From an optimization exercise on the open Yosys and OpenROAD flow, aimed at small area and a short achievable clock period; shortcuts taken in it are not production practice.
Where RTL was checked, it was by simulation tests only, not by an equivalence proof against the original.
Not every run is shown, and edits may drop behaviour that the tests do not exercise.
The RTL of runs 1 to 5, 10 and 11 was laid out without a check of its function.

--- design/flow/config.mk ---
export PLATFORM = sky130hd
export DESIGN_NAME = work_zyq
export DESIGN_NICKNAME = work_zyq
export VERILOG_FILES = /design/flow/design.v
export SDC_FILE = /design/flow/constraint.sdc
export NUM_CORES = 8
export LEC_CHECK = 0
export CAP_MARGIN = 20
export CORE_MARGIN = 2
export CORE_UTILIZATION = 40
export SLEW_MARGIN = 20
--- design/flow/constraint.sdc ---
create_clock -name core_clock -period 220.0 [get_ports {CLK}]
set_input_delay 44.0000 -clock core_clock [delete_from_list [all_inputs] [get_ports {CLK}]]
set_output_delay 44.0000 -clock core_clock [all_outputs]
set_load 0.01 [all_outputs]
--- design/flow/design.v ---
module work_zyq(CLK,rst,keystat,dataout);
	input CLK;
	input rst;
	input [4:0]keystat;
	output [31:0]dataout;
	reg [31:0]dataout;
	reg [14:0]first;       
	reg [2:0]preop;        
	reg [4:0]prestat;      
	wire [14:0] second;
	zq_v4 uv(.d(dataout[15:0]), .v(second));
	wire subm = preop[0];
	wire [14:0] u;
	wire uco;              
	zq_rca #(15) uas(.a(first), .b(second ^ {15{subm}}), .ci(subm), .s(u), .co(uco));
	wire gt = uco & |u;
	wire [14:0] mag;       
	zq_cneg #(15) uneg(.x(u), .n(~uco), .y(mag));
	wire [15:0] sum = {uco, u};
	wire [28:0] prod;
	zq_mul15 umul(.a(first), .b(second), .p(prod));
	wire [14:0] quo;
	zq_div15 udiv(.n(first), .d(second), .q(quo));
	wire is_add = preop == 3'b110;
	wire is_sub = preop == 3'b111;
	wire is_mul = preop == 3'b100;
	wire is_div = preop == 3'b101;
	wire is_none = ~preop[2];
	wire [28:0] ans = ({29{is_add}} & {13'd0, sum}) |
	                  ({29{is_sub}} & {14'd0, mag}) |
	                  ({29{is_mul}} & prod) |
	                  ({29{is_div}} & {14'd0, quo}) |
	                  ({29{is_none}} & {14'd0, first});
	wire [31:0] bcd;
	zq_bcd29 ubcd(.b(ans), .d(bcd));
	wire neg = is_sub & ~gt;
	wire ge10    = mag >= 15'd10;
	wire ge100   = mag >= 15'd100;
	wire ge1000  = mag >= 15'd1000;
	wire ge10000 = mag >= 15'd10000;
	wire [5:1] sgn;
	assign sgn[1] = neg & ~ge10;
	assign sgn[2] = neg & ge10 & ~ge100;
	assign sgn[3] = neg & ge100 & ~ge1000;
	assign sgn[4] = neg & ge1000 & ~ge10000;
	assign sgn[5] = neg & ge10000;
	wire dz = is_div & ~|second;
	wire [31:0] res = dz ? 32'h00000EDD :
		bcd | {8'd0, {4{sgn[5]}}, {4{sgn[4]}}, {4{sgn[3]}}, {4{sgn[2]}}, {4{sgn[1]}}, 4'd0};
	wire [31:0] d_nx;
	wire [14:0] f_nx;
	wire [2:0] p_nx;
	wire [4:0] k_nx;
	zq_ctl uctl(.rst(rst), .keystat(keystat), .prestat(prestat), .dataout(dataout), .res(res),
		.first(first), .second(second), .preop(preop),
		.d_nx(d_nx), .f_nx(f_nx), .p_nx(p_nx), .k_nx(k_nx));
	always @(posedge CLK) begin
		dataout <= d_nx;
		first <= f_nx;
		preop <= p_nx;
		prestat <= k_nx;
	end
endmodule
module zq_rca(a, b, ci, s, co);
	parameter W = 8;
	input [W-1:0] a, b;
	input ci;
	output [W-1:0] s;
	output co;
	wire [W:0] c;
	assign c[0] = ci;
	genvar i;
	generate for (i = 0; i < W; i = i + 1) begin : g
		assign s[i] = a[i] ^ b[i] ^ c[i];
		assign c[i+1] = (a[i] & b[i]) | (a[i] & c[i]) | (b[i] & c[i]);
	end endgenerate
	assign co = c[W];
endmodule
module zq_cneg(x, n, y);
	parameter W = 8;
	input [W-1:0] x;
	input n;
	output [W-1:0] y;
	wire [W:0] c;
	assign c[0] = n;
	genvar i;
	generate for (i = 0; i < W; i = i + 1) begin : g
		wire xi = x[i] ^ n;
		assign y[i] = xi ^ c[i];
		assign c[i+1] = xi & c[i];
	end endgenerate
endmodule
module zq_bcd29(b, d);
	input [28:0] b;
	output [31:0] d;
	function [3:0] add3;
		input [3:0] a;
		begin
			add3[3] = a[3] | (a[2] & (a[1] | a[0]));
			add3[2] = add3[3] ? (a[3] & a[0]) : a[2];
			add3[1] = add3[3] ? ~(a[1] ^ a[0]) : a[1];
			add3[0] = a[0] ^ add3[3];
		end
	endfunction
	function [31:0] conv;
		input [28:0] b;
		reg [35:0] x;
		integer i, k;
		begin
			x = 36'd0;
			for (i = 28; i >= 0; i = i - 1) begin
				for (k = 0; k < 8; k = k + 1)
					x[4*k +: 4] = add3(x[4*k +: 4]);
				x = {x[34:0], b[i]};
			end
			conv = x[31:0];
		end
	endfunction
	assign d = conv(b);
endmodule
module zq_ctl(rst, keystat, prestat, dataout, res, first, second, preop, d_nx, f_nx, p_nx, k_nx);
	input rst;
	input [4:0] keystat, prestat;
	input [31:0] dataout, res;
	input [14:0] first, second;
	input [2:0] preop;
	output [31:0] d_nx;
	output [14:0] f_nx;
	output [2:0] p_nx;
	output [4:0] k_nx;
	wire kedge = keystat != prestat;
	wire k_num = ~keystat[4];                         
	wire k_dig = k_num & ~(keystat[3] & (keystat[2] | keystat[1]));
	wire k_op  = k_num & keystat[3] & (keystat[2] ^ keystat[1]);
	wire k_eq  = keystat == 5'h0F;
	wire run = ~rst & kedge;
	wire d_keep  = ~rst & ~(kedge & k_num);
	wire d_shift = run & k_dig;
	wire d_res   = run & k_eq;
	wire f_load  = run & k_op;
	wire f_keep  = ~rst & ~f_load;
	assign d_nx = ({32{d_keep}} & dataout) | ({32{d_shift}} & {dataout[27:0], keystat[3:0]}) |
	              ({32{d_res}} & res);
	assign f_nx = ({15{f_keep}} & first) | ({15{f_load}} & second);
	assign p_nx = ({3{f_keep}} & preop) | ({3{f_load}} & {1'b1, keystat[1:0]});
	assign k_nx = rst ? 5'h10 : keystat;
endmodule
module zq_v4(d, v);
	input [15:0] d;
	output [14:0] v;
	wire [3:0] d3 = d[15:12], d2 = d[11:8], d1 = d[7:4], d0 = d[3:0];
	wire v_1, v_2, v_3, v_4, v_5, v_6, v_7, v_8, v_9, v_10, v_11, v_12, v_13, v_14, v_15, v_16;
	wire v_17, v_18, v_19, v_20, v_21, v_22, v_23, v_24, v_25, v_26, v_27, v_28, v_29, v_30, v_31, v_32;
	wire v_33, v_34, v_35, v_36, v_37, v_38, v_39, v_40, v_41, v_42, v_43, v_44, v_45, v_46, v_47, v_48;
	wire v_49, v_50, v_51, v_52, v_53, v_54, v_55, v_56, v_57, v_58, v_59, v_60, v_61, v_62, v_63, v_64;
	wire v_65, v_66, v_67, v_68, v_69, v_70, v_71, v_72, v_73, v_74, v_75, v_76, v_77, v_78, v_79, v_80;
	wire v_81, v_82, v_83, v_84, v_85, v_86, v_87, v_88, v_89, v_90, v_91, v_92, v_93, v_94, v_95, v_96;
	wire v_97, v_98, v_99, v_100, v_101, v_102, v_103, v_104, v_105, v_106, v_107, v_108, v_109, v_110, v_111, v_112;
	wire v_113, v_114, v_115, v_116, v_117, v_118, v_119, v_120, v_121, v_122, v_123, v_124, v_125, v_126, v_127, v_128;
	wire v_129, v_130, v_131, v_132, v_133, v_134, v_135, v_136, v_137, v_138, v_139, v_140, v_141, v_142, v_143, v_144;
	wire v_145, v_146, v_147, v_148, v_149, v_150;
	assign v_1 = d3[0] ^ d2[1];
	assign v_2 = d3[0] & d2[1];
	assign v_3 = d3[1] ^ d2[2];
	assign v_4 = d3[1] & d2[2];
	assign v_5 = d3[2] ^ d3[0] ^ d2[3];
	assign v_6 = (d3[2] & d3[0]) | (d3[2] & d2[3]) | (d3[0] & d2[3]);
	assign v_7 = d3[3] ^ d3[1] ^ d3[0];
	assign v_8 = (d3[3] & d3[1]) | (d3[3] & d3[0]) | (d3[1] & d3[0]);
	assign v_9 = d2[1] ^ d2[0];
	assign v_10 = d2[1] & d2[0];
	assign v_11 = d3[2] ^ d3[1] ^ d3[0];
	assign v_12 = (d3[2] & d3[1]) | (d3[2] & d3[0]) | (d3[1] & d3[0]);
	assign v_13 = d2[2] ^ d2[1];
	assign v_14 = d2[2] & d2[1];
	assign v_15 = d3[3] ^ d3[2] ^ d3[1];
	assign v_16 = (d3[3] & d3[2]) | (d3[3] & d3[1]) | (d3[2] & d3[1]);
	assign v_17 = d3[0] ^ d2[3] ^ d2[2];
	assign v_18 = (d3[0] & d2[3]) | (d3[0] & d2[2]) | (d2[3] & d2[2]);
	assign v_19 = d3[3] ^ d3[2] ^ d3[1];
	assign v_20 = (d3[3] & d3[2]) | (d3[3] & d3[1]) | (d3[2] & d3[1]);
	assign v_21 = d3[0] ^ d2[3];
	assign v_22 = d3[0] & d2[3];
	assign v_23 = d3[3] ^ d3[2];
	assign v_24 = d3[3] & d3[2];
	assign v_25 = v_1 ^ d1[2];
	assign v_26 = v_1 & d1[2];
	assign v_27 = v_3 ^ d1[3] ^ d1[1];
	assign v_28 = (v_3 & d1[3]) | (v_3 & d1[1]) | (d1[3] & d1[1]);
	assign v_29 = v_5 ^ d2[0] ^ d1[2];
	assign v_30 = (v_5 & d2[0]) | (v_5 & d1[2]) | (d2[0] & d1[2]);
	assign v_31 = v_7 ^ v_9 ^ d1[3];
	assign v_32 = (v_7 & v_9) | (v_7 & d1[3]) | (v_9 & d1[3]);
	assign v_33 = v_11 ^ v_13 ^ v_8;
	assign v_34 = (v_11 & v_13) | (v_11 & v_8) | (v_13 & v_8);
	assign v_35 = v_15 ^ v_17 ^ v_12;
	assign v_36 = (v_15 & v_17) | (v_15 & v_12) | (v_17 & v_12);
	assign v_37 = v_19 ^ v_21 ^ v_16;
	assign v_38 = (v_19 & v_21) | (v_19 & v_16) | (v_21 & v_16);
	assign v_39 = v_23 ^ d3[1] ^ v_20;
	assign v_40 = (v_23 & d3[1]) | (v_23 & v_20) | (d3[1] & v_20);
	assign v_41 = d3[3] ^ d3[2];
	assign v_42 = d3[3] & d3[2];
	assign v_43 = d2[0] ^ d1[1];
	assign v_44 = d2[0] & d1[1];
	assign v_45 = v_25 ^ d1[0] ^ d0[3];
	assign v_46 = (v_25 & d1[0]) | (v_25 & d0[3]) | (d1[0] & d0[3]);
	assign v_47 = v_27 ^ v_2 ^ v_26;
	assign v_48 = (v_27 & v_2) | (v_27 & v_26) | (v_2 & v_26);
	assign v_49 = v_29 ^ v_4 ^ v_28;
	assign v_50 = (v_29 & v_4) | (v_29 & v_28) | (v_4 & v_28);
	assign v_51 = v_31 ^ v_6 ^ v_30;
	assign v_52 = (v_31 & v_6) | (v_31 & v_30) | (v_6 & v_30);
	assign v_53 = v_33 ^ v_10 ^ v_32;
	assign v_54 = (v_33 & v_10) | (v_33 & v_32) | (v_10 & v_32);
	assign v_55 = v_35 ^ v_14 ^ v_34;
	assign v_56 = (v_35 & v_14) | (v_35 & v_34) | (v_14 & v_34);
	assign v_57 = v_37 ^ v_18 ^ v_36;
	assign v_58 = (v_37 & v_18) | (v_37 & v_36) | (v_18 & v_36);
	assign v_59 = v_39 ^ v_22 ^ v_38;
	assign v_60 = (v_39 & v_22) | (v_39 & v_38) | (v_22 & v_38);
	assign v_61 = v_41 ^ v_24 ^ v_40;
	assign v_62 = (v_41 & v_24) | (v_41 & v_40) | (v_24 & v_40);
	assign v_63 = d3[3] ^ v_42;
	assign v_64 = d3[3] & v_42;
	assign v_65 = d1[0] & d0[1];
	assign v_66 = d1[0] ^ d0[1];
	assign v_67 = v_43 & d0[2];
	assign v_68 = v_43 ^ d0[2];
	assign v_69 = v_45 & v_44;
	assign v_70 = v_45 ^ v_44;
	assign v_71 = v_47 & v_46;
	assign v_72 = v_47 ^ v_46;
	assign v_73 = v_49 & v_48;
	assign v_74 = v_49 ^ v_48;
	assign v_75 = v_51 & v_50;
	assign v_76 = v_51 ^ v_50;
	assign v_77 = v_53 & v_52;
	assign v_78 = v_53 ^ v_52;
	assign v_79 = v_55 & v_54;
	assign v_80 = v_55 ^ v_54;
	assign v_81 = v_57 & v_56;
	assign v_82 = v_57 ^ v_56;
	assign v_83 = v_59 & v_58;
	assign v_84 = v_59 ^ v_58;
	assign v_85 = v_61 & v_60;
	assign v_86 = v_61 ^ v_60;
	assign v_87 = v_63 & v_62;
	assign v_88 = v_63 ^ v_62;
	assign v_89 = v_66 & d0[0];
	assign v_90 = v_69 | (v_70 & v_67);
	assign v_91 = v_70 & v_68;
	assign v_92 = v_73 | (v_74 & v_71);
	assign v_93 = v_74 & v_72;
	assign v_94 = v_77 | (v_78 & v_75);
	assign v_95 = v_78 & v_76;
	assign v_96 = v_81 | (v_82 & v_79);
	assign v_97 = v_82 & v_80;
	assign v_98 = v_85 | (v_86 & v_83);
	assign v_99 = v_86 & v_84;
	assign v_100 = v_64 & v_87;
	assign v_101 = v_64 & v_88;
	assign v_102 = v_67 | (v_68 & v_65);
	assign v_103 = v_68 & v_89;
	assign v_104 = v_90 | (v_91 & v_65);
	assign v_105 = v_91 & v_89;
	assign v_106 = v_75 | (v_76 & v_92);
	assign v_107 = v_76 & v_93;
	assign v_108 = v_94 | (v_95 & v_92);
	assign v_109 = v_95 & v_93;
	assign v_110 = v_83 | (v_84 & v_96);
	assign v_111 = v_84 & v_97;
	assign v_112 = v_98 | (v_99 & v_96);
	assign v_113 = v_99 & v_97;
	assign v_114 = v_71 | (v_72 & v_104);
	assign v_115 = v_72 & v_105;
	assign v_116 = v_92 | (v_93 & v_104);
	assign v_117 = v_93 & v_105;
	assign v_118 = v_106 | (v_107 & v_104);
	assign v_119 = v_107 & v_105;
	assign v_120 = v_108 | (v_109 & v_104);
	assign v_121 = v_109 & v_105;
	assign v_122 = v_87 | (v_88 & v_112);
	assign v_123 = v_88 & v_113;
	assign v_124 = v_100 | (v_101 & v_112);
	assign v_125 = v_101 & v_113;
	assign v_126 = v_79 | (v_80 & v_120);
	assign v_127 = v_80 & v_121;
	assign v_128 = v_96 | (v_97 & v_120);
	assign v_129 = v_97 & v_121;
	assign v_130 = v_110 | (v_111 & v_120);
	assign v_131 = v_111 & v_121;
	assign v_132 = v_112 | (v_113 & v_120);
	assign v_133 = v_113 & v_121;
	assign v_134 = v_122 | (v_123 & v_120);
	assign v_135 = v_123 & v_121;
	assign v_136 = v_124 | (v_125 & v_120);
	assign v_137 = v_125 & v_121;
	assign v_138 = v_68 ^ v_65;
	assign v_139 = v_70 ^ v_102;
	assign v_140 = v_72 ^ v_104;
	assign v_141 = v_74 ^ v_114;
	assign v_142 = v_76 ^ v_116;
	assign v_143 = v_78 ^ v_118;
	assign v_144 = v_80 ^ v_120;
	assign v_145 = v_82 ^ v_126;
	assign v_146 = v_84 ^ v_128;
	assign v_147 = v_86 ^ v_130;
	assign v_148 = v_88 ^ v_132;
	assign v_149 = v_64 ^ v_134;
	assign v_150 = 1'b0 ^ v_136;
	assign v = {v_150, v_149, v_148, v_147, v_146, v_145, v_144, v_143, v_142, v_141, v_140, v_139, v_138, v_66, d0[0]};
endmodule
module zq_mul15(a, b, p);
	input [14:0] a, b;
	output [28:0] p;
	wire m_1, m_2, m_3, m_4, m_5, m_6, m_7, m_8, m_9, m_10, m_11, m_12, m_13, m_14, m_15, m_16;
	wire m_17, m_18, m_19, m_20, m_21, m_22, m_23, m_24, m_25, m_26, m_27, m_28, m_29, m_30, m_31, m_32;
	wire m_33, m_34, m_35, m_36, m_37, m_38, m_39, m_40, m_41, m_42, m_43, m_44, m_45, m_46, m_47, m_48;
	wire m_49, m_50, m_51, m_52, m_53, m_54, m_55, m_56, m_57, m_58, m_59, m_60, m_61, m_62, m_63, m_64;
	wire m_65, m_66, m_67, m_68, m_69, m_70, m_71, m_72, m_73, m_74, m_75, m_76, m_77, m_78, m_79, m_80;
	wire m_81, m_82, m_83, m_84, m_85, m_86, m_87, m_88, m_89, m_90, m_91, m_92, m_93, m_94, m_95, m_96;
	wire m_97, m_98, m_99, m_100, m_101, m_102, m_103, m_104, m_105, m_106, m_107, m_108, m_109, m_110, m_111, m_112;
	wire m_113, m_114, m_115, m_116, m_117, m_118, m_119, m_120, m_121, m_122, m_123, m_124, m_125, m_126, m_127, m_128;
	wire m_129, m_130, m_131, m_132, m_133, m_134, m_135, m_136, m_137, m_138, m_139, m_140, m_141, m_142, m_143, m_144;
	wire m_145, m_146, m_147, m_148, m_149, m_150, m_151, m_152, m_153, m_154, m_155, m_156, m_157, m_158, m_159, m_160;
	wire m_161, m_162, m_163, m_164, m_165, m_166, m_167, m_168, m_169, m_170, m_171, m_172, m_173, m_174, m_175, m_176;
	wire m_177, m_178, m_179, m_180, m_181, m_182, m_183, m_184, m_185, m_186, m_187, m_188, m_189, m_190, m_191, m_192;
	wire m_193, m_194, m_195, m_196, m_197, m_198, m_199, m_200, m_201, m_202, m_203, m_204, m_205, m_206, m_207, m_208;
	wire m_209, m_210, m_211, m_212, m_213, m_214, m_215, m_216, m_217, m_218, m_219, m_220, m_221, m_222, m_223, m_224;
	wire m_225, m_226, m_227, m_228, m_229, m_230, m_231, m_232, m_233, m_234, m_235, m_236, m_237, m_238, m_239, m_240;
	wire m_241, m_242, m_243, m_244, m_245, m_246, m_247, m_248, m_249, m_250, m_251, m_252, m_253, m_254, m_255, m_256;
	wire m_257, m_258, m_259, m_260, m_261, m_262, m_263, m_264, m_265, m_266, m_267, m_268, m_269, m_270, m_271, m_272;
	wire m_273, m_274, m_275, m_276, m_277, m_278, m_279, m_280, m_281, m_282, m_283, m_284, m_285, m_286, m_287, m_288;
	wire m_289, m_290, m_291, m_292, m_293, m_294, m_295, m_296, m_297, m_298, m_299, m_300, m_301, m_302, m_303, m_304;
	wire m_305, m_306, m_307, m_308, m_309, m_310, m_311, m_312, m_313, m_314, m_315, m_316, m_317, m_318, m_319, m_320;
	wire m_321, m_322, m_323, m_324, m_325, m_326, m_327, m_328, m_329, m_330, m_331, m_332, m_333, m_334, m_335, m_336;
	wire m_337, m_338, m_339, m_340, m_341, m_342, m_343, m_344, m_345, m_346, m_347, m_348, m_349, m_350, m_351, m_352;
	wire m_353, m_354, m_355, m_356, m_357, m_358, m_359, m_360, m_361, m_362, m_363, m_364, m_365, m_366, m_367, m_368;
	wire m_369, m_370, m_371, m_372, m_373, m_374, m_375, m_376, m_377, m_378, m_379, m_380, m_381, m_382, m_383, m_384;
	wire m_385, m_386, m_387, m_388, m_389, m_390, m_391, m_392, m_393, m_394, m_395, m_396, m_397, m_398, m_399, m_400;
	wire m_401, m_402, m_403, m_404, m_405, m_406, m_407, m_408, m_409, m_410, m_411, m_412, m_413, m_414, m_415, m_416;
	wire m_417, m_418, m_419, m_420, m_421, m_422, m_423, m_424, m_425, m_426, m_427, m_428, m_429, m_430, m_431, m_432;
	wire m_433, m_434, m_435, m_436, m_437, m_438, m_439, m_440, m_441, m_442, m_443, m_444, m_445, m_446, m_447, m_448;
	wire m_449, m_450, m_451, m_452, m_453, m_454, m_455, m_456, m_457, m_458, m_459, m_460, m_461, m_462, m_463, m_464;
	wire m_465, m_466, m_467, m_468, m_469, m_470, m_471, m_472, m_473, m_474, m_475, m_476, m_477, m_478, m_479, m_480;
	wire m_481, m_482, m_483, m_484, m_485, m_486, m_487, m_488, m_489, m_490, m_491, m_492, m_493, m_494, m_495, m_496;
	wire m_497, m_498, m_499, m_500, m_501, m_502, m_503, m_504, m_505, m_506, m_507, m_508, m_509, m_510, m_511, m_512;
	wire m_513, m_514, m_515, m_516, m_517, m_518, m_519, m_520, m_521, m_522, m_523, m_524, m_525, m_526, m_527, m_528;
	wire m_529, m_530, m_531, m_532, m_533, m_534, m_535, m_536, m_537, m_538, m_539, m_540, m_541, m_542, m_543, m_544;
	wire m_545, m_546, m_547, m_548, m_549, m_550, m_551, m_552, m_553, m_554, m_555, m_556, m_557, m_558, m_559, m_560;
	wire m_561, m_562, m_563, m_564, m_565, m_566, m_567, m_568, m_569, m_570, m_571, m_572, m_573, m_574, m_575, m_576;
	wire m_577, m_578, m_579, m_580, m_581, m_582, m_583, m_584, m_585, m_586, m_587, m_588, m_589, m_590, m_591, m_592;
	wire m_593, m_594, m_595, m_596, m_597, m_598, m_599, m_600, m_601, m_602, m_603, m_604, m_605, m_606, m_607, m_608;
	wire m_609, m_610, m_611, m_612, m_613, m_614, m_615, m_616, m_617, m_618, m_619, m_620, m_621, m_622, m_623, m_624;
	wire m_625, m_626, m_627, m_628, m_629, m_630, m_631, m_632, m_633, m_634, m_635, m_636, m_637, m_638, m_639, m_640;
	wire m_641, m_642, m_643, m_644, m_645;
	assign m_1 = a[0] & b[0];
	assign m_2 = a[0] & b[1];
	assign m_3 = a[0] & b[2];
	assign m_4 = a[0] & b[3];
	assign m_5 = a[0] & b[4];
	assign m_6 = a[0] & b[5];
	assign m_7 = a[0] & b[6];
	assign m_8 = a[0] & b[7];
	assign m_9 = a[0] & b[8];
	assign m_10 = a[0] & b[9];
	assign m_11 = a[0] & b[10];
	assign m_12 = a[0] & b[11];
	assign m_13 = a[0] & b[12];
	assign m_14 = a[0] & b[13];
	assign m_15 = a[0] & b[14];
	assign m_16 = a[1] & b[0];
	assign m_17 = a[1] & b[1];
	assign m_18 = a[1] & b[2];
	assign m_19 = a[1] & b[3];
	assign m_20 = a[1] & b[4];
	assign m_21 = a[1] & b[5];
	assign m_22 = a[1] & b[6];
	assign m_23 = a[1] & b[7];
	assign m_24 = a[1] & b[8];
	assign m_25 = a[1] & b[9];
	assign m_26 = a[1] & b[10];
	assign m_27 = a[1] & b[11];
	assign m_28 = a[1] & b[12];
	assign m_29 = a[1] & b[13];
	assign m_30 = a[1] & b[14];
	assign m_31 = a[2] & b[0];
	assign m_32 = a[2] & b[1];
	assign m_33 = a[2] & b[2];
	assign m_34 = a[2] & b[3];
	assign m_35 = a[2] & b[4];
	assign m_36 = a[2] & b[5];
	assign m_37 = a[2] & b[6];
	assign m_38 = a[2] & b[7];
	assign m_39 = a[2] & b[8];
	assign m_40 = a[2] & b[9];
	assign m_41 = a[2] & b[10];
	assign m_42 = a[2] & b[11];
	assign m_43 = a[2] & b[12];
	assign m_44 = a[2] & b[13];
	assign m_45 = a[2] & b[14];
	assign m_46 = a[3] & b[0];
	assign m_47 = a[3] & b[1];
	assign m_48 = a[3] & b[2];
	assign m_49 = a[3] & b[3];
	assign m_50 = a[3] & b[4];
	assign m_51 = a[3] & b[5];
	assign m_52 = a[3] & b[6];
	assign m_53 = a[3] & b[7];
	assign m_54 = a[3] & b[8];
	assign m_55 = a[3] & b[9];
	assign m_56 = a[3] & b[10];
	assign m_57 = a[3] & b[11];
	assign m_58 = a[3] & b[12];
	assign m_59 = a[3] & b[13];
	assign m_60 = a[3] & b[14];
	assign m_61 = a[4] & b[0];
	assign m_62 = a[4] & b[1];
	assign m_63 = a[4] & b[2];
	assign m_64 = a[4] & b[3];
	assign m_65 = a[4] & b[4];
	assign m_66 = a[4] & b[5];
	assign m_67 = a[4] & b[6];
	assign m_68 = a[4] & b[7];
	assign m_69 = a[4] & b[8];
	assign m_70 = a[4] & b[9];
	assign m_71 = a[4] & b[10];
	assign m_72 = a[4] & b[11];
	assign m_73 = a[4] & b[12];
	assign m_74 = a[4] & b[13];
	assign m_75 = a[4] & b[14];
	assign m_76 = a[5] & b[0];
	assign m_77 = a[5] & b[1];
	assign m_78 = a[5] & b[2];
	assign m_79 = a[5] & b[3];
	assign m_80 = a[5] & b[4];
	assign m_81 = a[5] & b[5];
	assign m_82 = a[5] & b[6];
	assign m_83 = a[5] & b[7];
	assign m_84 = a[5] & b[8];
	assign m_85 = a[5] & b[9];
	assign m_86 = a[5] & b[10];
	assign m_87 = a[5] & b[11];
	assign m_88 = a[5] & b[12];
	assign m_89 = a[5] & b[13];
	assign m_90 = a[5] & b[14];
	assign m_91 = a[6] & b[0];
	assign m_92 = a[6] & b[1];
	assign m_93 = a[6] & b[2];
	assign m_94 = a[6] & b[3];
	assign m_95 = a[6] & b[4];
	assign m_96 = a[6] & b[5];
	assign m_97 = a[6] & b[6];
	assign m_98 = a[6] & b[7];
	assign m_99 = a[6] & b[8];
	assign m_100 = a[6] & b[9];
	assign m_101 = a[6] & b[10];
	assign m_102 = a[6] & b[11];
	assign m_103 = a[6] & b[12];
	assign m_104 = a[6] & b[13];
	assign m_105 = a[6] & b[14];
	assign m_106 = a[7] & b[0];
	assign m_107 = a[7] & b[1];
	assign m_108 = a[7] & b[2];
	assign m_109 = a[7] & b[3];
	assign m_110 = a[7] & b[4];
	assign m_111 = a[7] & b[5];
	assign m_112 = a[7] & b[6];
	assign m_113 = a[7] & b[7];
	assign m_114 = a[7] & b[8];
	assign m_115 = a[7] & b[9];
	assign m_116 = a[7] & b[10];
	assign m_117 = a[7] & b[11];
	assign m_118 = a[7] & b[12];
	assign m_119 = a[7] & b[13];
	assign m_120 = a[7] & b[14];
	assign m_121 = a[8] & b[0];
	assign m_122 = a[8] & b[1];
	assign m_123 = a[8] & b[2];
	assign m_124 = a[8] & b[3];
	assign m_125 = a[8] & b[4];
	assign m_126 = a[8] & b[5];
	assign m_127 = a[8] & b[6];
	assign m_128 = a[8] & b[7];
	assign m_129 = a[8] & b[8];
	assign m_130 = a[8] & b[9];
	assign m_131 = a[8] & b[10];
	assign m_132 = a[8] & b[11];
	assign m_133 = a[8] & b[12];
	assign m_134 = a[8] & b[13];
	assign m_135 = a[8] & b[14];
	assign m_136 = a[9] & b[0];
	assign m_137 = a[9] & b[1];
	assign m_138 = a[9] & b[2];
	assign m_139 = a[9] & b[3];
	assign m_140 = a[9] & b[4];
	assign m_141 = a[9] & b[5];
	assign m_142 = a[9] & b[6];
	assign m_143 = a[9] & b[7];
	assign m_144 = a[9] & b[8];
	assign m_145 = a[9] & b[9];
	assign m_146 = a[9] & b[10];
	assign m_147 = a[9] & b[11];
	assign m_148 = a[9] & b[12];
	assign m_149 = a[9] & b[13];
	assign m_150 = a[9] & b[14];
	assign m_151 = a[10] & b[0];
	assign m_152 = a[10] & b[1];
	assign m_153 = a[10] & b[2];
	assign m_154 = a[10] & b[3];
	assign m_155 = a[10] & b[4];
	assign m_156 = a[10] & b[5];
	assign m_157 = a[10] & b[6];
	assign m_158 = a[10] & b[7];
	assign m_159 = a[10] & b[8];
	assign m_160 = a[10] & b[9];
	assign m_161 = a[10] & b[10];
	assign m_162 = a[10] & b[11];
	assign m_163 = a[10] & b[12];
	assign m_164 = a[10] & b[13];
	assign m_165 = a[10] & b[14];
	assign m_166 = a[11] & b[0];
	assign m_167 = a[11] & b[1];
	assign m_168 = a[11] & b[2];
	assign m_169 = a[11] & b[3];
	assign m_170 = a[11] & b[4];
	assign m_171 = a[11] & b[5];
	assign m_172 = a[11] & b[6];
	assign m_173 = a[11] & b[7];
	assign m_174 = a[11] & b[8];
	assign m_175 = a[11] & b[9];
	assign m_176 = a[11] & b[10];
	assign m_177 = a[11] & b[11];
	assign m_178 = a[11] & b[12];
	assign m_179 = a[11] & b[13];
	assign m_180 = a[11] & b[14];
	assign m_181 = a[12] & b[0];
	assign m_182 = a[12] & b[1];
	assign m_183 = a[12] & b[2];
	assign m_184 = a[12] & b[3];
	assign m_185 = a[12] & b[4];
	assign m_186 = a[12] & b[5];
	assign m_187 = a[12] & b[6];
	assign m_188 = a[12] & b[7];
	assign m_189 = a[12] & b[8];
	assign m_190 = a[12] & b[9];
	assign m_191 = a[12] & b[10];
	assign m_192 = a[12] & b[11];
	assign m_193 = a[12] & b[12];
	assign m_194 = a[12] & b[13];
	assign m_195 = a[12] & b[14];
	assign m_196 = a[13] & b[0];
	assign m_197 = a[13] & b[1];
	assign m_198 = a[13] & b[2];
	assign m_199 = a[13] & b[3];
	assign m_200 = a[13] & b[4];
	assign m_201 = a[13] & b[5];
	assign m_202 = a[13] & b[6];
	assign m_203 = a[13] & b[7];
	assign m_204 = a[13] & b[8];
	assign m_205 = a[13] & b[9];
	assign m_206 = a[13] & b[10];
	assign m_207 = a[13] & b[11];
	assign m_208 = a[13] & b[12];
	assign m_209 = a[13] & b[13];
	assign m_210 = a[13] & b[14];
	assign m_211 = a[14] & b[0];
	assign m_212 = a[14] & b[1];
	assign m_213 = a[14] & b[2];
	assign m_214 = a[14] & b[3];
	assign m_215 = a[14] & b[4];
	assign m_216 = a[14] & b[5];
	assign m_217 = a[14] & b[6];
	assign m_218 = a[14] & b[7];
	assign m_219 = a[14] & b[8];
	assign m_220 = a[14] & b[9];
	assign m_221 = a[14] & b[10];
	assign m_222 = a[14] & b[11];
	assign m_223 = a[14] & b[12];
	assign m_224 = a[14] & b[13];
	assign m_225 = a[14] & b[14];
	assign m_226 = m_14 ^ m_28;
	assign m_227 = m_14 & m_28;
	assign m_228 = m_15 ^ m_29 ^ m_43;
	assign m_229 = (m_15 & m_29) | (m_15 & m_43) | (m_29 & m_43);
	assign m_230 = m_57 ^ m_71;
	assign m_231 = m_57 & m_71;
	assign m_232 = m_30 ^ m_44 ^ m_58;
	assign m_233 = (m_30 & m_44) | (m_30 & m_58) | (m_44 & m_58);
	assign m_234 = m_72 ^ m_86;
	assign m_235 = m_72 & m_86;
	assign m_236 = m_45 ^ m_59 ^ m_73;
	assign m_237 = (m_45 & m_59) | (m_45 & m_73) | (m_59 & m_73);
	assign m_238 = m_10 ^ m_24;
	assign m_239 = m_10 & m_24;
	assign m_240 = m_11 ^ m_25 ^ m_39;
	assign m_241 = (m_11 & m_25) | (m_11 & m_39) | (m_25 & m_39);
	assign m_242 = m_53 ^ m_67;
	assign m_243 = m_53 & m_67;
	assign m_244 = m_12 ^ m_26 ^ m_40;
	assign m_245 = (m_12 & m_26) | (m_12 & m_40) | (m_26 & m_40);
	assign m_246 = m_54 ^ m_68 ^ m_82;
	assign m_247 = (m_54 & m_68) | (m_54 & m_82) | (m_68 & m_82);
	assign m_248 = m_96 ^ m_110;
	assign m_249 = m_96 & m_110;
	assign m_250 = m_13 ^ m_27 ^ m_41;
	assign m_251 = (m_13 & m_27) | (m_13 & m_41) | (m_27 & m_41);
	assign m_252 = m_55 ^ m_69 ^ m_83;
	assign m_253 = (m_55 & m_69) | (m_55 & m_83) | (m_69 & m_83);
	assign m_254 = m_97 ^ m_111 ^ m_125;
	assign m_255 = (m_97 & m_111) | (m_97 & m_125) | (m_111 & m_125);
	assign m_256 = m_139 ^ m_153;
	assign m_257 = m_139 & m_153;
	assign m_258 = m_226 ^ m_42 ^ m_56;
	assign m_259 = (m_226 & m_42) | (m_226 & m_56) | (m_42 & m_56);
	assign m_260 = m_70 ^ m_84 ^ m_98;
	assign m_261 = (m_70 & m_84) | (m_70 & m_98) | (m_84 & m_98);
	assign m_262 = m_112 ^ m_126 ^ m_140;
	assign m_263 = (m_112 & m_126) | (m_112 & m_140) | (m_126 & m_140);
	assign m_264 = m_154 ^ m_168 ^ m_182;
	assign m_265 = (m_154 & m_168) | (m_154 & m_182) | (m_168 & m_182);
	assign m_266 = m_228 ^ m_230 ^ m_85;
	assign m_267 = (m_228 & m_230) | (m_228 & m_85) | (m_230 & m_85);
	assign m_268 = m_99 ^ m_113 ^ m_127;
	assign m_269 = (m_99 & m_113) | (m_99 & m_127) | (m_113 & m_127);
	assign m_270 = m_141 ^ m_155 ^ m_169;
	assign m_271 = (m_141 & m_155) | (m_141 & m_169) | (m_155 & m_169);
	assign m_272 = m_183 ^ m_197 ^ m_211;
	assign m_273 = (m_183 & m_197) | (m_183 & m_211) | (m_197 & m_211);
	assign m_274 = m_232 ^ m_234 ^ m_100;
	assign m_275 = (m_232 & m_234) | (m_232 & m_100) | (m_234 & m_100);
	assign m_276 = m_114 ^ m_128 ^ m_142;
	assign m_277 = (m_114 & m_128) | (m_114 & m_142) | (m_128 & m_142);
	assign m_278 = m_156 ^ m_170 ^ m_184;
	assign m_279 = (m_156 & m_170) | (m_156 & m_184) | (m_170 & m_184);
	assign m_280 = m_198 ^ m_212 ^ m_229;
	assign m_281 = (m_198 & m_212) | (m_198 & m_229) | (m_212 & m_229);
	assign m_282 = m_236 ^ m_87 ^ m_101;
	assign m_283 = (m_236 & m_87) | (m_236 & m_101) | (m_87 & m_101);
	assign m_284 = m_115 ^ m_129 ^ m_143;
	assign m_285 = (m_115 & m_129) | (m_115 & m_143) | (m_129 & m_143);
	assign m_286 = m_157 ^ m_171 ^ m_185;
	assign m_287 = (m_157 & m_171) | (m_157 & m_185) | (m_171 & m_185);
	assign m_288 = m_199 ^ m_213 ^ m_233;
	assign m_289 = (m_199 & m_213) | (m_199 & m_233) | (m_213 & m_233);
	assign m_290 = m_60 ^ m_74 ^ m_88;
	assign m_291 = (m_60 & m_74) | (m_60 & m_88) | (m_74 & m_88);
	assign m_292 = m_102 ^ m_116 ^ m_130;
	assign m_293 = (m_102 & m_116) | (m_102 & m_130) | (m_116 & m_130);
	assign m_294 = m_144 ^ m_158 ^ m_172;
	assign m_295 = (m_144 & m_158) | (m_144 & m_172) | (m_158 & m_172);
	assign m_296 = m_186 ^ m_200 ^ m_214;
	assign m_297 = (m_186 & m_200) | (m_186 & m_214) | (m_200 & m_214);
	assign m_298 = m_75 ^ m_89 ^ m_103;
	assign m_299 = (m_75 & m_89) | (m_75 & m_103) | (m_89 & m_103);
	assign m_300 = m_117 ^ m_131 ^ m_145;
	assign m_301 = (m_117 & m_131) | (m_117 & m_145) | (m_131 & m_145);
	assign m_302 = m_159 ^ m_173 ^ m_187;
	assign m_303 = (m_159 & m_173) | (m_159 & m_187) | (m_173 & m_187);
	assign m_304 = m_90 ^ m_104 ^ m_118;
	assign m_305 = (m_90 & m_104) | (m_90 & m_118) | (m_104 & m_118);
	assign m_306 = m_132 ^ m_146 ^ m_160;
	assign m_307 = (m_132 & m_146) | (m_132 & m_160) | (m_146 & m_160);
	assign m_308 = m_105 ^ m_119 ^ m_133;
	assign m_309 = (m_105 & m_119) | (m_105 & m_133) | (m_119 & m_133);
	assign m_310 = m_7 ^ m_21;
	assign m_311 = m_7 & m_21;
	assign m_312 = m_8 ^ m_22 ^ m_36;
	assign m_313 = (m_8 & m_22) | (m_8 & m_36) | (m_22 & m_36);
	assign m_314 = m_50 ^ m_64;
	assign m_315 = m_50 & m_64;
	assign m_316 = m_9 ^ m_23 ^ m_37;
	assign m_317 = (m_9 & m_23) | (m_9 & m_37) | (m_23 & m_37);
	assign m_318 = m_51 ^ m_65 ^ m_79;
	assign m_319 = (m_51 & m_65) | (m_51 & m_79) | (m_65 & m_79);
	assign m_320 = m_93 ^ m_107;
	assign m_321 = m_93 & m_107;
	assign m_322 = m_238 ^ m_38 ^ m_52;
	assign m_323 = (m_238 & m_38) | (m_238 & m_52) | (m_38 & m_52);
	assign m_324 = m_66 ^ m_80 ^ m_94;
	assign m_325 = (m_66 & m_80) | (m_66 & m_94) | (m_80 & m_94);
	assign m_326 = m_108 ^ m_122 ^ m_136;
	assign m_327 = (m_108 & m_122) | (m_108 & m_136) | (m_122 & m_136);
	assign m_328 = m_240 ^ m_242 ^ m_81;
	assign m_329 = (m_240 & m_242) | (m_240 & m_81) | (m_242 & m_81);
	assign m_330 = m_95 ^ m_109 ^ m_123;
	assign m_331 = (m_95 & m_109) | (m_95 & m_123) | (m_109 & m_123);
	assign m_332 = m_137 ^ m_151 ^ m_239;
	assign m_333 = (m_137 & m_151) | (m_137 & m_239) | (m_151 & m_239);
	assign m_334 = m_244 ^ m_246 ^ m_248;
	assign m_335 = (m_244 & m_246) | (m_244 & m_248) | (m_246 & m_248);
	assign m_336 = m_124 ^ m_138 ^ m_152;
	assign m_337 = (m_124 & m_138) | (m_124 & m_152) | (m_138 & m_152);
	assign m_338 = m_166 ^ m_241 ^ m_243;
	assign m_339 = (m_166 & m_241) | (m_166 & m_243) | (m_241 & m_243);
	assign m_340 = m_250 ^ m_252 ^ m_254;
	assign m_341 = (m_250 & m_252) | (m_250 & m_254) | (m_252 & m_254);
	assign m_342 = m_256 ^ m_167 ^ m_181;
	assign m_343 = (m_256 & m_167) | (m_256 & m_181) | (m_167 & m_181);
	assign m_344 = m_245 ^ m_247 ^ m_249;
	assign m_345 = (m_245 & m_247) | (m_245 & m_249) | (m_247 & m_249);
	assign m_346 = m_258 ^ m_260 ^ m_262;
	assign m_347 = (m_258 & m_260) | (m_258 & m_262) | (m_260 & m_262);
	assign m_348 = m_264 ^ m_196 ^ m_251;
	assign m_349 = (m_264 & m_196) | (m_264 & m_251) | (m_196 & m_251);
	assign m_350 = m_253 ^ m_255 ^ m_257;
	assign m_351 = (m_253 & m_255) | (m_253 & m_257) | (m_255 & m_257);
	assign m_352 = m_266 ^ m_268 ^ m_270;
	assign m_353 = (m_266 & m_268) | (m_266 & m_270) | (m_268 & m_270);
	assign m_354 = m_272 ^ m_227 ^ m_259;
	assign m_355 = (m_272 & m_227) | (m_272 & m_259) | (m_227 & m_259);
	assign m_356 = m_261 ^ m_263 ^ m_265;
	assign m_357 = (m_261 & m_263) | (m_261 & m_265) | (m_263 & m_265);
	assign m_358 = m_274 ^ m_276 ^ m_278;
	assign m_359 = (m_274 & m_276) | (m_274 & m_278) | (m_276 & m_278);
	assign m_360 = m_280 ^ m_231 ^ m_267;
	assign m_361 = (m_280 & m_231) | (m_280 & m_267) | (m_231 & m_267);
	assign m_362 = m_269 ^ m_271 ^ m_273;
	assign m_363 = (m_269 & m_271) | (m_269 & m_273) | (m_271 & m_273);
	assign m_364 = m_282 ^ m_284 ^ m_286;
	assign m_365 = (m_282 & m_284) | (m_282 & m_286) | (m_284 & m_286);
	assign m_366 = m_288 ^ m_235 ^ m_275;
	assign m_367 = (m_288 & m_235) | (m_288 & m_275) | (m_235 & m_275);
	assign m_368 = m_277 ^ m_279 ^ m_281;
	assign m_369 = (m_277 & m_279) | (m_277 & m_281) | (m_279 & m_281);
	assign m_370 = m_290 ^ m_292 ^ m_294;
	assign m_371 = (m_290 & m_292) | (m_290 & m_294) | (m_292 & m_294);
	assign m_372 = m_296 ^ m_237 ^ m_283;
	assign m_373 = (m_296 & m_237) | (m_296 & m_283) | (m_237 & m_283);
	assign m_374 = m_285 ^ m_287 ^ m_289;
	assign m_375 = (m_285 & m_287) | (m_285 & m_289) | (m_287 & m_289);
	assign m_376 = m_298 ^ m_300 ^ m_302;
	assign m_377 = (m_298 & m_300) | (m_298 & m_302) | (m_300 & m_302);
	assign m_378 = m_201 ^ m_215 ^ m_291;
	assign m_379 = (m_201 & m_215) | (m_201 & m_291) | (m_215 & m_291);
	assign m_380 = m_293 ^ m_295 ^ m_297;
	assign m_381 = (m_293 & m_295) | (m_293 & m_297) | (m_295 & m_297);
	assign m_382 = m_304 ^ m_306 ^ m_174;
	assign m_383 = (m_304 & m_306) | (m_304 & m_174) | (m_306 & m_174);
	assign m_384 = m_188 ^ m_202 ^ m_216;
	assign m_385 = (m_188 & m_202) | (m_188 & m_216) | (m_202 & m_216);
	assign m_386 = m_299 ^ m_301 ^ m_303;
	assign m_387 = (m_299 & m_301) | (m_299 & m_303) | (m_301 & m_303);
	assign m_388 = m_308 ^ m_147 ^ m_161;
	assign m_389 = (m_308 & m_147) | (m_308 & m_161) | (m_147 & m_161);
	assign m_390 = m_175 ^ m_189 ^ m_203;
	assign m_391 = (m_175 & m_189) | (m_175 & m_203) | (m_189 & m_203);
	assign m_392 = m_217 ^ m_305 ^ m_307;
	assign m_393 = (m_217 & m_305) | (m_217 & m_307) | (m_305 & m_307);
	assign m_394 = m_120 ^ m_134 ^ m_148;
	assign m_395 = (m_120 & m_134) | (m_120 & m_148) | (m_134 & m_148);
	assign m_396 = m_162 ^ m_176 ^ m_190;
	assign m_397 = (m_162 & m_176) | (m_162 & m_190) | (m_176 & m_190);
	assign m_398 = m_204 ^ m_218 ^ m_309;
	assign m_399 = (m_204 & m_218) | (m_204 & m_309) | (m_218 & m_309);
	assign m_400 = m_135 ^ m_149 ^ m_163;
	assign m_401 = (m_135 & m_149) | (m_135 & m_163) | (m_149 & m_163);
	assign m_402 = m_177 ^ m_191 ^ m_205;
	assign m_403 = (m_177 & m_191) | (m_177 & m_205) | (m_191 & m_205);
	assign m_404 = m_150 ^ m_164 ^ m_178;
	assign m_405 = (m_150 & m_164) | (m_150 & m_178) | (m_164 & m_178);
	assign m_406 = m_5 ^ m_19;
	assign m_407 = m_5 & m_19;
	assign m_408 = m_6 ^ m_20 ^ m_34;
	assign m_409 = (m_6 & m_20) | (m_6 & m_34) | (m_20 & m_34);
	assign m_410 = m_48 ^ m_62;
	assign m_411 = m_48 & m_62;
	assign m_412 = m_310 ^ m_35 ^ m_49;
	assign m_413 = (m_310 & m_35) | (m_310 & m_49) | (m_35 & m_49);
	assign m_414 = m_63 ^ m_77 ^ m_91;
	assign m_415 = (m_63 & m_77) | (m_63 & m_91) | (m_77 & m_91);
	assign m_416 = m_312 ^ m_314 ^ m_78;
	assign m_417 = (m_312 & m_314) | (m_312 & m_78) | (m_314 & m_78);
	assign m_418 = m_92 ^ m_106 ^ m_311;
	assign m_419 = (m_92 & m_106) | (m_92 & m_311) | (m_106 & m_311);
	assign m_420 = m_316 ^ m_318 ^ m_320;
	assign m_421 = (m_316 & m_318) | (m_316 & m_320) | (m_318 & m_320);
	assign m_422 = m_121 ^ m_313 ^ m_315;
	assign m_423 = (m_121 & m_313) | (m_121 & m_315) | (m_313 & m_315);
	assign m_424 = m_322 ^ m_324 ^ m_326;
	assign m_425 = (m_322 & m_324) | (m_322 & m_326) | (m_324 & m_326);
	assign m_426 = m_317 ^ m_319 ^ m_321;
	assign m_427 = (m_317 & m_319) | (m_317 & m_321) | (m_319 & m_321);
	assign m_428 = m_328 ^ m_330 ^ m_332;
	assign m_429 = (m_328 & m_330) | (m_328 & m_332) | (m_330 & m_332);
	assign m_430 = m_323 ^ m_325 ^ m_327;
	assign m_431 = (m_323 & m_325) | (m_323 & m_327) | (m_325 & m_327);
	assign m_432 = m_334 ^ m_336 ^ m_338;
	assign m_433 = (m_334 & m_336) | (m_334 & m_338) | (m_336 & m_338);
	assign m_434 = m_329 ^ m_331 ^ m_333;
	assign m_435 = (m_329 & m_331) | (m_329 & m_333) | (m_331 & m_333);
	assign m_436 = m_340 ^ m_342 ^ m_344;
	assign m_437 = (m_340 & m_342) | (m_340 & m_344) | (m_342 & m_344);
	assign m_438 = m_335 ^ m_337 ^ m_339;
	assign m_439 = (m_335 & m_337) | (m_335 & m_339) | (m_337 & m_339);
	assign m_440 = m_346 ^ m_348 ^ m_350;
	assign m_441 = (m_346 & m_348) | (m_346 & m_350) | (m_348 & m_350);
	assign m_442 = m_341 ^ m_343 ^ m_345;
	assign m_443 = (m_341 & m_343) | (m_341 & m_345) | (m_343 & m_345);
	assign m_444 = m_352 ^ m_354 ^ m_356;
	assign m_445 = (m_352 & m_354) | (m_352 & m_356) | (m_354 & m_356);
	assign m_446 = m_347 ^ m_349 ^ m_351;
	assign m_447 = (m_347 & m_349) | (m_347 & m_351) | (m_349 & m_351);
	assign m_448 = m_358 ^ m_360 ^ m_362;
	assign m_449 = (m_358 & m_360) | (m_358 & m_362) | (m_360 & m_362);
	assign m_450 = m_353 ^ m_355 ^ m_357;
	assign m_451 = (m_353 & m_355) | (m_353 & m_357) | (m_355 & m_357);
	assign m_452 = m_364 ^ m_366 ^ m_368;
	assign m_453 = (m_364 & m_366) | (m_364 & m_368) | (m_366 & m_368);
	assign m_454 = m_359 ^ m_361 ^ m_363;
	assign m_455 = (m_359 & m_361) | (m_359 & m_363) | (m_361 & m_363);
	assign m_456 = m_370 ^ m_372 ^ m_374;
	assign m_457 = (m_370 & m_372) | (m_370 & m_374) | (m_372 & m_374);
	assign m_458 = m_365 ^ m_367 ^ m_369;
	assign m_459 = (m_365 & m_367) | (m_365 & m_369) | (m_367 & m_369);
	assign m_460 = m_376 ^ m_378 ^ m_380;
	assign m_461 = (m_376 & m_378) | (m_376 & m_380) | (m_378 & m_380);
	assign m_462 = m_371 ^ m_373 ^ m_375;
	assign m_463 = (m_371 & m_373) | (m_371 & m_375) | (m_373 & m_375);
	assign m_464 = m_382 ^ m_384 ^ m_386;
	assign m_465 = (m_382 & m_384) | (m_382 & m_386) | (m_384 & m_386);
	assign m_466 = m_377 ^ m_379 ^ m_381;
	assign m_467 = (m_377 & m_379) | (m_377 & m_381) | (m_379 & m_381);
	assign m_468 = m_388 ^ m_390 ^ m_392;
	assign m_469 = (m_388 & m_390) | (m_388 & m_392) | (m_390 & m_392);
	assign m_470 = m_383 ^ m_385 ^ m_387;
	assign m_471 = (m_383 & m_385) | (m_383 & m_387) | (m_385 & m_387);
	assign m_472 = m_394 ^ m_396 ^ m_398;
	assign m_473 = (m_394 & m_396) | (m_394 & m_398) | (m_396 & m_398);
	assign m_474 = m_389 ^ m_391 ^ m_393;
	assign m_475 = (m_389 & m_391) | (m_389 & m_393) | (m_391 & m_393);
	assign m_476 = m_400 ^ m_402 ^ m_219;
	assign m_477 = (m_400 & m_402) | (m_400 & m_219) | (m_402 & m_219);
	assign m_478 = m_395 ^ m_397 ^ m_399;
	assign m_479 = (m_395 & m_397) | (m_395 & m_399) | (m_397 & m_399);
	assign m_480 = m_404 ^ m_192 ^ m_206;
	assign m_481 = (m_404 & m_192) | (m_404 & m_206) | (m_192 & m_206);
	assign m_482 = m_220 ^ m_401 ^ m_403;
	assign m_483 = (m_220 & m_401) | (m_220 & m_403) | (m_401 & m_403);
	assign m_484 = m_165 ^ m_179 ^ m_193;
	assign m_485 = (m_165 & m_179) | (m_165 & m_193) | (m_179 & m_193);
	assign m_486 = m_207 ^ m_221 ^ m_405;
	assign m_487 = (m_207 & m_221) | (m_207 & m_405) | (m_221 & m_405);
	assign m_488 = m_180 ^ m_194 ^ m_208;
	assign m_489 = (m_180 & m_194) | (m_180 & m_208) | (m_194 & m_208);
	assign m_490 = m_4 ^ m_18;
	assign m_491 = m_4 & m_18;
	assign m_492 = m_406 ^ m_33 ^ m_47;
	assign m_493 = (m_406 & m_33) | (m_406 & m_47) | (m_33 & m_47);
	assign m_494 = m_408 ^ m_410 ^ m_76;
	assign m_495 = (m_408 & m_410) | (m_408 & m_76) | (m_410 & m_76);
	assign m_496 = m_412 ^ m_414 ^ m_409;
	assign m_497 = (m_412 & m_414) | (m_412 & m_409) | (m_414 & m_409);
	assign m_498 = m_416 ^ m_418 ^ m_413;
	assign m_499 = (m_416 & m_418) | (m_416 & m_413) | (m_418 & m_413);
	assign m_500 = m_420 ^ m_422 ^ m_417;
	assign m_501 = (m_420 & m_422) | (m_420 & m_417) | (m_422 & m_417);
	assign m_502 = m_424 ^ m_426 ^ m_421;
	assign m_503 = (m_424 & m_426) | (m_424 & m_421) | (m_426 & m_421);
	assign m_504 = m_428 ^ m_430 ^ m_425;
	assign m_505 = (m_428 & m_430) | (m_428 & m_425) | (m_430 & m_425);
	assign m_506 = m_432 ^ m_434 ^ m_429;
	assign m_507 = (m_432 & m_434) | (m_432 & m_429) | (m_434 & m_429);
	assign m_508 = m_436 ^ m_438 ^ m_433;
	assign m_509 = (m_436 & m_438) | (m_436 & m_433) | (m_438 & m_433);
	assign m_510 = m_440 ^ m_442 ^ m_437;
	assign m_511 = (m_440 & m_442) | (m_440 & m_437) | (m_442 & m_437);
	assign m_512 = m_444 ^ m_446 ^ m_441;
	assign m_513 = (m_444 & m_446) | (m_444 & m_441) | (m_446 & m_441);
	assign m_514 = m_448 ^ m_450 ^ m_445;
	assign m_515 = (m_448 & m_450) | (m_448 & m_445) | (m_450 & m_445);
	assign m_516 = m_452 ^ m_454 ^ m_449;
	assign m_517 = (m_452 & m_454) | (m_452 & m_449) | (m_454 & m_449);
	assign m_518 = m_456 ^ m_458 ^ m_453;
	assign m_519 = (m_456 & m_458) | (m_456 & m_453) | (m_458 & m_453);
	assign m_520 = m_460 ^ m_462 ^ m_457;
	assign m_521 = (m_460 & m_462) | (m_460 & m_457) | (m_462 & m_457);
	assign m_522 = m_464 ^ m_466 ^ m_461;
	assign m_523 = (m_464 & m_466) | (m_464 & m_461) | (m_466 & m_461);
	assign m_524 = m_468 ^ m_470 ^ m_465;
	assign m_525 = (m_468 & m_470) | (m_468 & m_465) | (m_470 & m_465);
	assign m_526 = m_472 ^ m_474 ^ m_469;
	assign m_527 = (m_472 & m_474) | (m_472 & m_469) | (m_474 & m_469);
	assign m_528 = m_476 ^ m_478 ^ m_473;
	assign m_529 = (m_476 & m_478) | (m_476 & m_473) | (m_478 & m_473);
	assign m_530 = m_480 ^ m_482 ^ m_477;
	assign m_531 = (m_480 & m_482) | (m_480 & m_477) | (m_482 & m_477);
	assign m_532 = m_484 ^ m_486 ^ m_481;
	assign m_533 = (m_484 & m_486) | (m_484 & m_481) | (m_486 & m_481);
	assign m_534 = m_488 ^ m_222 ^ m_485;
	assign m_535 = (m_488 & m_222) | (m_488 & m_485) | (m_222 & m_485);
	assign m_536 = m_195 ^ m_209 ^ m_223;
	assign m_537 = (m_195 & m_209) | (m_195 & m_223) | (m_209 & m_223);
	assign m_538 = m_3 ^ m_17;
	assign m_539 = m_3 & m_17;
	assign m_540 = m_490 ^ m_32 ^ m_46;
	assign m_541 = (m_490 & m_32) | (m_490 & m_46) | (m_32 & m_46);
	assign m_542 = m_492 ^ m_61 ^ m_491;
	assign m_543 = (m_492 & m_61) | (m_492 & m_491) | (m_61 & m_491);
	assign m_544 = m_494 ^ m_407 ^ m_493;
	assign m_545 = (m_494 & m_407) | (m_494 & m_493) | (m_407 & m_493);
	assign m_546 = m_496 ^ m_411 ^ m_495;
	assign m_547 = (m_496 & m_411) | (m_496 & m_495) | (m_411 & m_495);
	assign m_548 = m_498 ^ m_415 ^ m_497;
	assign m_549 = (m_498 & m_415) | (m_498 & m_497) | (m_415 & m_497);
	assign m_550 = m_500 ^ m_419 ^ m_499;
	assign m_551 = (m_500 & m_419) | (m_500 & m_499) | (m_419 & m_499);
	assign m_552 = m_502 ^ m_423 ^ m_501;
	assign m_553 = (m_502 & m_423) | (m_502 & m_501) | (m_423 & m_501);
	assign m_554 = m_504 ^ m_427 ^ m_503;
	assign m_555 = (m_504 & m_427) | (m_504 & m_503) | (m_427 & m_503);
	assign m_556 = m_506 ^ m_431 ^ m_505;
	assign m_557 = (m_506 & m_431) | (m_506 & m_505) | (m_431 & m_505);
	assign m_558 = m_508 ^ m_435 ^ m_507;
	assign m_559 = (m_508 & m_435) | (m_508 & m_507) | (m_435 & m_507);
	assign m_560 = m_510 ^ m_439 ^ m_509;
	assign m_561 = (m_510 & m_439) | (m_510 & m_509) | (m_439 & m_509);
	assign m_562 = m_512 ^ m_443 ^ m_511;
	assign m_563 = (m_512 & m_443) | (m_512 & m_511) | (m_443 & m_511);
	assign m_564 = m_514 ^ m_447 ^ m_513;
	assign m_565 = (m_514 & m_447) | (m_514 & m_513) | (m_447 & m_513);
	assign m_566 = m_516 ^ m_451 ^ m_515;
	assign m_567 = (m_516 & m_451) | (m_516 & m_515) | (m_451 & m_515);
	assign m_568 = m_518 ^ m_455 ^ m_517;
	assign m_569 = (m_518 & m_455) | (m_518 & m_517) | (m_455 & m_517);
	assign m_570 = m_520 ^ m_459 ^ m_519;
	assign m_571 = (m_520 & m_459) | (m_520 & m_519) | (m_459 & m_519);
	assign m_572 = m_522 ^ m_463 ^ m_521;
	assign m_573 = (m_522 & m_463) | (m_522 & m_521) | (m_463 & m_521);
	assign m_574 = m_524 ^ m_467 ^ m_523;
	assign m_575 = (m_524 & m_467) | (m_524 & m_523) | (m_467 & m_523);
	assign m_576 = m_526 ^ m_471 ^ m_525;
	assign m_577 = (m_526 & m_471) | (m_526 & m_525) | (m_471 & m_525);
	assign m_578 = m_528 ^ m_475 ^ m_527;
	assign m_579 = (m_528 & m_475) | (m_528 & m_527) | (m_475 & m_527);
	assign m_580 = m_530 ^ m_479 ^ m_529;
	assign m_581 = (m_530 & m_479) | (m_530 & m_529) | (m_479 & m_529);
	assign m_582 = m_532 ^ m_483 ^ m_531;
	assign m_583 = (m_532 & m_483) | (m_532 & m_531) | (m_483 & m_531);
	assign m_584 = m_534 ^ m_487 ^ m_533;
	assign m_585 = (m_534 & m_487) | (m_534 & m_533) | (m_487 & m_533);
	assign m_586 = m_536 ^ m_489 ^ m_535;
	assign m_587 = (m_536 & m_489) | (m_536 & m_535) | (m_489 & m_535);
	assign m_588 = m_210 ^ m_224 ^ m_537;
	assign m_589 = (m_210 & m_224) | (m_210 & m_537) | (m_224 & m_537);
	assign m_590 = m_2 ^ m_16;
	assign m_591 = m_2 & m_16;
	assign m_592 = m_538 ^ m_31 ^ m_591;
	assign m_593 = (m_538 & m_31) | (m_538 & m_591) | (m_31 & m_591);
	assign m_594 = m_540 ^ m_539 ^ m_593;
	assign m_595 = (m_540 & m_539) | (m_540 & m_593) | (m_539 & m_593);
	assign m_596 = m_542 ^ m_541 ^ m_595;
	assign m_597 = (m_542 & m_541) | (m_542 & m_595) | (m_541 & m_595);
	assign m_598 = m_544 ^ m_543 ^ m_597;
	assign m_599 = (m_544 & m_543) | (m_544 & m_597) | (m_543 & m_597);
	assign m_600 = m_546 ^ m_545 ^ m_599;
	assign m_601 = (m_546 & m_545) | (m_546 & m_599) | (m_545 & m_599);
	assign m_602 = m_548 ^ m_547 ^ m_601;
	assign m_603 = (m_548 & m_547) | (m_548 & m_601) | (m_547 & m_601);
	assign m_604 = m_550 ^ m_549 ^ m_603;
	assign m_605 = (m_550 & m_549) | (m_550 & m_603) | (m_549 & m_603);
	assign m_606 = m_552 ^ m_551 ^ m_605;
	assign m_607 = (m_552 & m_551) | (m_552 & m_605) | (m_551 & m_605);
	assign m_608 = m_554 ^ m_553 ^ m_607;
	assign m_609 = (m_554 & m_553) | (m_554 & m_607) | (m_553 & m_607);
	assign m_610 = m_556 ^ m_555 ^ m_609;
	assign m_611 = (m_556 & m_555) | (m_556 & m_609) | (m_555 & m_609);
	assign m_612 = m_558 ^ m_557 ^ m_611;
	assign m_613 = (m_558 & m_557) | (m_558 & m_611) | (m_557 & m_611);
	assign m_614 = m_560 ^ m_559 ^ m_613;
	assign m_615 = (m_560 & m_559) | (m_560 & m_613) | (m_559 & m_613);
	assign m_616 = m_562 ^ m_561 ^ m_615;
	assign m_617 = (m_562 & m_561) | (m_562 & m_615) | (m_561 & m_615);
	assign m_618 = m_564 ^ m_563 ^ m_617;
	assign m_619 = (m_564 & m_563) | (m_564 & m_617) | (m_563 & m_617);
	assign m_620 = m_566 ^ m_565 ^ m_619;
	assign m_621 = (m_566 & m_565) | (m_566 & m_619) | (m_565 & m_619);
	assign m_622 = m_568 ^ m_567 ^ m_621;
	assign m_623 = (m_568 & m_567) | (m_568 & m_621) | (m_567 & m_621);
	assign m_624 = m_570 ^ m_569 ^ m_623;
	assign m_625 = (m_570 & m_569) | (m_570 & m_623) | (m_569 & m_623);
	assign m_626 = m_572 ^ m_571 ^ m_625;
	assign m_627 = (m_572 & m_571) | (m_572 & m_625) | (m_571 & m_625);
	assign m_628 = m_574 ^ m_573 ^ m_627;
	assign m_629 = (m_574 & m_573) | (m_574 & m_627) | (m_573 & m_627);
	assign m_630 = m_576 ^ m_575 ^ m_629;
	assign m_631 = (m_576 & m_575) | (m_576 & m_629) | (m_575 & m_629);
	assign m_632 = m_578 ^ m_577 ^ m_631;
	assign m_633 = (m_578 & m_577) | (m_578 & m_631) | (m_577 & m_631);
	assign m_634 = m_580 ^ m_579 ^ m_633;
	assign m_635 = (m_580 & m_579) | (m_580 & m_633) | (m_579 & m_633);
	assign m_636 = m_582 ^ m_581 ^ m_635;
	assign m_637 = (m_582 & m_581) | (m_582 & m_635) | (m_581 & m_635);
	assign m_638 = m_584 ^ m_583 ^ m_637;
	assign m_639 = (m_584 & m_583) | (m_584 & m_637) | (m_583 & m_637);
	assign m_640 = m_586 ^ m_585 ^ m_639;
	assign m_641 = (m_586 & m_585) | (m_586 & m_639) | (m_585 & m_639);
	assign m_642 = m_588 ^ m_587 ^ m_641;
	assign m_643 = (m_588 & m_587) | (m_588 & m_641) | (m_587 & m_641);
	assign m_644 = m_225 ^ m_589 ^ m_643;
	assign m_645 = (m_225 & m_589) | (m_225 & m_643) | (m_589 & m_643);
	assign p = {m_644, m_642, m_640, m_638, m_636, m_634, m_632, m_630, m_628, m_626, m_624, m_622, m_620, m_618, m_616, m_614, m_612, m_610, m_608, m_606, m_604, m_602, m_600, m_598, m_596, m_594, m_592, m_590, m_1};
endmodule
module zq_div15(n, d, q);
	input [14:0] n, d;
	output [14:0] q;
	wire q_1, q_2, q_3, q_4, q_5, q_6, q_7, q_8, q_9, q_10, q_11, q_12, q_13, q_14, q_15, q_16;
	wire q_17, q_18, q_19, q_20, q_21, q_22, q_23, q_24, q_25, q_26, q_27, q_28, q_29, q_30, q_31, q_32;
	wire q_33, q_34, q_35, q_36, q_37, q_38, q_39, q_40, q_41, q_42, q_43, q_44, q_45, q_46, q_47, q_48;
	wire q_49, q_50, q_51, q_52, q_53, q_54, q_55, q_56, q_57, q_58, q_59, q_60, q_61, q_62, q_63, q_64;
	wire q_65, q_66, q_67, q_68, q_69, q_70, q_71, q_72, q_73, q_74, q_75, q_76, q_77, q_78, q_79, q_80;
	wire q_81, q_82, q_83, q_84, q_85, q_86, q_87, q_88, q_89, q_90, q_91, q_92, q_93, q_94, q_95, q_96;
	wire q_97, q_98, q_99, q_100, q_101, q_102, q_103, q_104, q_105, q_106, q_107, q_108, q_109, q_110, q_111, q_112;
	wire q_113, q_114, q_115, q_116, q_117, q_118, q_119, q_120, q_121, q_122, q_123, q_124, q_125, q_126, q_127, q_128;
	wire q_129, q_130, q_131, q_132, q_133, q_134, q_135, q_136, q_137, q_138, q_139, q_140, q_141, q_142, q_143, q_144;
	wire q_145, q_146, q_147, q_148, q_149, q_150, q_151, q_152, q_153, q_154, q_155, q_156, q_157, q_158, q_159, q_160;
	wire q_161, q_162, q_163, q_164, q_165, q_166, q_167, q_168, q_169, q_170, q_171, q_172, q_173, q_174, q_175, q_176;
	wire q_177, q_178, q_179, q_180, q_181, q_182, q_183, q_184, q_185, q_186, q_187, q_188, q_189, q_190, q_191, q_192;
	wire q_193, q_194, q_195, q_196, q_197, q_198, q_199, q_200, q_201, q_202, q_203, q_204, q_205, q_206, q_207, q_208;
	wire q_209, q_210, q_211, q_212, q_213, q_214, q_215, q_216, q_217, q_218, q_219, q_220, q_221, q_222, q_223, q_224;
	wire q_225, q_226, q_227, q_228, q_229, q_230, q_231, q_232, q_233, q_234, q_235, q_236, q_237, q_238, q_239, q_240;
	wire q_241, q_242, q_243, q_244, q_245, q_246, q_247, q_248, q_249, q_250, q_251, q_252, q_253, q_254, q_255, q_256;
	wire q_257, q_258, q_259, q_260, q_261, q_262, q_263, q_264, q_265, q_266, q_267, q_268, q_269, q_270, q_271, q_272;
	wire q_273, q_274, q_275, q_276, q_277, q_278, q_279, q_280, q_281, q_282, q_283, q_284, q_285, q_286, q_287, q_288;
	wire q_289, q_290, q_291, q_292, q_293, q_294, q_295, q_296, q_297, q_298, q_299, q_300, q_301, q_302, q_303, q_304;
	wire q_305, q_306, q_307, q_308, q_309, q_310, q_311, q_312, q_313, q_314, q_315, q_316, q_317, q_318, q_319, q_320;
	wire q_321, q_322, q_323, q_324, q_325, q_326, q_327, q_328, q_329, q_330, q_331, q_332, q_333, q_334, q_335, q_336;
	wire q_337, q_338, q_339, q_340, q_341, q_342, q_343, q_344, q_345, q_346, q_347, q_348, q_349, q_350, q_351, q_352;
	wire q_353, q_354, q_355, q_356, q_357, q_358, q_359, q_360, q_361, q_362, q_363, q_364, q_365, q_366, q_367, q_368;
	wire q_369, q_370, q_371, q_372, q_373, q_374, q_375, q_376, q_377, q_378, q_379, q_380, q_381, q_382, q_383, q_384;
	wire q_385, q_386, q_387, q_388, q_389, q_390, q_391, q_392, q_393, q_394, q_395, q_396, q_397, q_398, q_399, q_400;
	wire q_401, q_402, q_403, q_404, q_405, q_406, q_407, q_408, q_409, q_410, q_411, q_412, q_413, q_414, q_415, q_416;
	wire q_417, q_418, q_419, q_420, q_421, q_422, q_423, q_424, q_425, q_426, q_427, q_428, q_429, q_430, q_431, q_432;
	wire q_433, q_434, q_435, q_436, q_437, q_438, q_439, q_440, q_441, q_442, q_443, q_444, q_445, q_446, q_447, q_448;
	wire q_449, q_450, q_451, q_452, q_453, q_454, q_455, q_456, q_457, q_458, q_459, q_460, q_461, q_462, q_463, q_464;
	wire q_465, q_466, q_467, q_468, q_469, q_470, q_471, q_472, q_473, q_474, q_475, q_476, q_477, q_478, q_479, q_480;
	wire q_481, q_482, q_483, q_484, q_485, q_486, q_487, q_488, q_489, q_490, q_491, q_492, q_493, q_494, q_495, q_496;
	wire q_497, q_498, q_499, q_500, q_501, q_502, q_503, q_504, q_505, q_506, q_507, q_508, q_509, q_510, q_511, q_512;
	wire q_513, q_514, q_515, q_516, q_517, q_518, q_519, q_520, q_521, q_522, q_523, q_524, q_525, q_526, q_527, q_528;
	wire q_529, q_530, q_531, q_532, q_533, q_534, q_535, q_536, q_537, q_538, q_539, q_540, q_541, q_542, q_543, q_544;
	wire q_545, q_546, q_547, q_548, q_549, q_550, q_551, q_552, q_553, q_554, q_555, q_556, q_557, q_558, q_559, q_560;
	wire q_561, q_562, q_563, q_564, q_565, q_566, q_567, q_568, q_569, q_570, q_571, q_572, q_573, q_574, q_575, q_576;
	wire q_577, q_578, q_579, q_580, q_581, q_582, q_583, q_584, q_585, q_586, q_587, q_588, q_589, q_590, q_591, q_592;
	wire q_593, q_594, q_595, q_596, q_597, q_598, q_599, q_600, q_601, q_602, q_603, q_604, q_605, q_606, q_607, q_608;
	wire q_609, q_610, q_611, q_612, q_613, q_614, q_615, q_616, q_617, q_618, q_619, q_620, q_621, q_622, q_623, q_624;
	wire q_625, q_626, q_627, q_628, q_629, q_630, q_631, q_632, q_633, q_634, q_635, q_636, q_637, q_638, q_639, q_640;
	wire q_641, q_642, q_643, q_644, q_645, q_646, q_647, q_648, q_649, q_650, q_651, q_652, q_653, q_654, q_655, q_656;
	wire q_657, q_658, q_659, q_660, q_661, q_662, q_663, q_664, q_665, q_666, q_667, q_668, q_669, q_670, q_671, q_672;
	wire q_673, q_674, q_675, q_676, q_677, q_678;
	assign q_1 = ~d[0];
	assign q_2 = n[14] ^ q_1 ^ 1'b1;
	assign q_3 = (n[14] & q_1) | (n[14] & 1'b1) | (q_1 & 1'b1);
	assign q_4 = q_3 & ~|d[14:1];
	assign q_5 = q_4 ? q_2 : n[14];
	assign q_6 = ~d[0];
	assign q_7 = ~d[1];
	assign q_8 = n[13] ^ q_6 ^ 1'b1;
	assign q_9 = (n[13] & q_6) | (n[13] & 1'b1) | (q_6 & 1'b1);
	assign q_10 = q_5 ^ q_7 ^ q_9;
	assign q_11 = (q_5 & q_7) | (q_5 & q_9) | (q_7 & q_9);
	assign q_12 = q_11 & ~|d[14:2];
	assign q_13 = q_12 ? q_8 : n[13];
	assign q_14 = q_12 ? q_10 : q_5;
	assign q_15 = ~d[0];
	assign q_16 = ~d[1];
	assign q_17 = ~d[2];
	assign q_18 = n[12] ^ q_15 ^ 1'b1;
	assign q_19 = (n[12] & q_15) | (n[12] & 1'b1) | (q_15 & 1'b1);
	assign q_20 = q_13 ^ q_16 ^ q_19;
	assign q_21 = (q_13 & q_16) | (q_13 & q_19) | (q_16 & q_19);
	assign q_22 = q_14 ^ q_17 ^ q_21;
	assign q_23 = (q_14 & q_17) | (q_14 & q_21) | (q_17 & q_21);
	assign q_24 = q_23 & ~|d[14:3];
	assign q_25 = q_24 ? q_18 : n[12];
	assign q_26 = q_24 ? q_20 : q_13;
	assign q_27 = q_24 ? q_22 : q_14;
	assign q_28 = ~d[0];
	assign q_29 = ~d[1];
	assign q_30 = ~d[2];
	assign q_31 = ~d[3];
	assign q_32 = n[11] ^ q_28 ^ 1'b1;
	assign q_33 = (n[11] & q_28) | (n[11] & 1'b1) | (q_28 & 1'b1);
	assign q_34 = q_25 ^ q_29 ^ q_33;
	assign q_35 = (q_25 & q_29) | (q_25 & q_33) | (q_29 & q_33);
	assign q_36 = q_26 ^ q_30 ^ q_35;
	assign q_37 = (q_26 & q_30) | (q_26 & q_35) | (q_30 & q_35);
	assign q_38 = q_27 ^ q_31 ^ q_37;
	assign q_39 = (q_27 & q_31) | (q_27 & q_37) | (q_31 & q_37);
	assign q_40 = q_39 & ~|d[14:4];
	assign q_41 = q_40 ? q_32 : n[11];
	assign q_42 = q_40 ? q_34 : q_25;
	assign q_43 = q_40 ? q_36 : q_26;
	assign q_44 = q_40 ? q_38 : q_27;
	assign q_45 = ~d[0];
	assign q_46 = ~d[1];
	assign q_47 = ~d[2];
	assign q_48 = ~d[3];
	assign q_49 = ~d[4];
	assign q_50 = n[10] ^ q_45 ^ 1'b1;
	assign q_51 = (n[10] & q_45) | (n[10] & 1'b1) | (q_45 & 1'b1);
	assign q_52 = q_41 ^ q_46 ^ q_51;
	assign q_53 = (q_41 & q_46) | (q_41 & q_51) | (q_46 & q_51);
	assign q_54 = q_42 ^ q_47 ^ q_53;
	assign q_55 = (q_42 & q_47) | (q_42 & q_53) | (q_47 & q_53);
	assign q_56 = q_43 ^ q_48 ^ q_55;
	assign q_57 = (q_43 & q_48) | (q_43 & q_55) | (q_48 & q_55);
	assign q_58 = q_44 ^ q_49 ^ q_57;
	assign q_59 = (q_44 & q_49) | (q_44 & q_57) | (q_49 & q_57);
	assign q_60 = q_59 & ~|d[14:5];
	assign q_61 = q_60 ? q_50 : n[10];
	assign q_62 = q_60 ? q_52 : q_41;
	assign q_63 = q_60 ? q_54 : q_42;
	assign q_64 = q_60 ? q_56 : q_43;
	assign q_65 = q_60 ? q_58 : q_44;
	assign q_66 = ~d[0];
	assign q_67 = ~d[1];
	assign q_68 = ~d[2];
	assign q_69 = ~d[3];
	assign q_70 = ~d[4];
	assign q_71 = ~d[5];
	assign q_72 = n[9] ^ q_66 ^ 1'b1;
	assign q_73 = (n[9] & q_66) | (n[9] & 1'b1) | (q_66 & 1'b1);
	assign q_74 = q_61 ^ q_67 ^ q_73;
	assign q_75 = (q_61 & q_67) | (q_61 & q_73) | (q_67 & q_73);
	assign q_76 = q_62 ^ q_68 ^ q_75;
	assign q_77 = (q_62 & q_68) | (q_62 & q_75) | (q_68 & q_75);
	assign q_78 = q_63 ^ q_69 ^ q_77;
	assign q_79 = (q_63 & q_69) | (q_63 & q_77) | (q_69 & q_77);
	assign q_80 = q_64 ^ q_70 ^ q_79;
	assign q_81 = (q_64 & q_70) | (q_64 & q_79) | (q_70 & q_79);
	assign q_82 = q_65 ^ q_71 ^ q_81;
	assign q_83 = (q_65 & q_71) | (q_65 & q_81) | (q_71 & q_81);
	assign q_84 = q_83 & ~|d[14:6];
	assign q_85 = q_84 ? q_72 : n[9];
	assign q_86 = q_84 ? q_74 : q_61;
	assign q_87 = q_84 ? q_76 : q_62;
	assign q_88 = q_84 ? q_78 : q_63;
	assign q_89 = q_84 ? q_80 : q_64;
	assign q_90 = q_84 ? q_82 : q_65;
	assign q_91 = ~d[0];
	assign q_92 = ~d[1];
	assign q_93 = ~d[2];
	assign q_94 = ~d[3];
	assign q_95 = ~d[4];
	assign q_96 = ~d[5];
	assign q_97 = ~d[6];
	assign q_98 = n[8] ^ q_91 ^ 1'b1;
	assign q_99 = (n[8] & q_91) | (n[8] & 1'b1) | (q_91 & 1'b1);
	assign q_100 = q_85 ^ q_92 ^ q_99;
	assign q_101 = (q_85 & q_92) | (q_85 & q_99) | (q_92 & q_99);
	assign q_102 = q_86 ^ q_93 ^ q_101;
	assign q_103 = (q_86 & q_93) | (q_86 & q_101) | (q_93 & q_101);
	assign q_104 = q_87 ^ q_94 ^ q_103;
	assign q_105 = (q_87 & q_94) | (q_87 & q_103) | (q_94 & q_103);
	assign q_106 = q_88 ^ q_95 ^ q_105;
	assign q_107 = (q_88 & q_95) | (q_88 & q_105) | (q_95 & q_105);
	assign q_108 = q_89 ^ q_96 ^ q_107;
	assign q_109 = (q_89 & q_96) | (q_89 & q_107) | (q_96 & q_107);
	assign q_110 = q_90 ^ q_97 ^ q_109;
	assign q_111 = (q_90 & q_97) | (q_90 & q_109) | (q_97 & q_109);
	assign q_112 = q_111 & ~|d[14:7];
	assign q_113 = q_112 ? q_98 : n[8];
	assign q_114 = q_112 ? q_100 : q_85;
	assign q_115 = q_112 ? q_102 : q_86;
	assign q_116 = q_112 ? q_104 : q_87;
	assign q_117 = q_112 ? q_106 : q_88;
	assign q_118 = q_112 ? q_108 : q_89;
	assign q_119 = q_112 ? q_110 : q_90;
	assign q_120 = ~d[0];
	assign q_121 = ~d[1];
	assign q_122 = ~d[2];
	assign q_123 = ~d[3];
	assign q_124 = ~d[4];
	assign q_125 = ~d[5];
	assign q_126 = ~d[6];
	assign q_127 = ~d[7];
	assign q_128 = n[7] ^ q_120 ^ 1'b1;
	assign q_129 = (n[7] & q_120) | (n[7] & 1'b1) | (q_120 & 1'b1);
	assign q_130 = q_113 ^ q_121 ^ q_129;
	assign q_131 = (q_113 & q_121) | (q_113 & q_129) | (q_121 & q_129);
	assign q_132 = q_114 ^ q_122 ^ q_131;
	assign q_133 = (q_114 & q_122) | (q_114 & q_131) | (q_122 & q_131);
	assign q_134 = q_115 ^ q_123 ^ q_133;
	assign q_135 = (q_115 & q_123) | (q_115 & q_133) | (q_123 & q_133);
	assign q_136 = q_116 ^ q_124;
	assign q_137 = q_116 & q_124;
	assign q_138 = q_117 ^ q_125 ^ q_137;
	assign q_139 = (q_117 & q_125) | (q_117 & q_137) | (q_125 & q_137);
	assign q_140 = q_118 ^ q_126 ^ q_139;
	assign q_141 = (q_118 & q_126) | (q_118 & q_139) | (q_126 & q_139);
	assign q_142 = q_119 ^ q_127 ^ q_141;
	assign q_143 = (q_119 & q_127) | (q_119 & q_141) | (q_127 & q_141);
	assign q_144 = q_116 ^ q_124 ^ 1'b1;
	assign q_145 = (q_116 & q_124) | (q_116 & 1'b1) | (q_124 & 1'b1);
	assign q_146 = q_117 ^ q_125 ^ q_145;
	assign q_147 = (q_117 & q_125) | (q_117 & q_145) | (q_125 & q_145);
	assign q_148 = q_118 ^ q_126 ^ q_147;
	assign q_149 = (q_118 & q_126) | (q_118 & q_147) | (q_126 & q_147);
	assign q_150 = q_119 ^ q_127 ^ q_149;
	assign q_151 = (q_119 & q_127) | (q_119 & q_149) | (q_127 & q_149);
	assign q_152 = q_135 ? q_144 : q_136;
	assign q_153 = q_135 ? q_146 : q_138;
	assign q_154 = q_135 ? q_148 : q_140;
	assign q_155 = q_135 ? q_150 : q_142;
	assign q_156 = q_135 ? q_151 : q_143;
	assign q_157 = q_156 & ~|d[14:8];
	assign q_158 = q_157 ? q_128 : n[7];
	assign q_159 = q_157 ? q_130 : q_113;
	assign q_160 = q_157 ? q_132 : q_114;
	assign q_161 = q_157 ? q_134 : q_115;
	assign q_162 = q_157 ? q_152 : q_116;
	assign q_163 = q_157 ? q_153 : q_117;
	assign q_164 = q_157 ? q_154 : q_118;
	assign q_165 = q_157 ? q_155 : q_119;
	assign q_166 = ~d[0];
	assign q_167 = ~d[1];
	assign q_168 = ~d[2];
	assign q_169 = ~d[3];
	assign q_170 = ~d[4];
	assign q_171 = ~d[5];
	assign q_172 = ~d[6];
	assign q_173 = ~d[7];
	assign q_174 = ~d[8];
	assign q_175 = n[6] ^ q_166 ^ 1'b1;
	assign q_176 = (n[6] & q_166) | (n[6] & 1'b1) | (q_166 & 1'b1);
	assign q_177 = q_158 ^ q_167 ^ q_176;
	assign q_178 = (q_158 & q_167) | (q_158 & q_176) | (q_167 & q_176);
	assign q_179 = q_159 ^ q_168 ^ q_178;
	assign q_180 = (q_159 & q_168) | (q_159 & q_178) | (q_168 & q_178);
	assign q_181 = q_160 ^ q_169 ^ q_180;
	assign q_182 = (q_160 & q_169) | (q_160 & q_180) | (q_169 & q_180);
	assign q_183 = q_161 ^ q_170;
	assign q_184 = q_161 & q_170;
	assign q_185 = q_162 ^ q_171 ^ q_184;
	assign q_186 = (q_162 & q_171) | (q_162 & q_184) | (q_171 & q_184);
	assign q_187 = q_163 ^ q_172 ^ q_186;
	assign q_188 = (q_163 & q_172) | (q_163 & q_186) | (q_172 & q_186);
	assign q_189 = q_164 ^ q_173 ^ q_188;
	assign q_190 = (q_164 & q_173) | (q_164 & q_188) | (q_173 & q_188);
	assign q_191 = q_165 ^ q_174 ^ q_190;
	assign q_192 = (q_165 & q_174) | (q_165 & q_190) | (q_174 & q_190);
	assign q_193 = q_161 ^ q_170 ^ 1'b1;
	assign q_194 = (q_161 & q_170) | (q_161 & 1'b1) | (q_170 & 1'b1);
	assign q_195 = q_162 ^ q_171 ^ q_194;
	assign q_196 = (q_162 & q_171) | (q_162 & q_194) | (q_171 & q_194);
	assign q_197 = q_163 ^ q_172 ^ q_196;
	assign q_198 = (q_163 & q_172) | (q_163 & q_196) | (q_172 & q_196);
	assign q_199 = q_164 ^ q_173 ^ q_198;
	assign q_200 = (q_164 & q_173) | (q_164 & q_198) | (q_173 & q_198);
	assign q_201 = q_165 ^ q_174 ^ q_200;
	assign q_202 = (q_165 & q_174) | (q_165 & q_200) | (q_174 & q_200);
	assign q_203 = q_182 ? q_193 : q_183;
	assign q_204 = q_182 ? q_195 : q_185;
	assign q_205 = q_182 ? q_197 : q_187;
	assign q_206 = q_182 ? q_199 : q_189;
	assign q_207 = q_182 ? q_201 : q_191;
	assign q_208 = q_182 ? q_202 : q_192;
	assign q_209 = q_208 & ~|d[14:9];
	assign q_210 = q_209 ? q_175 : n[6];
	assign q_211 = q_209 ? q_177 : q_158;
	assign q_212 = q_209 ? q_179 : q_159;
	assign q_213 = q_209 ? q_181 : q_160;
	assign q_214 = q_209 ? q_203 : q_161;
	assign q_215 = q_209 ? q_204 : q_162;
	assign q_216 = q_209 ? q_205 : q_163;
	assign q_217 = q_209 ? q_206 : q_164;
	assign q_218 = q_209 ? q_207 : q_165;
	assign q_219 = ~d[0];
	assign q_220 = ~d[1];
	assign q_221 = ~d[2];
	assign q_222 = ~d[3];
	assign q_223 = ~d[4];
	assign q_224 = ~d[5];
	assign q_225 = ~d[6];
	assign q_226 = ~d[7];
	assign q_227 = ~d[8];
	assign q_228 = ~d[9];
	assign q_229 = n[5] ^ q_219 ^ 1'b1;
	assign q_230 = (n[5] & q_219) | (n[5] & 1'b1) | (q_219 & 1'b1);
	assign q_231 = q_210 ^ q_220 ^ q_230;
	assign q_232 = (q_210 & q_220) | (q_210 & q_230) | (q_220 & q_230);
	assign q_233 = q_211 ^ q_221 ^ q_232;
	assign q_234 = (q_211 & q_221) | (q_211 & q_232) | (q_221 & q_232);
	assign q_235 = q_212 ^ q_222 ^ q_234;
	assign q_236 = (q_212 & q_222) | (q_212 & q_234) | (q_222 & q_234);
	assign q_237 = q_213 ^ q_223 ^ q_236;
	assign q_238 = (q_213 & q_223) | (q_213 & q_236) | (q_223 & q_236);
	assign q_239 = q_214 ^ q_224;
	assign q_240 = q_214 & q_224;
	assign q_241 = q_215 ^ q_225 ^ q_240;
	assign q_242 = (q_215 & q_225) | (q_215 & q_240) | (q_225 & q_240);
	assign q_243 = q_216 ^ q_226 ^ q_242;
	assign q_244 = (q_216 & q_226) | (q_216 & q_242) | (q_226 & q_242);
	assign q_245 = q_217 ^ q_227 ^ q_244;
	assign q_246 = (q_217 & q_227) | (q_217 & q_244) | (q_227 & q_244);
	assign q_247 = q_218 ^ q_228 ^ q_246;
	assign q_248 = (q_218 & q_228) | (q_218 & q_246) | (q_228 & q_246);
	assign q_249 = q_214 ^ q_224 ^ 1'b1;
	assign q_250 = (q_214 & q_224) | (q_214 & 1'b1) | (q_224 & 1'b1);
	assign q_251 = q_215 ^ q_225 ^ q_250;
	assign q_252 = (q_215 & q_225) | (q_215 & q_250) | (q_225 & q_250);
	assign q_253 = q_216 ^ q_226 ^ q_252;
	assign q_254 = (q_216 & q_226) | (q_216 & q_252) | (q_226 & q_252);
	assign q_255 = q_217 ^ q_227 ^ q_254;
	assign q_256 = (q_217 & q_227) | (q_217 & q_254) | (q_227 & q_254);
	assign q_257 = q_218 ^ q_228 ^ q_256;
	assign q_258 = (q_218 & q_228) | (q_218 & q_256) | (q_228 & q_256);
	assign q_259 = q_238 ? q_249 : q_239;
	assign q_260 = q_238 ? q_251 : q_241;
	assign q_261 = q_238 ? q_253 : q_243;
	assign q_262 = q_238 ? q_255 : q_245;
	assign q_263 = q_238 ? q_257 : q_247;
	assign q_264 = q_238 ? q_258 : q_248;
	assign q_265 = q_264 & ~|d[14:10];
	assign q_266 = q_265 ? q_229 : n[5];
	assign q_267 = q_265 ? q_231 : q_210;
	assign q_268 = q_265 ? q_233 : q_211;
	assign q_269 = q_265 ? q_235 : q_212;
	assign q_270 = q_265 ? q_237 : q_213;
	assign q_271 = q_265 ? q_259 : q_214;
	assign q_272 = q_265 ? q_260 : q_215;
	assign q_273 = q_265 ? q_261 : q_216;
	assign q_274 = q_265 ? q_262 : q_217;
	assign q_275 = q_265 ? q_263 : q_218;
	assign q_276 = ~d[0];
	assign q_277 = ~d[1];
	assign q_278 = ~d[2];
	assign q_279 = ~d[3];
	assign q_280 = ~d[4];
	assign q_281 = ~d[5];
	assign q_282 = ~d[6];
	assign q_283 = ~d[7];
	assign q_284 = ~d[8];
	assign q_285 = ~d[9];
	assign q_286 = ~d[10];
	assign q_287 = n[4] ^ q_276 ^ 1'b1;
	assign q_288 = (n[4] & q_276) | (n[4] & 1'b1) | (q_276 & 1'b1);
	assign q_289 = q_266 ^ q_277 ^ q_288;
	assign q_290 = (q_266 & q_277) | (q_266 & q_288) | (q_277 & q_288);
	assign q_291 = q_267 ^ q_278 ^ q_290;
	assign q_292 = (q_267 & q_278) | (q_267 & q_290) | (q_278 & q_290);
	assign q_293 = q_268 ^ q_279 ^ q_292;
	assign q_294 = (q_268 & q_279) | (q_268 & q_292) | (q_279 & q_292);
	assign q_295 = q_269 ^ q_280 ^ q_294;
	assign q_296 = (q_269 & q_280) | (q_269 & q_294) | (q_280 & q_294);
	assign q_297 = q_270 ^ q_281;
	assign q_298 = q_270 & q_281;
	assign q_299 = q_271 ^ q_282 ^ q_298;
	assign q_300 = (q_271 & q_282) | (q_271 & q_298) | (q_282 & q_298);
	assign q_301 = q_272 ^ q_283 ^ q_300;
	assign q_302 = (q_272 & q_283) | (q_272 & q_300) | (q_283 & q_300);
	assign q_303 = q_273 ^ q_284 ^ q_302;
	assign q_304 = (q_273 & q_284) | (q_273 & q_302) | (q_284 & q_302);
	assign q_305 = q_274 ^ q_285 ^ q_304;
	assign q_306 = (q_274 & q_285) | (q_274 & q_304) | (q_285 & q_304);
	assign q_307 = q_275 ^ q_286 ^ q_306;
	assign q_308 = (q_275 & q_286) | (q_275 & q_306) | (q_286 & q_306);
	assign q_309 = q_270 ^ q_281 ^ 1'b1;
	assign q_310 = (q_270 & q_281) | (q_270 & 1'b1) | (q_281 & 1'b1);
	assign q_311 = q_271 ^ q_282 ^ q_310;
	assign q_312 = (q_271 & q_282) | (q_271 & q_310) | (q_282 & q_310);
	assign q_313 = q_272 ^ q_283 ^ q_312;
	assign q_314 = (q_272 & q_283) | (q_272 & q_312) | (q_283 & q_312);
	assign q_315 = q_273 ^ q_284 ^ q_314;
	assign q_316 = (q_273 & q_284) | (q_273 & q_314) | (q_284 & q_314);
	assign q_317 = q_274 ^ q_285 ^ q_316;
	assign q_318 = (q_274 & q_285) | (q_274 & q_316) | (q_285 & q_316);
	assign q_319 = q_275 ^ q_286 ^ q_318;
	assign q_320 = (q_275 & q_286) | (q_275 & q_318) | (q_286 & q_318);
	assign q_321 = q_296 ? q_309 : q_297;
	assign q_322 = q_296 ? q_311 : q_299;
	assign q_323 = q_296 ? q_313 : q_301;
	assign q_324 = q_296 ? q_315 : q_303;
	assign q_325 = q_296 ? q_317 : q_305;
	assign q_326 = q_296 ? q_319 : q_307;
	assign q_327 = q_296 ? q_320 : q_308;
	assign q_328 = q_327 & ~|d[14:11];
	assign q_329 = q_328 ? q_287 : n[4];
	assign q_330 = q_328 ? q_289 : q_266;
	assign q_331 = q_328 ? q_291 : q_267;
	assign q_332 = q_328 ? q_293 : q_268;
	assign q_333 = q_328 ? q_295 : q_269;
	assign q_334 = q_328 ? q_321 : q_270;
	assign q_335 = q_328 ? q_322 : q_271;
	assign q_336 = q_328 ? q_323 : q_272;
	assign q_337 = q_328 ? q_324 : q_273;
	assign q_338 = q_328 ? q_325 : q_274;
	assign q_339 = q_328 ? q_326 : q_275;
	assign q_340 = ~d[0];
	assign q_341 = ~d[1];
	assign q_342 = ~d[2];
	assign q_343 = ~d[3];
	assign q_344 = ~d[4];
	assign q_345 = ~d[5];
	assign q_346 = ~d[6];
	assign q_347 = ~d[7];
	assign q_348 = ~d[8];
	assign q_349 = ~d[9];
	assign q_350 = ~d[10];
	assign q_351 = ~d[11];
	assign q_352 = n[3] ^ q_340 ^ 1'b1;
	assign q_353 = (n[3] & q_340) | (n[3] & 1'b1) | (q_340 & 1'b1);
	assign q_354 = q_329 ^ q_341 ^ q_353;
	assign q_355 = (q_329 & q_341) | (q_329 & q_353) | (q_341 & q_353);
	assign q_356 = q_330 ^ q_342 ^ q_355;
	assign q_357 = (q_330 & q_342) | (q_330 & q_355) | (q_342 & q_355);
	assign q_358 = q_331 ^ q_343 ^ q_357;
	assign q_359 = (q_331 & q_343) | (q_331 & q_357) | (q_343 & q_357);
	assign q_360 = q_332 ^ q_344 ^ q_359;
	assign q_361 = (q_332 & q_344) | (q_332 & q_359) | (q_344 & q_359);
	assign q_362 = q_333 ^ q_345 ^ q_361;
	assign q_363 = (q_333 & q_345) | (q_333 & q_361) | (q_345 & q_361);
	assign q_364 = q_334 ^ q_346;
	assign q_365 = q_334 & q_346;
	assign q_366 = q_335 ^ q_347 ^ q_365;
	assign q_367 = (q_335 & q_347) | (q_335 & q_365) | (q_347 & q_365);
	assign q_368 = q_336 ^ q_348 ^ q_367;
	assign q_369 = (q_336 & q_348) | (q_336 & q_367) | (q_348 & q_367);
	assign q_370 = q_337 ^ q_349 ^ q_369;
	assign q_371 = (q_337 & q_349) | (q_337 & q_369) | (q_349 & q_369);
	assign q_372 = q_338 ^ q_350 ^ q_371;
	assign q_373 = (q_338 & q_350) | (q_338 & q_371) | (q_350 & q_371);
	assign q_374 = q_339 ^ q_351 ^ q_373;
	assign q_375 = (q_339 & q_351) | (q_339 & q_373) | (q_351 & q_373);
	assign q_376 = q_334 ^ q_346 ^ 1'b1;
	assign q_377 = (q_334 & q_346) | (q_334 & 1'b1) | (q_346 & 1'b1);
	assign q_378 = q_335 ^ q_347 ^ q_377;
	assign q_379 = (q_335 & q_347) | (q_335 & q_377) | (q_347 & q_377);
	assign q_380 = q_336 ^ q_348 ^ q_379;
	assign q_381 = (q_336 & q_348) | (q_336 & q_379) | (q_348 & q_379);
	assign q_382 = q_337 ^ q_349 ^ q_381;
	assign q_383 = (q_337 & q_349) | (q_337 & q_381) | (q_349 & q_381);
	assign q_384 = q_338 ^ q_350 ^ q_383;
	assign q_385 = (q_338 & q_350) | (q_338 & q_383) | (q_350 & q_383);
	assign q_386 = q_339 ^ q_351 ^ q_385;
	assign q_387 = (q_339 & q_351) | (q_339 & q_385) | (q_351 & q_385);
	assign q_388 = q_363 ? q_376 : q_364;
	assign q_389 = q_363 ? q_378 : q_366;
	assign q_390 = q_363 ? q_380 : q_368;
	assign q_391 = q_363 ? q_382 : q_370;
	assign q_392 = q_363 ? q_384 : q_372;
	assign q_393 = q_363 ? q_386 : q_374;
	assign q_394 = q_363 ? q_387 : q_375;
	assign q_395 = q_394 & ~|d[14:12];
	assign q_396 = q_395 ? q_352 : n[3];
	assign q_397 = q_395 ? q_354 : q_329;
	assign q_398 = q_395 ? q_356 : q_330;
	assign q_399 = q_395 ? q_358 : q_331;
	assign q_400 = q_395 ? q_360 : q_332;
	assign q_401 = q_395 ? q_362 : q_333;
	assign q_402 = q_395 ? q_388 : q_334;
	assign q_403 = q_395 ? q_389 : q_335;
	assign q_404 = q_395 ? q_390 : q_336;
	assign q_405 = q_395 ? q_391 : q_337;
	assign q_406 = q_395 ? q_392 : q_338;
	assign q_407 = q_395 ? q_393 : q_339;
	assign q_408 = ~d[0];
	assign q_409 = ~d[1];
	assign q_410 = ~d[2];
	assign q_411 = ~d[3];
	assign q_412 = ~d[4];
	assign q_413 = ~d[5];
	assign q_414 = ~d[6];
	assign q_415 = ~d[7];
	assign q_416 = ~d[8];
	assign q_417 = ~d[9];
	assign q_418 = ~d[10];
	assign q_419 = ~d[11];
	assign q_420 = ~d[12];
	assign q_421 = n[2] ^ q_408 ^ 1'b1;
	assign q_422 = (n[2] & q_408) | (n[2] & 1'b1) | (q_408 & 1'b1);
	assign q_423 = q_396 ^ q_409 ^ q_422;
	assign q_424 = (q_396 & q_409) | (q_396 & q_422) | (q_409 & q_422);
	assign q_425 = q_397 ^ q_410 ^ q_424;
	assign q_426 = (q_397 & q_410) | (q_397 & q_424) | (q_410 & q_424);
	assign q_427 = q_398 ^ q_411 ^ q_426;
	assign q_428 = (q_398 & q_411) | (q_398 & q_426) | (q_411 & q_426);
	assign q_429 = q_399 ^ q_412 ^ q_428;
	assign q_430 = (q_399 & q_412) | (q_399 & q_428) | (q_412 & q_428);
	assign q_431 = q_400 ^ q_413 ^ q_430;
	assign q_432 = (q_400 & q_413) | (q_400 & q_430) | (q_413 & q_430);
	assign q_433 = q_401 ^ q_414;
	assign q_434 = q_401 & q_414;
	assign q_435 = q_402 ^ q_415 ^ q_434;
	assign q_436 = (q_402 & q_415) | (q_402 & q_434) | (q_415 & q_434);
	assign q_437 = q_403 ^ q_416 ^ q_436;
	assign q_438 = (q_403 & q_416) | (q_403 & q_436) | (q_416 & q_436);
	assign q_439 = q_404 ^ q_417 ^ q_438;
	assign q_440 = (q_404 & q_417) | (q_404 & q_438) | (q_417 & q_438);
	assign q_441 = q_405 ^ q_418 ^ q_440;
	assign q_442 = (q_405 & q_418) | (q_405 & q_440) | (q_418 & q_440);
	assign q_443 = q_406 ^ q_419 ^ q_442;
	assign q_444 = (q_406 & q_419) | (q_406 & q_442) | (q_419 & q_442);
	assign q_445 = q_407 ^ q_420 ^ q_444;
	assign q_446 = (q_407 & q_420) | (q_407 & q_444) | (q_420 & q_444);
	assign q_447 = q_401 ^ q_414 ^ 1'b1;
	assign q_448 = (q_401 & q_414) | (q_401 & 1'b1) | (q_414 & 1'b1);
	assign q_449 = q_402 ^ q_415 ^ q_448;
	assign q_450 = (q_402 & q_415) | (q_402 & q_448) | (q_415 & q_448);
	assign q_451 = q_403 ^ q_416 ^ q_450;
	assign q_452 = (q_403 & q_416) | (q_403 & q_450) | (q_416 & q_450);
	assign q_453 = q_404 ^ q_417 ^ q_452;
	assign q_454 = (q_404 & q_417) | (q_404 & q_452) | (q_417 & q_452);
	assign q_455 = q_405 ^ q_418 ^ q_454;
	assign q_456 = (q_405 & q_418) | (q_405 & q_454) | (q_418 & q_454);
	assign q_457 = q_406 ^ q_419 ^ q_456;
	assign q_458 = (q_406 & q_419) | (q_406 & q_456) | (q_419 & q_456);
	assign q_459 = q_407 ^ q_420 ^ q_458;
	assign q_460 = (q_407 & q_420) | (q_407 & q_458) | (q_420 & q_458);
	assign q_461 = q_432 ? q_447 : q_433;
	assign q_462 = q_432 ? q_449 : q_435;
	assign q_463 = q_432 ? q_451 : q_437;
	assign q_464 = q_432 ? q_453 : q_439;
	assign q_465 = q_432 ? q_455 : q_441;
	assign q_466 = q_432 ? q_457 : q_443;
	assign q_467 = q_432 ? q_459 : q_445;
	assign q_468 = q_432 ? q_460 : q_446;
	assign q_469 = q_468 & ~|d[14:13];
	assign q_470 = q_469 ? q_421 : n[2];
	assign q_471 = q_469 ? q_423 : q_396;
	assign q_472 = q_469 ? q_425 : q_397;
	assign q_473 = q_469 ? q_427 : q_398;
	assign q_474 = q_469 ? q_429 : q_399;
	assign q_475 = q_469 ? q_431 : q_400;
	assign q_476 = q_469 ? q_461 : q_401;
	assign q_477 = q_469 ? q_462 : q_402;
	assign q_478 = q_469 ? q_463 : q_403;
	assign q_479 = q_469 ? q_464 : q_404;
	assign q_480 = q_469 ? q_465 : q_405;
	assign q_481 = q_469 ? q_466 : q_406;
	assign q_482 = q_469 ? q_467 : q_407;
	assign q_483 = ~d[0];
	assign q_484 = ~d[1];
	assign q_485 = ~d[2];
	assign q_486 = ~d[3];
	assign q_487 = ~d[4];
	assign q_488 = ~d[5];
	assign q_489 = ~d[6];
	assign q_490 = ~d[7];
	assign q_491 = ~d[8];
	assign q_492 = ~d[9];
	assign q_493 = ~d[10];
	assign q_494 = ~d[11];
	assign q_495 = ~d[12];
	assign q_496 = ~d[13];
	assign q_497 = n[1] ^ q_483 ^ 1'b1;
	assign q_498 = (n[1] & q_483) | (n[1] & 1'b1) | (q_483 & 1'b1);
	assign q_499 = q_470 ^ q_484 ^ q_498;
	assign q_500 = (q_470 & q_484) | (q_470 & q_498) | (q_484 & q_498);
	assign q_501 = q_471 ^ q_485 ^ q_500;
	assign q_502 = (q_471 & q_485) | (q_471 & q_500) | (q_485 & q_500);
	assign q_503 = q_472 ^ q_486 ^ q_502;
	assign q_504 = (q_472 & q_486) | (q_472 & q_502) | (q_486 & q_502);
	assign q_505 = q_473 ^ q_487 ^ q_504;
	assign q_506 = (q_473 & q_487) | (q_473 & q_504) | (q_487 & q_504);
	assign q_507 = q_474 ^ q_488 ^ q_506;
	assign q_508 = (q_474 & q_488) | (q_474 & q_506) | (q_488 & q_506);
	assign q_509 = q_475 ^ q_489 ^ q_508;
	assign q_510 = (q_475 & q_489) | (q_475 & q_508) | (q_489 & q_508);
	assign q_511 = q_476 ^ q_490;
	assign q_512 = q_476 & q_490;
	assign q_513 = q_477 ^ q_491 ^ q_512;
	assign q_514 = (q_477 & q_491) | (q_477 & q_512) | (q_491 & q_512);
	assign q_515 = q_478 ^ q_492 ^ q_514;
	assign q_516 = (q_478 & q_492) | (q_478 & q_514) | (q_492 & q_514);
	assign q_517 = q_479 ^ q_493 ^ q_516;
	assign q_518 = (q_479 & q_493) | (q_479 & q_516) | (q_493 & q_516);
	assign q_519 = q_480 ^ q_494 ^ q_518;
	assign q_520 = (q_480 & q_494) | (q_480 & q_518) | (q_494 & q_518);
	assign q_521 = q_481 ^ q_495 ^ q_520;
	assign q_522 = (q_481 & q_495) | (q_481 & q_520) | (q_495 & q_520);
	assign q_523 = q_482 ^ q_496 ^ q_522;
	assign q_524 = (q_482 & q_496) | (q_482 & q_522) | (q_496 & q_522);
	assign q_525 = q_476 ^ q_490 ^ 1'b1;
	assign q_526 = (q_476 & q_490) | (q_476 & 1'b1) | (q_490 & 1'b1);
	assign q_527 = q_477 ^ q_491 ^ q_526;
	assign q_528 = (q_477 & q_491) | (q_477 & q_526) | (q_491 & q_526);
	assign q_529 = q_478 ^ q_492 ^ q_528;
	assign q_530 = (q_478 & q_492) | (q_478 & q_528) | (q_492 & q_528);
	assign q_531 = q_479 ^ q_493 ^ q_530;
	assign q_532 = (q_479 & q_493) | (q_479 & q_530) | (q_493 & q_530);
	assign q_533 = q_480 ^ q_494 ^ q_532;
	assign q_534 = (q_480 & q_494) | (q_480 & q_532) | (q_494 & q_532);
	assign q_535 = q_481 ^ q_495 ^ q_534;
	assign q_536 = (q_481 & q_495) | (q_481 & q_534) | (q_495 & q_534);
	assign q_537 = q_482 ^ q_496 ^ q_536;
	assign q_538 = (q_482 & q_496) | (q_482 & q_536) | (q_496 & q_536);
	assign q_539 = q_510 ? q_525 : q_511;
	assign q_540 = q_510 ? q_527 : q_513;
	assign q_541 = q_510 ? q_529 : q_515;
	assign q_542 = q_510 ? q_531 : q_517;
	assign q_543 = q_510 ? q_533 : q_519;
	assign q_544 = q_510 ? q_535 : q_521;
	assign q_545 = q_510 ? q_537 : q_523;
	assign q_546 = q_510 ? q_538 : q_524;
	assign q_547 = q_546 & ~|d[14:14];
	assign q_548 = q_547 ? q_497 : n[1];
	assign q_549 = q_547 ? q_499 : q_470;
	assign q_550 = q_547 ? q_501 : q_471;
	assign q_551 = q_547 ? q_503 : q_472;
	assign q_552 = q_547 ? q_505 : q_473;
	assign q_553 = q_547 ? q_507 : q_474;
	assign q_554 = q_547 ? q_509 : q_475;
	assign q_555 = q_547 ? q_539 : q_476;
	assign q_556 = q_547 ? q_540 : q_477;
	assign q_557 = q_547 ? q_541 : q_478;
	assign q_558 = q_547 ? q_542 : q_479;
	assign q_559 = q_547 ? q_543 : q_480;
	assign q_560 = q_547 ? q_544 : q_481;
	assign q_561 = q_547 ? q_545 : q_482;
	assign q_562 = ~d[0];
	assign q_563 = ~d[1];
	assign q_564 = ~d[2];
	assign q_565 = ~d[3];
	assign q_566 = ~d[4];
	assign q_567 = ~d[5];
	assign q_568 = ~d[6];
	assign q_569 = ~d[7];
	assign q_570 = ~d[8];
	assign q_571 = ~d[9];
	assign q_572 = ~d[10];
	assign q_573 = ~d[11];
	assign q_574 = ~d[12];
	assign q_575 = ~d[13];
	assign q_576 = ~d[14];
	assign q_577 = n[0] & q_562;
	assign q_578 = n[0] ^ q_562;
	assign q_579 = q_548 & q_563;
	assign q_580 = q_548 ^ q_563;
	assign q_581 = q_549 & q_564;
	assign q_582 = q_549 ^ q_564;
	assign q_583 = q_550 & q_565;
	assign q_584 = q_550 ^ q_565;
	assign q_585 = q_551 & q_566;
	assign q_586 = q_551 ^ q_566;
	assign q_587 = q_552 & q_567;
	assign q_588 = q_552 ^ q_567;
	assign q_589 = q_553 & q_568;
	assign q_590 = q_553 ^ q_568;
	assign q_591 = q_554 & q_569;
	assign q_592 = q_554 ^ q_569;
	assign q_593 = q_555 & q_570;
	assign q_594 = q_555 ^ q_570;
	assign q_595 = q_556 & q_571;
	assign q_596 = q_556 ^ q_571;
	assign q_597 = q_557 & q_572;
	assign q_598 = q_557 ^ q_572;
	assign q_599 = q_558 & q_573;
	assign q_600 = q_558 ^ q_573;
	assign q_601 = q_559 & q_574;
	assign q_602 = q_559 ^ q_574;
	assign q_603 = q_560 & q_575;
	assign q_604 = q_560 ^ q_575;
	assign q_605 = q_561 & q_576;
	assign q_606 = q_561 ^ q_576;
	assign q_607 = q_577 | (q_578 & 1'b1);
	assign q_608 = q_579 | (q_580 & q_607);
	assign q_609 = q_580 & q_578;
	assign q_610 = q_583 | (q_584 & q_581);
	assign q_611 = q_584 & q_582;
	assign q_612 = q_587 | (q_588 & q_585);
	assign q_613 = q_588 & q_586;
	assign q_614 = q_591 | (q_592 & q_589);
	assign q_615 = q_592 & q_590;
	assign q_616 = q_595 | (q_596 & q_593);
	assign q_617 = q_596 & q_594;
	assign q_618 = q_599 | (q_600 & q_597);
	assign q_619 = q_600 & q_598;
	assign q_620 = q_603 | (q_604 & q_601);
	assign q_621 = q_604 & q_602;
	assign q_622 = q_581 | (q_582 & q_608);
	assign q_623 = q_582 & q_609;
	assign q_624 = q_610 | (q_611 & q_608);
	assign q_625 = q_611 & q_609;
	assign q_626 = q_589 | (q_590 & q_612);
	assign q_627 = q_590 & q_613;
	assign q_628 = q_614 | (q_615 & q_612);
	assign q_629 = q_615 & q_613;
	assign q_630 = q_597 | (q_598 & q_616);
	assign q_631 = q_598 & q_617;
	assign q_632 = q_618 | (q_619 & q_616);
	assign q_633 = q_619 & q_617;
	assign q_634 = q_605 | (q_606 & q_620);
	assign q_635 = q_606 & q_621;
	assign q_636 = q_585 | (q_586 & q_624);
	assign q_637 = q_586 & q_625;
	assign q_638 = q_612 | (q_613 & q_624);
	assign q_639 = q_613 & q_625;
	assign q_640 = q_626 | (q_627 & q_624);
	assign q_641 = q_627 & q_625;
	assign q_642 = q_628 | (q_629 & q_624);
	assign q_643 = q_629 & q_625;
	assign q_644 = q_601 | (q_602 & q_632);
	assign q_645 = q_602 & q_633;
	assign q_646 = q_620 | (q_621 & q_632);
	assign q_647 = q_621 & q_633;
	assign q_648 = q_634 | (q_635 & q_632);
	assign q_649 = q_635 & q_633;
	assign q_650 = q_593 | (q_594 & q_642);
	assign q_651 = q_594 & q_643;
	assign q_652 = q_616 | (q_617 & q_642);
	assign q_653 = q_617 & q_643;
	assign q_654 = q_630 | (q_631 & q_642);
	assign q_655 = q_631 & q_643;
	assign q_656 = q_632 | (q_633 & q_642);
	assign q_657 = q_633 & q_643;
	assign q_658 = q_644 | (q_645 & q_642);
	assign q_659 = q_645 & q_643;
	assign q_660 = q_646 | (q_647 & q_642);
	assign q_661 = q_647 & q_643;
	assign q_662 = q_648 | (q_649 & q_642);
	assign q_663 = q_649 & q_643;
	assign q_664 = q_578 ^ 1'b1;
	assign q_665 = q_580 ^ q_607;
	assign q_666 = q_582 ^ q_608;
	assign q_667 = q_584 ^ q_622;
	assign q_668 = q_586 ^ q_624;
	assign q_669 = q_588 ^ q_636;
	assign q_670 = q_590 ^ q_638;
	assign q_671 = q_592 ^ q_640;
	assign q_672 = q_594 ^ q_642;
	assign q_673 = q_596 ^ q_650;
	assign q_674 = q_598 ^ q_652;
	assign q_675 = q_600 ^ q_654;
	assign q_676 = q_602 ^ q_656;
	assign q_677 = q_604 ^ q_658;
	assign q_678 = q_606 ^ q_660;
	assign q = {q_4, q_12, q_24, q_40, q_60, q_84, q_112, q_157, q_209, q_265, q_328, q_395, q_469, q_547, q_662};
endmodule
--- design/flow/flow/run.sh ---
#!/bin/bash
# Own layout flow: the standard synthesis and layout, except that
#  - Yosys maps the logic with the area-oriented ABC script in flow/abc.script (no gate
#    upsizing), and the next-state logic module zq_ctl (kept apart during mapping, then
#    flattened like the rest) with ORFS's speed script;
#  - port buffers are buf_2 cells;
#  - the resizer's repair_timing aims at slack SETUP_SLACK_MARGIN below (the SDC's clock is
#    unchanged).
# Each tool's full output goes to a log file in the work folder.
set -euo pipefail
WORK=$(pwd)
FL=$WORK/flow
MARGIN=$(cat "$FL/margin.txt")

sed -e "s#^source \$::env(SCRIPTS_DIR)/synth_preamble.tcl#source \$::env(SCRIPTS_DIR)/synth_preamble.tcl\nset abc_fast \$abc_args\nset abc_args [lreplace \$abc_args 1 1 $FL/abc.script]#" \
    -e "s#^  log_cmd abc {\*}\$abc_args\$#  log_cmd abc {*}\$abc_fast zq_ctl\n  log_cmd abc {*}\$abc_args \$::env(DESIGN_NAME)#" \
  "$FLOW_HOME/scripts/synth.tcl" > "$WORK/own_synth.tcl"
grep -q "lreplace \$abc_args 1 1" "$WORK/own_synth.tcl"
grep -q "abc_fast zq_ctl" "$WORK/own_synth.tcl"
sed "s#\$::env(SCRIPTS_DIR)/synth.tcl#$WORK/own_synth.tcl#" "$WORK/synth_recipe.tcl" > "$WORK/own_synth_recipe.tcl"
grep -q "own_synth.tcl" "$WORK/own_synth_recipe.tcl"
sed "s#SYNTH_SCRIPT=[^ ]*#SYNTH_SCRIPT=$WORK/own_synth_recipe.tcl#" "$WORK/standard.sh" > "$WORK/own_synth.sh"
grep -q "own_synth_recipe.tcl" "$WORK/own_synth.sh"

SYNTH_KEEP_MODULES=zq_ctl bash "$WORK/own_synth.sh" synth > "$WORK/synth.log" 2>&1
export BUFFER_PORTS_ARGS="-buffer_cell sky130_fd_sc_hd__buf_2"
export SETUP_SLACK_MARGIN=$MARGIN
bash "$WORK/standard.sh" > "$WORK/layout.log" 2>&1
test -f "$WORK/out/final.def"
--- design/flow/flow/abc.script ---
strash
dch
amap
topo
--- design/flow/flow/margin.txt ---
174.0
--- design/flow/standard.sh ---
#!/bin/bash
# synth_recipe.tcl (not shown) runs the flow's synth.tcl, then flattens the netlist and writes it again
# the make line also repeats each setting of config.mk as NAME=value (left out here)
make -C /OpenROAD-flow-scripts/flow DESIGN_CONFIG=/design/flow/config.mk WORK_HOME=/design/flow/orfs CLKGATE_MAP_FILE= SYNTH_SCRIPT=/design/flow/synth_recipe.tcl "${@:-finish}"
**Run 1: the metal 1 layer**

Scale bar: 50 um.
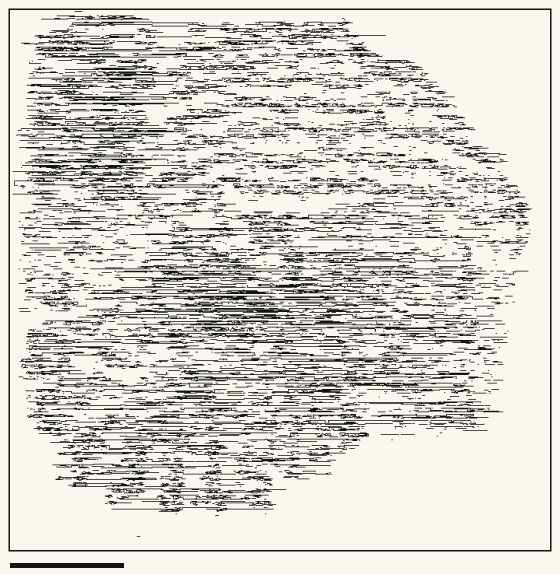
The layer carries 27.7 mm of wire. The layer holds 43% of the routed length.

**Run 1: the metal 2 layer**

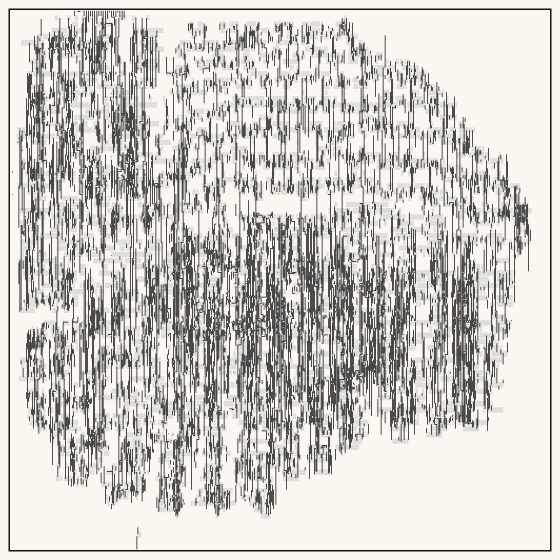
The layer holds 46% of the routed length. The wires run mostly vertical. 2843 nets have wire on it. The longest straight run is 74.8 um. The layer carries 29.4 mm of wire.
M2 GR Usage: 38.9%
vias after detailed routing: 20900
drt total wl: 63700 um

==> summary.txt, run 1 <==
Core Area = 53500 um2
synth unique cells = 52
RSZ-0062 raised after global routing = false
sequential share of the synthesized area = 5.11%
status = complete, no violations
row count = 85
CTS Buffer Depth = 2
ratio of cells with drive above 1 in the final layout = 4.71%
drt wl/cell = 18.1 um
Remaining DRCs = 0
Syn Area/Cell = 7.80 um2
Die Height = 236 um
first-pass GRT wire length = 104000 um
setup ws final = 174310 ps
Multi-input gate area = 18500 um2
Antenna Nets Post-Route = 0
Vias per Instance = 5.93
Slew Limit Headroom = 32.2%
initial antenna violation count = 0
synthesized netlist cell count = 2762
Max Slew Vio Count = 0
largest fanout on the critical path = 48
Inserted Diodes = 0
ys async rst share = 0%
post-cts hold buffer count = 0
worst hold slack = 545 ps
highest-count cells in the layout ignoring fill and taps = clkinv_1, nor2_1, fa_1
synthesized net count = 3312
IO Port Bufs = 38
CP arrival = 45870 ps
Num CTS Buffers = 5
min Tclk post-route = 45690 ps
Hold WC Path Type = flip-flop to flip-flop
Layout Utilization = 43.3%
TritonCTS clock tree = yes
fin crit share = 20.8%
pre-CTS WS = 173880 ps
Tightest Pin Transition = 1000 ps
Post-Syn Area = 21500 um2
FILL cells = 5404
Final Net Count = 3371
yosys warns = 2
DP Wirelength = 48800 um
vias in the first global route = 20700
Synth Register Bits = 55
worst-case clock skew = 16.0 ps
area grow syn2layout = 7.54%
Root Driver = clkbuf_16
register area = 1100 um2
Worst EP required = 220180 ps
GRT Residual Overflow = 0
# clock sinks = 55
starting density of the core = 40.3%
Total Neg Setup Slack = 0 ps
die width = 236 um
largest net degree at the start of global routing = 57
DRT iter0 DRCs = 1212
Initial DRT Pass Iterations = 5
die area = 55700 um2
CP endpoint kind = flip-flop
Fmax achieved = 21.9 MHz
Clk pin slew, worst setup/hold paths = 90 ps
Max Cap Violations = 0
WS Path Type = primary input to flip-flop
Worst setup SP type = primary input
Skew-Pair Late Insertion Delay = 310 ps
commonest non-fill, non-tap cell in the layout = clkinv_1
routability cong. = 0.926
H-tree depth = 2
final setup vio count = 0
Global Route Usage Sum = 22.8%
Top Ports = 39
Hold Vio Cnt, Final = 0
Synth Flop Type = dfxtp_1
number of synthesized flops with an enable pin = 0
**Run 1: signal wires on met4**

Scale bar: 50 um.
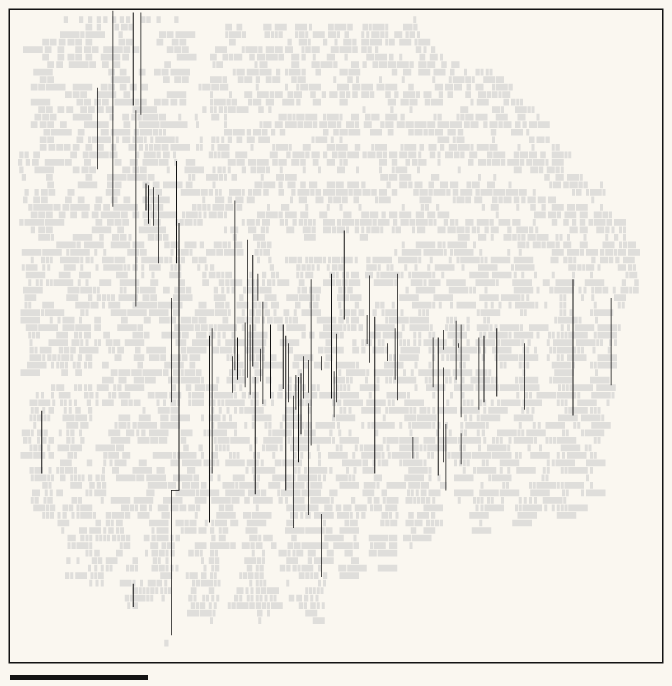
The wires run mostly vertical. 53 nets have wire on it. The longest straight run is 96.7 um.

run 1: through the flow:
stage	area, um2	cells
global placement	22900	3504
floorplan	21500	2762
finish	23200	3518
CTS	23000	3512
detailed placement	22900	3504
global route	23200	3518
run 1: worst max-delay path: stages:
cell and delay [ps]:
buf_2 150, xnor2_1 210, nand4_1 580, buf_4 530, o211ai_1 270, o211ai_1 110
run 1: Yosys cell counts (2+ instances only):
master	number	area share (%)
o22ai_1	190	5.5
clkinv_1	506	8.8
xor2_1	2	0.081
or3_1	5	0.15
a221o_1	3	0.14
or4_1	5	0.17
nor4_1	4	0.12
ha_1	266	15
nand4_1	6	0.17
nor3_1	26	0.60
o211ai_1	95	3.3
o22a_1	249	10
o21a_1	7	0.24
a21o_1	4	0.14
nor3b_1	34	1.2
o21bai_1	3	0.10
a211oi_1	3	0.10
nor2_1	388	6.8
clkbuf_1	33	0.58
nand3_1	10	0.23
fa_1	277	26
a22oi_1	43	1.5
mux2_1	8	0.42
o221ai_1	8	0.33
nand2_1	143	2.5
or2_0	5	0.15
mux2_2	8	0.42
a221oi_1	9	0.37
inv_1	6	0.10
buf_2	4	0.093
a2111oi_0	4	0.16
o21ai_0	184	4.3
xnor2_1	4	0.16
dfxtp_1	55	5.1
a21oi_1	105	2.4
nor2b_1	21	0.61
a22o_1	23	0.94
nand2b_1	2	0.058
run 1: flip-flops by register name, indices dropped and copies added, names as in the netlist:
signal   flops
first       15
dataout     32
preop        3
prestat      5
run 1: routing by layer:
metal / vias up / share of wire [%] / GRT usage, %
met5: - / 0 / 0
met4: 0 / 3.2 / 6.66
met3: 148 / 7.2 / 3.98
met2: 624 / 46 / 38.9
met1: 10100 / 43 / 29.4
li1: 9990 / - / -
run 1: final cells by class:
class	count	area share [%]
timing repair buffer	91	2.68
multi-input combinational	2156	79.8
clock inverter	3	0.124
sequential	55	4.76
tap	696	3.76
inverter	512	8.35
clock buffer	5	0.540
run 1: path summary, 6_finish.rpt:
kind	startpoint	end	slack, ps	depth (start not counted)
worst max register to register	dataout[13]	dataout[0]	177110	164
worst max-delay path	keystat[0]	dataout[9]	174310	6
worst min-delay path	dataout[27]	dataout[31]	550	2
worst min register to register	dataout[27]	dataout[31]	550	2
run 1: per-module statistics from Yosys, one instance, submodules excluded:
module | cells | area [um2]
work_zyq | 2500 | 19700
zq_ctl | 262 | 1830
run 1: what timing repair did:
item | CTS | global route
resized for setup | 1 | 43
cloned | 0 | 0
setup endpoints to repair | 1 | 32
buffers inserted | 0 | 4
run 1: cell families after synthesis:
logic type               after synthesis  synth area share (%)
AO/OA/AOI/OAI                        939                  30.1
AND/OR/NAND/NOR                      651                  12.8
buffers and inverters                551                  9.66
adder cells (fa/ha/maj)              543                  41.2
flip-flops                            55                  5.11
multiplexers                          17                 0.883
XOR/XNOR                               6                 0.244
--- run 2: outline of the changes from run 1 ---
design/flow/design.v: 1730 -> 1487 lines; modules unchanged: 5
  work_zyq: edited, 63 -> 75 lines
  zq_div15: edited, 726 -> 498 lines
  removed: zq_ctl
==> module work_zyq as of run 2 <==
module work_zyq(CLK,rst,keystat,dataout);
	input CLK;
	input rst;
	input [4:0]keystat;
	output [31:0]dataout;
	reg [31:0]dataout;
	reg [14:0]first;       
	reg [2:0]preop;        
	reg [4:0]prestat;      
	wire [14:0] second;
	zq_v4 uv(.d(dataout[15:0]), .v(second));
	wire [14:0] t;
	wire tco;              
	zq_rca #(15) usub(.a(first), .b(~second), .ci(1'b1), .s(t), .co(tco));
	wire gt = tco & |t;
	wire [14:0] mag;       
	zq_cneg #(15) uneg(.x(t), .n(~tco), .y(mag));
	wire [15:0] sum;
	zq_rca #(15) uadd(.a(first), .b(second), .ci(1'b0), .s(sum[14:0]), .co(sum[15]));
	wire [28:0] prod;
	zq_mul15 umul(.a(first), .b(second), .p(prod));
	wire [14:0] quo;
	zq_div15 udiv(.n(first), .d(second), .q(quo));
	wire is_add = preop == 3'b110;
	wire is_sub = preop == 3'b111;
	wire is_mul = preop == 3'b100;
	wire is_div = preop == 3'b101;
	wire is_none = ~preop[2];
	wire [28:0] ans = ({29{is_add}} & {13'd0, sum}) |
	                  ({29{is_sub}} & {14'd0, mag}) |
	                  ({29{is_mul}} & prod) |
	                  ({29{is_div}} & {14'd0, quo}) |
	                  ({29{is_none}} & {14'd0, first});
	wire [31:0] bcd;
	zq_bcd29 ubcd(.b(ans), .d(bcd));
	wire neg = is_sub & ~gt;
	wire ge10    = mag >= 15'd10;
	wire ge100   = mag >= 15'd100;
	wire ge1000  = mag >= 15'd1000;
	wire ge10000 = mag >= 15'd10000;
	wire [5:1] sgn;
	assign sgn[1] = neg & ~ge10;
	assign sgn[2] = neg & ge10 & ~ge100;
	assign sgn[3] = neg & ge100 & ~ge1000;
	assign sgn[4] = neg & ge1000 & ~ge10000;
	assign sgn[5] = neg & ge10000;
	wire dz = is_div & ~|second;
	wire [31:0] res = dz ? 32'h00000EDD :
		bcd | {8'd0, {4{sgn[5]}}, {4{sgn[4]}}, {4{sgn[3]}}, {4{sgn[2]}}, {4{sgn[1]}}, 4'd0};
	wire kedge = keystat != prestat;
	wire k_dig = keystat <= 5'd9;
	wire k_op  = keystat[4:1] == 4'b0101 || keystat[4:1] == 4'b0110;
	wire k_clr = keystat == 5'h0E;
	wire k_eq  = keystat == 5'h0F;
	always @(posedge CLK) begin
		if (rst) begin
			dataout <= 32'd0;
			preop <= 3'd0;
			prestat <= 5'h10;
			first <= 15'd0;
		end else if (kedge) begin
			prestat <= keystat;
			if (k_clr)
				dataout <= 32'd0;
			else if (k_dig)
				dataout <= {dataout[27:0], keystat[3:0]};
			else if (k_op) begin
				first <= second;
				dataout <= 32'd0;
				preop <= {1'b1, keystat[1:0]};
			end else if (k_eq)
				dataout <= res;
		end
	end
endmodule
==> design/flow/run.sh (new file) <==
#!/bin/bash
# synth_recipe.tcl (not shown) runs the flow's synth.tcl, then flattens the netlist and writes it again
# the make line also repeats each setting of config.mk as NAME=value (left out here)
make -C /OpenROAD-flow-scripts/flow DESIGN_CONFIG=/design/flow/config.mk WORK_HOME=/design/flow/orfs CLKGATE_MAP_FILE= SYNTH_SCRIPT=/design/flow/synth_recipe.tcl finish
removed: design/flow/flow/run.sh
removed: design/flow/flow/abc.script
removed: design/flow/flow/margin.txt
removed: design/flow/standard.sh
**Run 2: the metal 1 layer**

Scale bar: 100 um.
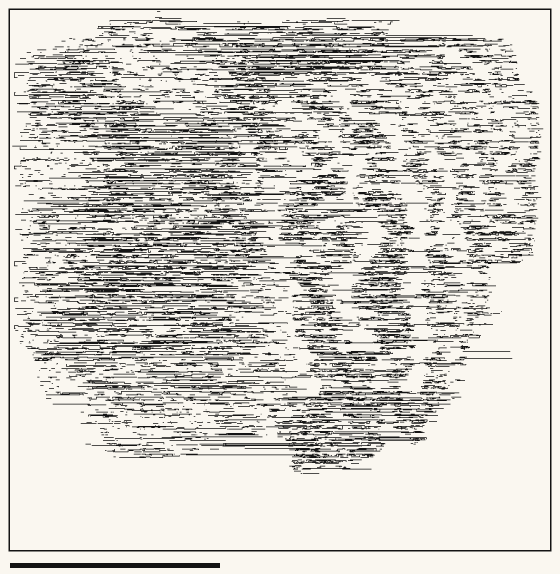
The longest straight run is 95.2 um. The wires run mostly horizontal. The layer carries 33.6 mm of wire. 3466 nets have wire on it.
vias after detailed routing: 22300
drt total wl: 71900 um
met1 Track Usage GR: 31.4%

**Run 2: the metal 2 layer**

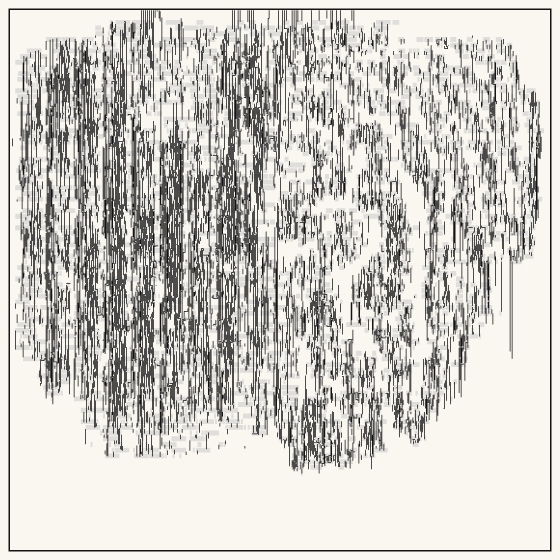
The wires run mostly vertical. The longest straight run is 90.9 um. The layer carries 32.4 mm of wire. 3081 nets have wire on it. The layer holds 45% of the routed length.

==> run 2 against run 1 <==
  * Still clean
  * Area after synthesis grew 19%
  * Hold slack worse by 54 ps
  * Design area rose by 18%
  * Critical path depth is 162 higher
  * Largest cell class unchanged
==> summary.txt, run 2 <==
largest fanout on the critical path = 17 (-65%)
Critical Path Most Common Cell = fa_1
Top Ports = 39 (unchanged)
min Tclk post-route = 52730 ps (+7050 ps)
Synth top area share = 25.7% (-0.049 points)
Hold WC Path Type = flip-flop to flip-flop
Max Cap Violations = 0 (unchanged)
die width = 257 um (+9.1%)
Inserted Diodes = 0 (unchanged)
highest-count cells in the layout ignoring fill and taps = inv_1, nor2_1, fa_1
area grow syn2layout = 6.06%
top-count cell post-synth = inv_1
Fmax achieved = 19.0 MHz (-13%)
Core Area = 63300 um2 (+18%)
sequential share of the synthesized area = 4.28% (-0.83 points)
Die Height = 257 um (+9.1%)
CP endpoint kind = flip-flop
starting density of the core = 40.6% (+0.34 points)
ys async rst share = 0% (unchanged)
TritonCTS clock tree = yes
CP max stage cell = fa_1
DRT iter0 DRCs = 1633 (+35%)
fin crit share = 24.0% (+3.2 points)
Clk pin slew, worst setup/hold paths = 90 ps (about the same)
Multi-input gate area = 22400 um2 (+21%)
initial antenna violation count = 0 (unchanged)
CTS resizes = 0 (-1)
final setup vio count = 0 (unchanged)
DP Wirelength = 57500 um (+18%)
Final Net Count = 3657 (+8.5%)
RSZ-0062 raised after global routing = false
Largest stage delay, worst path = 560 ps (-20 ps)
Reg with most FFs = dataout
Synth area leader = fa_1
Vias per Instance = 5.67 (-4.4%)
status = complete, no violations
row count = 92 (+8.2%)
Initial DRT Pass Iterations = 5 (unchanged)
Post-Syn Area = 25700 um2 (+19%)
Non-Filler Instances = 3942 (+12%)
Synth Register Bits = 55 (unchanged)
FILL cells = 6514 (+21%)
worst-case clock skew = 21.9 ps (+5.98 ps)
Regs by FF count = dataout: 32 flops, first: 15 flops, prestat: 5 flops
# clock sinks = 55 (unchanged)
postcts setup bufs = 0 (unchanged)
synthesized net count = 3667 (+11%)
Tightest Pin Transition = 1120 ps (+113 ps)
CP arrival = 52980 ps (+7110 ps)
die area = 66300 um2 (+19%)
Remaining DRCs = 0 (unchanged)
Num CTS Buffers = 5 (unchanged)
H-tree depth = 2 (unchanged)
Worst EP required = 220250 ps (+70 ps)
Hold Vio Cnt, Final = 0 (unchanged)
Antenna Nets Post-Route = 0 (unchanged)
first-pass GRT wire length = 119000 um (+14%)
WS Path Type = flip-flop to flip-flop
register area = 1100 um2 (-0.11%)
Commonest cells post-synth = inv_1, fa_1, nor2_1
Slew Limit Headroom = 24.7% (-7.5 points)
yosys warns = 2 (unchanged)
Max Slew Vio Count = 0 (unchanged)
post-cts hold buffer count = 0 (unchanged)
vias in the first global route = 22000 (+6.6%)
Synth Flop Type = dfxtp_1
largest net degree at the start of global routing = 39 (-32%)
Inst Count DP = 3934 (+12%)
synthesized netlist cell count = 3105 (+12%)
commonest non-fill, non-tap cell in the layout = inv_1
CTS Buffer Depth = 2 (unchanged)
routability cong. = 0.937 (+1.2%)
Syn Area/Cell = 8.28 um2 (+6.2%)
Worst setup SP type = flip-flop
Total Neg Setup Slack = 0 ps (unchanged)
ratio of cells with drive above 1 in the final layout = 9.82% (+5.1 points)
largest cells by area after synthesis = fa_1, ha_1, inv_1
Root Driver = clkbuf_16
synth unique cells = 142 (+170%)
Skew-Pair Late Insertion Delay = 330 ps (+20 ps)
GRT Residual Overflow = 0 (unchanged)
IO Port Bufs = 38 (unchanged)
max FFs per register = 32 (unchanged)
number of synthesized flops with an enable pin = 0 (unchanged)
**Run 2: routing congestion**

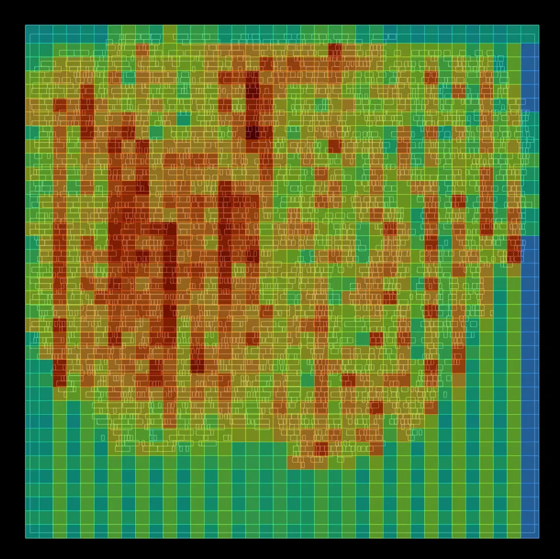
drt wl/cell: 18.2 um
Layout Utilization: 43.1%
busiest layer in global routing: met2
Global Route Usage Sum: 21.9%
M2 GR Usage: 35.5%

[run 2: metal layers]
layer  share of wire [%]  vias up  global-route usage [%]
met1                  47    10900                    31.4
met4                 2.2        0                    4.17
met2                  45      633                    35.5
li1                    -    10700                       -
met3                 6.0       95                    2.41
met5                   0        -                       0
[run 2: worst paths after layout]
path / startpoint / to / slack, ps / depth (start not counted)
setup / recovery: dataout[12] / dataout[0] / 167270 / 168
hold / removal: dataout[26] / dataout[26] / 490 / 2
hold reg to reg: dataout[26] / dataout[26] / 490 / 2
setup reg to reg: dataout[12] / dataout[0] / 167270 / 168
[run 2: kinds of logic (layout without fill, tap and decap cells)]
family                     Yosys count  count (layout)  share of synthesized area, %
AOI/OAI and AO/OA                  726             726                          21.6
muxes                              175             175                          7.38
xor gates and xnor gates           145             145                          5.13
DFF                                 55              55                          4.28
buffers and inverters              586             577                          8.73
adders and majority gates          563             563                          37.0
and+or+nand+nor                    855             855                          15.9
[run 2: final cells by class]
type,count,share of cell area [%]
Clock buffer,5,0.459
Clock inverter,3,0.101
Inverter,491,6.77
Multi-Input combinational cell,2464,82.3
Sequential cell,55,4.04
Tap cell,846,3.88
Timing Repair Buffer,78,2.50
[run 2: critical path: cells and delay by family, from the launching register on]
family / cells / cell delay [ps]
simple gates: 26 / 6480
buf+inv: 9 / 1430
compound gates: 28 / 5040
flops: 1 / 450
fa+ha+maj: 104 / 39070
xor+xnor: 1 / 160
[run 2: metrics by stage]
stage                     hold WS, ps  utilization, %  worst slack (ps)  area, um2
after global routing              531            43.1            164560      27300
after floorplan                   487               -            172580      25700
after global placement            474            42.8            168470      27100
after detailed placement          478            42.8            167510      27100
after CTS                         493            43.1            167400      27300
final                             492            43.1            167270      27300
--- run 3 (diff from run 2) ---
==> design/flow/flow/run.sh (new file) <==
#!/bin/bash
# Own layout flow: the standard synthesis and layout, except that Yosys maps the
# logic with the area-oriented ABC script in flow/abc.script (no gate upsizing), then
# the standard layout (standard.sh) from floorplan to finish.
# Each tool's full output goes to a log file in the work folder.
set -euo pipefail
WORK=$(pwd)
FL=$WORK/flow

# synthesis script: synth_recipe.tcl with ORFS's synth.tcl swapped for a copy whose
# ABC call uses flow/abc.script
sed "s#^source \$::env(SCRIPTS_DIR)/synth_preamble.tcl#source \$::env(SCRIPTS_DIR)/synth_preamble.tcl\nset abc_args [lreplace \$abc_args 1 1 $FL/abc.script]#" \
  "$FLOW_HOME/scripts/synth.tcl" > "$WORK/own_synth.tcl"
grep -q "lreplace \$abc_args 1 1" "$WORK/own_synth.tcl"
sed "s#\$::env(SCRIPTS_DIR)/synth.tcl#$WORK/own_synth.tcl#" "$WORK/synth_recipe.tcl" > "$WORK/own_synth_recipe.tcl"
grep -q "own_synth.tcl" "$WORK/own_synth_recipe.tcl"
sed "s#SYNTH_SCRIPT=[^ ]*#SYNTH_SCRIPT=$WORK/own_synth_recipe.tcl#" "$WORK/standard.sh" > "$WORK/own_synth.sh"
grep -q "own_synth_recipe.tcl" "$WORK/own_synth.sh"

bash "$WORK/own_synth.sh" synth > "$WORK/synth.log" 2>&1
bash "$WORK/standard.sh" > "$WORK/layout.log" 2>&1
test -f "$WORK/out/final.def"
==> design/flow/flow/abc.script (new file) <==
strash
dch
amap
topo
==> design/flow/standard.sh (new file) <==
#!/bin/bash
# synth_recipe.tcl (not shown) runs the flow's synth.tcl, then flattens the netlist and writes it again
# the make line also repeats each setting of config.mk as NAME=value (left out here)
make -C /OpenROAD-flow-scripts/flow DESIGN_CONFIG=/design/flow/config.mk WORK_HOME=/design/flow/orfs CLKGATE_MAP_FILE= SYNTH_SCRIPT=/design/flow/synth_recipe.tcl "${@:-finish}"
removed: design/flow/run.sh
**Run 3: the metal 1 layer**

Scale bar: 50 um.
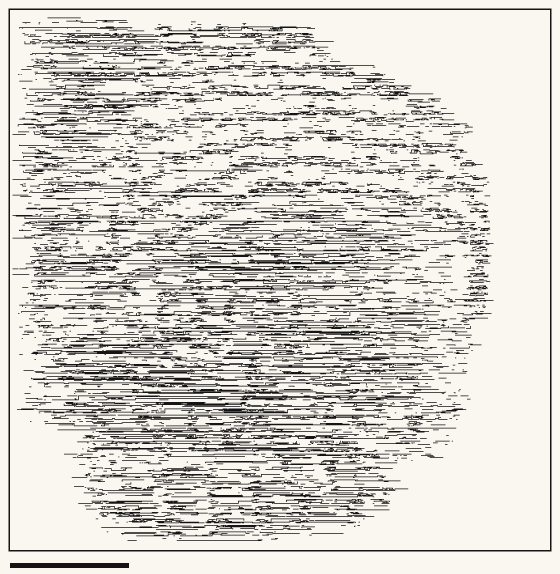
2798 nets have wire on it. The longest straight run is 90.6 um. The wires run mostly horizontal.
drt total wl: 59700 um
met1 Track Usage GR: 33.6%
vias after detailed routing: 18100

**Run 3: signal wires on met4**

Scale bar: 50 um.
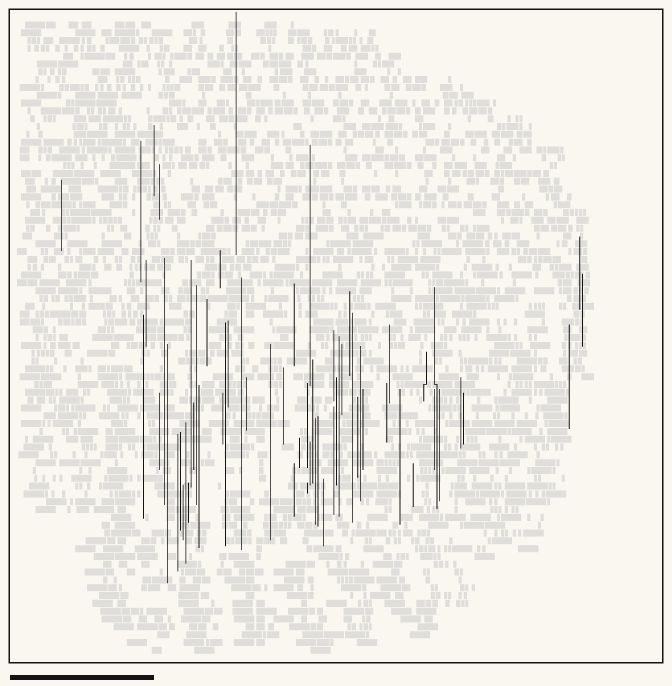
50 nets have wire on it. The longest straight run is 94.5 um.

==> run 3 against run 2 <==
  * Still clean
  * Maximum frequency decreased by 4.1%
  * Clock skew decreased by 14 ps
  * Die area decreased by 22%
  * Via count decreased by 19%
  * Global-route usage increased by 2.2 points
  * Non-clock buffer count increased by 3
  * Synthesized cell count decreased by 23%
  * Critical path depth increased by 28
  * Routed wire length decreased by 17%
  * Largest cell class unchanged
==> summary.txt, run 3 <==
largest cells by area after synthesis = fa_1, ha_1, o22a_1
Hold WC Path Type = flip-flop to flip-flop
Max Slew Vio Count = 0 (unchanged)
top-count cell post-synth = clkinv_1
initial antenna violation count = 0 (unchanged)
Initial DRT Pass Iterations = 5 (unchanged)
R2R Path End = dataout[0]
Top Ports = 39 (unchanged)
Remaining DRCs = 0 (unchanged)
Critical Path Most Common Cell = fa_1
Regs by FF count = dataout: 32 flops, first: 15 flops, prestat: 5 flops
Worst Hold Path EP = dataout[28]
yosys warns = 2 (unchanged)
RSZ-0062 raised after global routing = false
Synth Area in Adders = 47.4% (+10 points)
post-cts hold buffer count = 0 (unchanged)
setup ws final = 165000 ps (-2260 ps)
Syn Area/Cell = 8.27 um2 (-0.12%)
Global Route Usage Sum = 24.0% (+2.2 points)
starting density of the core = 40.6% (about the same)
highest-count cells in the layout ignoring fill and taps = clkinv_1, nor2_1, fa_1
Layout Utilization = 44.1% (+1.0 points)
largest net degree at the start of global routing = 56 (+44%)
reg2reg start = dataout[12]
Num CTS Buffers = 5 (unchanged)
fin crit share = 25.0% (+1.0 points)
CP arrival = 55240 ps (+2260 ps)
Die Height = 227 um (-12%)
commonest non-fill, non-tap cell in the layout = clkinv_1
Non-Filler Instances = 3156 (-20%)
CP max stage cell = fa_1
Root Driver = clkbuf_16
Hold Startpoint = dataout[28]
synthesized netlist cell count = 2403 (-23%)
Skew-Pair Late Insertion Delay = 310 ps (-20 ps)
Synth Flop Type = dfxtp_1
Hold Vio Cnt, Final = 0 (unchanged)
Total Neg Setup Slack = 0 ps (unchanged)
Post-Syn Area = 19900 um2 (-23%)
Reg with most FFs = dataout
TritonCTS clock tree = yes
status = complete, no violations
Final Net Count = 3053 (-17%)
FILL cells = 4888 (-25%)
largest fanout on the critical path = 22 (+5)
Commonest cells post-synth = clkinv_1, nor2_1, fa_1
Synth Area in Simple Gates = 10.6% (-5.2 points)
synthesized net count = 2965 (-19%)
routability cong. = 0.949 (+1.3%)
CP endpoint kind = flip-flop
Worst setup SP type = flip-flop
H-tree depth = 2 (unchanged)
max FFs per register = 32 (unchanged)
XOR/XNOR Fraction of Synth Area = 0.0441% (-5.1 points)
worst-case clock skew = 8.06 ps (-13.9 ps)
Multi-input gate area = 17000 um2 (-24%)
Tightest Pin Transition = 1170 ps (+48.1 ps)
Synth Area in Compound Gates = 27.1% (+5.4 points)
**Run 3: I/O pins on the die edge**

Pins as bars across the die edge, other pins in gray.
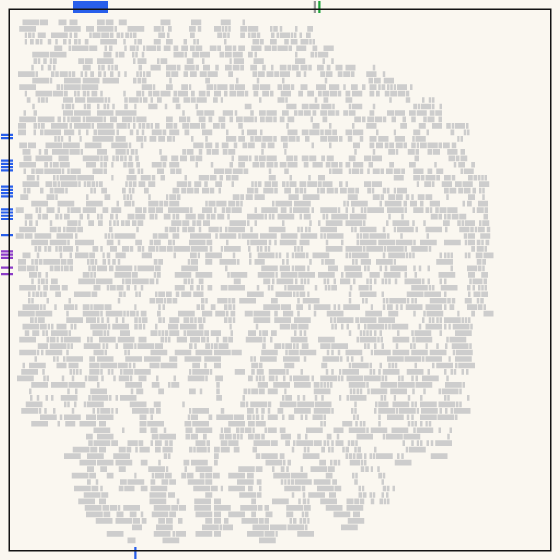
Key: purple = keystat [pins 5, direction input, edge left]; blue = dataout [pins 32, direction output, edge 16 top, 15 left, 1 bottom]; green = CLK [pins 1, direction input, edge top]
All pins by edge: 20 left, 18 top, 1 bottom.

-- run 3: how the worst max path moves through the flow --
| stage | start | endpoint | slack (ps) | cells past startpoint |
|---|---|---|---|---|
| final | dataout[12] | dataout[0] | 165000 | 196 |
| after global routing | dataout[12] | dataout[0] | 161730 | 196 |
| after CTS | dataout[12] | dataout[0] | 165490 | 196 |
| after detailed placement | dataout[12] | dataout[0] | 165620 | 196 |
| after global placement | dataout[12] | dataout[0] | 166770 | 195 |
| after floorplan | dataout[12] | dataout[0] | 169490 | 189 |
-- run 3: through the flow --
stage | hold slack (ps) | cell area, um2
3_3_place_gp | 468 | 21400
3_5_place_dp | 485 | 21400
6_report | 502 | 21600
5_1_grt | 533 | 21600
2_1_floorplan | 457 | 19900
4_1_cts | 503 | 21600
-- run 3: cell type report --
| type | instances | area share [%] |
|---|---|---|
| multi-input cells | 1857 | 78.6 |
| inverters | 491 | 8.54 |
| flip-flops and latches | 55 | 5.10 |
| well taps | 664 | 3.85 |
| clock inverters | 3 | 0.104 |
| clock buffers | 5 | 0.580 |
| repair buffers | 81 | 3.25 |
-- run 3: cells by family (layout without fill, tap and decap cells) --
logic type | after synthesis | after routing
buf+inv | 491 | 580
simple gates | 530 | 530
flops | 55 | 55
xor+xnor | 1 | 1
fa+ha+maj | 555 | 555
compound gates | 771 | 771
-- run 3: per-layer routing --
layer / share of wire, % / vias to the layer above / track usage, % / wire, um
met5: 0 / - / 0 / 0
met4: 4.0 / 0 / 7.89 / 2390
met3: 6.8 / 137 / 2.99 / 4090
met2: 44 / 574 / 38.5 / 26500
met1: 45 / 8781 / 33.6 / 26700
li1: - / 8564 / - / -
-- run 3: worst max-delay path, delay by kind of cell, from the launching register on --
kind / cells / cell delay (ps)
fa+ha+maj: 90 / 34680
simple gates: 48 / 9180
compound gates: 42 / 6800
buf+inv: 16 / 3820
flops: 1 / 430
--- run 4 (diff from run 3) ---
--- a/design/flow/design.v
+++ b/design/flow/design.v
@@ -9,14 +9,14 @@
 	reg [4:0]prestat;      
 	wire [14:0] second;
 	zq_v4 uv(.d(dataout[15:0]), .v(second));
-	wire [14:0] t;
-	wire tco;              
-	zq_rca #(15) usub(.a(first), .b(~second), .ci(1'b1), .s(t), .co(tco));
-	wire gt = tco & |t;
+	wire subm = preop[0];
+	wire [14:0] u;
+	wire uco;              
+	zq_rca #(15) uas(.a(first), .b(second ^ {15{subm}}), .ci(subm), .s(u), .co(uco));
+	wire gt = uco & |u;
 	wire [14:0] mag;       
-	zq_cneg #(15) uneg(.x(t), .n(~tco), .y(mag));
-	wire [15:0] sum;
-	zq_rca #(15) uadd(.a(first), .b(second), .ci(1'b0), .s(sum[14:0]), .co(sum[15]));
+	zq_cneg #(15) uneg(.x(u), .n(~uco), .y(mag));
+	wire [15:0] sum = {uco, u};
 	wire [28:0] prod;
 	zq_mul15 umul(.a(first), .b(second), .p(prod));
 	wire [14:0] quo;
@@ -47,30 +47,18 @@
 	wire dz = is_div & ~|second;
 	wire [31:0] res = dz ? 32'h00000EDD :
 		bcd | {8'd0, {4{sgn[5]}}, {4{sgn[4]}}, {4{sgn[3]}}, {4{sgn[2]}}, {4{sgn[1]}}, 4'd0};
-	wire kedge = keystat != prestat;
-	wire k_dig = keystat <= 5'd9;
-	wire k_op  = keystat[4:1] == 4'b0101 || keystat[4:1] == 4'b0110;
-	wire k_clr = keystat == 5'h0E;
-	wire k_eq  = keystat == 5'h0F;
+	wire [31:0] d_nx;
+	wire [14:0] f_nx;
+	wire [2:0] p_nx;
+	wire [4:0] k_nx;
+	zq_ctl uctl(.rst(rst), .keystat(keystat), .prestat(prestat), .dataout(dataout), .res(res),
+		.first(first), .second(second), .preop(preop),
+		.d_nx(d_nx), .f_nx(f_nx), .p_nx(p_nx), .k_nx(k_nx));
 	always @(posedge CLK) begin
-		if (rst) begin
-			dataout <= 32'd0;
-			preop <= 3'd0;
-			prestat <= 5'h10;
-			first <= 15'd0;
-		end else if (kedge) begin
-			prestat <= keystat;
-			if (k_clr)
-				dataout <= 32'd0;
-			else if (k_dig)
-				dataout <= {dataout[27:0], keystat[3:0]};
-			else if (k_op) begin
-				first <= second;
-				dataout <= 32'd0;
-				preop <= {1'b1, keystat[1:0]};
-			end else if (k_eq)
-				dataout <= res;
-		end
+		dataout <= d_nx;
+		first <= f_nx;
+		preop <= p_nx;
+		prestat <= k_nx;
 	end
 endmodule
 module zq_rca(a, b, ci, s, co);
@@ -130,6 +118,33 @@
 	endfunction
 	assign d = conv(b);
 endmodule
+module zq_ctl(rst, keystat, prestat, dataout, res, first, second, preop, d_nx, f_nx, p_nx, k_nx);
+	input rst;
+	input [4:0] keystat, prestat;
+	input [31:0] dataout, res;
+	input [14:0] first, second;
+	input [2:0] preop;
+	output [31:0] d_nx;
+	output [14:0] f_nx;
+	output [2:0] p_nx;
+	output [4:0] k_nx;
+	wire kedge = keystat != prestat;
+	wire k_num = ~keystat[4];                         
+	wire k_dig = k_num & ~(keystat[3] & (keystat[2] | keystat[1]));
+	wire k_op  = k_num & keystat[3] & (keystat[2] ^ keystat[1]);
+	wire k_eq  = keystat == 5'h0F;
+	wire run = ~rst & kedge;
+	wire d_keep  = ~rst & ~(kedge & k_num);
+	wire d_shift = run & k_dig;
+	wire d_res   = run & k_eq;
+	wire f_load  = run & k_op;
+	wire f_keep  = ~rst & ~f_load;
+	assign d_nx = ({32{d_keep}} & dataout) | ({32{d_shift}} & {dataout[27:0], keystat[3:0]}) |
+	              ({32{d_res}} & res);
+	assign f_nx = ({15{f_keep}} & first) | ({15{f_load}} & second);
+	assign p_nx = ({3{f_keep}} & preop) | ({3{f_load}} & {1'b1, keystat[1:0]});
+	assign k_nx = rst ? 5'h10 : keystat;
+endmodule
 module zq_v4(d, v);
 	input [15:0] d;
 	output [14:0] v;
@@ -1019,6 +1034,12 @@
 	wire q_417, q_418, q_419, q_420, q_421, q_422, q_423, q_424, q_425, q_426, q_427, q_428, q_429, q_430, q_431, q_432;
 	wire q_433, q_434, q_435, q_436, q_437, q_438, q_439, q_440, q_441, q_442, q_443, q_444, q_445, q_446, q_447, q_448;
 	wire q_449, q_450, q_451, q_452, q_453, q_454, q_455, q_456, q_457, q_458, q_459, q_460, q_461, q_462, q_463, q_464;
+	wire q_465, q_466, q_467, q_468, q_469, q_470, q_471, q_472, q_473, q_474, q_475, q_476, q_477, q_478, q_479, q_480;
+	wire q_481, q_482, q_483, q_484, q_485, q_486, q_487, q_488, q_489, q_490, q_491, q_492, q_493, q_494, q_495, q_496;
+	wire q_497, q_498, q_499, q_500, q_501, q_502, q_503, q_504, q_505, q_506, q_507, q_508, q_509, q_510, q_511, q_512;
+	wire q_513, q_514, q_515, q_516, q_517, q_518, q_519, q_520, q_521, q_522, q_523, q_524, q_525, q_526, q_527, q_528;
+	wire q_529, q_530, q_531, q_532, q_533, q_534, q_535, q_536, q_537, q_538, q_539, q_540, q_541, q_542, q_543, q_544;
+	wire q_545, q_546, q_547, q_548, q_549, q_550, q_551;
 	assign q_1 = ~d[0];
 	assign q_2 = n[14] ^ q_1 ^ 1'b1;
 	assign q_3 = (n[14] & q_1) | (n[14] & 1'b1) | (q_1 & 1'b1);
@@ -1468,20 +1489,107 @@
 	assign q_447 = ~d[12];
 	assign q_448 = ~d[13];
 	assign q_449 = ~d[14];
-	assign q_450 = n[0] | q_435;
-	assign q_451 = (q_421 & q_436) | (q_421 & q_450) | (q_436 & q_450);
-	assign q_452 = (q_422 & q_437) | (q_422 & q_451) | (q_437 & q_451);
-	assign q_453 = (q_423 & q_438) | (q_423 & q_452) | (q_438 & q_452);
-	assign q_454 = (q_424 & q_439) | (q_424 & q_453) | (q_439 & q_453);
-	assign q_455 = (q_425 & q_440) | (q_425 & q_454) | (q_440 & q_454);
-	assign q_456 = (q_426 & q_441) | (q_426 & q_455) | (q_441 & q_455);
-	assign q_457 = (q_427 & q_442) | (q_427 & q_456) | (q_442 & q_456);
-	assign q_458 = (q_428 & q_443) | (q_428 & q_457) | (q_443 & q_457);
-	assign q_459 = (q_429 & q_444) | (q_429 & q_458) | (q_444 & q_458);
-	assign q_460 = (q_430 & q_445) | (q_430 & q_459) | (q_445 & q_459);
-	assign q_461 = (q_431 & q_446) | (q_431 & q_460) | (q_446 & q_460);
-	assign q_462 = (q_432 & q_447) | (q_432 & q_461) | (q_447 & q_461);
-	assign q_463 = (q_433 & q_448) | (q_433 & q_462) | (q_448 & q_462);
-	assign q_464 = (q_434 & q_449) | (q_434 & q_463) | (q_449 & q_463);
-	assign q = {q_4, q_12, q_24, q_40, q_60, q_84, q_112, q_144, q_180, q_220, q_264, q_312, q_364, q_420, q_464};
+	assign q_450 = n[0] & q_435;
+	assign q_451 = n[0] ^ q_435;
+	assign q_452 = q_421 & q_436;
+	assign q_453 = q_421 ^ q_436;
+	assign q_454 = q_422 & q_437;
+	assign q_455 = q_422 ^ q_437;
+	assign q_456 = q_423 & q_438;
+	assign q_457 = q_423 ^ q_438;
+	assign q_458 = q_424 & q_439;
+	assign q_459 = q_424 ^ q_439;
+	assign q_460 = q_425 & q_440;
+	assign q_461 = q_425 ^ q_440;
+	assign q_462 = q_426 & q_441;
+	assign q_463 = q_426 ^ q_441;
+	assign q_464 = q_427 & q_442;
+	assign q_465 = q_427 ^ q_442;
+	assign q_466 = q_428 & q_443;
+	assign q_467 = q_428 ^ q_443;
+	assign q_468 = q_429 & q_444;
+	assign q_469 = q_429 ^ q_444;
+	assign q_470 = q_430 & q_445;
+	assign q_471 = q_430 ^ q_445;
+	assign q_472 = q_431 & q_446;
+	assign q_473 = q_431 ^ q_446;
+	assign q_474 = q_432 & q_447;
+	assign q_475 = q_432 ^ q_447;
+	assign q_476 = q_433 & q_448;
+	assign q_477 = q_433 ^ q_448;
+	assign q_478 = q_434 & q_449;
+	assign q_479 = q_434 ^ q_449;
+	assign q_480 = q_450 | (q_451 & 1'b1);
+	assign q_481 = q_452 | (q_453 & q_480);
+	assign q_482 = q_453 & q_451;
+	assign q_483 = q_456 | (q_457 & q_454);
+	assign q_484 = q_457 & q_455;
+	assign q_485 = q_460 | (q_461 & q_458);
+	assign q_486 = q_461 & q_459;
+	assign q_487 = q_464 | (q_465 & q_462);
+	assign q_488 = q_465 & q_463;
+	assign q_489 = q_468 | (q_469 & q_466);
+	assign q_490 = q_469 & q_467;
+	assign q_491 = q_472 | (q_473 & q_470);
+	assign q_492 = q_473 & q_471;
+	assign q_493 = q_476 | (q_477 & q_474);
+	assign q_494 = q_477 & q_475;
+	assign q_495 = q_454 | (q_455 & q_481);
+	assign q_496 = q_455 & q_482;
+	assign q_497 = q_483 | (q_484 & q_481);
+	assign q_498 = q_484 & q_482;
+	assign q_499 = q_462 | (q_463 & q_485);
+	assign q_500 = q_463 & q_486;
+	assign q_501 = q_487 | (q_488 & q_485);
+	assign q_502 = q_488 & q_486;
+	assign q_503 = q_470 | (q_471 & q_489);
+	assign q_504 = q_471 & q_490;
+	assign q_505 = q_491 | (q_492 & q_489);
+	assign q_506 = q_492 & q_490;
+	assign q_507 = q_478 | (q_479 & q_493);
+	assign q_508 = q_479 & q_494;
+	assign q_509 = q_458 | (q_459 & q_497);
+	assign q_510 = q_459 & q_498;
+	assign q_511 = q_485 | (q_486 & q_497);
+	assign q_512 = q_486 & q_498;
+	assign q_513 = q_499 | (q_500 & q_497);
+	assign q_514 = q_500 & q_498;
+	assign q_515 = q_501 | (q_502 & q_497);
+	assign q_516 = q_502 & q_498;
+	assign q_517 = q_474 | (q_475 & q_505);
+	assign q_518 = q_475 & q_506;
+	assign q_519 = q_493 | (q_494 & q_505);
+	assign q_520 = q_494 & q_506;
+	assign q_521 = q_507 | (q_508 & q_505);
+	assign q_522 = q_508 & q_506;
+	assign q_523 = q_466 | (q_467 & q_515);
+	assign q_524 = q_467 & q_516;
+	assign q_525 = q_489 | (q_490 & q_515);
+	assign q_526 = q_490 & q_516;
+	assign q_527 = q_503 | (q_504 & q_515);
+	assign q_528 = q_504 & q_516;
+	assign q_529 = q_505 | (q_506 & q_515);
+	assign q_530 = q_506 & q_516;
+	assign q_531 = q_517 | (q_518 & q_515);
+	assign q_532 = q_518 & q_516;
+	assign q_533 = q_519 | (q_520 & q_515);
+	assign q_534 = q_520 & q_516;
+	assign q_535 = q_521 | (q_522 & q_515);
+	assign q_536 = q_522 & q_516;
+	assign q_537 = q_451 ^ 1'b1;
+	assign q_538 = q_453 ^ q_480;
+	assign q_539 = q_455 ^ q_481;
+	assign q_540 = q_457 ^ q_495;
+	assign q_541 = q_459 ^ q_497;
+	assign q_542 = q_461 ^ q_509;
+	assign q_543 = q_463 ^ q_511;
+	assign q_544 = q_465 ^ q_513;
+	assign q_545 = q_467 ^ q_515;
+	assign q_546 = q_469 ^ q_523;
+	assign q_547 = q_471 ^ q_525;
+	assign q_548 = q_473 ^ q_527;
+	assign q_549 = q_475 ^ q_529;
+	assign q_550 = q_477 ^ q_531;
+	assign q_551 = q_479 ^ q_533;
+	assign q = {q_4, q_12, q_24, q_40, q_60, q_84, q_112, q_144, q_180, q_220, q_264, q_312, q_364, q_420, q_535};
 endmodule
==> design/flow/flow/run.sh (replaced) <==
#!/bin/bash
# Own layout flow: the standard synthesis and layout, except that
#  - Yosys skips the quick ABC pass inside synth (-noabc), extracts full/half adder
#    cells only in the modules listed in flow/fa_modules.txt (kept apart until mapping,
#    then flattened like the rest), and maps the logic with the area-oriented ABC script
#    in flow/abc.script (no gate upsizing); the next-state module zq_ctl is mapped with
#    ORFS's speed script;
#  - port buffers are buf_2 cells;
#  - the resizer's repair_timing aims at the slack in flow/margin.txt (the SDC's clock is
#    unchanged).
# Each tool's full output goes to a log file in the work folder.
set -euo pipefail
WORK=$(pwd)
FL=$WORK/flow
MARGIN=$(cat "$FL/margin.txt")
FAMODS=$(cat "$FL/fa_modules.txt")

sed -e "s#^source \$::env(SCRIPTS_DIR)/synth_preamble.tcl#source \$::env(SCRIPTS_DIR)/synth_preamble.tcl\nset abc_fast \$abc_args\nset abc_args [lreplace \$abc_args 1 1 $FL/abc.script]#" \
    -e "s#^  extract_fa {\*}\[dont_use_extract_fa_args\]\$#  extract_fa {*}[dont_use_extract_fa_args] $FAMODS#" \
    -e "s#^  log_cmd abc {\*}\$abc_args\$#  log_cmd abc {*}\$abc_fast zq_ctl\n  log_cmd abc {*}\$abc_args \$::env(DESIGN_NAME) $FAMODS#" \
  "$FLOW_HOME/scripts/synth.tcl" > "$WORK/own_synth.tcl"
grep -q "lreplace \$abc_args 1 1" "$WORK/own_synth.tcl"
grep -q "abc_fast zq_ctl" "$WORK/own_synth.tcl"
grep -q "extract_fa {\*}\[dont_use_extract_fa_args\] $FAMODS" "$WORK/own_synth.tcl"
sed "s#\$::env(SCRIPTS_DIR)/synth.tcl#$WORK/own_synth.tcl#" "$WORK/synth_recipe.tcl" > "$WORK/own_synth_recipe.tcl"
grep -q "own_synth.tcl" "$WORK/own_synth_recipe.tcl"
sed "s#SYNTH_SCRIPT=[^ ]*#SYNTH_SCRIPT=$WORK/own_synth_recipe.tcl#" "$WORK/standard.sh" > "$WORK/own_synth.sh"
grep -q "own_synth_recipe.tcl" "$WORK/own_synth.sh"

SYNTH_KEEP_MODULES="zq_ctl $FAMODS" SYNTH_ARGS=-noabc bash "$WORK/own_synth.sh" synth > "$WORK/synth.log" 2>&1
export BUFFER_PORTS_ARGS="-buffer_cell sky130_fd_sc_hd__buf_2"
export SETUP_SLACK_MARGIN=$MARGIN
bash "$WORK/standard.sh" > "$WORK/layout.log" 2>&1
test -f "$WORK/out/final.def"
==> design/flow/flow/fa_modules.txt (new file) <==
zq_mul15 zq_v4
==> design/flow/flow/margin.txt (new file) <==
174.0
**Run 4: the metal 1 layer**

Scale bar: 50 um.
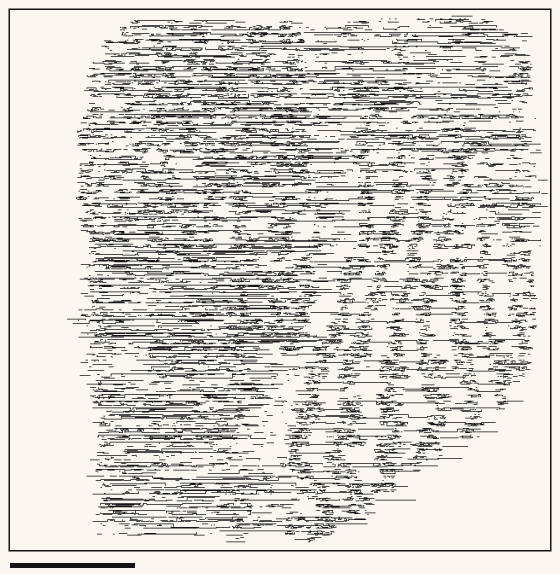
The layer carries 24.6 mm of wire. 2799 nets have wire on it. The longest straight run is 81.4 um. The wires run mostly horizontal.
met1 Track Usage GR: 30.4%
drt total wl: 54800 um
vias after detailed routing: 19000

**Run 4: routing congestion**

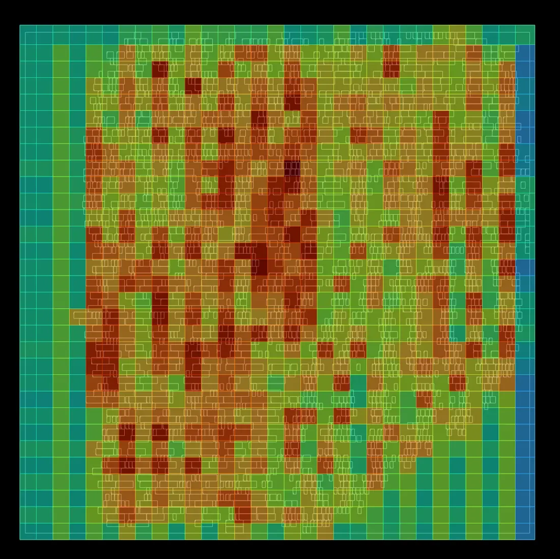
Global Route Usage Sum: 23.0%
M2 GR Usage: 39.5%

==> run 4 against run 3 <==
  * Sequential share of layout area rose by 0.65 points
  * Synthesized cell count rose by 11%
  * Utilization fell by 0.14 points
  * Die area fell by 10%
==> summary.txt, run 4 <==
H-tree depth = 2 (unchanged)
synthesized netlist cell count = 2657 (+11%)
min Tclk post-route = 45730 ps
Max Slew Vio Count = 0 (unchanged)
commonest non-fill, non-tap cell in the layout = nor2_1
GRT Residual Overflow = 0
Non-Filler Instances = 3285 (+4.1%)
Num CTS Buffers = 5 (unchanged)
Synth Register Bits = 55
Fmax achieved = 21.9 MHz
number of synthesized flops with an enable pin = 0
TritonCTS clock tree = yes
synth unique cells = 61
initial antenna violation count = 0 (unchanged)
XOR/XNOR Fraction of Synth Area = 3.04% (+3.0 points)
largest net degree at the start of global routing = 57 (+1.8%)
row count = 77
starting density of the core = 40.4% (-0.17 points)
DP Wirelength = 41200 um
Synth top area share = 24.5%
sequential share of the synthesized area = 6.17%
Vias per Instance = 5.78
CP max stage cell = buf_2
Antenna Nets Post-Route = 0
Total Neg Setup Slack = 0 ps (unchanged)
IO Port Bufs = 38
RSZ-0062 raised after global routing = false
synthesized net count = 2919 (-1.6%)
status = complete, no violations
Inserted Diodes = 0
Root Driver = clkbuf_16
worst-path cell chain = buf_2 -> and4bb_2 -> and3_2 -> a22oi_1 -> o32ai_1
Synth area leader = fa_1
Regs by FF count = dataout: 32 flops, first: 15 flops, prestat: 5 flops
area grow syn2layout = 8.74%
Skew-Pair Late Insertion Delay = 300 ps (about the same)
die area = 46300 um2
max FFs per register = 32 (unchanged)
highest-count cells in the layout ignoring fill and taps = nor2_1, o21ai_0, clkinv_1
fin crit share = 20.8% (-4.2 points)
Core Area = 44100 um2
drt wl/cell = 16.7 um
Post-Syn Area = 17800 um2 (-10%)
Initial DRT Pass Iterations = 5 (unchanged)
Inst Count DP = 3252
top-count cell post-synth = nor2_1
Max Cap Violations = 0
Slew Limit Headroom = 31.6%
Synth Area in Compound Gates = 31.3% (+4.2 points)
Hold Vio Cnt, Final = 0 (unchanged)
Hold WC Path Type = flip-flop to flip-flop
FILL cells = 4596 (-6.0%)
Layout Utilization = 43.9% (-0.14 points)
Largest stage delay, worst path = 750 ps
largest cells by area after synthesis = fa_1, nor2_1, o21ai_0
Clk pin slew, worst setup/hold paths = 70 ps
final setup vio count = 0
Synth Flop Type = dfxtp_1
# clock sinks = 55
routability cong. = 0.887 (-6.5%)
yosys warns = 2 (unchanged)
Syn Area/Cell = 6.71 um2 (-19%)
Remaining DRCs = 0 (unchanged)
ys async rst share = 0%
Synth Area in Simple Gates = 22.6% (+12 points)
post-synthesis mux area share = 1.26%
WS Path Type = primary input to flip-flop
Commonest cells post-synth = nor2_1, o21ai_0, clkinv_1
ratio of cells with drive above 1 in the final layout = 8.58%
Tightest Pin Transition = 1030 ps (-138 ps)
CP endpoint kind = flip-flop
largest fanout on the critical path = 56 (+150%)
Top Ports = 39 (unchanged)
Die Height = 215 um (-5.2%)
worst-case clock skew = 9.01 ps (+0.944 ps)
CP arrival = 45860 ps (-9380 ps)
Worst setup SP type = primary input
Final Net Count = 2954 (-3.2%)
Synth Area in Adders = 27.1% (-20 points)
Reg with most FFs = dataout
**Run 4: the metal 2 layer**

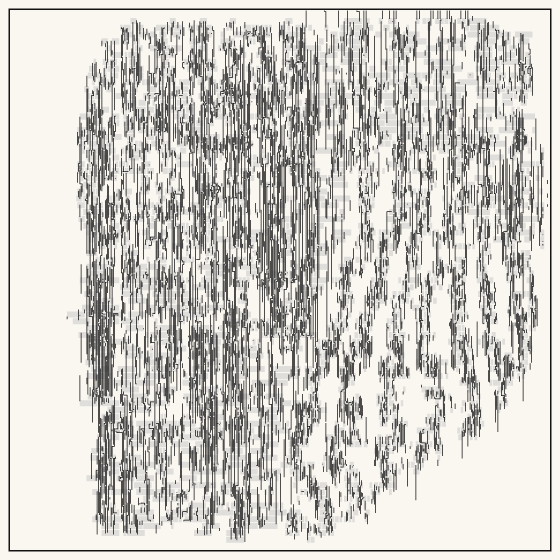
The layer carries 26.0 mm of wire. The layer holds 47% of the routed length. The wires run mostly vertical.

[run 4: modules after synthesis (local to each module, per instance)]
module,flops+latches,cells,copies in the design,cell area (um2)
zq_v4,0,108,1,1090
zq_ctl,0,175,1,1270
work_zyq,55,1878,1,10200
zq_mul15,0,496,1,5260
[run 4: cells by family after synthesis]
kind of cell | count (synthesis)
and+or+nand+nor | 1003
AOI/OAI and AO/OA | 910
buffers and inverters | 355
adders and majority gates | 255
xor gates and xnor gates | 62
DFF | 55
muxes | 17
[run 4: per-layer routing]
| layer | part of all wire [%] | vias to the layer above | GRT usage (%) |
|---|---|---|---|
| li1 | - | 9352 | - |
| met1 | 45 | 9009 | 30.4 |
| met2 | 47 | 516 | 39.5 |
| met3 | 4.8 | 102 | 2.05 |
| met4 | 2.8 | 0 | 7.75 |
| met5 | 0 | - | 0 |
[run 4: final timing paths]
path / from / slack, ps / depth (start not counted) / endpoint
max: rst / 174270 / 5 / dataout[14]
max reg2reg: dataout[12] / 178180 / 287 / dataout[0]
min reg2reg: dataout[28] / 480 / 2 / dataout[28]
min: dataout[28] / 480 / 2 / dataout[28]
[run 4: timing repair]
item / 4_1_cts / 5_1_grt
setup endpoints to repair: 5 / 9
gates resized for setup: 9 / 127
buffers inserted: 1 / 24
hold buffers: 0 / 0
cloned: 0 / 0
pin swaps: 1 / 36
[run 4: per-stage QoR]
step	hold WS, ps	instance area, um2	setup WS, ps
finish	477	19400	174270
global route	499	19400	173480
CTS	477	18700	174050
floorplan	469	17800	174690
detailed placement	465	18600	172530
global placement	461	18600	173810
[run 4: area by class of cell]
type	instances	area [um2]	share of cell area, %
Clock buffer	5	125	0.645
Clock inverter	3	27.5	0.142
Inverter	290	1100	5.68
Multi-Input combinational cell	2247	15700	80.9
Sequential cell	55	1110	5.75
Tap cell	592	741	3.82
Timing Repair Buffer	93	603	3.11
[run 4: worst max-delay path, delay by kind of cell]
kind	cells	cell delay [ps]
simple gates	2	740
buf+inv	1	750
compound gates	2	350
--- run 5 (diff from run 4) ---
==> design/flow/flow/fa_modules.txt (replaced) <==
zq_mul15
**Run 5: I/O pins on the die edge**

Pins as bars across the die edge, other pins in gray.
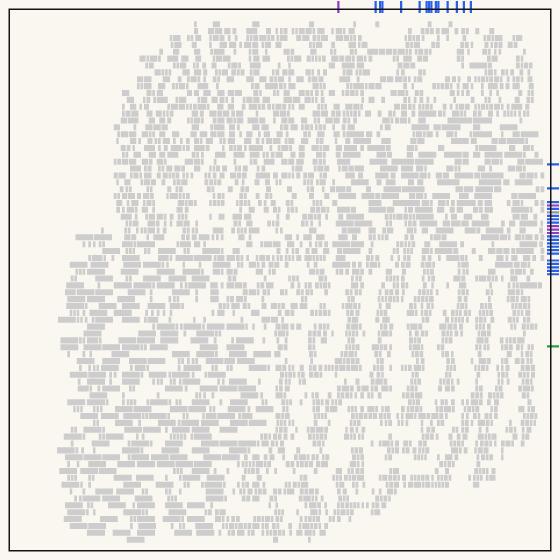
Key: blue = dataout [pins 32, direction output, edge 18 right, 14 top]; purple = keystat [pins 5, direction input, edge 4 right, 1 top]; green = CLK [pins 1, direction input, edge right]
All pins by edge: 24 right, 15 top.

**Run 5: signal wires on met4**

Scale bar: 50 um.
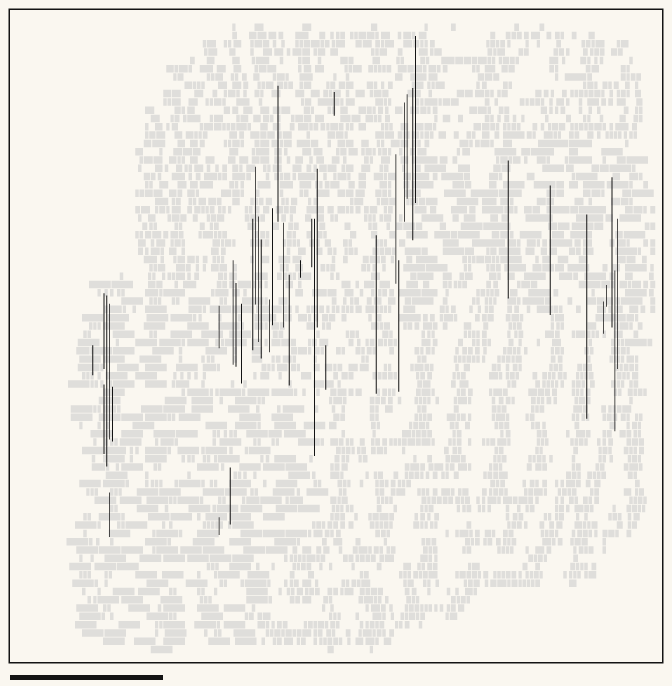
The wires run mostly vertical. The layer carries 1460 um of wire. The layer holds 2.6% of the routed length.

==> run 5 against run 4 <==
  * Non-clock buffer count rose by 8
  * Highest routed layer unchanged
  * Synthesized cell count rose by 3.3%
==> summary.txt, run 5 <==
WP buf/inv = 1 (unchanged)
status = complete, no violations
area grow syn2layout = 9.66%
Die Height = 214 um (-0.66%)
Core Area = 43300 um2 (-1.9%)
WS Path Type = primary input to flip-flop
Global Route Usage Sum = 24.1% (+1.1 points)
fin crit share = 20.8% (about the same)
largest fanout on the critical path = 56 (unchanged)
Regs by FF count = dataout: 32 flops, first: 15 flops, prestat: 5 flops
CP max stage cell = buf_2
min Tclk post-route = 45760 ps (+36.0 ps)
post-cts hold buffer count = 0 (unchanged)
Hold Vio Cnt, Final = 0 (unchanged)
Fmax achieved = 21.9 MHz (about the same)
CP endpoint kind = flip-flop
# clock sinks = 55 (unchanged)
Top Ports = 39 (unchanged)
Post-Syn Area = 17600 um2 (-1.3%)
Root Driver = clkbuf_16
number of synthesized flops with an enable pin = 0 (unchanged)
die area = 45700 um2 (-1.3%)
ratio of cells with drive above 1 in the final layout = 8.38% (-0.19 points)
Total Neg Setup Slack = 0 ps (unchanged)
synthesized net count = 2960 (+1.4%)
Skew-Pair Late Insertion Delay = 290 ps (about the same)
Num CTS Buffers = 5 (unchanged)
sequential share of the synthesized area = 6.26% (+0.084 points)
Largest stage delay, worst path = 750 ps (about the same)
yosys warns = 2 (unchanged)
Slew Limit Headroom = 32.5% (+0.94 points)
initial antenna violation count = 0 (unchanged)
FILL cells = 4487 (-2.4%)
final setup vio count = 0 (unchanged)
Antenna Nets Post-Route = 0 (unchanged)
H-tree depth = 2 (unchanged)
worst-path cell chain = buf_2 -> and4bb_2 -> and3_2 -> a22oi_1 -> o32ai_1
DP Wirelength = 41900 um (+1.7%)
IO Port Bufs = 38 (unchanged)
Reg with most FFs = dataout
synthesized netlist cell count = 2744 (+3.3%)
commonest non-fill, non-tap cell in the layout = nor2_1
worst-case clock skew = 8.66 ps (-0.344 ps)
**Run 5: the metal 1 layer**

Scale bar: 50 um.
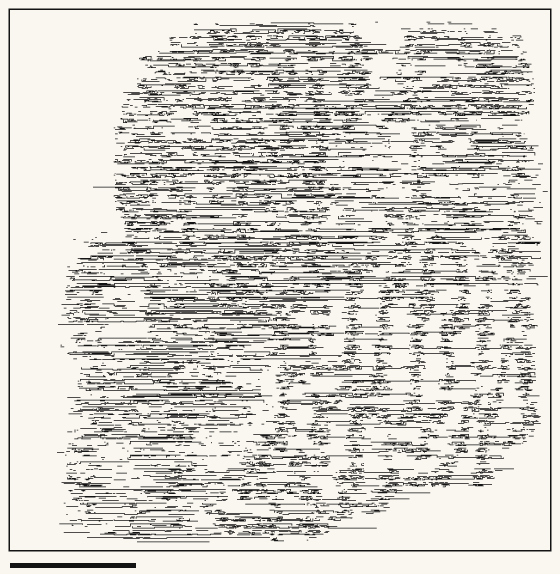
The layer carries 24.9 mm of wire. The longest straight run is 45.1 um. The wires run mostly horizontal.
met1 Track Usage GR: 32.1%
vias after detailed routing: 19700
drt total wl: 55700 um

==> run 5: changes by cell type in the layout (fill, tap and decap cells not counted), sizes merged, moves of 8 or more <==
cell / before / now
a21oi: 225 / 260
o21a: 20 / 4
nor2: 688 / 747
nor3: 54 / 38
fa: 218 / 194
ha: 37 / 15
buf: 93 / 101
o21ai: 295 / 305
clkinv: 256 / 281
o22ai: 99 / 112
nand2: 191 / 211
==> run 5: cell type report <==
class	instances	area (um2)	share of cell area [%]
multi-input combinational	2322	15400	79.9
tap	585	732	3.79
clock inverter	2	35.0	0.182
timing repair buffer	101	663	3.44
clock buffer	6	139	0.720
sequential	55	1110	5.74
inverter	317	1200	6.21
==> run 5: per-layer routing <==
metal	vias to the layer above	global-route usage [%]	part of all wire (%)
met1	9297	32.1	45
met3	91	1.99	5.7
met5	-	0	0
met2	559	41.8	47
met4	0	6.87	2.6
li1	9709	-	-
==> run 5: timing repair <==
item	CTS	global route
endpoints found under the setup margin	4	9
pin swaps	1	38
setup buffers	1	38
gates resized for setup	6	126
==> run 5: cell families (layout without fill, tap and decap cells) <==
logic type,Yosys count,count (layout),synth area share [%]
AOI/OAI and AO/OA,969,969,33.5
adders and majority gates,209,209,23.1
muxes,17,17,1.28
buffers and inverters,367,426,8.63
and+or+nand+nor,1065,1065,24.1
DFF,55,55,6.26
xor gates and xnor gates,62,62,3.09
==> run 5: worst reg2reg max path: cells and delay by family, from the launching register on <==
kind,cells,cell delay [ps]
buffers and inverters,38,4340
DFF,1,400
xor gates and xnor gates,2,500
AOI/OAI and AO/OA,124,19260
and+or+nand+nor,127,16650
==> run 5: modules after synthesis (local to each module, per instance) <==
module / times used / flip-flops and latches / cell area (um2)
work_zyq: 1 / 55 / 11100
zq_mul15: 1 / 0 / 5260
zq_ctl: 1 / 0 / 1270
==> run 5: path summary, 6_finish.rpt <==
kind | from | endpoint | slack (ps) | depth (start not counted)
min | dataout[29] | dataout[29] | 480 | 2
min reg2reg | dataout[29] | dataout[29] | 480 | 2
max reg2reg | dataout[12] | dataout[0] | 178730 | 291
max | rst | dataout[13] | 174240 | 5
==> run 5: through the flow <==
stage	instances	hold slack, ps	area (um2)	worst slack [ps]	util (%)
detailed placement	3341	470	18400	173090	42.5
floorplan	2744	492	17600	174690	-
finish	3388	478	19300	174240	44.6
CTS	3350	481	18600	174010	43.0
global placement	3341	459	18400	173730	42.5
global route	3388	507	19300	173730	44.6
--- run 6 (diff from run 5) ---
--- a/design/flow/design.v
+++ b/design/flow/design.v
@@ -1039,7 +1039,10 @@
 	wire q_497, q_498, q_499, q_500, q_501, q_502, q_503, q_504, q_505, q_506, q_507, q_508, q_509, q_510, q_511, q_512;
 	wire q_513, q_514, q_515, q_516, q_517, q_518, q_519, q_520, q_521, q_522, q_523, q_524, q_525, q_526, q_527, q_528;
 	wire q_529, q_530, q_531, q_532, q_533, q_534, q_535, q_536, q_537, q_538, q_539, q_540, q_541, q_542, q_543, q_544;
-	wire q_545, q_546, q_547, q_548, q_549, q_550, q_551;
+	wire q_545, q_546, q_547, q_548, q_549, q_550, q_551, q_552, q_553, q_554, q_555, q_556, q_557, q_558, q_559, q_560;
+	wire q_561, q_562, q_563, q_564, q_565, q_566, q_567, q_568, q_569, q_570, q_571, q_572, q_573, q_574, q_575, q_576;
+	wire q_577, q_578, q_579, q_580, q_581, q_582, q_583, q_584, q_585, q_586, q_587, q_588, q_589, q_590, q_591, q_592;
+	wire q_593, q_594, q_595;
 	assign q_1 = ~d[0];
 	assign q_2 = n[14] ^ q_1 ^ 1'b1;
 	assign q_3 = (n[14] & q_1) | (n[14] & 1'b1) | (q_1 & 1'b1);
@@ -1389,8 +1392,8 @@
 	assign q_347 = (q_316 & q_329) | (q_316 & q_345) | (q_329 & q_345);
 	assign q_348 = q_317 ^ q_330 ^ q_347;
 	assign q_349 = (q_317 & q_330) | (q_317 & q_347) | (q_330 & q_347);
-	assign q_350 = q_318 ^ q_331 ^ q_349;
-	assign q_351 = (q_318 & q_331) | (q_318 & q_349) | (q_331 & q_349);
+	assign q_350 = q_318 ^ q_331;
+	assign q_351 = q_318 & q_331;
 	assign q_352 = q_319 ^ q_332 ^ q_351;
 	assign q_353 = (q_319 & q_332) | (q_319 & q_351) | (q_332 & q_351);
 	assign q_354 = q_320 ^ q_333 ^ q_353;
@@ -1403,193 +1406,237 @@
 	assign q_361 = (q_323 & q_336) | (q_323 & q_359) | (q_336 & q_359);
 	assign q_362 = q_324 ^ q_337 ^ q_361;
 	assign q_363 = (q_324 & q_337) | (q_324 & q_361) | (q_337 & q_361);
-	assign q_364 = q_363 & ~|d[14:13];
-	assign q_365 = q_364 ? q_338 : n[2];
-	assign q_366 = q_364 ? q_340 : q_313;
-	assign q_367 = q_364 ? q_342 : q_314;
-	assign q_368 = q_364 ? q_344 : q_315;
-	assign q_369 = q_364 ? q_346 : q_316;
-	assign q_370 = q_364 ? q_348 : q_317;
-	assign q_371 = q_364 ? q_350 : q_318;
-	assign q_372 = q_364 ? q_352 : q_319;
-	assign q_373 = q_364 ? q_354 : q_320;
-	assign q_374 = q_364 ? q_356 : q_321;
-	assign q_375 = q_364 ? q_358 : q_322;
-	assign q_376 = q_364 ? q_360 : q_323;
-	assign q_377 = q_364 ? q_362 : q_324;
-	assign q_378 = ~d[0];
-	assign q_379 = ~d[1];
-	assign q_380 = ~d[2];
-	assign q_381 = ~d[3];
-	assign q_382 = ~d[4];
-	assign q_383 = ~d[5];
-	assign q_384 = ~d[6];
-	assign q_385 = ~d[7];
-	assign q_386 = ~d[8];
-	assign q_387 = ~d[9];
-	assign q_388 = ~d[10];
-	assign q_389 = ~d[11];
-	assign q_390 = ~d[12];
-	assign q_391 = ~d[13];
-	assign q_392 = n[1] ^ q_378 ^ 1'b1;
-	assign q_393 = (n[1] & q_378) | (n[1] & 1'b1) | (q_378 & 1'b1);
-	assign q_394 = q_365 ^ q_379 ^ q_393;
-	assign q_395 = (q_365 & q_379) | (q_365 & q_393) | (q_379 & q_393);
-	assign q_396 = q_366 ^ q_380 ^ q_395;
-	assign q_397 = (q_366 & q_380) | (q_366 & q_395) | (q_380 & q_395);
-	assign q_398 = q_367 ^ q_381 ^ q_397;
-	assign q_399 = (q_367 & q_381) | (q_367 & q_397) | (q_381 & q_397);
-	assign q_400 = q_368 ^ q_382 ^ q_399;
-	assign q_401 = (q_368 & q_382) | (q_368 & q_399) | (q_382 & q_399);
-	assign q_402 = q_369 ^ q_383 ^ q_401;
-	assign q_403 = (q_369 & q_383) | (q_369 & q_401) | (q_383 & q_401);
-	assign q_404 = q_370 ^ q_384 ^ q_403;
-	assign q_405 = (q_370 & q_384) | (q_370 & q_403) | (q_384 & q_403);
-	assign q_406 = q_371 ^ q_385 ^ q_405;
-	assign q_407 = (q_371 & q_385) | (q_371 & q_405) | (q_385 & q_405);
-	assign q_408 = q_372 ^ q_386 ^ q_407;
-	assign q_409 = (q_372 & q_386) | (q_372 & q_407) | (q_386 & q_407);
-	assign q_410 = q_373 ^ q_387 ^ q_409;
-	assign q_411 = (q_373 & q_387) | (q_373 & q_409) | (q_387 & q_409);
-	assign q_412 = q_374 ^ q_388 ^ q_411;
-	assign q_413 = (q_374 & q_388) | (q_374 & q_411) | (q_388 & q_411);
-	assign q_414 = q_375 ^ q_389 ^ q_413;
-	assign q_415 = (q_375 & q_389) | (q_375 & q_413) | (q_389 & q_413);
-	assign q_416 = q_376 ^ q_390 ^ q_415;
-	assign q_417 = (q_376 & q_390) | (q_376 & q_415) | (q_390 & q_415);
-	assign q_418 = q_377 ^ q_391 ^ q_417;
-	assign q_419 = (q_377 & q_391) | (q_377 & q_417) | (q_391 & q_417);
-	assign q_420 = q_419 & ~|d[14:14];
-	assign q_421 = q_420 ? q_392 : n[1];
-	assign q_422 = q_420 ? q_394 : q_365;
-	assign q_423 = q_420 ? q_396 : q_366;
-	assign q_424 = q_420 ? q_398 : q_367;
-	assign q_425 = q_420 ? q_400 : q_368;
-	assign q_426 = q_420 ? q_402 : q_369;
-	assign q_427 = q_420 ? q_404 : q_370;
-	assign q_428 = q_420 ? q_406 : q_371;
-	assign q_429 = q_420 ? q_408 : q_372;
-	assign q_430 = q_420 ? q_410 : q_373;
-	assign q_431 = q_420 ? q_412 : q_374;
-	assign q_432 = q_420 ? q_414 : q_375;
-	assign q_433 = q_420 ? q_416 : q_376;
-	assign q_434 = q_420 ? q_418 : q_377;
-	assign q_435 = ~d[0];
-	assign q_436 = ~d[1];
-	assign q_437 = ~d[2];
-	assign q_438 = ~d[3];
-	assign q_439 = ~d[4];
-	assign q_440 = ~d[5];
-	assign q_441 = ~d[6];
-	assign q_442 = ~d[7];
-	assign q_443 = ~d[8];
-	assign q_444 = ~d[9];
-	assign q_445 = ~d[10];
-	assign q_446 = ~d[11];
-	assign q_447 = ~d[12];
-	assign q_448 = ~d[13];
-	assign q_449 = ~d[14];
-	assign q_450 = n[0] & q_435;
-	assign q_451 = n[0] ^ q_435;
-	assign q_452 = q_421 & q_436;
-	assign q_453 = q_421 ^ q_436;
-	assign q_454 = q_422 & q_437;
-	assign q_455 = q_422 ^ q_437;
-	assign q_456 = q_423 & q_438;
-	assign q_457 = q_423 ^ q_438;
-	assign q_458 = q_424 & q_439;
-	assign q_459 = q_424 ^ q_439;
-	assign q_460 = q_425 & q_440;
-	assign q_461 = q_425 ^ q_440;
-	assign q_462 = q_426 & q_441;
-	assign q_463 = q_426 ^ q_441;
-	assign q_464 = q_427 & q_442;
-	assign q_465 = q_427 ^ q_442;
-	assign q_466 = q_428 & q_443;
-	assign q_467 = q_428 ^ q_443;
-	assign q_468 = q_429 & q_444;
-	assign q_469 = q_429 ^ q_444;
-	assign q_470 = q_430 & q_445;
-	assign q_471 = q_430 ^ q_445;
-	assign q_472 = q_431 & q_446;
-	assign q_473 = q_431 ^ q_446;
-	assign q_474 = q_432 & q_447;
-	assign q_475 = q_432 ^ q_447;
-	assign q_476 = q_433 & q_448;
-	assign q_477 = q_433 ^ q_448;
-	assign q_478 = q_434 & q_449;
-	assign q_479 = q_434 ^ q_449;
-	assign q_480 = q_450 | (q_451 & 1'b1);
-	assign q_481 = q_452 | (q_453 & q_480);
-	assign q_482 = q_453 & q_451;
-	assign q_483 = q_456 | (q_457 & q_454);
-	assign q_484 = q_457 & q_455;
-	assign q_485 = q_460 | (q_461 & q_458);
-	assign q_486 = q_461 & q_459;
-	assign q_487 = q_464 | (q_465 & q_462);
-	assign q_488 = q_465 & q_463;
-	assign q_489 = q_468 | (q_469 & q_466);
-	assign q_490 = q_469 & q_467;
-	assign q_491 = q_472 | (q_473 & q_470);
-	assign q_492 = q_473 & q_471;
-	assign q_493 = q_476 | (q_477 & q_474);
-	assign q_494 = q_477 & q_475;
-	assign q_495 = q_454 | (q_455 & q_481);
-	assign q_496 = q_455 & q_482;
-	assign q_497 = q_483 | (q_484 & q_481);
-	assign q_498 = q_484 & q_482;
-	assign q_499 = q_462 | (q_463 & q_485);
-	assign q_500 = q_463 & q_486;
-	assign q_501 = q_487 | (q_488 & q_485);
-	assign q_502 = q_488 & q_486;
-	assign q_503 = q_470 | (q_471 & q_489);
-	assign q_504 = q_471 & q_490;
-	assign q_505 = q_491 | (q_492 & q_489);
-	assign q_506 = q_492 & q_490;
-	assign q_507 = q_478 | (q_479 & q_493);
-	assign q_508 = q_479 & q_494;
-	assign q_509 = q_458 | (q_459 & q_497);
-	assign q_510 = q_459 & q_498;
-	assign q_511 = q_485 | (q_486 & q_497);
-	assign q_512 = q_486 & q_498;
-	assign q_513 = q_499 | (q_500 & q_497);
-	assign q_514 = q_500 & q_498;
-	assign q_515 = q_501 | (q_502 & q_497);
-	assign q_516 = q_502 & q_498;
-	assign q_517 = q_474 | (q_475 & q_505);
-	assign q_518 = q_475 & q_506;
-	assign q_519 = q_493 | (q_494 & q_505);
-	assign q_520 = q_494 & q_506;
-	assign q_521 = q_507 | (q_508 & q_505);
-	assign q_522 = q_508 & q_506;
-	assign q_523 = q_466 | (q_467 & q_515);
-	assign q_524 = q_467 & q_516;
-	assign q_525 = q_489 | (q_490 & q_515);
-	assign q_526 = q_490 & q_516;
-	assign q_527 = q_503 | (q_504 & q_515);
-	assign q_528 = q_504 & q_516;
-	assign q_529 = q_505 | (q_506 & q_515);
-	assign q_530 = q_506 & q_516;
-	assign q_531 = q_517 | (q_518 & q_515);
-	assign q_532 = q_518 & q_516;
-	assign q_533 = q_519 | (q_520 & q_515);
-	assign q_534 = q_520 & q_516;
-	assign q_535 = q_521 | (q_522 & q_515);
-	assign q_536 = q_522 & q_516;
-	assign q_537 = q_451 ^ 1'b1;
-	assign q_538 = q_453 ^ q_480;
-	assign q_539 = q_455 ^ q_481;
-	assign q_540 = q_457 ^ q_495;
-	assign q_541 = q_459 ^ q_497;
-	assign q_542 = q_461 ^ q_509;
-	assign q_543 = q_463 ^ q_511;
-	assign q_544 = q_465 ^ q_513;
-	assign q_545 = q_467 ^ q_515;
-	assign q_546 = q_469 ^ q_523;
-	assign q_547 = q_471 ^ q_525;
-	assign q_548 = q_473 ^ q_527;
-	assign q_549 = q_475 ^ q_529;
-	assign q_550 = q_477 ^ q_531;
-	assign q_551 = q_479 ^ q_533;
-	assign q = {q_4, q_12, q_24, q_40, q_60, q_84, q_112, q_144, q_180, q_220, q_264, q_312, q_364, q_420, q_535};
+	assign q_364 = q_318 ^ q_331 ^ 1'b1;
+	assign q_365 = (q_318 & q_331) | (q_318 & 1'b1) | (q_331 & 1'b1);
+	assign q_366 = q_319 ^ q_332 ^ q_365;
+	assign q_367 = (q_319 & q_332) | (q_319 & q_365) | (q_332 & q_365);
+	assign q_368 = q_320 ^ q_333 ^ q_367;
+	assign q_369 = (q_320 & q_333) | (q_320 & q_367) | (q_333 & q_367);
+	assign q_370 = q_321 ^ q_334 ^ q_369;
+	assign q_371 = (q_321 & q_334) | (q_321 & q_369) | (q_334 & q_369);
+	assign q_372 = q_322 ^ q_335 ^ q_371;
+	assign q_373 = (q_322 & q_335) | (q_322 & q_371) | (q_335 & q_371);
+	assign q_374 = q_323 ^ q_336 ^ q_373;
+	assign q_375 = (q_323 & q_336) | (q_323 & q_373) | (q_336 & q_373);
+	assign q_376 = q_324 ^ q_337 ^ q_375;
+	assign q_377 = (q_324 & q_337) | (q_324 & q_375) | (q_337 & q_375);
+	assign q_378 = q_349 ? q_364 : q_350;
+	assign q_379 = q_349 ? q_366 : q_352;
+	assign q_380 = q_349 ? q_368 : q_354;
+	assign q_381 = q_349 ? q_370 : q_356;
+	assign q_382 = q_349 ? q_372 : q_358;
+	assign q_383 = q_349 ? q_374 : q_360;
+	assign q_384 = q_349 ? q_376 : q_362;
+	assign q_385 = q_349 ? q_377 : q_363;
+	assign q_386 = q_385 & ~|d[14:13];
+	assign q_387 = q_386 ? q_338 : n[2];
+	assign q_388 = q_386 ? q_340 : q_313;
+	assign q_389 = q_386 ? q_342 : q_314;
+	assign q_390 = q_386 ? q_344 : q_315;
+	assign q_391 = q_386 ? q_346 : q_316;
+	assign q_392 = q_386 ? q_348 : q_317;
+	assign q_393 = q_386 ? q_378 : q_318;
+	assign q_394 = q_386 ? q_379 : q_319;
+	assign q_395 = q_386 ? q_380 : q_320;
+	assign q_396 = q_386 ? q_381 : q_321;
+	assign q_397 = q_386 ? q_382 : q_322;
+	assign q_398 = q_386 ? q_383 : q_323;
+	assign q_399 = q_386 ? q_384 : q_324;
+	assign q_400 = ~d[0];
+	assign q_401 = ~d[1];
+	assign q_402 = ~d[2];
+	assign q_403 = ~d[3];
+	assign q_404 = ~d[4];
+	assign q_405 = ~d[5];
+	assign q_406 = ~d[6];
+	assign q_407 = ~d[7];
+	assign q_408 = ~d[8];
+	assign q_409 = ~d[9];
+	assign q_410 = ~d[10];
+	assign q_411 = ~d[11];
+	assign q_412 = ~d[12];
+	assign q_413 = ~d[13];
+	assign q_414 = n[1] ^ q_400 ^ 1'b1;
+	assign q_415 = (n[1] & q_400) | (n[1] & 1'b1) | (q_400 & 1'b1);
+	assign q_416 = q_387 ^ q_401 ^ q_415;
+	assign q_417 = (q_387 & q_401) | (q_387 & q_415) | (q_401 & q_415);
+	assign q_418 = q_388 ^ q_402 ^ q_417;
+	assign q_419 = (q_388 & q_402) | (q_388 & q_417) | (q_402 & q_417);
+	assign q_420 = q_389 ^ q_403 ^ q_419;
+	assign q_421 = (q_389 & q_403) | (q_389 & q_419) | (q_403 & q_419);
+	assign q_422 = q_390 ^ q_404 ^ q_421;
+	assign q_423 = (q_390 & q_404) | (q_390 & q_421) | (q_404 & q_421);
+	assign q_424 = q_391 ^ q_405 ^ q_423;
+	assign q_425 = (q_391 & q_405) | (q_391 & q_423) | (q_405 & q_423);
+	assign q_426 = q_392 ^ q_406 ^ q_425;
+	assign q_427 = (q_392 & q_406) | (q_392 & q_425) | (q_406 & q_425);
+	assign q_428 = q_393 ^ q_407;
+	assign q_429 = q_393 & q_407;
+	assign q_430 = q_394 ^ q_408 ^ q_429;
+	assign q_431 = (q_394 & q_408) | (q_394 & q_429) | (q_408 & q_429);
+	assign q_432 = q_395 ^ q_409 ^ q_431;
+	assign q_433 = (q_395 & q_409) | (q_395 & q_431) | (q_409 & q_431);
+	assign q_434 = q_396 ^ q_410 ^ q_433;
+	assign q_435 = (q_396 & q_410) | (q_396 & q_433) | (q_410 & q_433);
+	assign q_436 = q_397 ^ q_411 ^ q_435;
+	assign q_437 = (q_397 & q_411) | (q_397 & q_435) | (q_411 & q_435);
+	assign q_438 = q_398 ^ q_412 ^ q_437;
+	assign q_439 = (q_398 & q_412) | (q_398 & q_437) | (q_412 & q_437);
+	assign q_440 = q_399 ^ q_413 ^ q_439;
+	assign q_441 = (q_399 & q_413) | (q_399 & q_439) | (q_413 & q_439);
+	assign q_442 = q_393 ^ q_407 ^ 1'b1;
+	assign q_443 = (q_393 & q_407) | (q_393 & 1'b1) | (q_407 & 1'b1);
+	assign q_444 = q_394 ^ q_408 ^ q_443;
+	assign q_445 = (q_394 & q_408) | (q_394 & q_443) | (q_408 & q_443);
+	assign q_446 = q_395 ^ q_409 ^ q_445;
+	assign q_447 = (q_395 & q_409) | (q_395 & q_445) | (q_409 & q_445);
+	assign q_448 = q_396 ^ q_410 ^ q_447;
+	assign q_449 = (q_396 & q_410) | (q_396 & q_447) | (q_410 & q_447);
+	assign q_450 = q_397 ^ q_411 ^ q_449;
+	assign q_451 = (q_397 & q_411) | (q_397 & q_449) | (q_411 & q_449);
+	assign q_452 = q_398 ^ q_412 ^ q_451;
+	assign q_453 = (q_398 & q_412) | (q_398 & q_451) | (q_412 & q_451);
+	assign q_454 = q_399 ^ q_413 ^ q_453;
+	assign q_455 = (q_399 & q_413) | (q_399 & q_453) | (q_413 & q_453);
+	assign q_456 = q_427 ? q_442 : q_428;
+	assign q_457 = q_427 ? q_444 : q_430;
+	assign q_458 = q_427 ? q_446 : q_432;
+	assign q_459 = q_427 ? q_448 : q_434;
+	assign q_460 = q_427 ? q_450 : q_436;
+	assign q_461 = q_427 ? q_452 : q_438;
+	assign q_462 = q_427 ? q_454 : q_440;
+	assign q_463 = q_427 ? q_455 : q_441;
+	assign q_464 = q_463 & ~|d[14:14];
+	assign q_465 = q_464 ? q_414 : n[1];
+	assign q_466 = q_464 ? q_416 : q_387;
+	assign q_467 = q_464 ? q_418 : q_388;
+	assign q_468 = q_464 ? q_420 : q_389;
+	assign q_469 = q_464 ? q_422 : q_390;
+	assign q_470 = q_464 ? q_424 : q_391;
+	assign q_471 = q_464 ? q_426 : q_392;
+	assign q_472 = q_464 ? q_456 : q_393;
+	assign q_473 = q_464 ? q_457 : q_394;
+	assign q_474 = q_464 ? q_458 : q_395;
+	assign q_475 = q_464 ? q_459 : q_396;
+	assign q_476 = q_464 ? q_460 : q_397;
+	assign q_477 = q_464 ? q_461 : q_398;
+	assign q_478 = q_464 ? q_462 : q_399;
+	assign q_479 = ~d[0];
+	assign q_480 = ~d[1];
+	assign q_481 = ~d[2];
+	assign q_482 = ~d[3];
+	assign q_483 = ~d[4];
+	assign q_484 = ~d[5];
+	assign q_485 = ~d[6];
+	assign q_486 = ~d[7];
+	assign q_487 = ~d[8];
+	assign q_488 = ~d[9];
+	assign q_489 = ~d[10];
+	assign q_490 = ~d[11];
+	assign q_491 = ~d[12];
+	assign q_492 = ~d[13];
+	assign q_493 = ~d[14];
+	assign q_494 = n[0] & q_479;
+	assign q_495 = n[0] ^ q_479;
+	assign q_496 = q_465 & q_480;
+	assign q_497 = q_465 ^ q_480;
+	assign q_498 = q_466 & q_481;
+	assign q_499 = q_466 ^ q_481;
+	assign q_500 = q_467 & q_482;
+	assign q_501 = q_467 ^ q_482;
+	assign q_502 = q_468 & q_483;
+	assign q_503 = q_468 ^ q_483;
+	assign q_504 = q_469 & q_484;
+	assign q_505 = q_469 ^ q_484;
+	assign q_506 = q_470 & q_485;
+	assign q_507 = q_470 ^ q_485;
+	assign q_508 = q_471 & q_486;
+	assign q_509 = q_471 ^ q_486;
+	assign q_510 = q_472 & q_487;
+	assign q_511 = q_472 ^ q_487;
+	assign q_512 = q_473 & q_488;
+	assign q_513 = q_473 ^ q_488;
+	assign q_514 = q_474 & q_489;
+	assign q_515 = q_474 ^ q_489;
+	assign q_516 = q_475 & q_490;
+	assign q_517 = q_475 ^ q_490;
+	assign q_518 = q_476 & q_491;
+	assign q_519 = q_476 ^ q_491;
+	assign q_520 = q_477 & q_492;
+	assign q_521 = q_477 ^ q_492;
+	assign q_522 = q_478 & q_493;
+	assign q_523 = q_478 ^ q_493;
+	assign q_524 = q_494 | (q_495 & 1'b1);
+	assign q_525 = q_496 | (q_497 & q_524);
+	assign q_526 = q_497 & q_495;
+	assign q_527 = q_500 | (q_501 & q_498);
+	assign q_528 = q_501 & q_499;
+	assign q_529 = q_504 | (q_505 & q_502);
+	assign q_530 = q_505 & q_503;
+	assign q_531 = q_508 | (q_509 & q_506);
+	assign q_532 = q_509 & q_507;
+	assign q_533 = q_512 | (q_513 & q_510);
+	assign q_534 = q_513 & q_511;
+	assign q_535 = q_516 | (q_517 & q_514);
+	assign q_536 = q_517 & q_515;
+	assign q_537 = q_520 | (q_521 & q_518);
+	assign q_538 = q_521 & q_519;
+	assign q_539 = q_498 | (q_499 & q_525);
+	assign q_540 = q_499 & q_526;
+	assign q_541 = q_527 | (q_528 & q_525);
+	assign q_542 = q_528 & q_526;
+	assign q_543 = q_506 | (q_507 & q_529);
+	assign q_544 = q_507 & q_530;
+	assign q_545 = q_531 | (q_532 & q_529);
+	assign q_546 = q_532 & q_530;
+	assign q_547 = q_514 | (q_515 & q_533);
+	assign q_548 = q_515 & q_534;
+	assign q_549 = q_535 | (q_536 & q_533);
+	assign q_550 = q_536 & q_534;
+	assign q_551 = q_522 | (q_523 & q_537);
+	assign q_552 = q_523 & q_538;
+	assign q_553 = q_502 | (q_503 & q_541);
+	assign q_554 = q_503 & q_542;
+	assign q_555 = q_529 | (q_530 & q_541);
+	assign q_556 = q_530 & q_542;
+	assign q_557 = q_543 | (q_544 & q_541);
+	assign q_558 = q_544 & q_542;
+	assign q_559 = q_545 | (q_546 & q_541);
+	assign q_560 = q_546 & q_542;
+	assign q_561 = q_518 | (q_519 & q_549);
+	assign q_562 = q_519 & q_550;
+	assign q_563 = q_537 | (q_538 & q_549);
+	assign q_564 = q_538 & q_550;
+	assign q_565 = q_551 | (q_552 & q_549);
+	assign q_566 = q_552 & q_550;
+	assign q_567 = q_510 | (q_511 & q_559);
+	assign q_568 = q_511 & q_560;
+	assign q_569 = q_533 | (q_534 & q_559);
+	assign q_570 = q_534 & q_560;
+	assign q_571 = q_547 | (q_548 & q_559);
+	assign q_572 = q_548 & q_560;
+	assign q_573 = q_549 | (q_550 & q_559);
+	assign q_574 = q_550 & q_560;
+	assign q_575 = q_561 | (q_562 & q_559);
+	assign q_576 = q_562 & q_560;
+	assign q_577 = q_563 | (q_564 & q_559);
+	assign q_578 = q_564 & q_560;
+	assign q_579 = q_565 | (q_566 & q_559);
+	assign q_580 = q_566 & q_560;
+	assign q_581 = q_495 ^ 1'b1;
+	assign q_582 = q_497 ^ q_524;
+	assign q_583 = q_499 ^ q_525;
+	assign q_584 = q_501 ^ q_539;
+	assign q_585 = q_503 ^ q_541;
+	assign q_586 = q_505 ^ q_553;
+	assign q_587 = q_507 ^ q_555;
+	assign q_588 = q_509 ^ q_557;
+	assign q_589 = q_511 ^ q_559;
+	assign q_590 = q_513 ^ q_567;
+	assign q_591 = q_515 ^ q_569;
+	assign q_592 = q_517 ^ q_571;
+	assign q_593 = q_519 ^ q_573;
+	assign q_594 = q_521 ^ q_575;
+	assign q_595 = q_523 ^ q_577;
+	assign q = {q_4, q_12, q_24, q_40, q_60, q_84, q_112, q_144, q_180, q_220, q_264, q_312, q_386, q_464, q_579};
 endmodule
==> design/flow/flow/margin.txt (replaced) <==
174.6
**Run 6: the metal 2 layer**

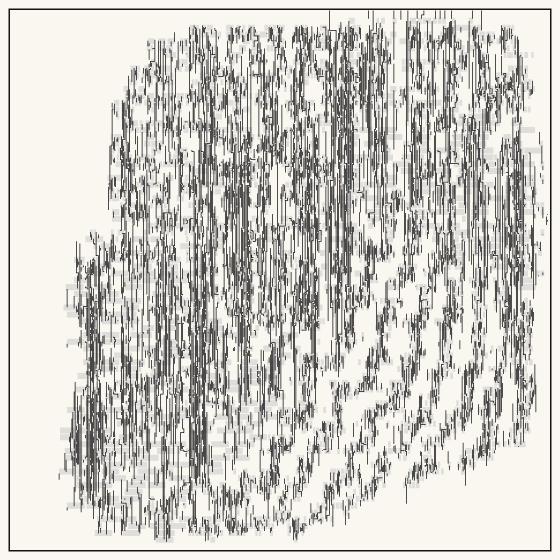
The longest straight run is 56.1 um. 2587 nets have wire on it. The layer holds 47% of the routed length. The layer carries 26.0 mm of wire. The wires run mostly vertical.

**Run 6: I/O pins on the die edge**

Pins as bars across the die edge, other pins in gray.
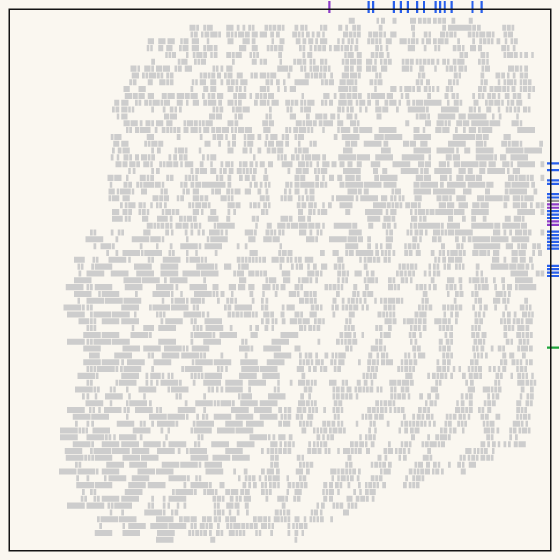
Key: purple = keystat [pins 5, direction input, edge 4 right, 1 top]; blue = dataout [pins 32, direction output, edge 19 right, 13 top]; green = CLK [pins 1, direction input, edge right]
All pins by edge: 25 right, 14 top.

==> run 6 against run 5 <==
  * Still clean
  * Clock skew is 0.99 ps higher
  * Design area is 0.63% lower
  * Final cell count is 1.5% higher
  * Setup slack better by 410 ps
  * Routed wire length is 0.83% lower
  * Sequential share of layout area hardly changed
  * Critical path depth stayed put
  * Largest cell class unchanged
  * Highest routed layer unchanged
==> summary.txt, run 6 <==
Slew Limit Headroom = 46.8% (+14 points)
Top Ports = 39 (unchanged)
H-tree depth = 2 (unchanged)
starting density of the core = 40.4%
TritonCTS clock tree = yes
RSZ-0062 raised after global routing = false
max FFs per register = 32
yosys warns = 2 (unchanged)
Vias per Instance = 5.74
ys async rst share = 0%
Inserted Diodes = 0
IO Port Bufs = 38 (unchanged)
Multi-input gate area = 15400 um2 (-0.19%)
synthesized net count = 3020 (+2.0%)
Num CTS Buffers = 5 (unchanged)
Max Cap Violations = 0
Regs by FF count = dataout: 32 flops, first: 15 flops, prestat: 5 flops
DP Wirelength = 41900 um (-0.14%)
largest net degree at the start of global routing = 57
Reg with most FFs = dataout
CP endpoint kind = flip-flop
Tightest Pin Transition = 793 ps
DRT iter0 DRCs = 1519
Non-Filler Instances = 3438 (+1.5%)
largest cells by area after synthesis = fa_1, nor2_1, o21ai_0
CP arrival = 45550 ps
Global Route Usage Sum = 23.5% (-0.58 points)
Worst setup SP type = primary input
sequential share of the synthesized area = 6.18% (-0.082 points)
vias in the first global route = 18700
worst-case clock skew = 9.65 ps (+0.990 ps)
top-count cell post-synth = nor2_1
area grow syn2layout = 7.54%
Root Driver = clkbuf_16
synth unique cells = 65
design area = 19200 um2 (-0.63%)
largest fanout on the critical path = 56 (unchanged)
WS Path Type = primary input to flip-flop
synthesized netlist cell count = 2804 (+2.2%)
Syn Area/Cell = 6.36 um2
commonest non-fill, non-tap cell in the layout = nor2_1
setup ws final = 174650 ps (+408 ps)
register area = 1100 um2 (-0.45%)
status = complete, no violations
die area = 46300 um2 (+1.3%)
# clock sinks = 55 (unchanged)
Remaining DRCs = 0
ratio of cells with drive above 1 in the final layout = 5.31% (-3.1 points)
Synth Flop Type = dfxtp_1
placed instance area = 18600 um2 (+1.3%)
GRT Residual Overflow = 0
Final Net Count = 3061
Hold WC Path Type = flip-flop to flip-flop
pre-CTS WS = 173740 ps (+647 ps)
Die Height = 215 um (+0.65%)
FILL cells = 4627 (+3.1%)
final setup vio count = 0 (unchanged)
Skew-Pair Late Insertion Delay = 300 ps (about the same)
min Tclk post-route = 45350 ps (-408 ps)
drt wl/cell = 16.1 um
Initial DRT Pass Iterations = 8
Total Neg Setup Slack = 0 ps (unchanged)
die width = 215 um
Synth area leader = fa_1
number of synthesized flops with an enable pin = 0 (unchanged)
Fmax achieved = 22.0 MHz (+0.90%)
Post-Syn Area = 17800 um2 (+1.3%)
Worst EP required = 220190 ps
Core Area = 44100 um2 (+2.0%)
initial antenna violation count = 0 (unchanged)
Synth Register Bits = 55
routability cong. = 0.884
Commonest cells post-synth = nor2_1, o21ai_0, clkinv_1
Hold Vio Cnt, Final = 0 (unchanged)
Antenna Nets Post-Route = 0 (unchanged)
highest-count cells in the layout ignoring fill and taps = nor2_1, o21ai_0, clkinv_1
fin crit share = 20.6% (-0.19 points)
Max Slew Vio Count = 0
Clk pin slew, worst setup/hold paths = 70 ps
Synth top area share = 21.8%
CTS Buffer Depth = 2
row count = 77
Inst Count DP = 3407 (+2.0%)
first-pass GRT wire length = 91700 um
**Run 6: the metal 1 layer**

Scale bar: 50 um.
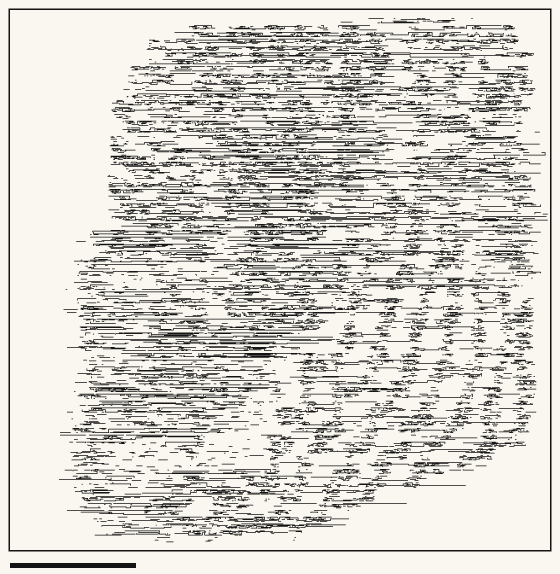
The wires run mostly horizontal. 2878 nets have wire on it.
met1 Track Usage GR: 31.8%
vias after detailed routing: 19800
drt total wl: 55300 um

## run 6: worst max-delay path: stages
cell and delay, ps:
buf_6 210, or2_4 340, nor2_2 610, a22oi_1 210, o32ai_1 160
## run 6: worst paths after layout
path | from | end | slack (ps) | cells after the start
setup / recovery | rst | dataout[27] | 174650 | 5
hold / removal | dataout[31] | dataout[31] | 480 | 2
setup reg to reg | dataout[12] | dataout[0] | 180450 | 259
hold reg to reg | dataout[31] | dataout[31] | 480 | 2
## run 6: modules after synthesis, one instance, submodules excluded
module | copies in the design | flip-flops and latches | area [um2] | cells
work_zyq | 1 | 55 | 11300 | 2133
zq_mul15 | 1 | 0 | 5260 | 496
zq_ctl | 1 | 0 | 1270 | 175
## run 6: logic make-up after synthesis
family	share of synthesized area (%)
adders and majority gates	22.8
buffers and inverters	8.63
DFF	6.18
muxes	1.26
and+or+nand+nor	24.6
AOI/OAI and AO/OA	33.6
xor gates and xnor gates	2.90
## run 6: per-stage QoR
stage	hold WS [ps]	utilization (%)
floorplan	492	-
CTS	480	42.7
detailed placement	469	42.2
global placement	460	42.2
finish	479	43.4
global route	505	43.4
## run 6: repair_timing
action                                  4_1_cts  5_1_grt
pin swaps                                     2       10
hold endpoints to repair                      0        0
gates resized for setup                       3       46
endpoints found under the setup margin       50       12
cloned                                        0        1
buffers inserted                              1       21
hold buffers                                  0        0
## run 6: layout make-up
class	count	share of cell area, %
multi-input cells	2378	80.3
inverters	322	6.36
flip-flops and latches	55	5.75
well taps	592	3.86
repair buffers	83	2.87
clock buffers	6	0.672
clock inverters	2	0.202
## run 6: layer usage
| layer | wire length (um) | GRT usage [%] |
|---|---|---|
| met2 | 26000 | 40.2 |
| met1 | 25100 | 31.8 |
| met5 | 0 | 0 |
| met3 | 3120 | 2.15 |
| met4 | 1110 | 6.46 |
--- run 7 (diff from run 6) ---
==> design/flow/flow/margin.txt (replaced) <==
175.0
**Run 7: the metal 1 layer**

Scale bar: 50 um.
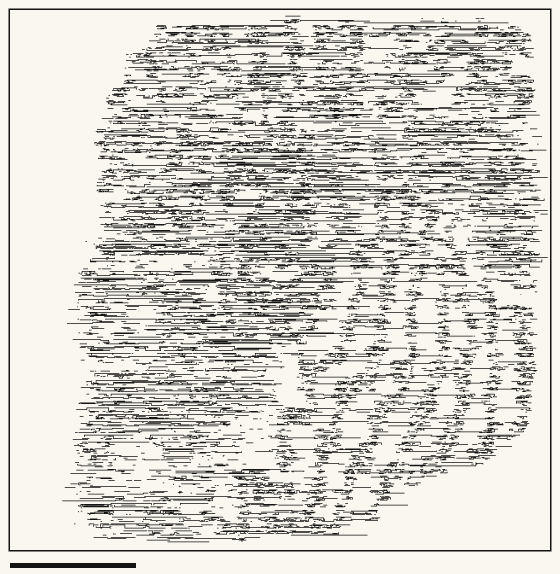
The longest straight run is 57.5 um. The layer holds 44% of the routed length. The wires run mostly horizontal. 2926 nets have wire on it. The layer carries 25.6 mm of wire.

**Run 7: signal wires on met4**

Scale bar: 50 um.
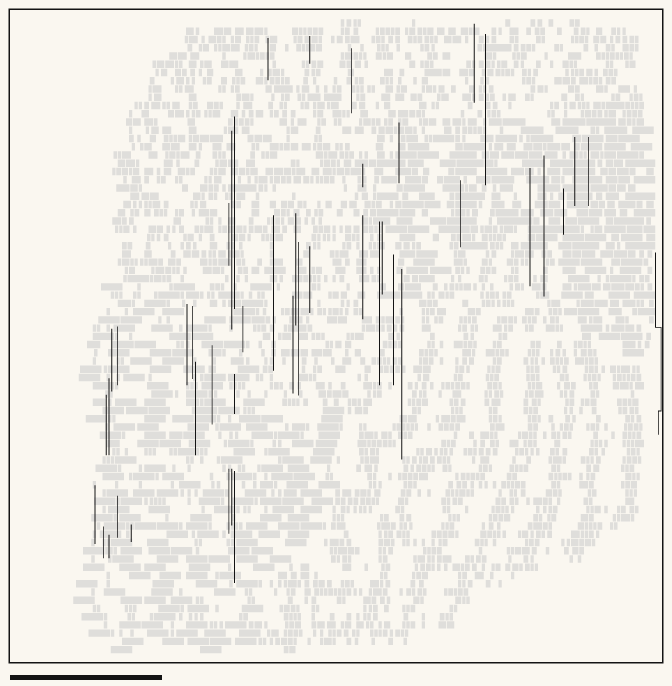
The wires run mostly vertical. The layer holds 2.2% of the routed length. The layer carries 1280 um of wire.

==> run 7 against run 6 <==
  * Still clean on timing, DRC and antenna
  * Setup slack improved by 230 ps
  * Design area increased by 4.4%
  * Via count increased by 1.5%
  * Routed wire length increased by 4.5%
  * First-iteration DRC count about the same
  * Maximum frequency increased by 0.51%
  * Final cell count increased by 0.81%
  * Critical endpoint is now first[8]
  * Largest cell class unchanged
==> summary.txt, run 7 <==
WS Path Type = primary input to flip-flop
Tightest Pin Transition = 787 ps (-5.83 ps)
Hold WC Path Type = flip-flop to flip-flop
top-count cell post-synth = nor2_1
commonest non-fill, non-tap cell in the layout = nor2_1
Die Height = 215 um (unchanged)
Worst EP required = 220180 ps (about the same)
initial antenna violation count = 0 (unchanged)
worst r2r path cells = 254 (-1.9%)
Synth top area share = 21.8% (unchanged)
Regs by FF count = dataout: 32 flops, first: 15 flops, prestat: 5 flops
Synth area leader = fa_1
max FFs per register = 32 (unchanged)
Synth Flop Type = dfxtp_1
design area = 20000 um2 (+4.4%)
ratio of cells with drive above 1 in the final layout = 7.83% (+2.5 points)
synthesized netlist cell count = 2804 (unchanged)
sequential share of the synthesized area = 6.18% (unchanged)
row count = 77 (unchanged)
ys async rst share = 0% (unchanged)
Vias per Instance = 5.78 (+0.68%)
drt total wl = 57800 um (+4.5%)
worst-case clock skew = 6.50 ps (-3.15 ps)
die width = 215 um (unchanged)
status = complete, no violations
Remaining DRCs = 0 (unchanged)
highest-count cells in the layout ignoring fill and taps = nor2_1, o21ai_0, clkinv_1
Worst Hold Path EP = dataout[30]
TritonCTS clock tree = yes
worst-path cell chain = buf_12 -> xnor2_4 -> nand3_4 -> o211ai_4 -> buf_6 -> buf_12 -> buf_16 -> mux2_4
Num CTS Buffers = 5 (unchanged)
largest net degree at the start of global routing = 40 (-30%)
Final Net Count = 3089 (+0.91%)
RSZ-0062 raised after global routing = true
setup ws final = 174880 ps (+230 ps)
Root Driver = clkbuf_16
min Tclk post-route = 45130 ps (-230 ps)
Worst setup SP type = primary input
Total Neg Setup Slack = 0 ps (unchanged)
post-cts hold buffer count = 0 (unchanged)
IO Port Bufs = 38 (unchanged)
H-tree depth = 2 (unchanged)
CP endpoint kind = flip-flop
CP max stage cell = mux2_4
Slew Limit Headroom = 47.0% (+0.16 points)
Core Area = 44100 um2 (unchanged)
final setup vio count = 0 (unchanged)
pre-CTS WS = 173680 ps (-52.0 ps)
reg-to-reg setup timing slack = 180390 ps (-60 ps)
Max Cap Violations = 0 (unchanged)
Initial DRT Pass Iterations = 6 (-2)
# clock sinks = 55 (unchanged)
vias in the first global route = 19100 (+1.8%)
Critical Path Most Common Cell = buf_12
Hold Startpoint = dataout[30]
Skew-Pair Late Insertion Delay = 300 ps (about the same)
Commonest cells post-synth = nor2_1, o21ai_0, clkinv_1
WP buf/inv = 4 (+3)
Clk pin slew, worst setup/hold paths = 70 ps (about the same)
Worst path top cell family by delay = buffers and inverters
routability cong. = 0.886 (+0.26%)
Inserted Diodes = 0 (unchanged)
Top Ports = 39 (unchanged)
number of synthesized flops with an enable pin = 0 (unchanged)
fin crit share = 20.5% (-0.10 points)
placed instance area = 18800 um2 (+0.83%)
vias after detailed routing = 20000 (+1.5%)
die area = 46300 um2 (unchanged)
area grow syn2layout = 12.2%
synth unique cells = 65 (unchanged)
R2R Path End = dataout[0]
Post-Syn Area = 17800 um2 (unchanged)
first-pass GRT wire length = 93700 um (+2.2%)
Hold Vio Cnt, Final = 0 (unchanged)
largest fanout on the critical path = 6 (-89%)
Largest stage delay, worst path = 290 ps (-320 ps)
Antenna Nets Post-Route = 0 (unchanged)
CTS Buffer Depth = 2 (unchanged)
CP arrival = 45310 ps (-240 ps)
synthesized net count = 3020 (unchanged)
yosys warns = 2 (unchanged)
DP Wirelength = 42300 um (+0.90%)
reg2reg start = dataout[14]
**Run 7: routing congestion**

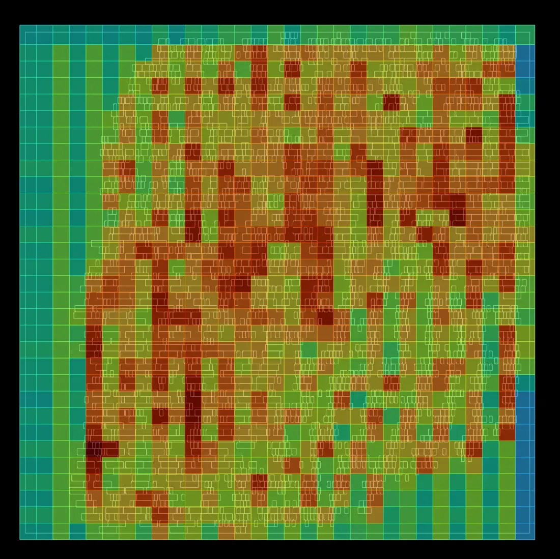
Global Route Usage Sum: 24.2%
Layout Utilization: 45.3%
met1 Track Usage GR: 31.6%
drt wl/cell: 16.7 um

[run 7: cell counts after synthesis]
No cell type changed its count.
[run 7: what timing repair did]
item,4_1_cts,5_1_grt
endpoints found under the setup margin,59,51
gates resized for setup,43,74
cloned,6,2
buffers inserted,22,21
pin swaps,12,15
[run 7: worst max path at each step]
| stage | endpoint | depth (start not counted) | slack (ps) | start |
|---|---|---|---|---|
| after global routing | dataout[0] | 260 | 174850 | dataout[12] |
| after global placement | dataout[1] | 6 | 173690 | rst |
| after floorplan | first[10] | 6 | 174760 | keystat[1] |
| final | first[8] | 8 | 174880 | keystat[3] |
| after CTS | dataout[8] | 6 | 174910 | keystat[4] |
| after detailed placement | dataout[8] | 6 | 173680 | rst |
[run 7: cells by family after synthesis]
logic type | share of synthesized area [%]
buffers and inverters | 8.63
muxes | 1.26
AOI/OAI and AO/OA | 33.6
xor gates and xnor gates | 2.90
and+or+nand+nor | 24.6
DFF | 6.18
adders and majority gates | 22.8
[run 7: final cells by class]
cell class,instances,area [um2]
clock inverters,2,38.8
repair inverters,1,7.51
fillers,4541,24100
clock buffers,6,139
repair buffers,109,1030
flip-flops and latches,55,1110
multi-input cells,2379,15700
well taps,592,741
inverters,322,1220
[run 7: routing by layer]
layer | up-vias | global-route usage, % | wire [um] | share of wire, %
met5 | - | 0 | 0 | 0
met4 | 0 | 5.68 | 1280 | 2.2
met3 | 93 | 2.35 | 3480 | 6.0
met2 | 585 | 43.1 | 27400 | 47
met1 | 9432 | 31.6 | 25600 | 44
li1 | 9936 | - | - | -
[run 7: per-module statistics from Yosys, one instance, submodules excluded]
module    copies in the design  cells inside
zq_ctl                       1           175
zq_mul15                     1           496
work_zyq                     1          2133
[run 7: worst min-delay path: stages, from the launching register on]
cell and delay (ps):
dfxtp_1 310, inv_1 50, o32ai_1 70
[run 7: per-stage QoR]
stage	std cells	hold WS, ps	utilization (%)
floorplan	2804	492	-
global placement	3407	459	42.6
detailed placement	3407	470	42.6
CTS	3443	480	44.2
global route	3466	495	45.3
finish	3466	479	45.3
--- run 8 (diff from run 7) ---
==> design/flow/flow/margin.txt (replaced) <==
174.0
**Run 8: signal wires on met4**

Scale bar: 50 um.
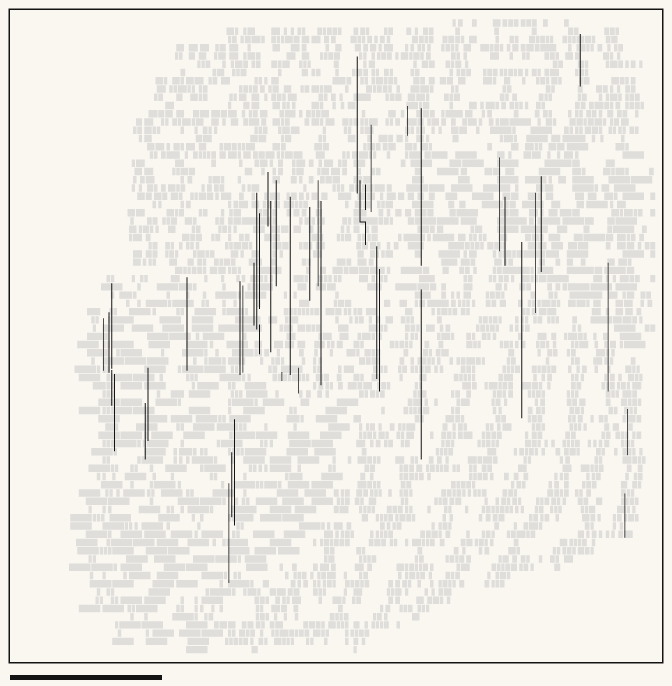
The layer carries 1300 um of wire. The layer holds 2.4% of the routed length. The longest straight run is 60.5 um. 36 nets have wire on it.

**Run 8: I/O pins on the die edge**

Pins as bars across the die edge, other pins in gray.
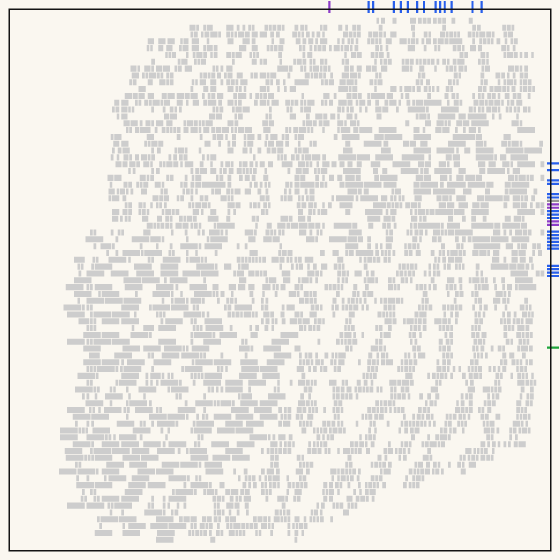
Key: purple = keystat [pins 5, direction input, edge 4 right, 1 top]; green = CLK [pins 1, direction input, edge right]; blue = dataout [pins 32, direction output, edge 19 right, 13 top]
All pins by edge: 25 right, 14 top.

==> run 8 against run 7 <==
  * Still clean on timing, DRC and antenna
  * Routed wire length down 4.8%
  * First-iteration DRC count down 4.7%
  * Clock-buffer cell count unchanged
  * Synthesized cell count unchanged
  * Utilization down 2.3 points
  * Clock skew up 1.9 ps
  * Die area unchanged
  * Design area down 5.0%
  * Critical endpoint is now dataout[27]
==> summary.txt, run 8 <==
placed instance area = 18600 um2 (-0.83%)
top-count cell post-synth = nor2_1
Core Area = 44100 um2 (unchanged)
starting density of the core = 40.4%
fin crit share = 20.8% (+0.27 points)
commonest non-fill, non-tap cell in the layout = nor2_1
Synth Register Bits = 55
synth unique cells = 65 (unchanged)
Clk pin slew, worst setup/hold paths = 70 ps (about the same)
Root Driver = clkbuf_16
Fmax achieved = 21.9 MHz
final setup vio count = 0 (unchanged)
Antenna Nets Post-Route = 0 (unchanged)
worst-case clock skew = 8.42 ps (+1.92 ps)
Non-Filler Instances = 3428 (-1.1%)
CP arrival = 45860 ps (+550 ps)
pre-CTS WS = 173740 ps (+52.0 ps)
H-tree depth = 2 (unchanged)
number of synthesized flops with an enable pin = 0 (unchanged)
Worst setup SP type = primary input
Slew Limit Headroom = 33.4% (-14 points)
register area = 1100 um2 (-1.1%)
highest-count cells in the layout ignoring fill and taps = nor2_1, o21ai_0, clkinv_1
drt wl/cell = 16.0 um (-3.7%)
Final Net Count = 3051 (-1.2%)
largest cells by area after synthesis = fa_1, nor2_1, o21ai_0
RSZ-0062 raised after global routing = false
largest net degree at the start of global routing = 57 (+43%)
CP endpoint kind = flip-flop
DRT iter0 DRCs = 1448
Post-Syn Area = 17800 um2 (unchanged)
Total Neg Setup Slack = 0 ps (unchanged)
largest fanout on the critical path = 56 (+50)
ys async rst share = 0% (unchanged)
Commonest cells post-synth = nor2_1, o21ai_0, clkinv_1
Hold Vio Cnt, Final = 0 (unchanged)
vias in the first global route = 18700 (-1.8%)
Remaining DRCs = 0 (unchanged)
Skew-Pair Late Insertion Delay = 290 ps (about the same)
Layout Utilization = 43.1% (-2.3 points)
worst hold slack = 478 ps (-1.22 ps)
setup ws final = 174280 ps (-597 ps)
Global Route Usage Sum = 23.5% (-0.71 points)
# clock sinks = 55 (unchanged)
area grow syn2layout = 6.65%
Tightest Pin Transition = 999 ps (+213 ps)
drt total wl = 55000 um (-4.8%)
Synth area leader = fa_1
vias after detailed routing = 19700 (-1.6%)
FILL cells = 4641 (+2.2%)
row count = 77 (unchanged)
synthesized net count = 3020 (unchanged)
Top Ports = 39 (unchanged)
WS Path Type = primary input to flip-flop
Max Cap Violations = 0 (unchanged)
Worst EP required = 220130 ps (-50 ps)
Vias per Instance = 5.75 (-0.53%)
Inserted Diodes = 0 (unchanged)
routability cong. = 0.884 (-0.26%)
die area = 46300 um2 (unchanged)
die width = 215 um (unchanged)
Hold WC Path Type = flip-flop to flip-flop
min Tclk post-route = 45720 ps (+597 ps)
CTS Buffer Depth = 2 (unchanged)
initial antenna violation count = 0 (unchanged)
Max Slew Vio Count = 0
IO Port Bufs = 38 (unchanged)
sequential share of the synthesized area = 6.18% (unchanged)
TritonCTS clock tree = yes
Synth Flop Type = dfxtp_1
yosys warns = 2 (unchanged)
Reg with most FFs = dataout
Die Height = 215 um (unchanged)
status = complete, no violations
Synth top area share = 21.8% (unchanged)
Initial DRT Pass Iterations = 8 (+2)
design area = 19000 um2 (-5.0%)
DP Wirelength = 41900 um (-0.89%)
synthesized netlist cell count = 2804 (unchanged)
Regs by FF count = dataout: 32 flops, first: 15 flops, prestat: 5 flops
GRT Residual Overflow = 0
max FFs per register = 32 (unchanged)
ratio of cells with drive above 1 in the final layout = 4.62% (-3.2 points)
Syn Area/Cell = 6.36 um2
Num CTS Buffers = 5 (unchanged)
Inst Count DP = 3407 (unchanged)
first-pass GRT wire length = 91600 um (-2.2%)
Multi-input gate area = 15300 um2 (-2.5%)
**Run 8: the metal 2 layer**

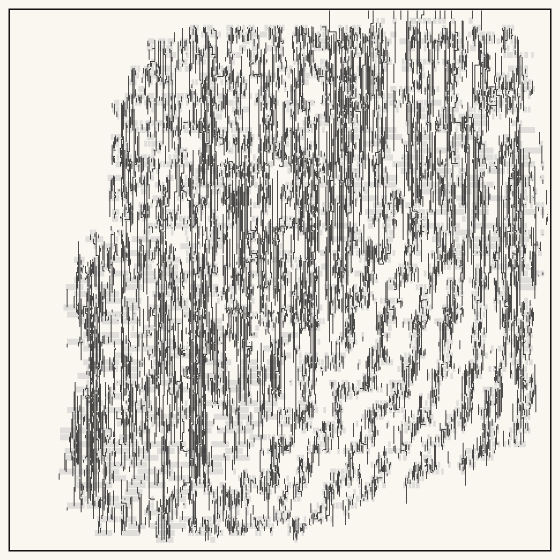
The longest straight run is 67.0 um. The layer carries 25.6 mm of wire. 2584 nets have wire on it. The wires run mostly vertical. The layer holds 46% of the routed length.

run 8: worst paths after layout:
check	start	end	slack, ps	depth (start not counted)
setup reg to reg	dataout[13]	dataout[0]	179860	255
hold / removal	dataout[31]	dataout[31]	480	2
hold reg to reg	dataout[31]	dataout[31]	480	2
setup / recovery	rst	dataout[27]	174280	5
run 8: what timing repair did:
action | in CTS | in global routing
gates resized for setup | 0 | 33
setup endpoints to repair | 0 | 5
hold buffers | 0 | 0
buffers inserted | 0 | 13
run 8: worst max-delay path, stage by stage:
cell and delay (ps):
buf_2 740, and4bb_2 310, and3_2 410, a22oi_1 240, o32ai_1 120
run 8: final cells by class:
class                           instances  share of cell area (%)
Clock inverter                          2                   0.204
Inverter                              322                    6.38
Clock buffer                            6                   0.678
Tap cell                              592                    3.90
Sequential cell                        55                    5.80
Timing Repair Buffer                   74                    2.42
Multi-Input combinational cell       2377                    80.6
run 8: per-module statistics from Yosys (local to each module, per instance):
module / times used / cell area, um2 / flip-flops and latches / cells inside
work_zyq: 1 / 11300 / 55 / 2133
zq_ctl: 1 / 1270 / 0 / 175
zq_mul15: 1 / 5260 / 0 / 496
run 8: logic make-up (layout without fill, tap and decap cells):
group,after synthesis,in the layout,share of synthesized area (%)
adder cells (fa/ha/maj),209,209,22.8
flip-flops,55,55,6.18
multiplexers,17,17,1.26
AND/OR/NAND/NOR,1100,1100,24.6
AO/OA/AOI/OAI,992,992,33.6
buffers and inverters,372,404,8.63
XOR/XNOR,59,59,2.90
run 8: routing by layer:
metal / GRT usage (%) / vias up / wire [um]
li1: - / 9861 / -
met1: 31.8 / 9169 / 24800
met2: 40.2 / 596 / 25600
met3: 2.15 / 96 / 3320
met4: 6.46 / 0 / 1300
met5: 0 / - / 0
==> run 9: too many edits to list; what changed since run 8 <==
design/flow/design.v: 1642 -> 1598 lines; modules unchanged: 5
  work_zyq: edited, 63 -> 65 lines
  zq_bcd29: edited, 28 -> 66 lines
  zq_mul15: edited, 691 -> 607 lines
==> module zq_bcd29 as of run 9 <==
module zq_bcd29(b, d);
	input [28:0] b;
	output [31:0] d;
	function [3:0] ndig;
		input integer i;
		begin
			case (i)
			0: ndig = 4'd8;
			1: ndig = 4'd8;
			2: ndig = 4'd7;
			3: ndig = 4'd7;
			4: ndig = 4'd7;
			5: ndig = 4'd6;
			6: ndig = 4'd6;
			7: ndig = 4'd6;
			8: ndig = 4'd6;
			9: ndig = 4'd5;
			10: ndig = 4'd5;
			11: ndig = 4'd5;
			12: ndig = 4'd4;
			13: ndig = 4'd4;
			14: ndig = 4'd4;
			15: ndig = 4'd3;
			16: ndig = 4'd3;
			17: ndig = 4'd3;
			18: ndig = 4'd3;
			19: ndig = 4'd2;
			20: ndig = 4'd2;
			21: ndig = 4'd2;
			22: ndig = 4'd1;
			23: ndig = 4'd1;
			24: ndig = 4'd1;
			25: ndig = 4'd0;
			26: ndig = 4'd0;
			27: ndig = 4'd0;
			28: ndig = 4'd0;
			default: ndig = 4'd8;
			endcase
		end
	endfunction
	function [3:0] add3;
		input [3:0] a;
		begin
			add3[3] = a[3] | (a[2] & (a[1] | a[0]));
			add3[2] = add3[3] ? (a[3] & a[0]) : a[2];
			add3[1] = add3[3] ? ~(a[1] ^ a[0]) : a[1];
			add3[0] = a[0] ^ add3[3];
		end
	endfunction
	function [31:0] conv;
		input [28:0] b;
		reg [35:0] x;
		integer i, k;
		begin
			x = 36'd0;
			for (i = 28; i >= 0; i = i - 1) begin
				for (k = 0; k < 8; k = k + 1)
					if (k < ndig(i))
						x[4*k +: 4] = add3(x[4*k +: 4]);
				x = {x[34:0], b[i]};
			end
			conv = x[31:0];
		end
	endfunction
	assign d = conv(b);
endmodule
==> module work_zyq as of run 9 <==
module work_zyq(CLK,rst,keystat,dataout);
	input CLK;
	input rst;
	input [4:0]keystat;
	output [31:0]dataout;
	reg [31:0]dataout;
	reg [14:0]first;       
	reg [2:0]preop;        
	reg [4:0]prestat;      
	wire [14:0] second;
	zq_v4 uv(.d(dataout[15:0]), .v(second));
	wire subm = preop[0];
	wire [14:0] u;
	wire uco;              
	zq_rca #(15) uas(.a(first), .b(second ^ {15{subm}}), .ci(subm), .s(u), .co(uco));
	wire gt = uco & |u;
	wire [14:0] mag;       
	zq_cneg #(15) uneg(.x(u), .n(~uco), .y(mag));
	wire [15:0] sum = {uco, u};
	wire [28:0] prod;
	zq_mul15 umul(.a(first), .b(second), .p(prod));
	wire [14:0] quo;
	zq_div15 udiv(.n(first), .d(second), .q(quo));
	wire is_add = preop == 3'b110;
	wire is_sub = preop == 3'b111;
	wire is_mul = preop == 3'b100;
	wire is_div = preop == 3'b101;
	wire is_none = ~preop[2];
	wire [28:0] ans = ({29{is_add}} & {13'd0, sum}) |
	                  ({29{is_sub}} & {14'd0, mag}) |
	                  ({29{is_mul}} & prod) |
	                  ({29{is_div}} & {14'd0, quo}) |
	                  ({29{is_none}} & {14'd0, first});
	wire [31:0] bcd;
	zq_bcd29 ubcd(.b(ans), .d(bcd));
	wire neg = is_sub & ~gt;
	wire [4:0] nz;         
	assign nz[0] = |bcd[3:0];
	assign nz[1] = |bcd[7:4];
	assign nz[2] = |bcd[11:8];
	assign nz[3] = |bcd[15:12];
	assign nz[4] = |bcd[19:16];
	wire [5:1] sgn;
	assign sgn[1] = neg & ~|nz[4:1];
	assign sgn[2] = neg & nz[1] & ~|nz[4:2];
	assign sgn[3] = neg & nz[2] & ~|nz[4:3];
	assign sgn[4] = neg & nz[3] & ~nz[4];
	assign sgn[5] = neg & nz[4];
	wire dz = is_div & ~|second;
	wire [31:0] res = dz ? 32'h00000EDD :
		bcd | {8'd0, {4{sgn[5]}}, {4{sgn[4]}}, {4{sgn[3]}}, {4{sgn[2]}}, {4{sgn[1]}}, 4'd0};
	wire [31:0] d_nx;
	wire [14:0] f_nx;
	wire [2:0] p_nx;
	wire [4:0] k_nx;
	zq_ctl uctl(.rst(rst), .keystat(keystat), .prestat(prestat), .dataout(dataout), .res(res),
		.first(first), .second(second), .preop(preop),
		.d_nx(d_nx), .f_nx(f_nx), .p_nx(p_nx), .k_nx(k_nx));
	always @(posedge CLK) begin
		dataout <= d_nx;
		first <= f_nx;
		preop <= p_nx;
		prestat <= k_nx;
	end
endmodule
==> design/flow/flow/run.sh (replaced) <==
#!/bin/bash
# Own layout flow: the standard synthesis and layout, except that
#  - Yosys skips the quick ABC pass inside synth (-noabc) and extracts full/half adder
#    cells only in the modules listed in flow/fa_modules.txt (kept apart until mapping,
#    then flattened like the rest);
#  - ABC maps the logic with the area-oriented script flow/abc.script (no gate upsizing),
#    except the modules in flow/fast_modules.txt (if any), mapped with ORFS's speed script;
#  - port buffers are buf_2 cells;
#  - the resizer's repair_timing aims at the slack in flow/margin.txt (the SDC's clock is
#    unchanged).
# Each tool's full output goes to a log file in the work folder.
set -euo pipefail
WORK=$(pwd)
FL=$WORK/flow
MARGIN=$(cat "$FL/margin.txt")
FAMODS=$(cat "$FL/fa_modules.txt")
FASTMODS=$(cat "$FL/fast_modules.txt" 2>/dev/null || true)

ABCCALL="  log_cmd abc {*}\$abc_args \$::env(DESIGN_NAME) $FAMODS"
if [[ -n "$FASTMODS" ]]; then
  ABCCALL="  log_cmd abc {*}\$abc_fast $FASTMODS\n$ABCCALL"
fi
sed -e "s#^source \$::env(SCRIPTS_DIR)/synth_preamble.tcl#source \$::env(SCRIPTS_DIR)/synth_preamble.tcl\nset abc_fast \$abc_args\nset abc_args [lreplace \$abc_args 1 1 $FL/abc.script]#" \
    -e "s#^  extract_fa {\*}\[dont_use_extract_fa_args\]\$#  extract_fa {*}[dont_use_extract_fa_args] $FAMODS#" \
    -e "s#^  log_cmd abc {\*}\$abc_args\$#$ABCCALL#" \
  "$FLOW_HOME/scripts/synth.tcl" > "$WORK/own_synth.tcl"
grep -q "lreplace \$abc_args 1 1" "$WORK/own_synth.tcl"
grep -q "log_cmd abc {\*}\$abc_args \$::env(DESIGN_NAME)" "$WORK/own_synth.tcl"
grep -q "extract_fa {\*}\[dont_use_extract_fa_args\] $FAMODS" "$WORK/own_synth.tcl"
sed "s#\$::env(SCRIPTS_DIR)/synth.tcl#$WORK/own_synth.tcl#" "$WORK/synth_recipe.tcl" > "$WORK/own_synth_recipe.tcl"
grep -q "own_synth.tcl" "$WORK/own_synth_recipe.tcl"
sed "s#SYNTH_SCRIPT=[^ ]*#SYNTH_SCRIPT=$WORK/own_synth_recipe.tcl#" "$WORK/standard.sh" > "$WORK/own_synth.sh"
grep -q "own_synth_recipe.tcl" "$WORK/own_synth.sh"

SYNTH_KEEP_MODULES="$FASTMODS $FAMODS" SYNTH_ARGS=-noabc bash "$WORK/own_synth.sh" synth > "$WORK/synth.log" 2>&1
export BUFFER_PORTS_ARGS="-buffer_cell sky130_fd_sc_hd__buf_2"
export SETUP_SLACK_MARGIN=$MARGIN
bash "$WORK/standard.sh" > "$WORK/layout.log" 2>&1
test -f "$WORK/out/final.def"
==> design/flow/flow/fast_modules.txt (new file) <==
==> design/flow/flow/margin.txt (replaced) <==
174.6
**Run 9: the metal 2 layer**

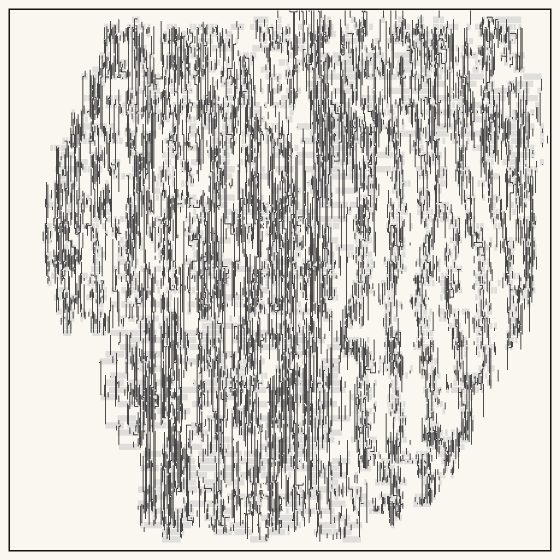
The wires run mostly vertical. The layer holds 46% of the routed length. 2475 nets have wire on it.
drt total wl: 53700 um
M2 GR Usage: 41.1%

**Run 9: I/O pins on the die edge**

Pins as bars across the die edge, other pins in gray.
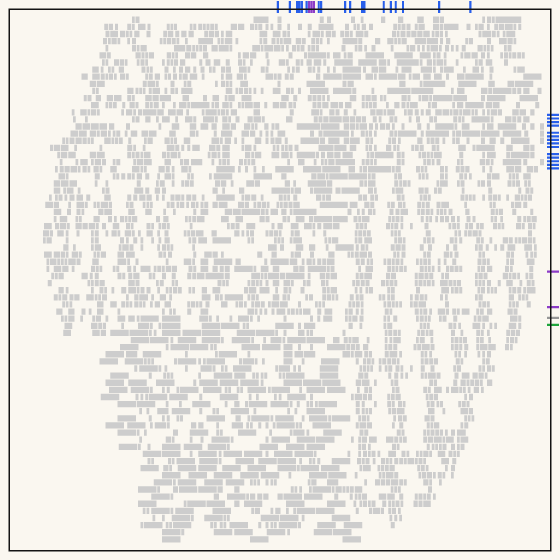
Key: purple = keystat [pins 5, direction input, edge 3 top, 2 right]; blue = dataout [pins 32, direction output, edge 18 top, 14 right]; green = CLK [pins 1, direction input, edge right]

==> run 9 against run 8 <==
  * Still clean
  * Design area decreased by 3.7%
  * Global-route usage is 0.97 points higher
  * Synthesized cell count shrank 5.8%
  * First-iteration DRC count rose by 3.5%
  * Critical endpoint is now dataout[3]
  * Highest routed layer unchanged
==> summary.txt, run 9 <==
status = complete, no violations
max FFs per register = 32 (unchanged)
reg2reg start = dataout[10]
Commonest cells post-synth = nor2_1, clkinv_1, o21ai_0
Non-Filler Instances = 3258 (-5.0%)
die area = 42600 um2 (-8.0%)
reg-to-reg setup timing slack = 179230 ps (-630 ps)
starting density of the core = 40.3% (-0.098 points)
largest fanout on the critical path = 9 (-84%)
synth unique cells = 45 (-31%)
Initial DRT Pass Iterations = 5 (-3)
Reg with most FFs = dataout
pre-CTS WS = 173790 ps (+52.0 ps)
largest cells by area after synthesis = fa_1, nor2_1, o21ai_0
Total Neg Setup Slack = 0 ps (unchanged)
GRT Residual Overflow = 0 (unchanged)
commonest non-fill, non-tap cell in the layout = nor2_1
Synth Flop Type = dfxtp_1
WS Path Type = primary input to flip-flop
H-tree depth = 2 (unchanged)
Worst EP required = 220180 ps (+50 ps)
Worst Hold Path EP = dataout[29]
Hold Vio Cnt, Final = 0 (unchanged)
synthesized netlist cell count = 2641 (-5.8%)
DP Wirelength = 40500 um (-3.2%)
Syn Area/Cell = 6.20 um2 (-2.4%)
row count = 74 (-3.9%)
final setup vio count = 0 (unchanged)
Synth Register Bits = 55 (unchanged)
IO Port Bufs = 38 (unchanged)
area grow syn2layout = 11.8%
Synth top area share = 20.5% (-1.3 points)
vias after detailed routing = 19000 (-3.6%)
setup ws final = 174580 ps (+304 ps)
highest-count cells in the layout ignoring fill and taps = nor2_1, clkinv_1, o21ai_0
Core Area = 40600 um2 (-7.9%)
min Tclk post-route = 45420 ps (-304 ps)
R2R Path End = dataout[0]
design area = 18300 um2 (-3.7%)
FILL cells = 4245 (-8.5%)
Layout Utilization = 45.0% (+2.0 points)
RSZ-0062 raised after global routing = true
number of synthesized flops with an enable pin = 0 (unchanged)
placed instance area = 17300 um2 (-7.0%)
Inst Count DP = 3208 (-5.8%)
CP endpoint kind = flip-flop
fin crit share = 20.6% (-0.14 points)
Max Slew Vio Count = 0 (unchanged)
# clock sinks = 55 (unchanged)
Slew Limit Headroom = 43.7% (+10 points)
Max Cap Violations = 0 (unchanged)
top-count cell post-synth = nor2_1
Fmax achieved = 22.0 MHz (+0.67%)
Clk pin slew, worst setup/hold paths = 80 ps (about the same)
CTS Buffer Depth = 2 (unchanged)
Post-Syn Area = 16400 um2 (-8.1%)
Num CTS Buffers = 5 (unchanged)
worst r2r path cells = 286 (+12%)
hold depth = 2 (unchanged)
routability cong. = 0.908 (+2.7%)
Global Route Usage Sum = 24.5% (+0.97 points)
Antenna Nets Post-Route = 0 (unchanged)
sequential share of the synthesized area = 6.72% (+0.54 points)
Remaining DRCs = 0 (unchanged)
DRT iter0 DRCs = 1499 (+3.5%)
TritonCTS clock tree = yes
Die Height = 206 um (-4.1%)
Final Net Count = 2913 (-4.5%)
**Run 9: signal wires on met4**

Scale bar: 50 um.
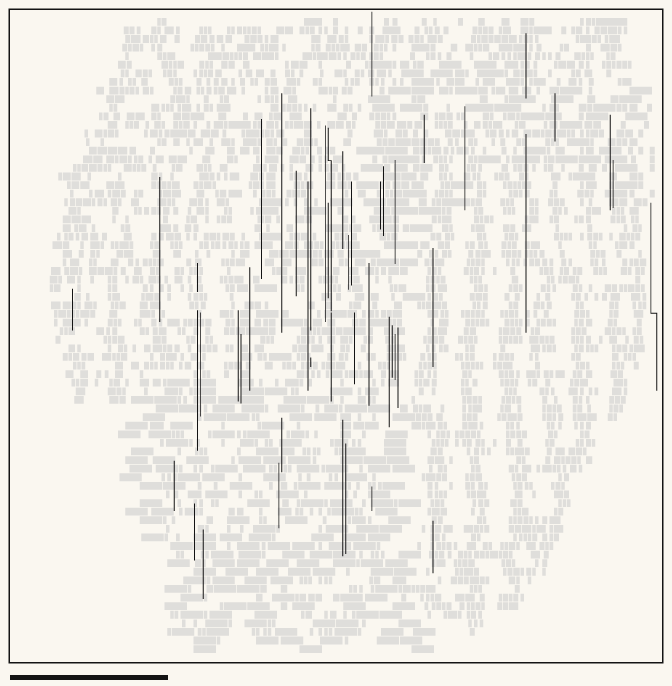
The layer carries 1530 um of wire. The wires run mostly vertical. The layer holds 2.9% of the routed length. The longest straight run is 75.5 um.

-- run 9: kinds of logic after synthesis --
| family | share of synthesized area (%) |
|---|---|
| XOR/XNOR | 2.30 |
| AND/OR/NAND/NOR | 24.6 |
| buffers and inverters | 8.39 |
| flip-flops | 6.72 |
| AO/OA/AOI/OAI | 36.3 |
| adder cells (fa/ha/maj) | 21.7 |
-- run 9: area by class of cell --
class	instances	area (um2)	share of cell area, %
diodes	2	5.00	0.0273
clock buffers	5	125	0.683
clock inverters	3	23.8	0.130
inverters	308	1210	6.62
multi-input cells	2252	14400	78.9
flip-flops and latches	55	1110	6.08
well taps	532	666	3.64
repair buffers	101	723	3.95
-- run 9: stage by stage --
stage	hold slack (ps)
floorplan	486
global placement	454
detailed placement	479
CTS	496
global route	524
finish	485
-- run 9: worst max-delay path by stage --
stage           startpoint     endpoint  slack [ps]  cells past startpoint
2_1_floorplan   keystat[0]  dataout[28]      174480                      9
3_3_place_gp    keystat[0]  dataout[28]      173880                     10
3_5_place_dp    keystat[0]   dataout[1]      173790                     10
4_1_cts         keystat[2]  dataout[28]      174630                      9
5_1_grt        dataout[15]   dataout[0]      174100                    292
6_report        keystat[0]   dataout[3]      174580                     11
-- run 9: per-module statistics from Yosys (local to each module, per instance) --
module | cell area [um2] | cells | copies in the design
work_zyq | 11700 | 2196 | 1
zq_mul15 | 4720 | 445 | 1
-- run 9: repair_timing --
action                     in CTS  in global routing
gates resized for setup         7                132
setup buffers                   8                 29
setup endpoints to repair      50                 47
pin swaps                       5                 23
hold buffers                    0                  0
cloned                          1                  2
-- run 9: critical path, stage by stage --
cell and delay, ps:
buf_12 100, clkinv_16 60, nand2_8 60, o21ai_4 60
a2111oi_4 390, a31oi_4 180, nand4_1 210, buf_4 220
a31oi_1 70, a21oi_1 120, o21ai_0 100
-- run 9: metal layers --
| metal | GRT usage, % | vias up | share of wire [%] |
|---|---|---|---|
| met5 | 0 | - | 0 |
| met4 | 7.83 | 0 | 2.9 |
| met3 | 4.89 | 103 | 7.2 |
| met2 | 41.1 | 545 | 46 |
| met1 | 31.5 | 8854 | 44 |
| li1 | - | 9513 | - |
--- run 10 (diff from run 9) ---
--- a/design/flow/design.v
+++ b/design/flow/design.v
@@ -15,8 +15,8 @@
 	zq_rca #(15) uas(.a(first), .b(second ^ {15{subm}}), .ci(subm), .s(u), .co(uco));
 	wire gt = uco & |u;
 	wire [14:0] mag;       
-	zq_cneg #(15) uneg(.x(u), .n(~uco), .y(mag));
-	wire [15:0] sum = {uco, u};
+	zq_cneg #(15) uneg(.x(u), .n(subm & ~uco), .y(mag));
+	wire [15:0] sum = {uco, mag};
 	wire [28:0] prod;
 	zq_mul15 umul(.a(first), .b(second), .p(prod));
 	wire [14:0] quo;
@@ -26,8 +26,8 @@
 	wire is_mul = preop == 3'b100;
 	wire is_div = preop == 3'b101;
 	wire is_none = ~preop[2];
-	wire [28:0] ans = ({29{is_add}} & {13'd0, sum}) |
-	                  ({29{is_sub}} & {14'd0, mag}) |
+	wire [28:0] ans = ({29{is_add}} & {13'd0, uco, 15'd0}) |
+	                  ({29{is_add | is_sub}} & {14'd0, mag}) |
 	                  ({29{is_mul}} & prod) |
 	                  ({29{is_div}} & {14'd0, quo}) |
 	                  ({29{is_none}} & {14'd0, first});
==> design/flow/flow/run.sh (replaced) <==
#!/bin/bash
# Own layout flow: the standard synthesis and layout, except that
#  - Yosys skips the quick ABC pass inside synth (-noabc), extracts full/half adder
#    cells only in the modules listed in flow/fa_modules.txt (kept apart until mapping,
#    then flattened like the rest), and maps the logic with the area-oriented ABC script
#    in flow/abc.script (no gate upsizing); the next-state module zq_ctl is mapped with
#    ORFS's speed script;
#  - port buffers are buf_2 cells;
#  - the resizer's repair_timing aims at the slack in flow/margin.txt (the SDC's clock is
#    unchanged).
# Each tool's full output goes to a log file in the work folder.
set -euo pipefail
WORK=$(pwd)
FL=$WORK/flow
MARGIN=$(cat "$FL/margin.txt")
FAMODS=$(cat "$FL/fa_modules.txt")

sed -e "s#^source \$::env(SCRIPTS_DIR)/synth_preamble.tcl#source \$::env(SCRIPTS_DIR)/synth_preamble.tcl\nset abc_fast \$abc_args\nset abc_args [lreplace \$abc_args 1 1 $FL/abc.script]#" \
    -e "s#^  extract_fa {\*}\[dont_use_extract_fa_args\]\$#  extract_fa {*}[dont_use_extract_fa_args] $FAMODS#" \
    -e "s#^  log_cmd abc {\*}\$abc_args\$#  log_cmd abc {*}\$abc_fast zq_ctl\n  log_cmd abc {*}\$abc_args \$::env(DESIGN_NAME) $FAMODS#" \
  "$FLOW_HOME/scripts/synth.tcl" > "$WORK/own_synth.tcl"
grep -q "lreplace \$abc_args 1 1" "$WORK/own_synth.tcl"
grep -q "abc_fast zq_ctl" "$WORK/own_synth.tcl"
grep -q "extract_fa {\*}\[dont_use_extract_fa_args\] $FAMODS" "$WORK/own_synth.tcl"
sed "s#\$::env(SCRIPTS_DIR)/synth.tcl#$WORK/own_synth.tcl#" "$WORK/synth_recipe.tcl" > "$WORK/own_synth_recipe.tcl"
grep -q "own_synth.tcl" "$WORK/own_synth_recipe.tcl"
sed "s#SYNTH_SCRIPT=[^ ]*#SYNTH_SCRIPT=$WORK/own_synth_recipe.tcl#" "$WORK/standard.sh" > "$WORK/own_synth.sh"
grep -q "own_synth_recipe.tcl" "$WORK/own_synth.sh"

SYNTH_KEEP_MODULES="zq_ctl $FAMODS" SYNTH_ARGS=-noabc bash "$WORK/own_synth.sh" synth > "$WORK/synth.log" 2>&1
export BUFFER_PORTS_ARGS="-buffer_cell sky130_fd_sc_hd__buf_2"
export SETUP_SLACK_MARGIN=$MARGIN
bash "$WORK/standard.sh" > "$WORK/layout.log" 2>&1
test -f "$WORK/out/final.def"
removed: design/flow/flow/fast_modules.txt
**Run 10: routing congestion**

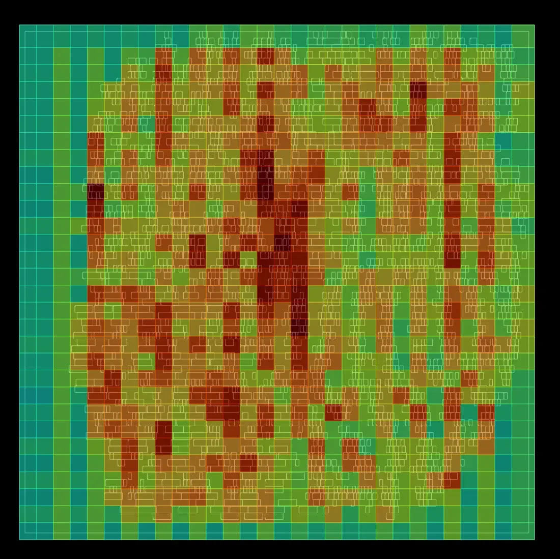
met3 usage: 2.50%
M2 GR Usage: 41.2%

**Run 10: the metal 2 layer**

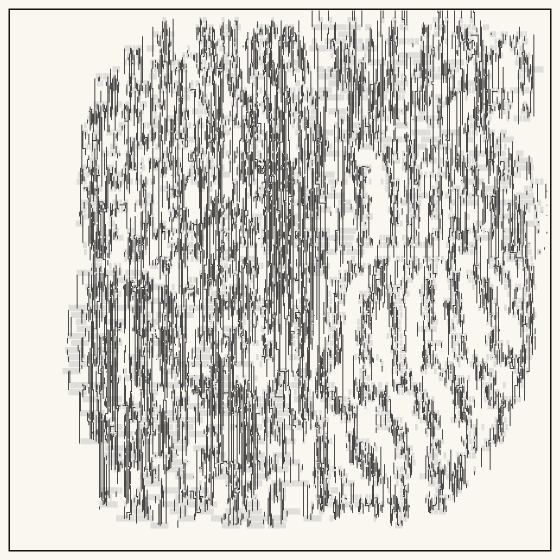
The longest straight run is 59.8 um. The wires run mostly vertical. The layer carries 24.9 mm of wire. The layer holds 47% of the routed length.
drt total wl: 52500 um
vias after detailed routing: 18900

==> run 10 against run 9 <==
  * Global-route usage down 1.0 points
  * Still clean
  * Hold slack worse by 8.2 ps
  * Area after synthesis up 2.9%
  * Synthesized cell count up 0.95%
==> summary.txt, run 10 <==
status = complete, no violations
highest-count cells in the layout ignoring fill and taps = nor2_1, o21ai_0, clkinv_1
Syn Area/Cell = 6.33 um2 (+2.0%)
met1 Track Usage GR = 30.3% (-1.2 points)
Total Neg Setup Slack = 0 ps (unchanged)
RSZ-0062 raised after global routing = true
max FFs per register = 32 (unchanged)
Non-Filler Instances = 3240 (-0.55%)
Inst Count DP = 3218 (+0.31%)
Hold Vio Cnt, Final = 0 (unchanged)
largest cells by area after synthesis = fa_1, nor2_1, o21ai_0
Regs by FF count = dataout: 32 flops, first: 15 flops, prestat: 5 flops
DP Wirelength = 39800 um (-1.9%)
CP endpoint kind = primary output
Final Net Count = 2890 (-0.79%)
synth unique cells = 63 (+40%)
Tightest Pin Transition = 934 ps
# clock sinks = 55 (unchanged)
area grow syn2layout = 6.75%
Synth top area share = 19.9% (-0.59 points)
Clk pin slew, worst setup/hold paths = 70 ps (about the same)
CP arrival = 1230 ps
first-pass GRT wire length = 85300 um
drt wl/cell = 16.2 um
Commonest cells post-synth = nor2_1, o21ai_0, clkinv_1
Num CTS Buffers = 5 (unchanged)
FILL cells = 4343 (+2.3%)
fin crit share = 20.6% (-0.085 points)
DRT iter0 DRCs = 1237 (-17%)
Layout Utilization = 43.1% (-1.9 points)
Skew-Pair Late Insertion Delay = 300 ps
number of synthesized flops with an enable pin = 0 (unchanged)
Inserted Diodes = 0 (-2)
row count = 75 (+1.4%)
post-cts hold buffer count = 0 (unchanged)
largest net degree at the start of global routing = 57
yosys warns = 2
GRT Residual Overflow = 0 (unchanged)
Global Route Usage Sum = 23.4% (-1.0 points)
synthesized net count = 2856
TritonCTS clock tree = yes
busiest layer in global routing = met2
top-count cell post-synth = nor2_1
worst-path cell chain = buf_2
H-tree depth = 2 (unchanged)
commonest non-fill, non-tap cell in the layout = nor2_1
CP max stage cell = dfxtp_1
WP buf/inv = 1 (-2)
WS Path Type = flip-flop to primary output
Largest stage delay, worst path = 660 ps (+270 ps)
synthesized netlist cell count = 2666 (+0.95%)
Synth Flop Type = dfxtp_1
Post-Syn Area = 16900 um2 (+2.9%)
final setup vio count = 0 (unchanged)
Max Slew Vio Count = 0 (unchanged)
Remaining DRCs = 0 (unchanged)
Core Area = 41800 um2 (+2.7%)
Initial DRT Pass Iterations = 6 (+1)
Antenna Nets Post-Route = 0 (unchanged)
Hold WC Path Type = flip-flop to flip-flop
Max Cap Violations = 0 (unchanged)
sequential share of the synthesized area = 6.53% (-0.19 points)
Reg with most FFs = dataout
vias in the first global route = 17500
min Tclk post-route = 45230 ps (-188 ps)
Slew Limit Headroom = 36.1% (-7.6 points)
Top Ports = 39
Worst EP required = 176000 ps (-44180 ps)
CTS Buffer Depth = 2 (unchanged)
largest fanout on the critical path = 11 (+2)
starting density of the core = 40.4% (+0.080 points)
ratio of cells with drive above 1 in the final layout = 5.07%
Worst path top cell family by delay = flip-flops
die area = 43800 um2 (+2.9%)
Fmax achieved = 22.1 MHz (+0.41%)
Synth Register Bits = 55 (unchanged)
routability cong. = 0.881 (-2.9%)
initial antenna violation count = 0
**Run 10: I/O pins on the die edge**

Pins as bars across the die edge, other pins in gray.
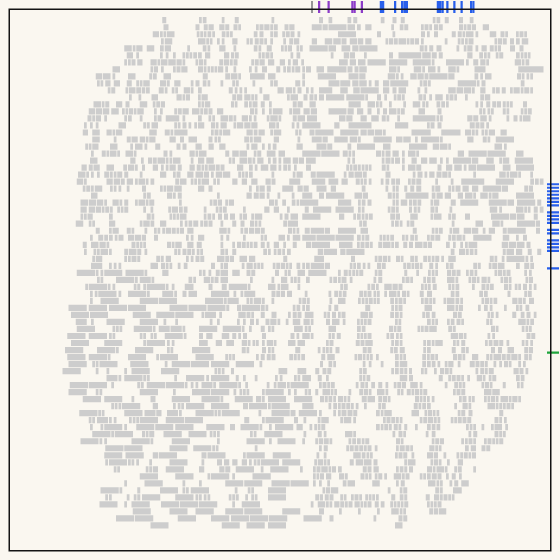
Key: blue = dataout [pins 32, direction output, edge 18 right, 14 top]; purple = keystat [pins 5, direction input, edge top]; green = CLK [pins 1, direction input, edge right]
IO Port Bufs: 38
die width: 209 um
Die Height: 209 um

[run 10: cell count changes after synthesis, sizes merged, moves of 19 or more]
cell	before	now
a21oi	274	255
o221ai	32	10
o22ai	166	139
nor2b	10	31
o32ai	2	34
inv	0	33
clkinv	308	280
nor2	736	701
[run 10: worst paths after layout]
kind	from	end	depth (start not counted)	slack [ps]
max reg2reg	dataout[12]	dataout[0]	257	179610
max	dataout[0]	dataout[0]	1	174770
min	dataout[29]	dataout[29]	2	480
min reg2reg	dataout[29]	dataout[29]	2	480
[run 10: final cells by class]
type / instances / area, um2 / share of cell area, %
Inverter: 313 / 1170 / 6.53
Sequential cell: 55 / 1100 / 6.13
Clock inverter: 2 / 16.3 / 0.0904
Multi-Input combinational cell: 2248 / 14400 / 79.9
Tap cell: 539 / 674 / 3.75
Clock buffer: 6 / 139 / 0.771
Timing Repair Buffer: 77 / 502 / 2.79
[run 10: kinds of logic (layout without fill, tap and decap cells)]
group / Yosys count / after routing / share of synthesized area, %
muxes: 17 / 17 / 1.34
and+or+nand+nor: 1013 / 1013 / 24.0
DFF: 55 / 55 / 6.53
buffers and inverters: 363 / 398 / 8.92
AOI/OAI and AO/OA: 983 / 983 / 35.4
adders and majority gates: 183 / 183 / 21.1
xor gates and xnor gates: 52 / 52 / 2.70
[run 10: timing repair]
item	4_1_cts	5_1_grt
setup endpoints to repair	49	40
gates resized for setup	2	43
pin swaps	0	8
setup buffers	0	14
[run 10: through the flow]
stage	setup slack, ps	cell area, um2	hold WS (ps)
floorplan	174690	16900	495
global placement	173820	17600	461
detailed placement	173730	17600	467
CTS	174610	17800	478
global route	174350	18000	512
finish	174770	18000	477
[run 10: layer usage]
layer | vias to the layer above | share of wire, %
li1 | 9476 | -
met1 | 8778 | 44
met2 | 564 | 47
met3 | 104 | 5.9
met4 | 0 | 2.7
met5 | - | 0
[run 10: Yosys stat by module (local to each module, per instance)]
| module | copies in the design | cells | area (um2) | flops+latches |
|---|---|---|---|---|
| zq_ctl | 1 | 175 | 1270 | 0 |
| work_zyq | 1 | 2046 | 10900 | 55 |
| zq_mul15 | 1 | 445 | 4720 | 0 |
--- run 11 (diff from run 10) ---
--- a/design/flow/design.v
+++ b/design/flow/design.v
@@ -30,7 +30,7 @@
 	                  ({29{is_add | is_sub}} & {14'd0, mag}) |
 	                  ({29{is_mul}} & prod) |
 	                  ({29{is_div}} & {14'd0, quo}) |
-	                  ({29{is_none}} & {14'd0, first});
+	                  29'd0;    
 	wire [31:0] bcd;
 	zq_bcd29 ubcd(.b(ans), .d(bcd));
 	wire neg = is_sub & ~gt;
**Run 11: the metal 1 layer**

Scale bar: 50 um.
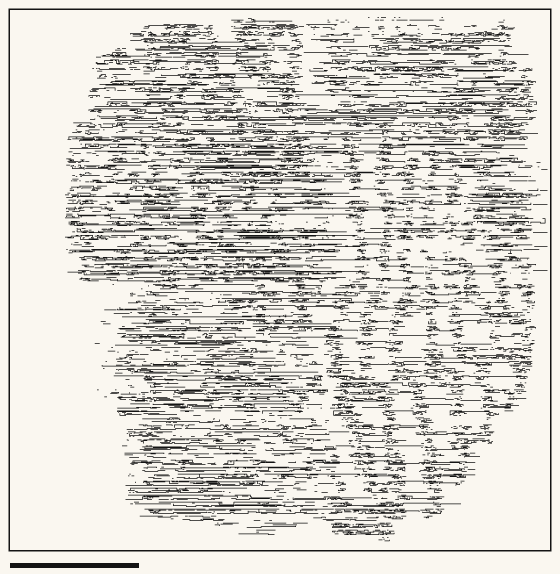
The wires run mostly horizontal. The layer carries 23.1 mm of wire. The layer holds 45% of the routed length.
drt total wl: 51400 um
vias after detailed routing: 18600
met1 Track Usage GR: 31.3%

**Run 11: routing congestion**

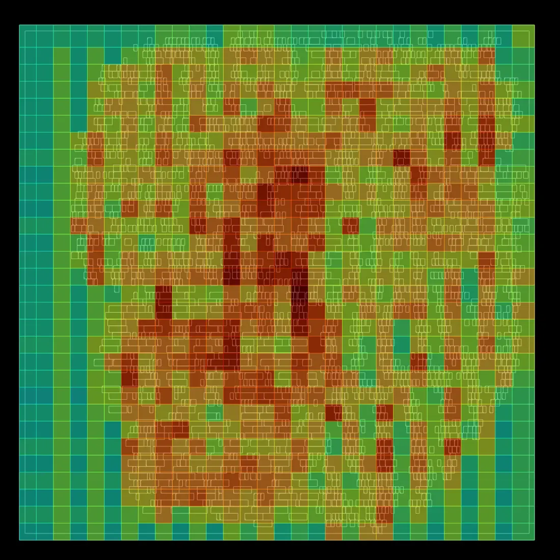
Layout Utilization: 42.9%
M2 GR Usage: 40.5%
drt wl/cell: 15.9 um

==> run 11 against run 10 <==
  * Area after synthesis down 0.16%
  * Design area fell by 0.52%
  * Clock skew about the same
  * Synthesized cell count down 0.15%
  * Utilization down 0.22 points
  * First-iteration DRC count is 13% higher
  * Setup slack got worse by 57 ps
  * Sequential cell count is the same
  * Highest routed layer unchanged
==> summary.txt, run 11 <==
Non-Filler Instances = 3227 (-0.40%)
top-count cell post-synth = nor2_1
Inserted Diodes = 0 (unchanged)
hold depth = 2 (unchanged)
design area = 17900 um2 (-0.52%)
Initial DRT Pass Iterations = 8 (+2)
Reg with most FFs = dataout
number of synthesized flops with an enable pin = 0 (unchanged)
Fmax achieved = 22.1 MHz (-0.12%)
synthesized net count = 2852 (-0.14%)
DRT iter0 DRCs = 1400 (+13%)
RSZ-0062 raised after global routing = true
Regs by FF count = dataout: 32 flops, first: 15 flops, prestat: 5 flops
post-cts hold buffer count = 0 (unchanged)
vias in the first global route = 17300 (-0.99%)
Hold WC Path Type = flip-flop to flip-flop
fin crit share = 20.6% (+0.026 points)
sequential share of the synthesized area = 6.54% (+0.011 points)
highest-count cells in the layout ignoring fill and taps = nor2_1, o21ai_0, clkinv_1
Antenna Nets Post-Route = 0 (unchanged)
pre-CTS WS = 173700 ps (-38.0 ps)
Inst Count DP = 3215 (-0.093%)
yosys warns = 2 (unchanged)
CP endpoint kind = flip-flop
worst hold slack = 465 ps (-11.6 ps)
min Tclk post-route = 45290 ps (+57.0 ps)
Synth Register Bits = 55 (unchanged)
CP arrival = 45450 ps (+44220 ps)
die width = 209 um (about the same)
Clk pin slew, worst setup/hold paths = 70 ps (about the same)
first-pass GRT wire length = 85300 um (unchanged)
Remaining DRCs = 0 (unchanged)
ys async rst share = 0%
Tightest Pin Transition = 940 ps (+5.43 ps)
FILL cells = 4342 (-0.023%)
Slew Limit Headroom = 37.1% (+1.0 points)
WS Path Type = primary input to flip-flop
Final Net Count = 2878 (-0.42%)
Die Height = 209 um (about the same)
GRT Residual Overflow = 0 (unchanged)
max FFs per register = 32 (unchanged)
Synth Flop Type = dfxtp_1
initial antenna violation count = 0 (unchanged)
status = complete, no violations
IO Port Bufs = 38 (unchanged)
DP Wirelength = 39200 um (-1.6%)
die area = 43700 um2 (-0.16%)
starting density of the core = 40.3% (-0.066 points)
Commonest cells post-synth = nor2_1, o21ai_0, clkinv_1
Max Slew Vio Count = 0 (unchanged)
CP max stage cell = and3_2
Core Area = 41800 um2 (unchanged)
Global Route Usage Sum = 23.3% (-0.15 points)
Top Ports = 39 (unchanged)
Hold Vio Cnt, Final = 0 (unchanged)
worst-path cell chain = buf_6 -> and4bb_2 -> and3_2 -> a22oi_1 -> o32ai_1
largest net degree at the start of global routing = 57 (unchanged)
ratio of cells with drive above 1 in the final layout = 4.65% (-0.42 points)
setup ws final = 174710 ps (-57.0 ps)
final setup vio count = 0 (unchanged)
Post-Syn Area = 16800 um2 (-0.16%)
worst r2r path cells = 250 (-2.7%)
area grow syn2layout = 6.37%
Skew-Pair Late Insertion Delay = 300 ps (about the same)
synth unique cells = 60 (-4.8%)
Num CTS Buffers = 5 (unchanged)
TritonCTS clock tree = yes
CTS Buffer Depth = 2 (unchanged)
Synth top area share = 20.0% (+0.033 points)
**Run 11: signal wires on met4**

Scale bar: 50 um.
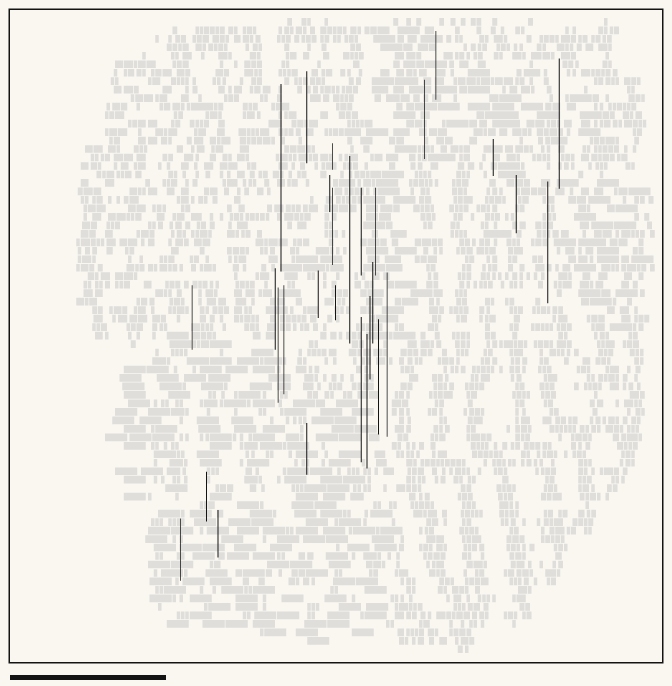
The layer holds 1.7% of the routed length. The layer carries 847 um of wire. The longest straight run is 59.8 um. 27 nets have wire on it. The wires run mostly vertical.

run 11: changes by cell type after synthesis, sizes merged, moves of 4 or more:
cell | previous run | this run
clkinv | 280 | 269
nor2b | 31 | 40
nor2 | 701 | 671
a21boi | 0 | 4
nor3 | 31 | 40
o21a | 6 | 10
a221oi | 7 | 12
o22a | 53 | 47
o22ai | 139 | 143
nand2 | 206 | 229
nand3 | 4 | 10
o221ai | 10 | 5
run 11: critical path, delay by kind of cell:
kind | cells | cell delay, ps
simple gates | 2 | 710
compound gates | 2 | 380
buf+inv | 1 | 340
run 11: logic make-up (layout without fill, tap and decap cells):
| logic type | after synthesis | after routing | synth area share (%) |
|---|---|---|---|
| fa+ha+maj | 183 | 183 | 21.1 |
| buf+inv | 352 | 377 | 8.69 |
| xor+xnor | 52 | 52 | 2.71 |
| mux | 17 | 17 | 1.34 |
| flops | 55 | 55 | 6.54 |
| compound gates | 976 | 977 | 35.0 |
| simple gates | 1027 | 1027 | 24.6 |
run 11: metal layers:
| metal | vias to the layer above | wire [um] | track usage [%] |
|---|---|---|---|
| li1 | 9426 | - | - |
| met1 | 8589 | 23100 | 31.3 |
| met2 | 528 | 24200 | 40.5 |
| met3 | 62 | 3250 | 2.86 |
| met4 | 0 | 846 | 4.11 |
| met5 | - | 0 | 0 |
run 11: metrics by stage:
stage / utilization [%]
4_1_cts: 42.5
6_report: 42.9
3_3_place_gp: 42.1
2_1_floorplan: -
5_1_grt: 42.9
3_5_place_dp: 42.1
run 11: per-module statistics from Yosys, one instance, submodules excluded:
module / times used / flops+latches / area [um2]
work_zyq: 1 / 55 / 10800
zq_mul15: 1 / 0 / 4720
zq_ctl: 1 / 0 / 1270
run 11: path summary, 6_finish.rpt:
check	to	from	slack (ps)
worst max-delay path	dataout[1]	rst	174710
worst min register to register	preop[2]	preop[2]	470
worst max register to register	dataout[0]	dataout[12]	180330
worst min-delay path	preop[2]	preop[2]	470
run 11: repair_timing:
item                                    in CTS  in global routing
pin swaps                                    0                  4
resized for setup                            2                 35
endpoints found under the setup margin      50                 40
cloned                                       0                  1
setup buffers                                0                  4
run 11: area by class of cell:
| type | instances | area (um2) | share of cell area, % |
|---|---|---|---|
| Clock buffer | 5 | 125 | 0.699 |
| Clock inverter | 2 | 37.5 | 0.210 |
| Inverter | 302 | 1130 | 6.33 |
| Multi-Input combinational cell | 2256 | 14400 | 80.4 |
| Sequential cell | 55 | 1100 | 6.16 |
| Tap cell | 539 | 674 | 3.77 |
| Timing Repair Buffer | 68 | 434 | 2.42 |

==> screenshots <==
Signal wires on met4.
picture 1
Scale bar: 100 um.
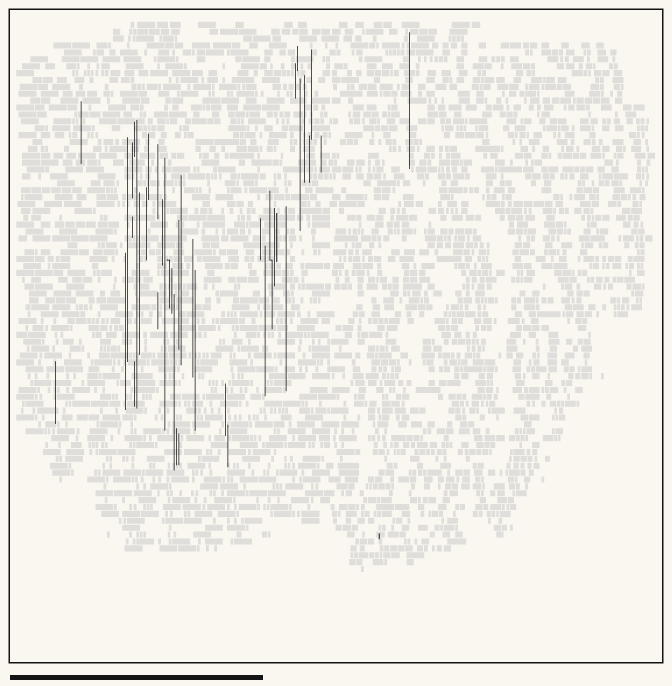
picture 2
Scale bar: 50 um.
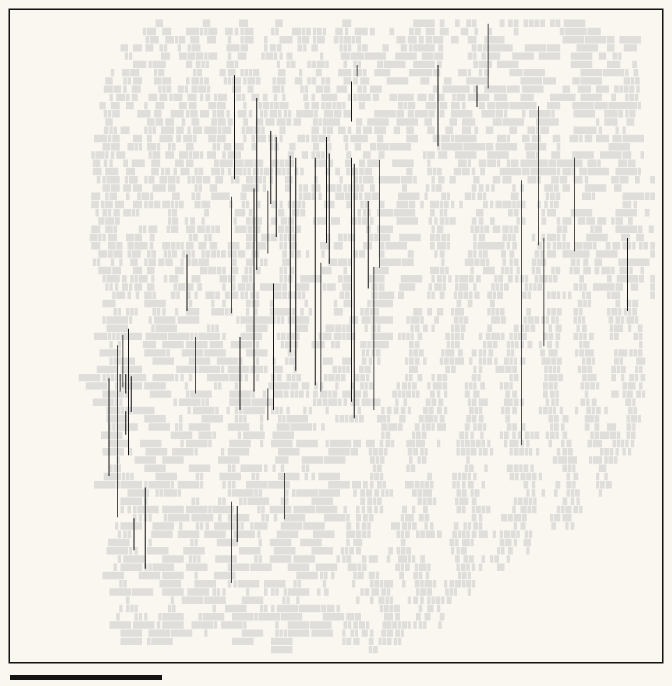
Picture 2 is run 4.
Picture 1 is run 2.

Key to picture 2:
The layer carries 1540 um of wire. The longest straight run is 87.0 um. 38 nets have wire on it. The wires run mostly vertical. The layer holds 2.8% of the routed length.

==> what the ideal ports hide <==
In the flow no input, the clock included, has a driving cell. The finished layouts below were timed again as built, in two steps. Step 1 assumes that a clkbuf_16 drives the clock port and a buf_2 every other input. Step 2 times the ports against the registers' clock, not the clock port: input delays grow and output delays shrink by t, the midpoint of the rising clock arrivals with the driver on. a / b / c = ideal ports / drivers / drivers and shift; a / b = the first two.
run	t, ns	setup WS [ns]	worst setup path after step 2	pins driven straight from the clock port
run 1	0.344	174.314 / 174.315 / 173.971	input to register	1
run 2	0.358	167.266 / 167.266 / 167.266	register to register	1
run 3	0.349	165.004 / 165.004 / 165.004	register to register	1
run 4	0.346	174.273 / 174.294 / 173.949	input to register	1
run 5	0.324	174.237 / 174.254 / 173.930	input to register	1
run 6	0.331	174.645 / 174.649 / 174.319	input to register	1
run 7	0.335	174.875 / 174.858 / 174.523	input to register	1
run 8	0.331	174.278 / 174.286 / 173.955	input to register	1
run 9	0.348	174.582 / 174.503 / 174.155	input to register	1
run 10	0.346	174.770 / 174.721 / 174.559	input to register	1
run 11	0.332	174.713 / 174.715 / 174.383	input to register	1
After both steps setup and hold are still met in every run listed. The setup slack of run 9, which loses most, moves by -0.079 ns with the drivers and by -0.427 ns with both steps.
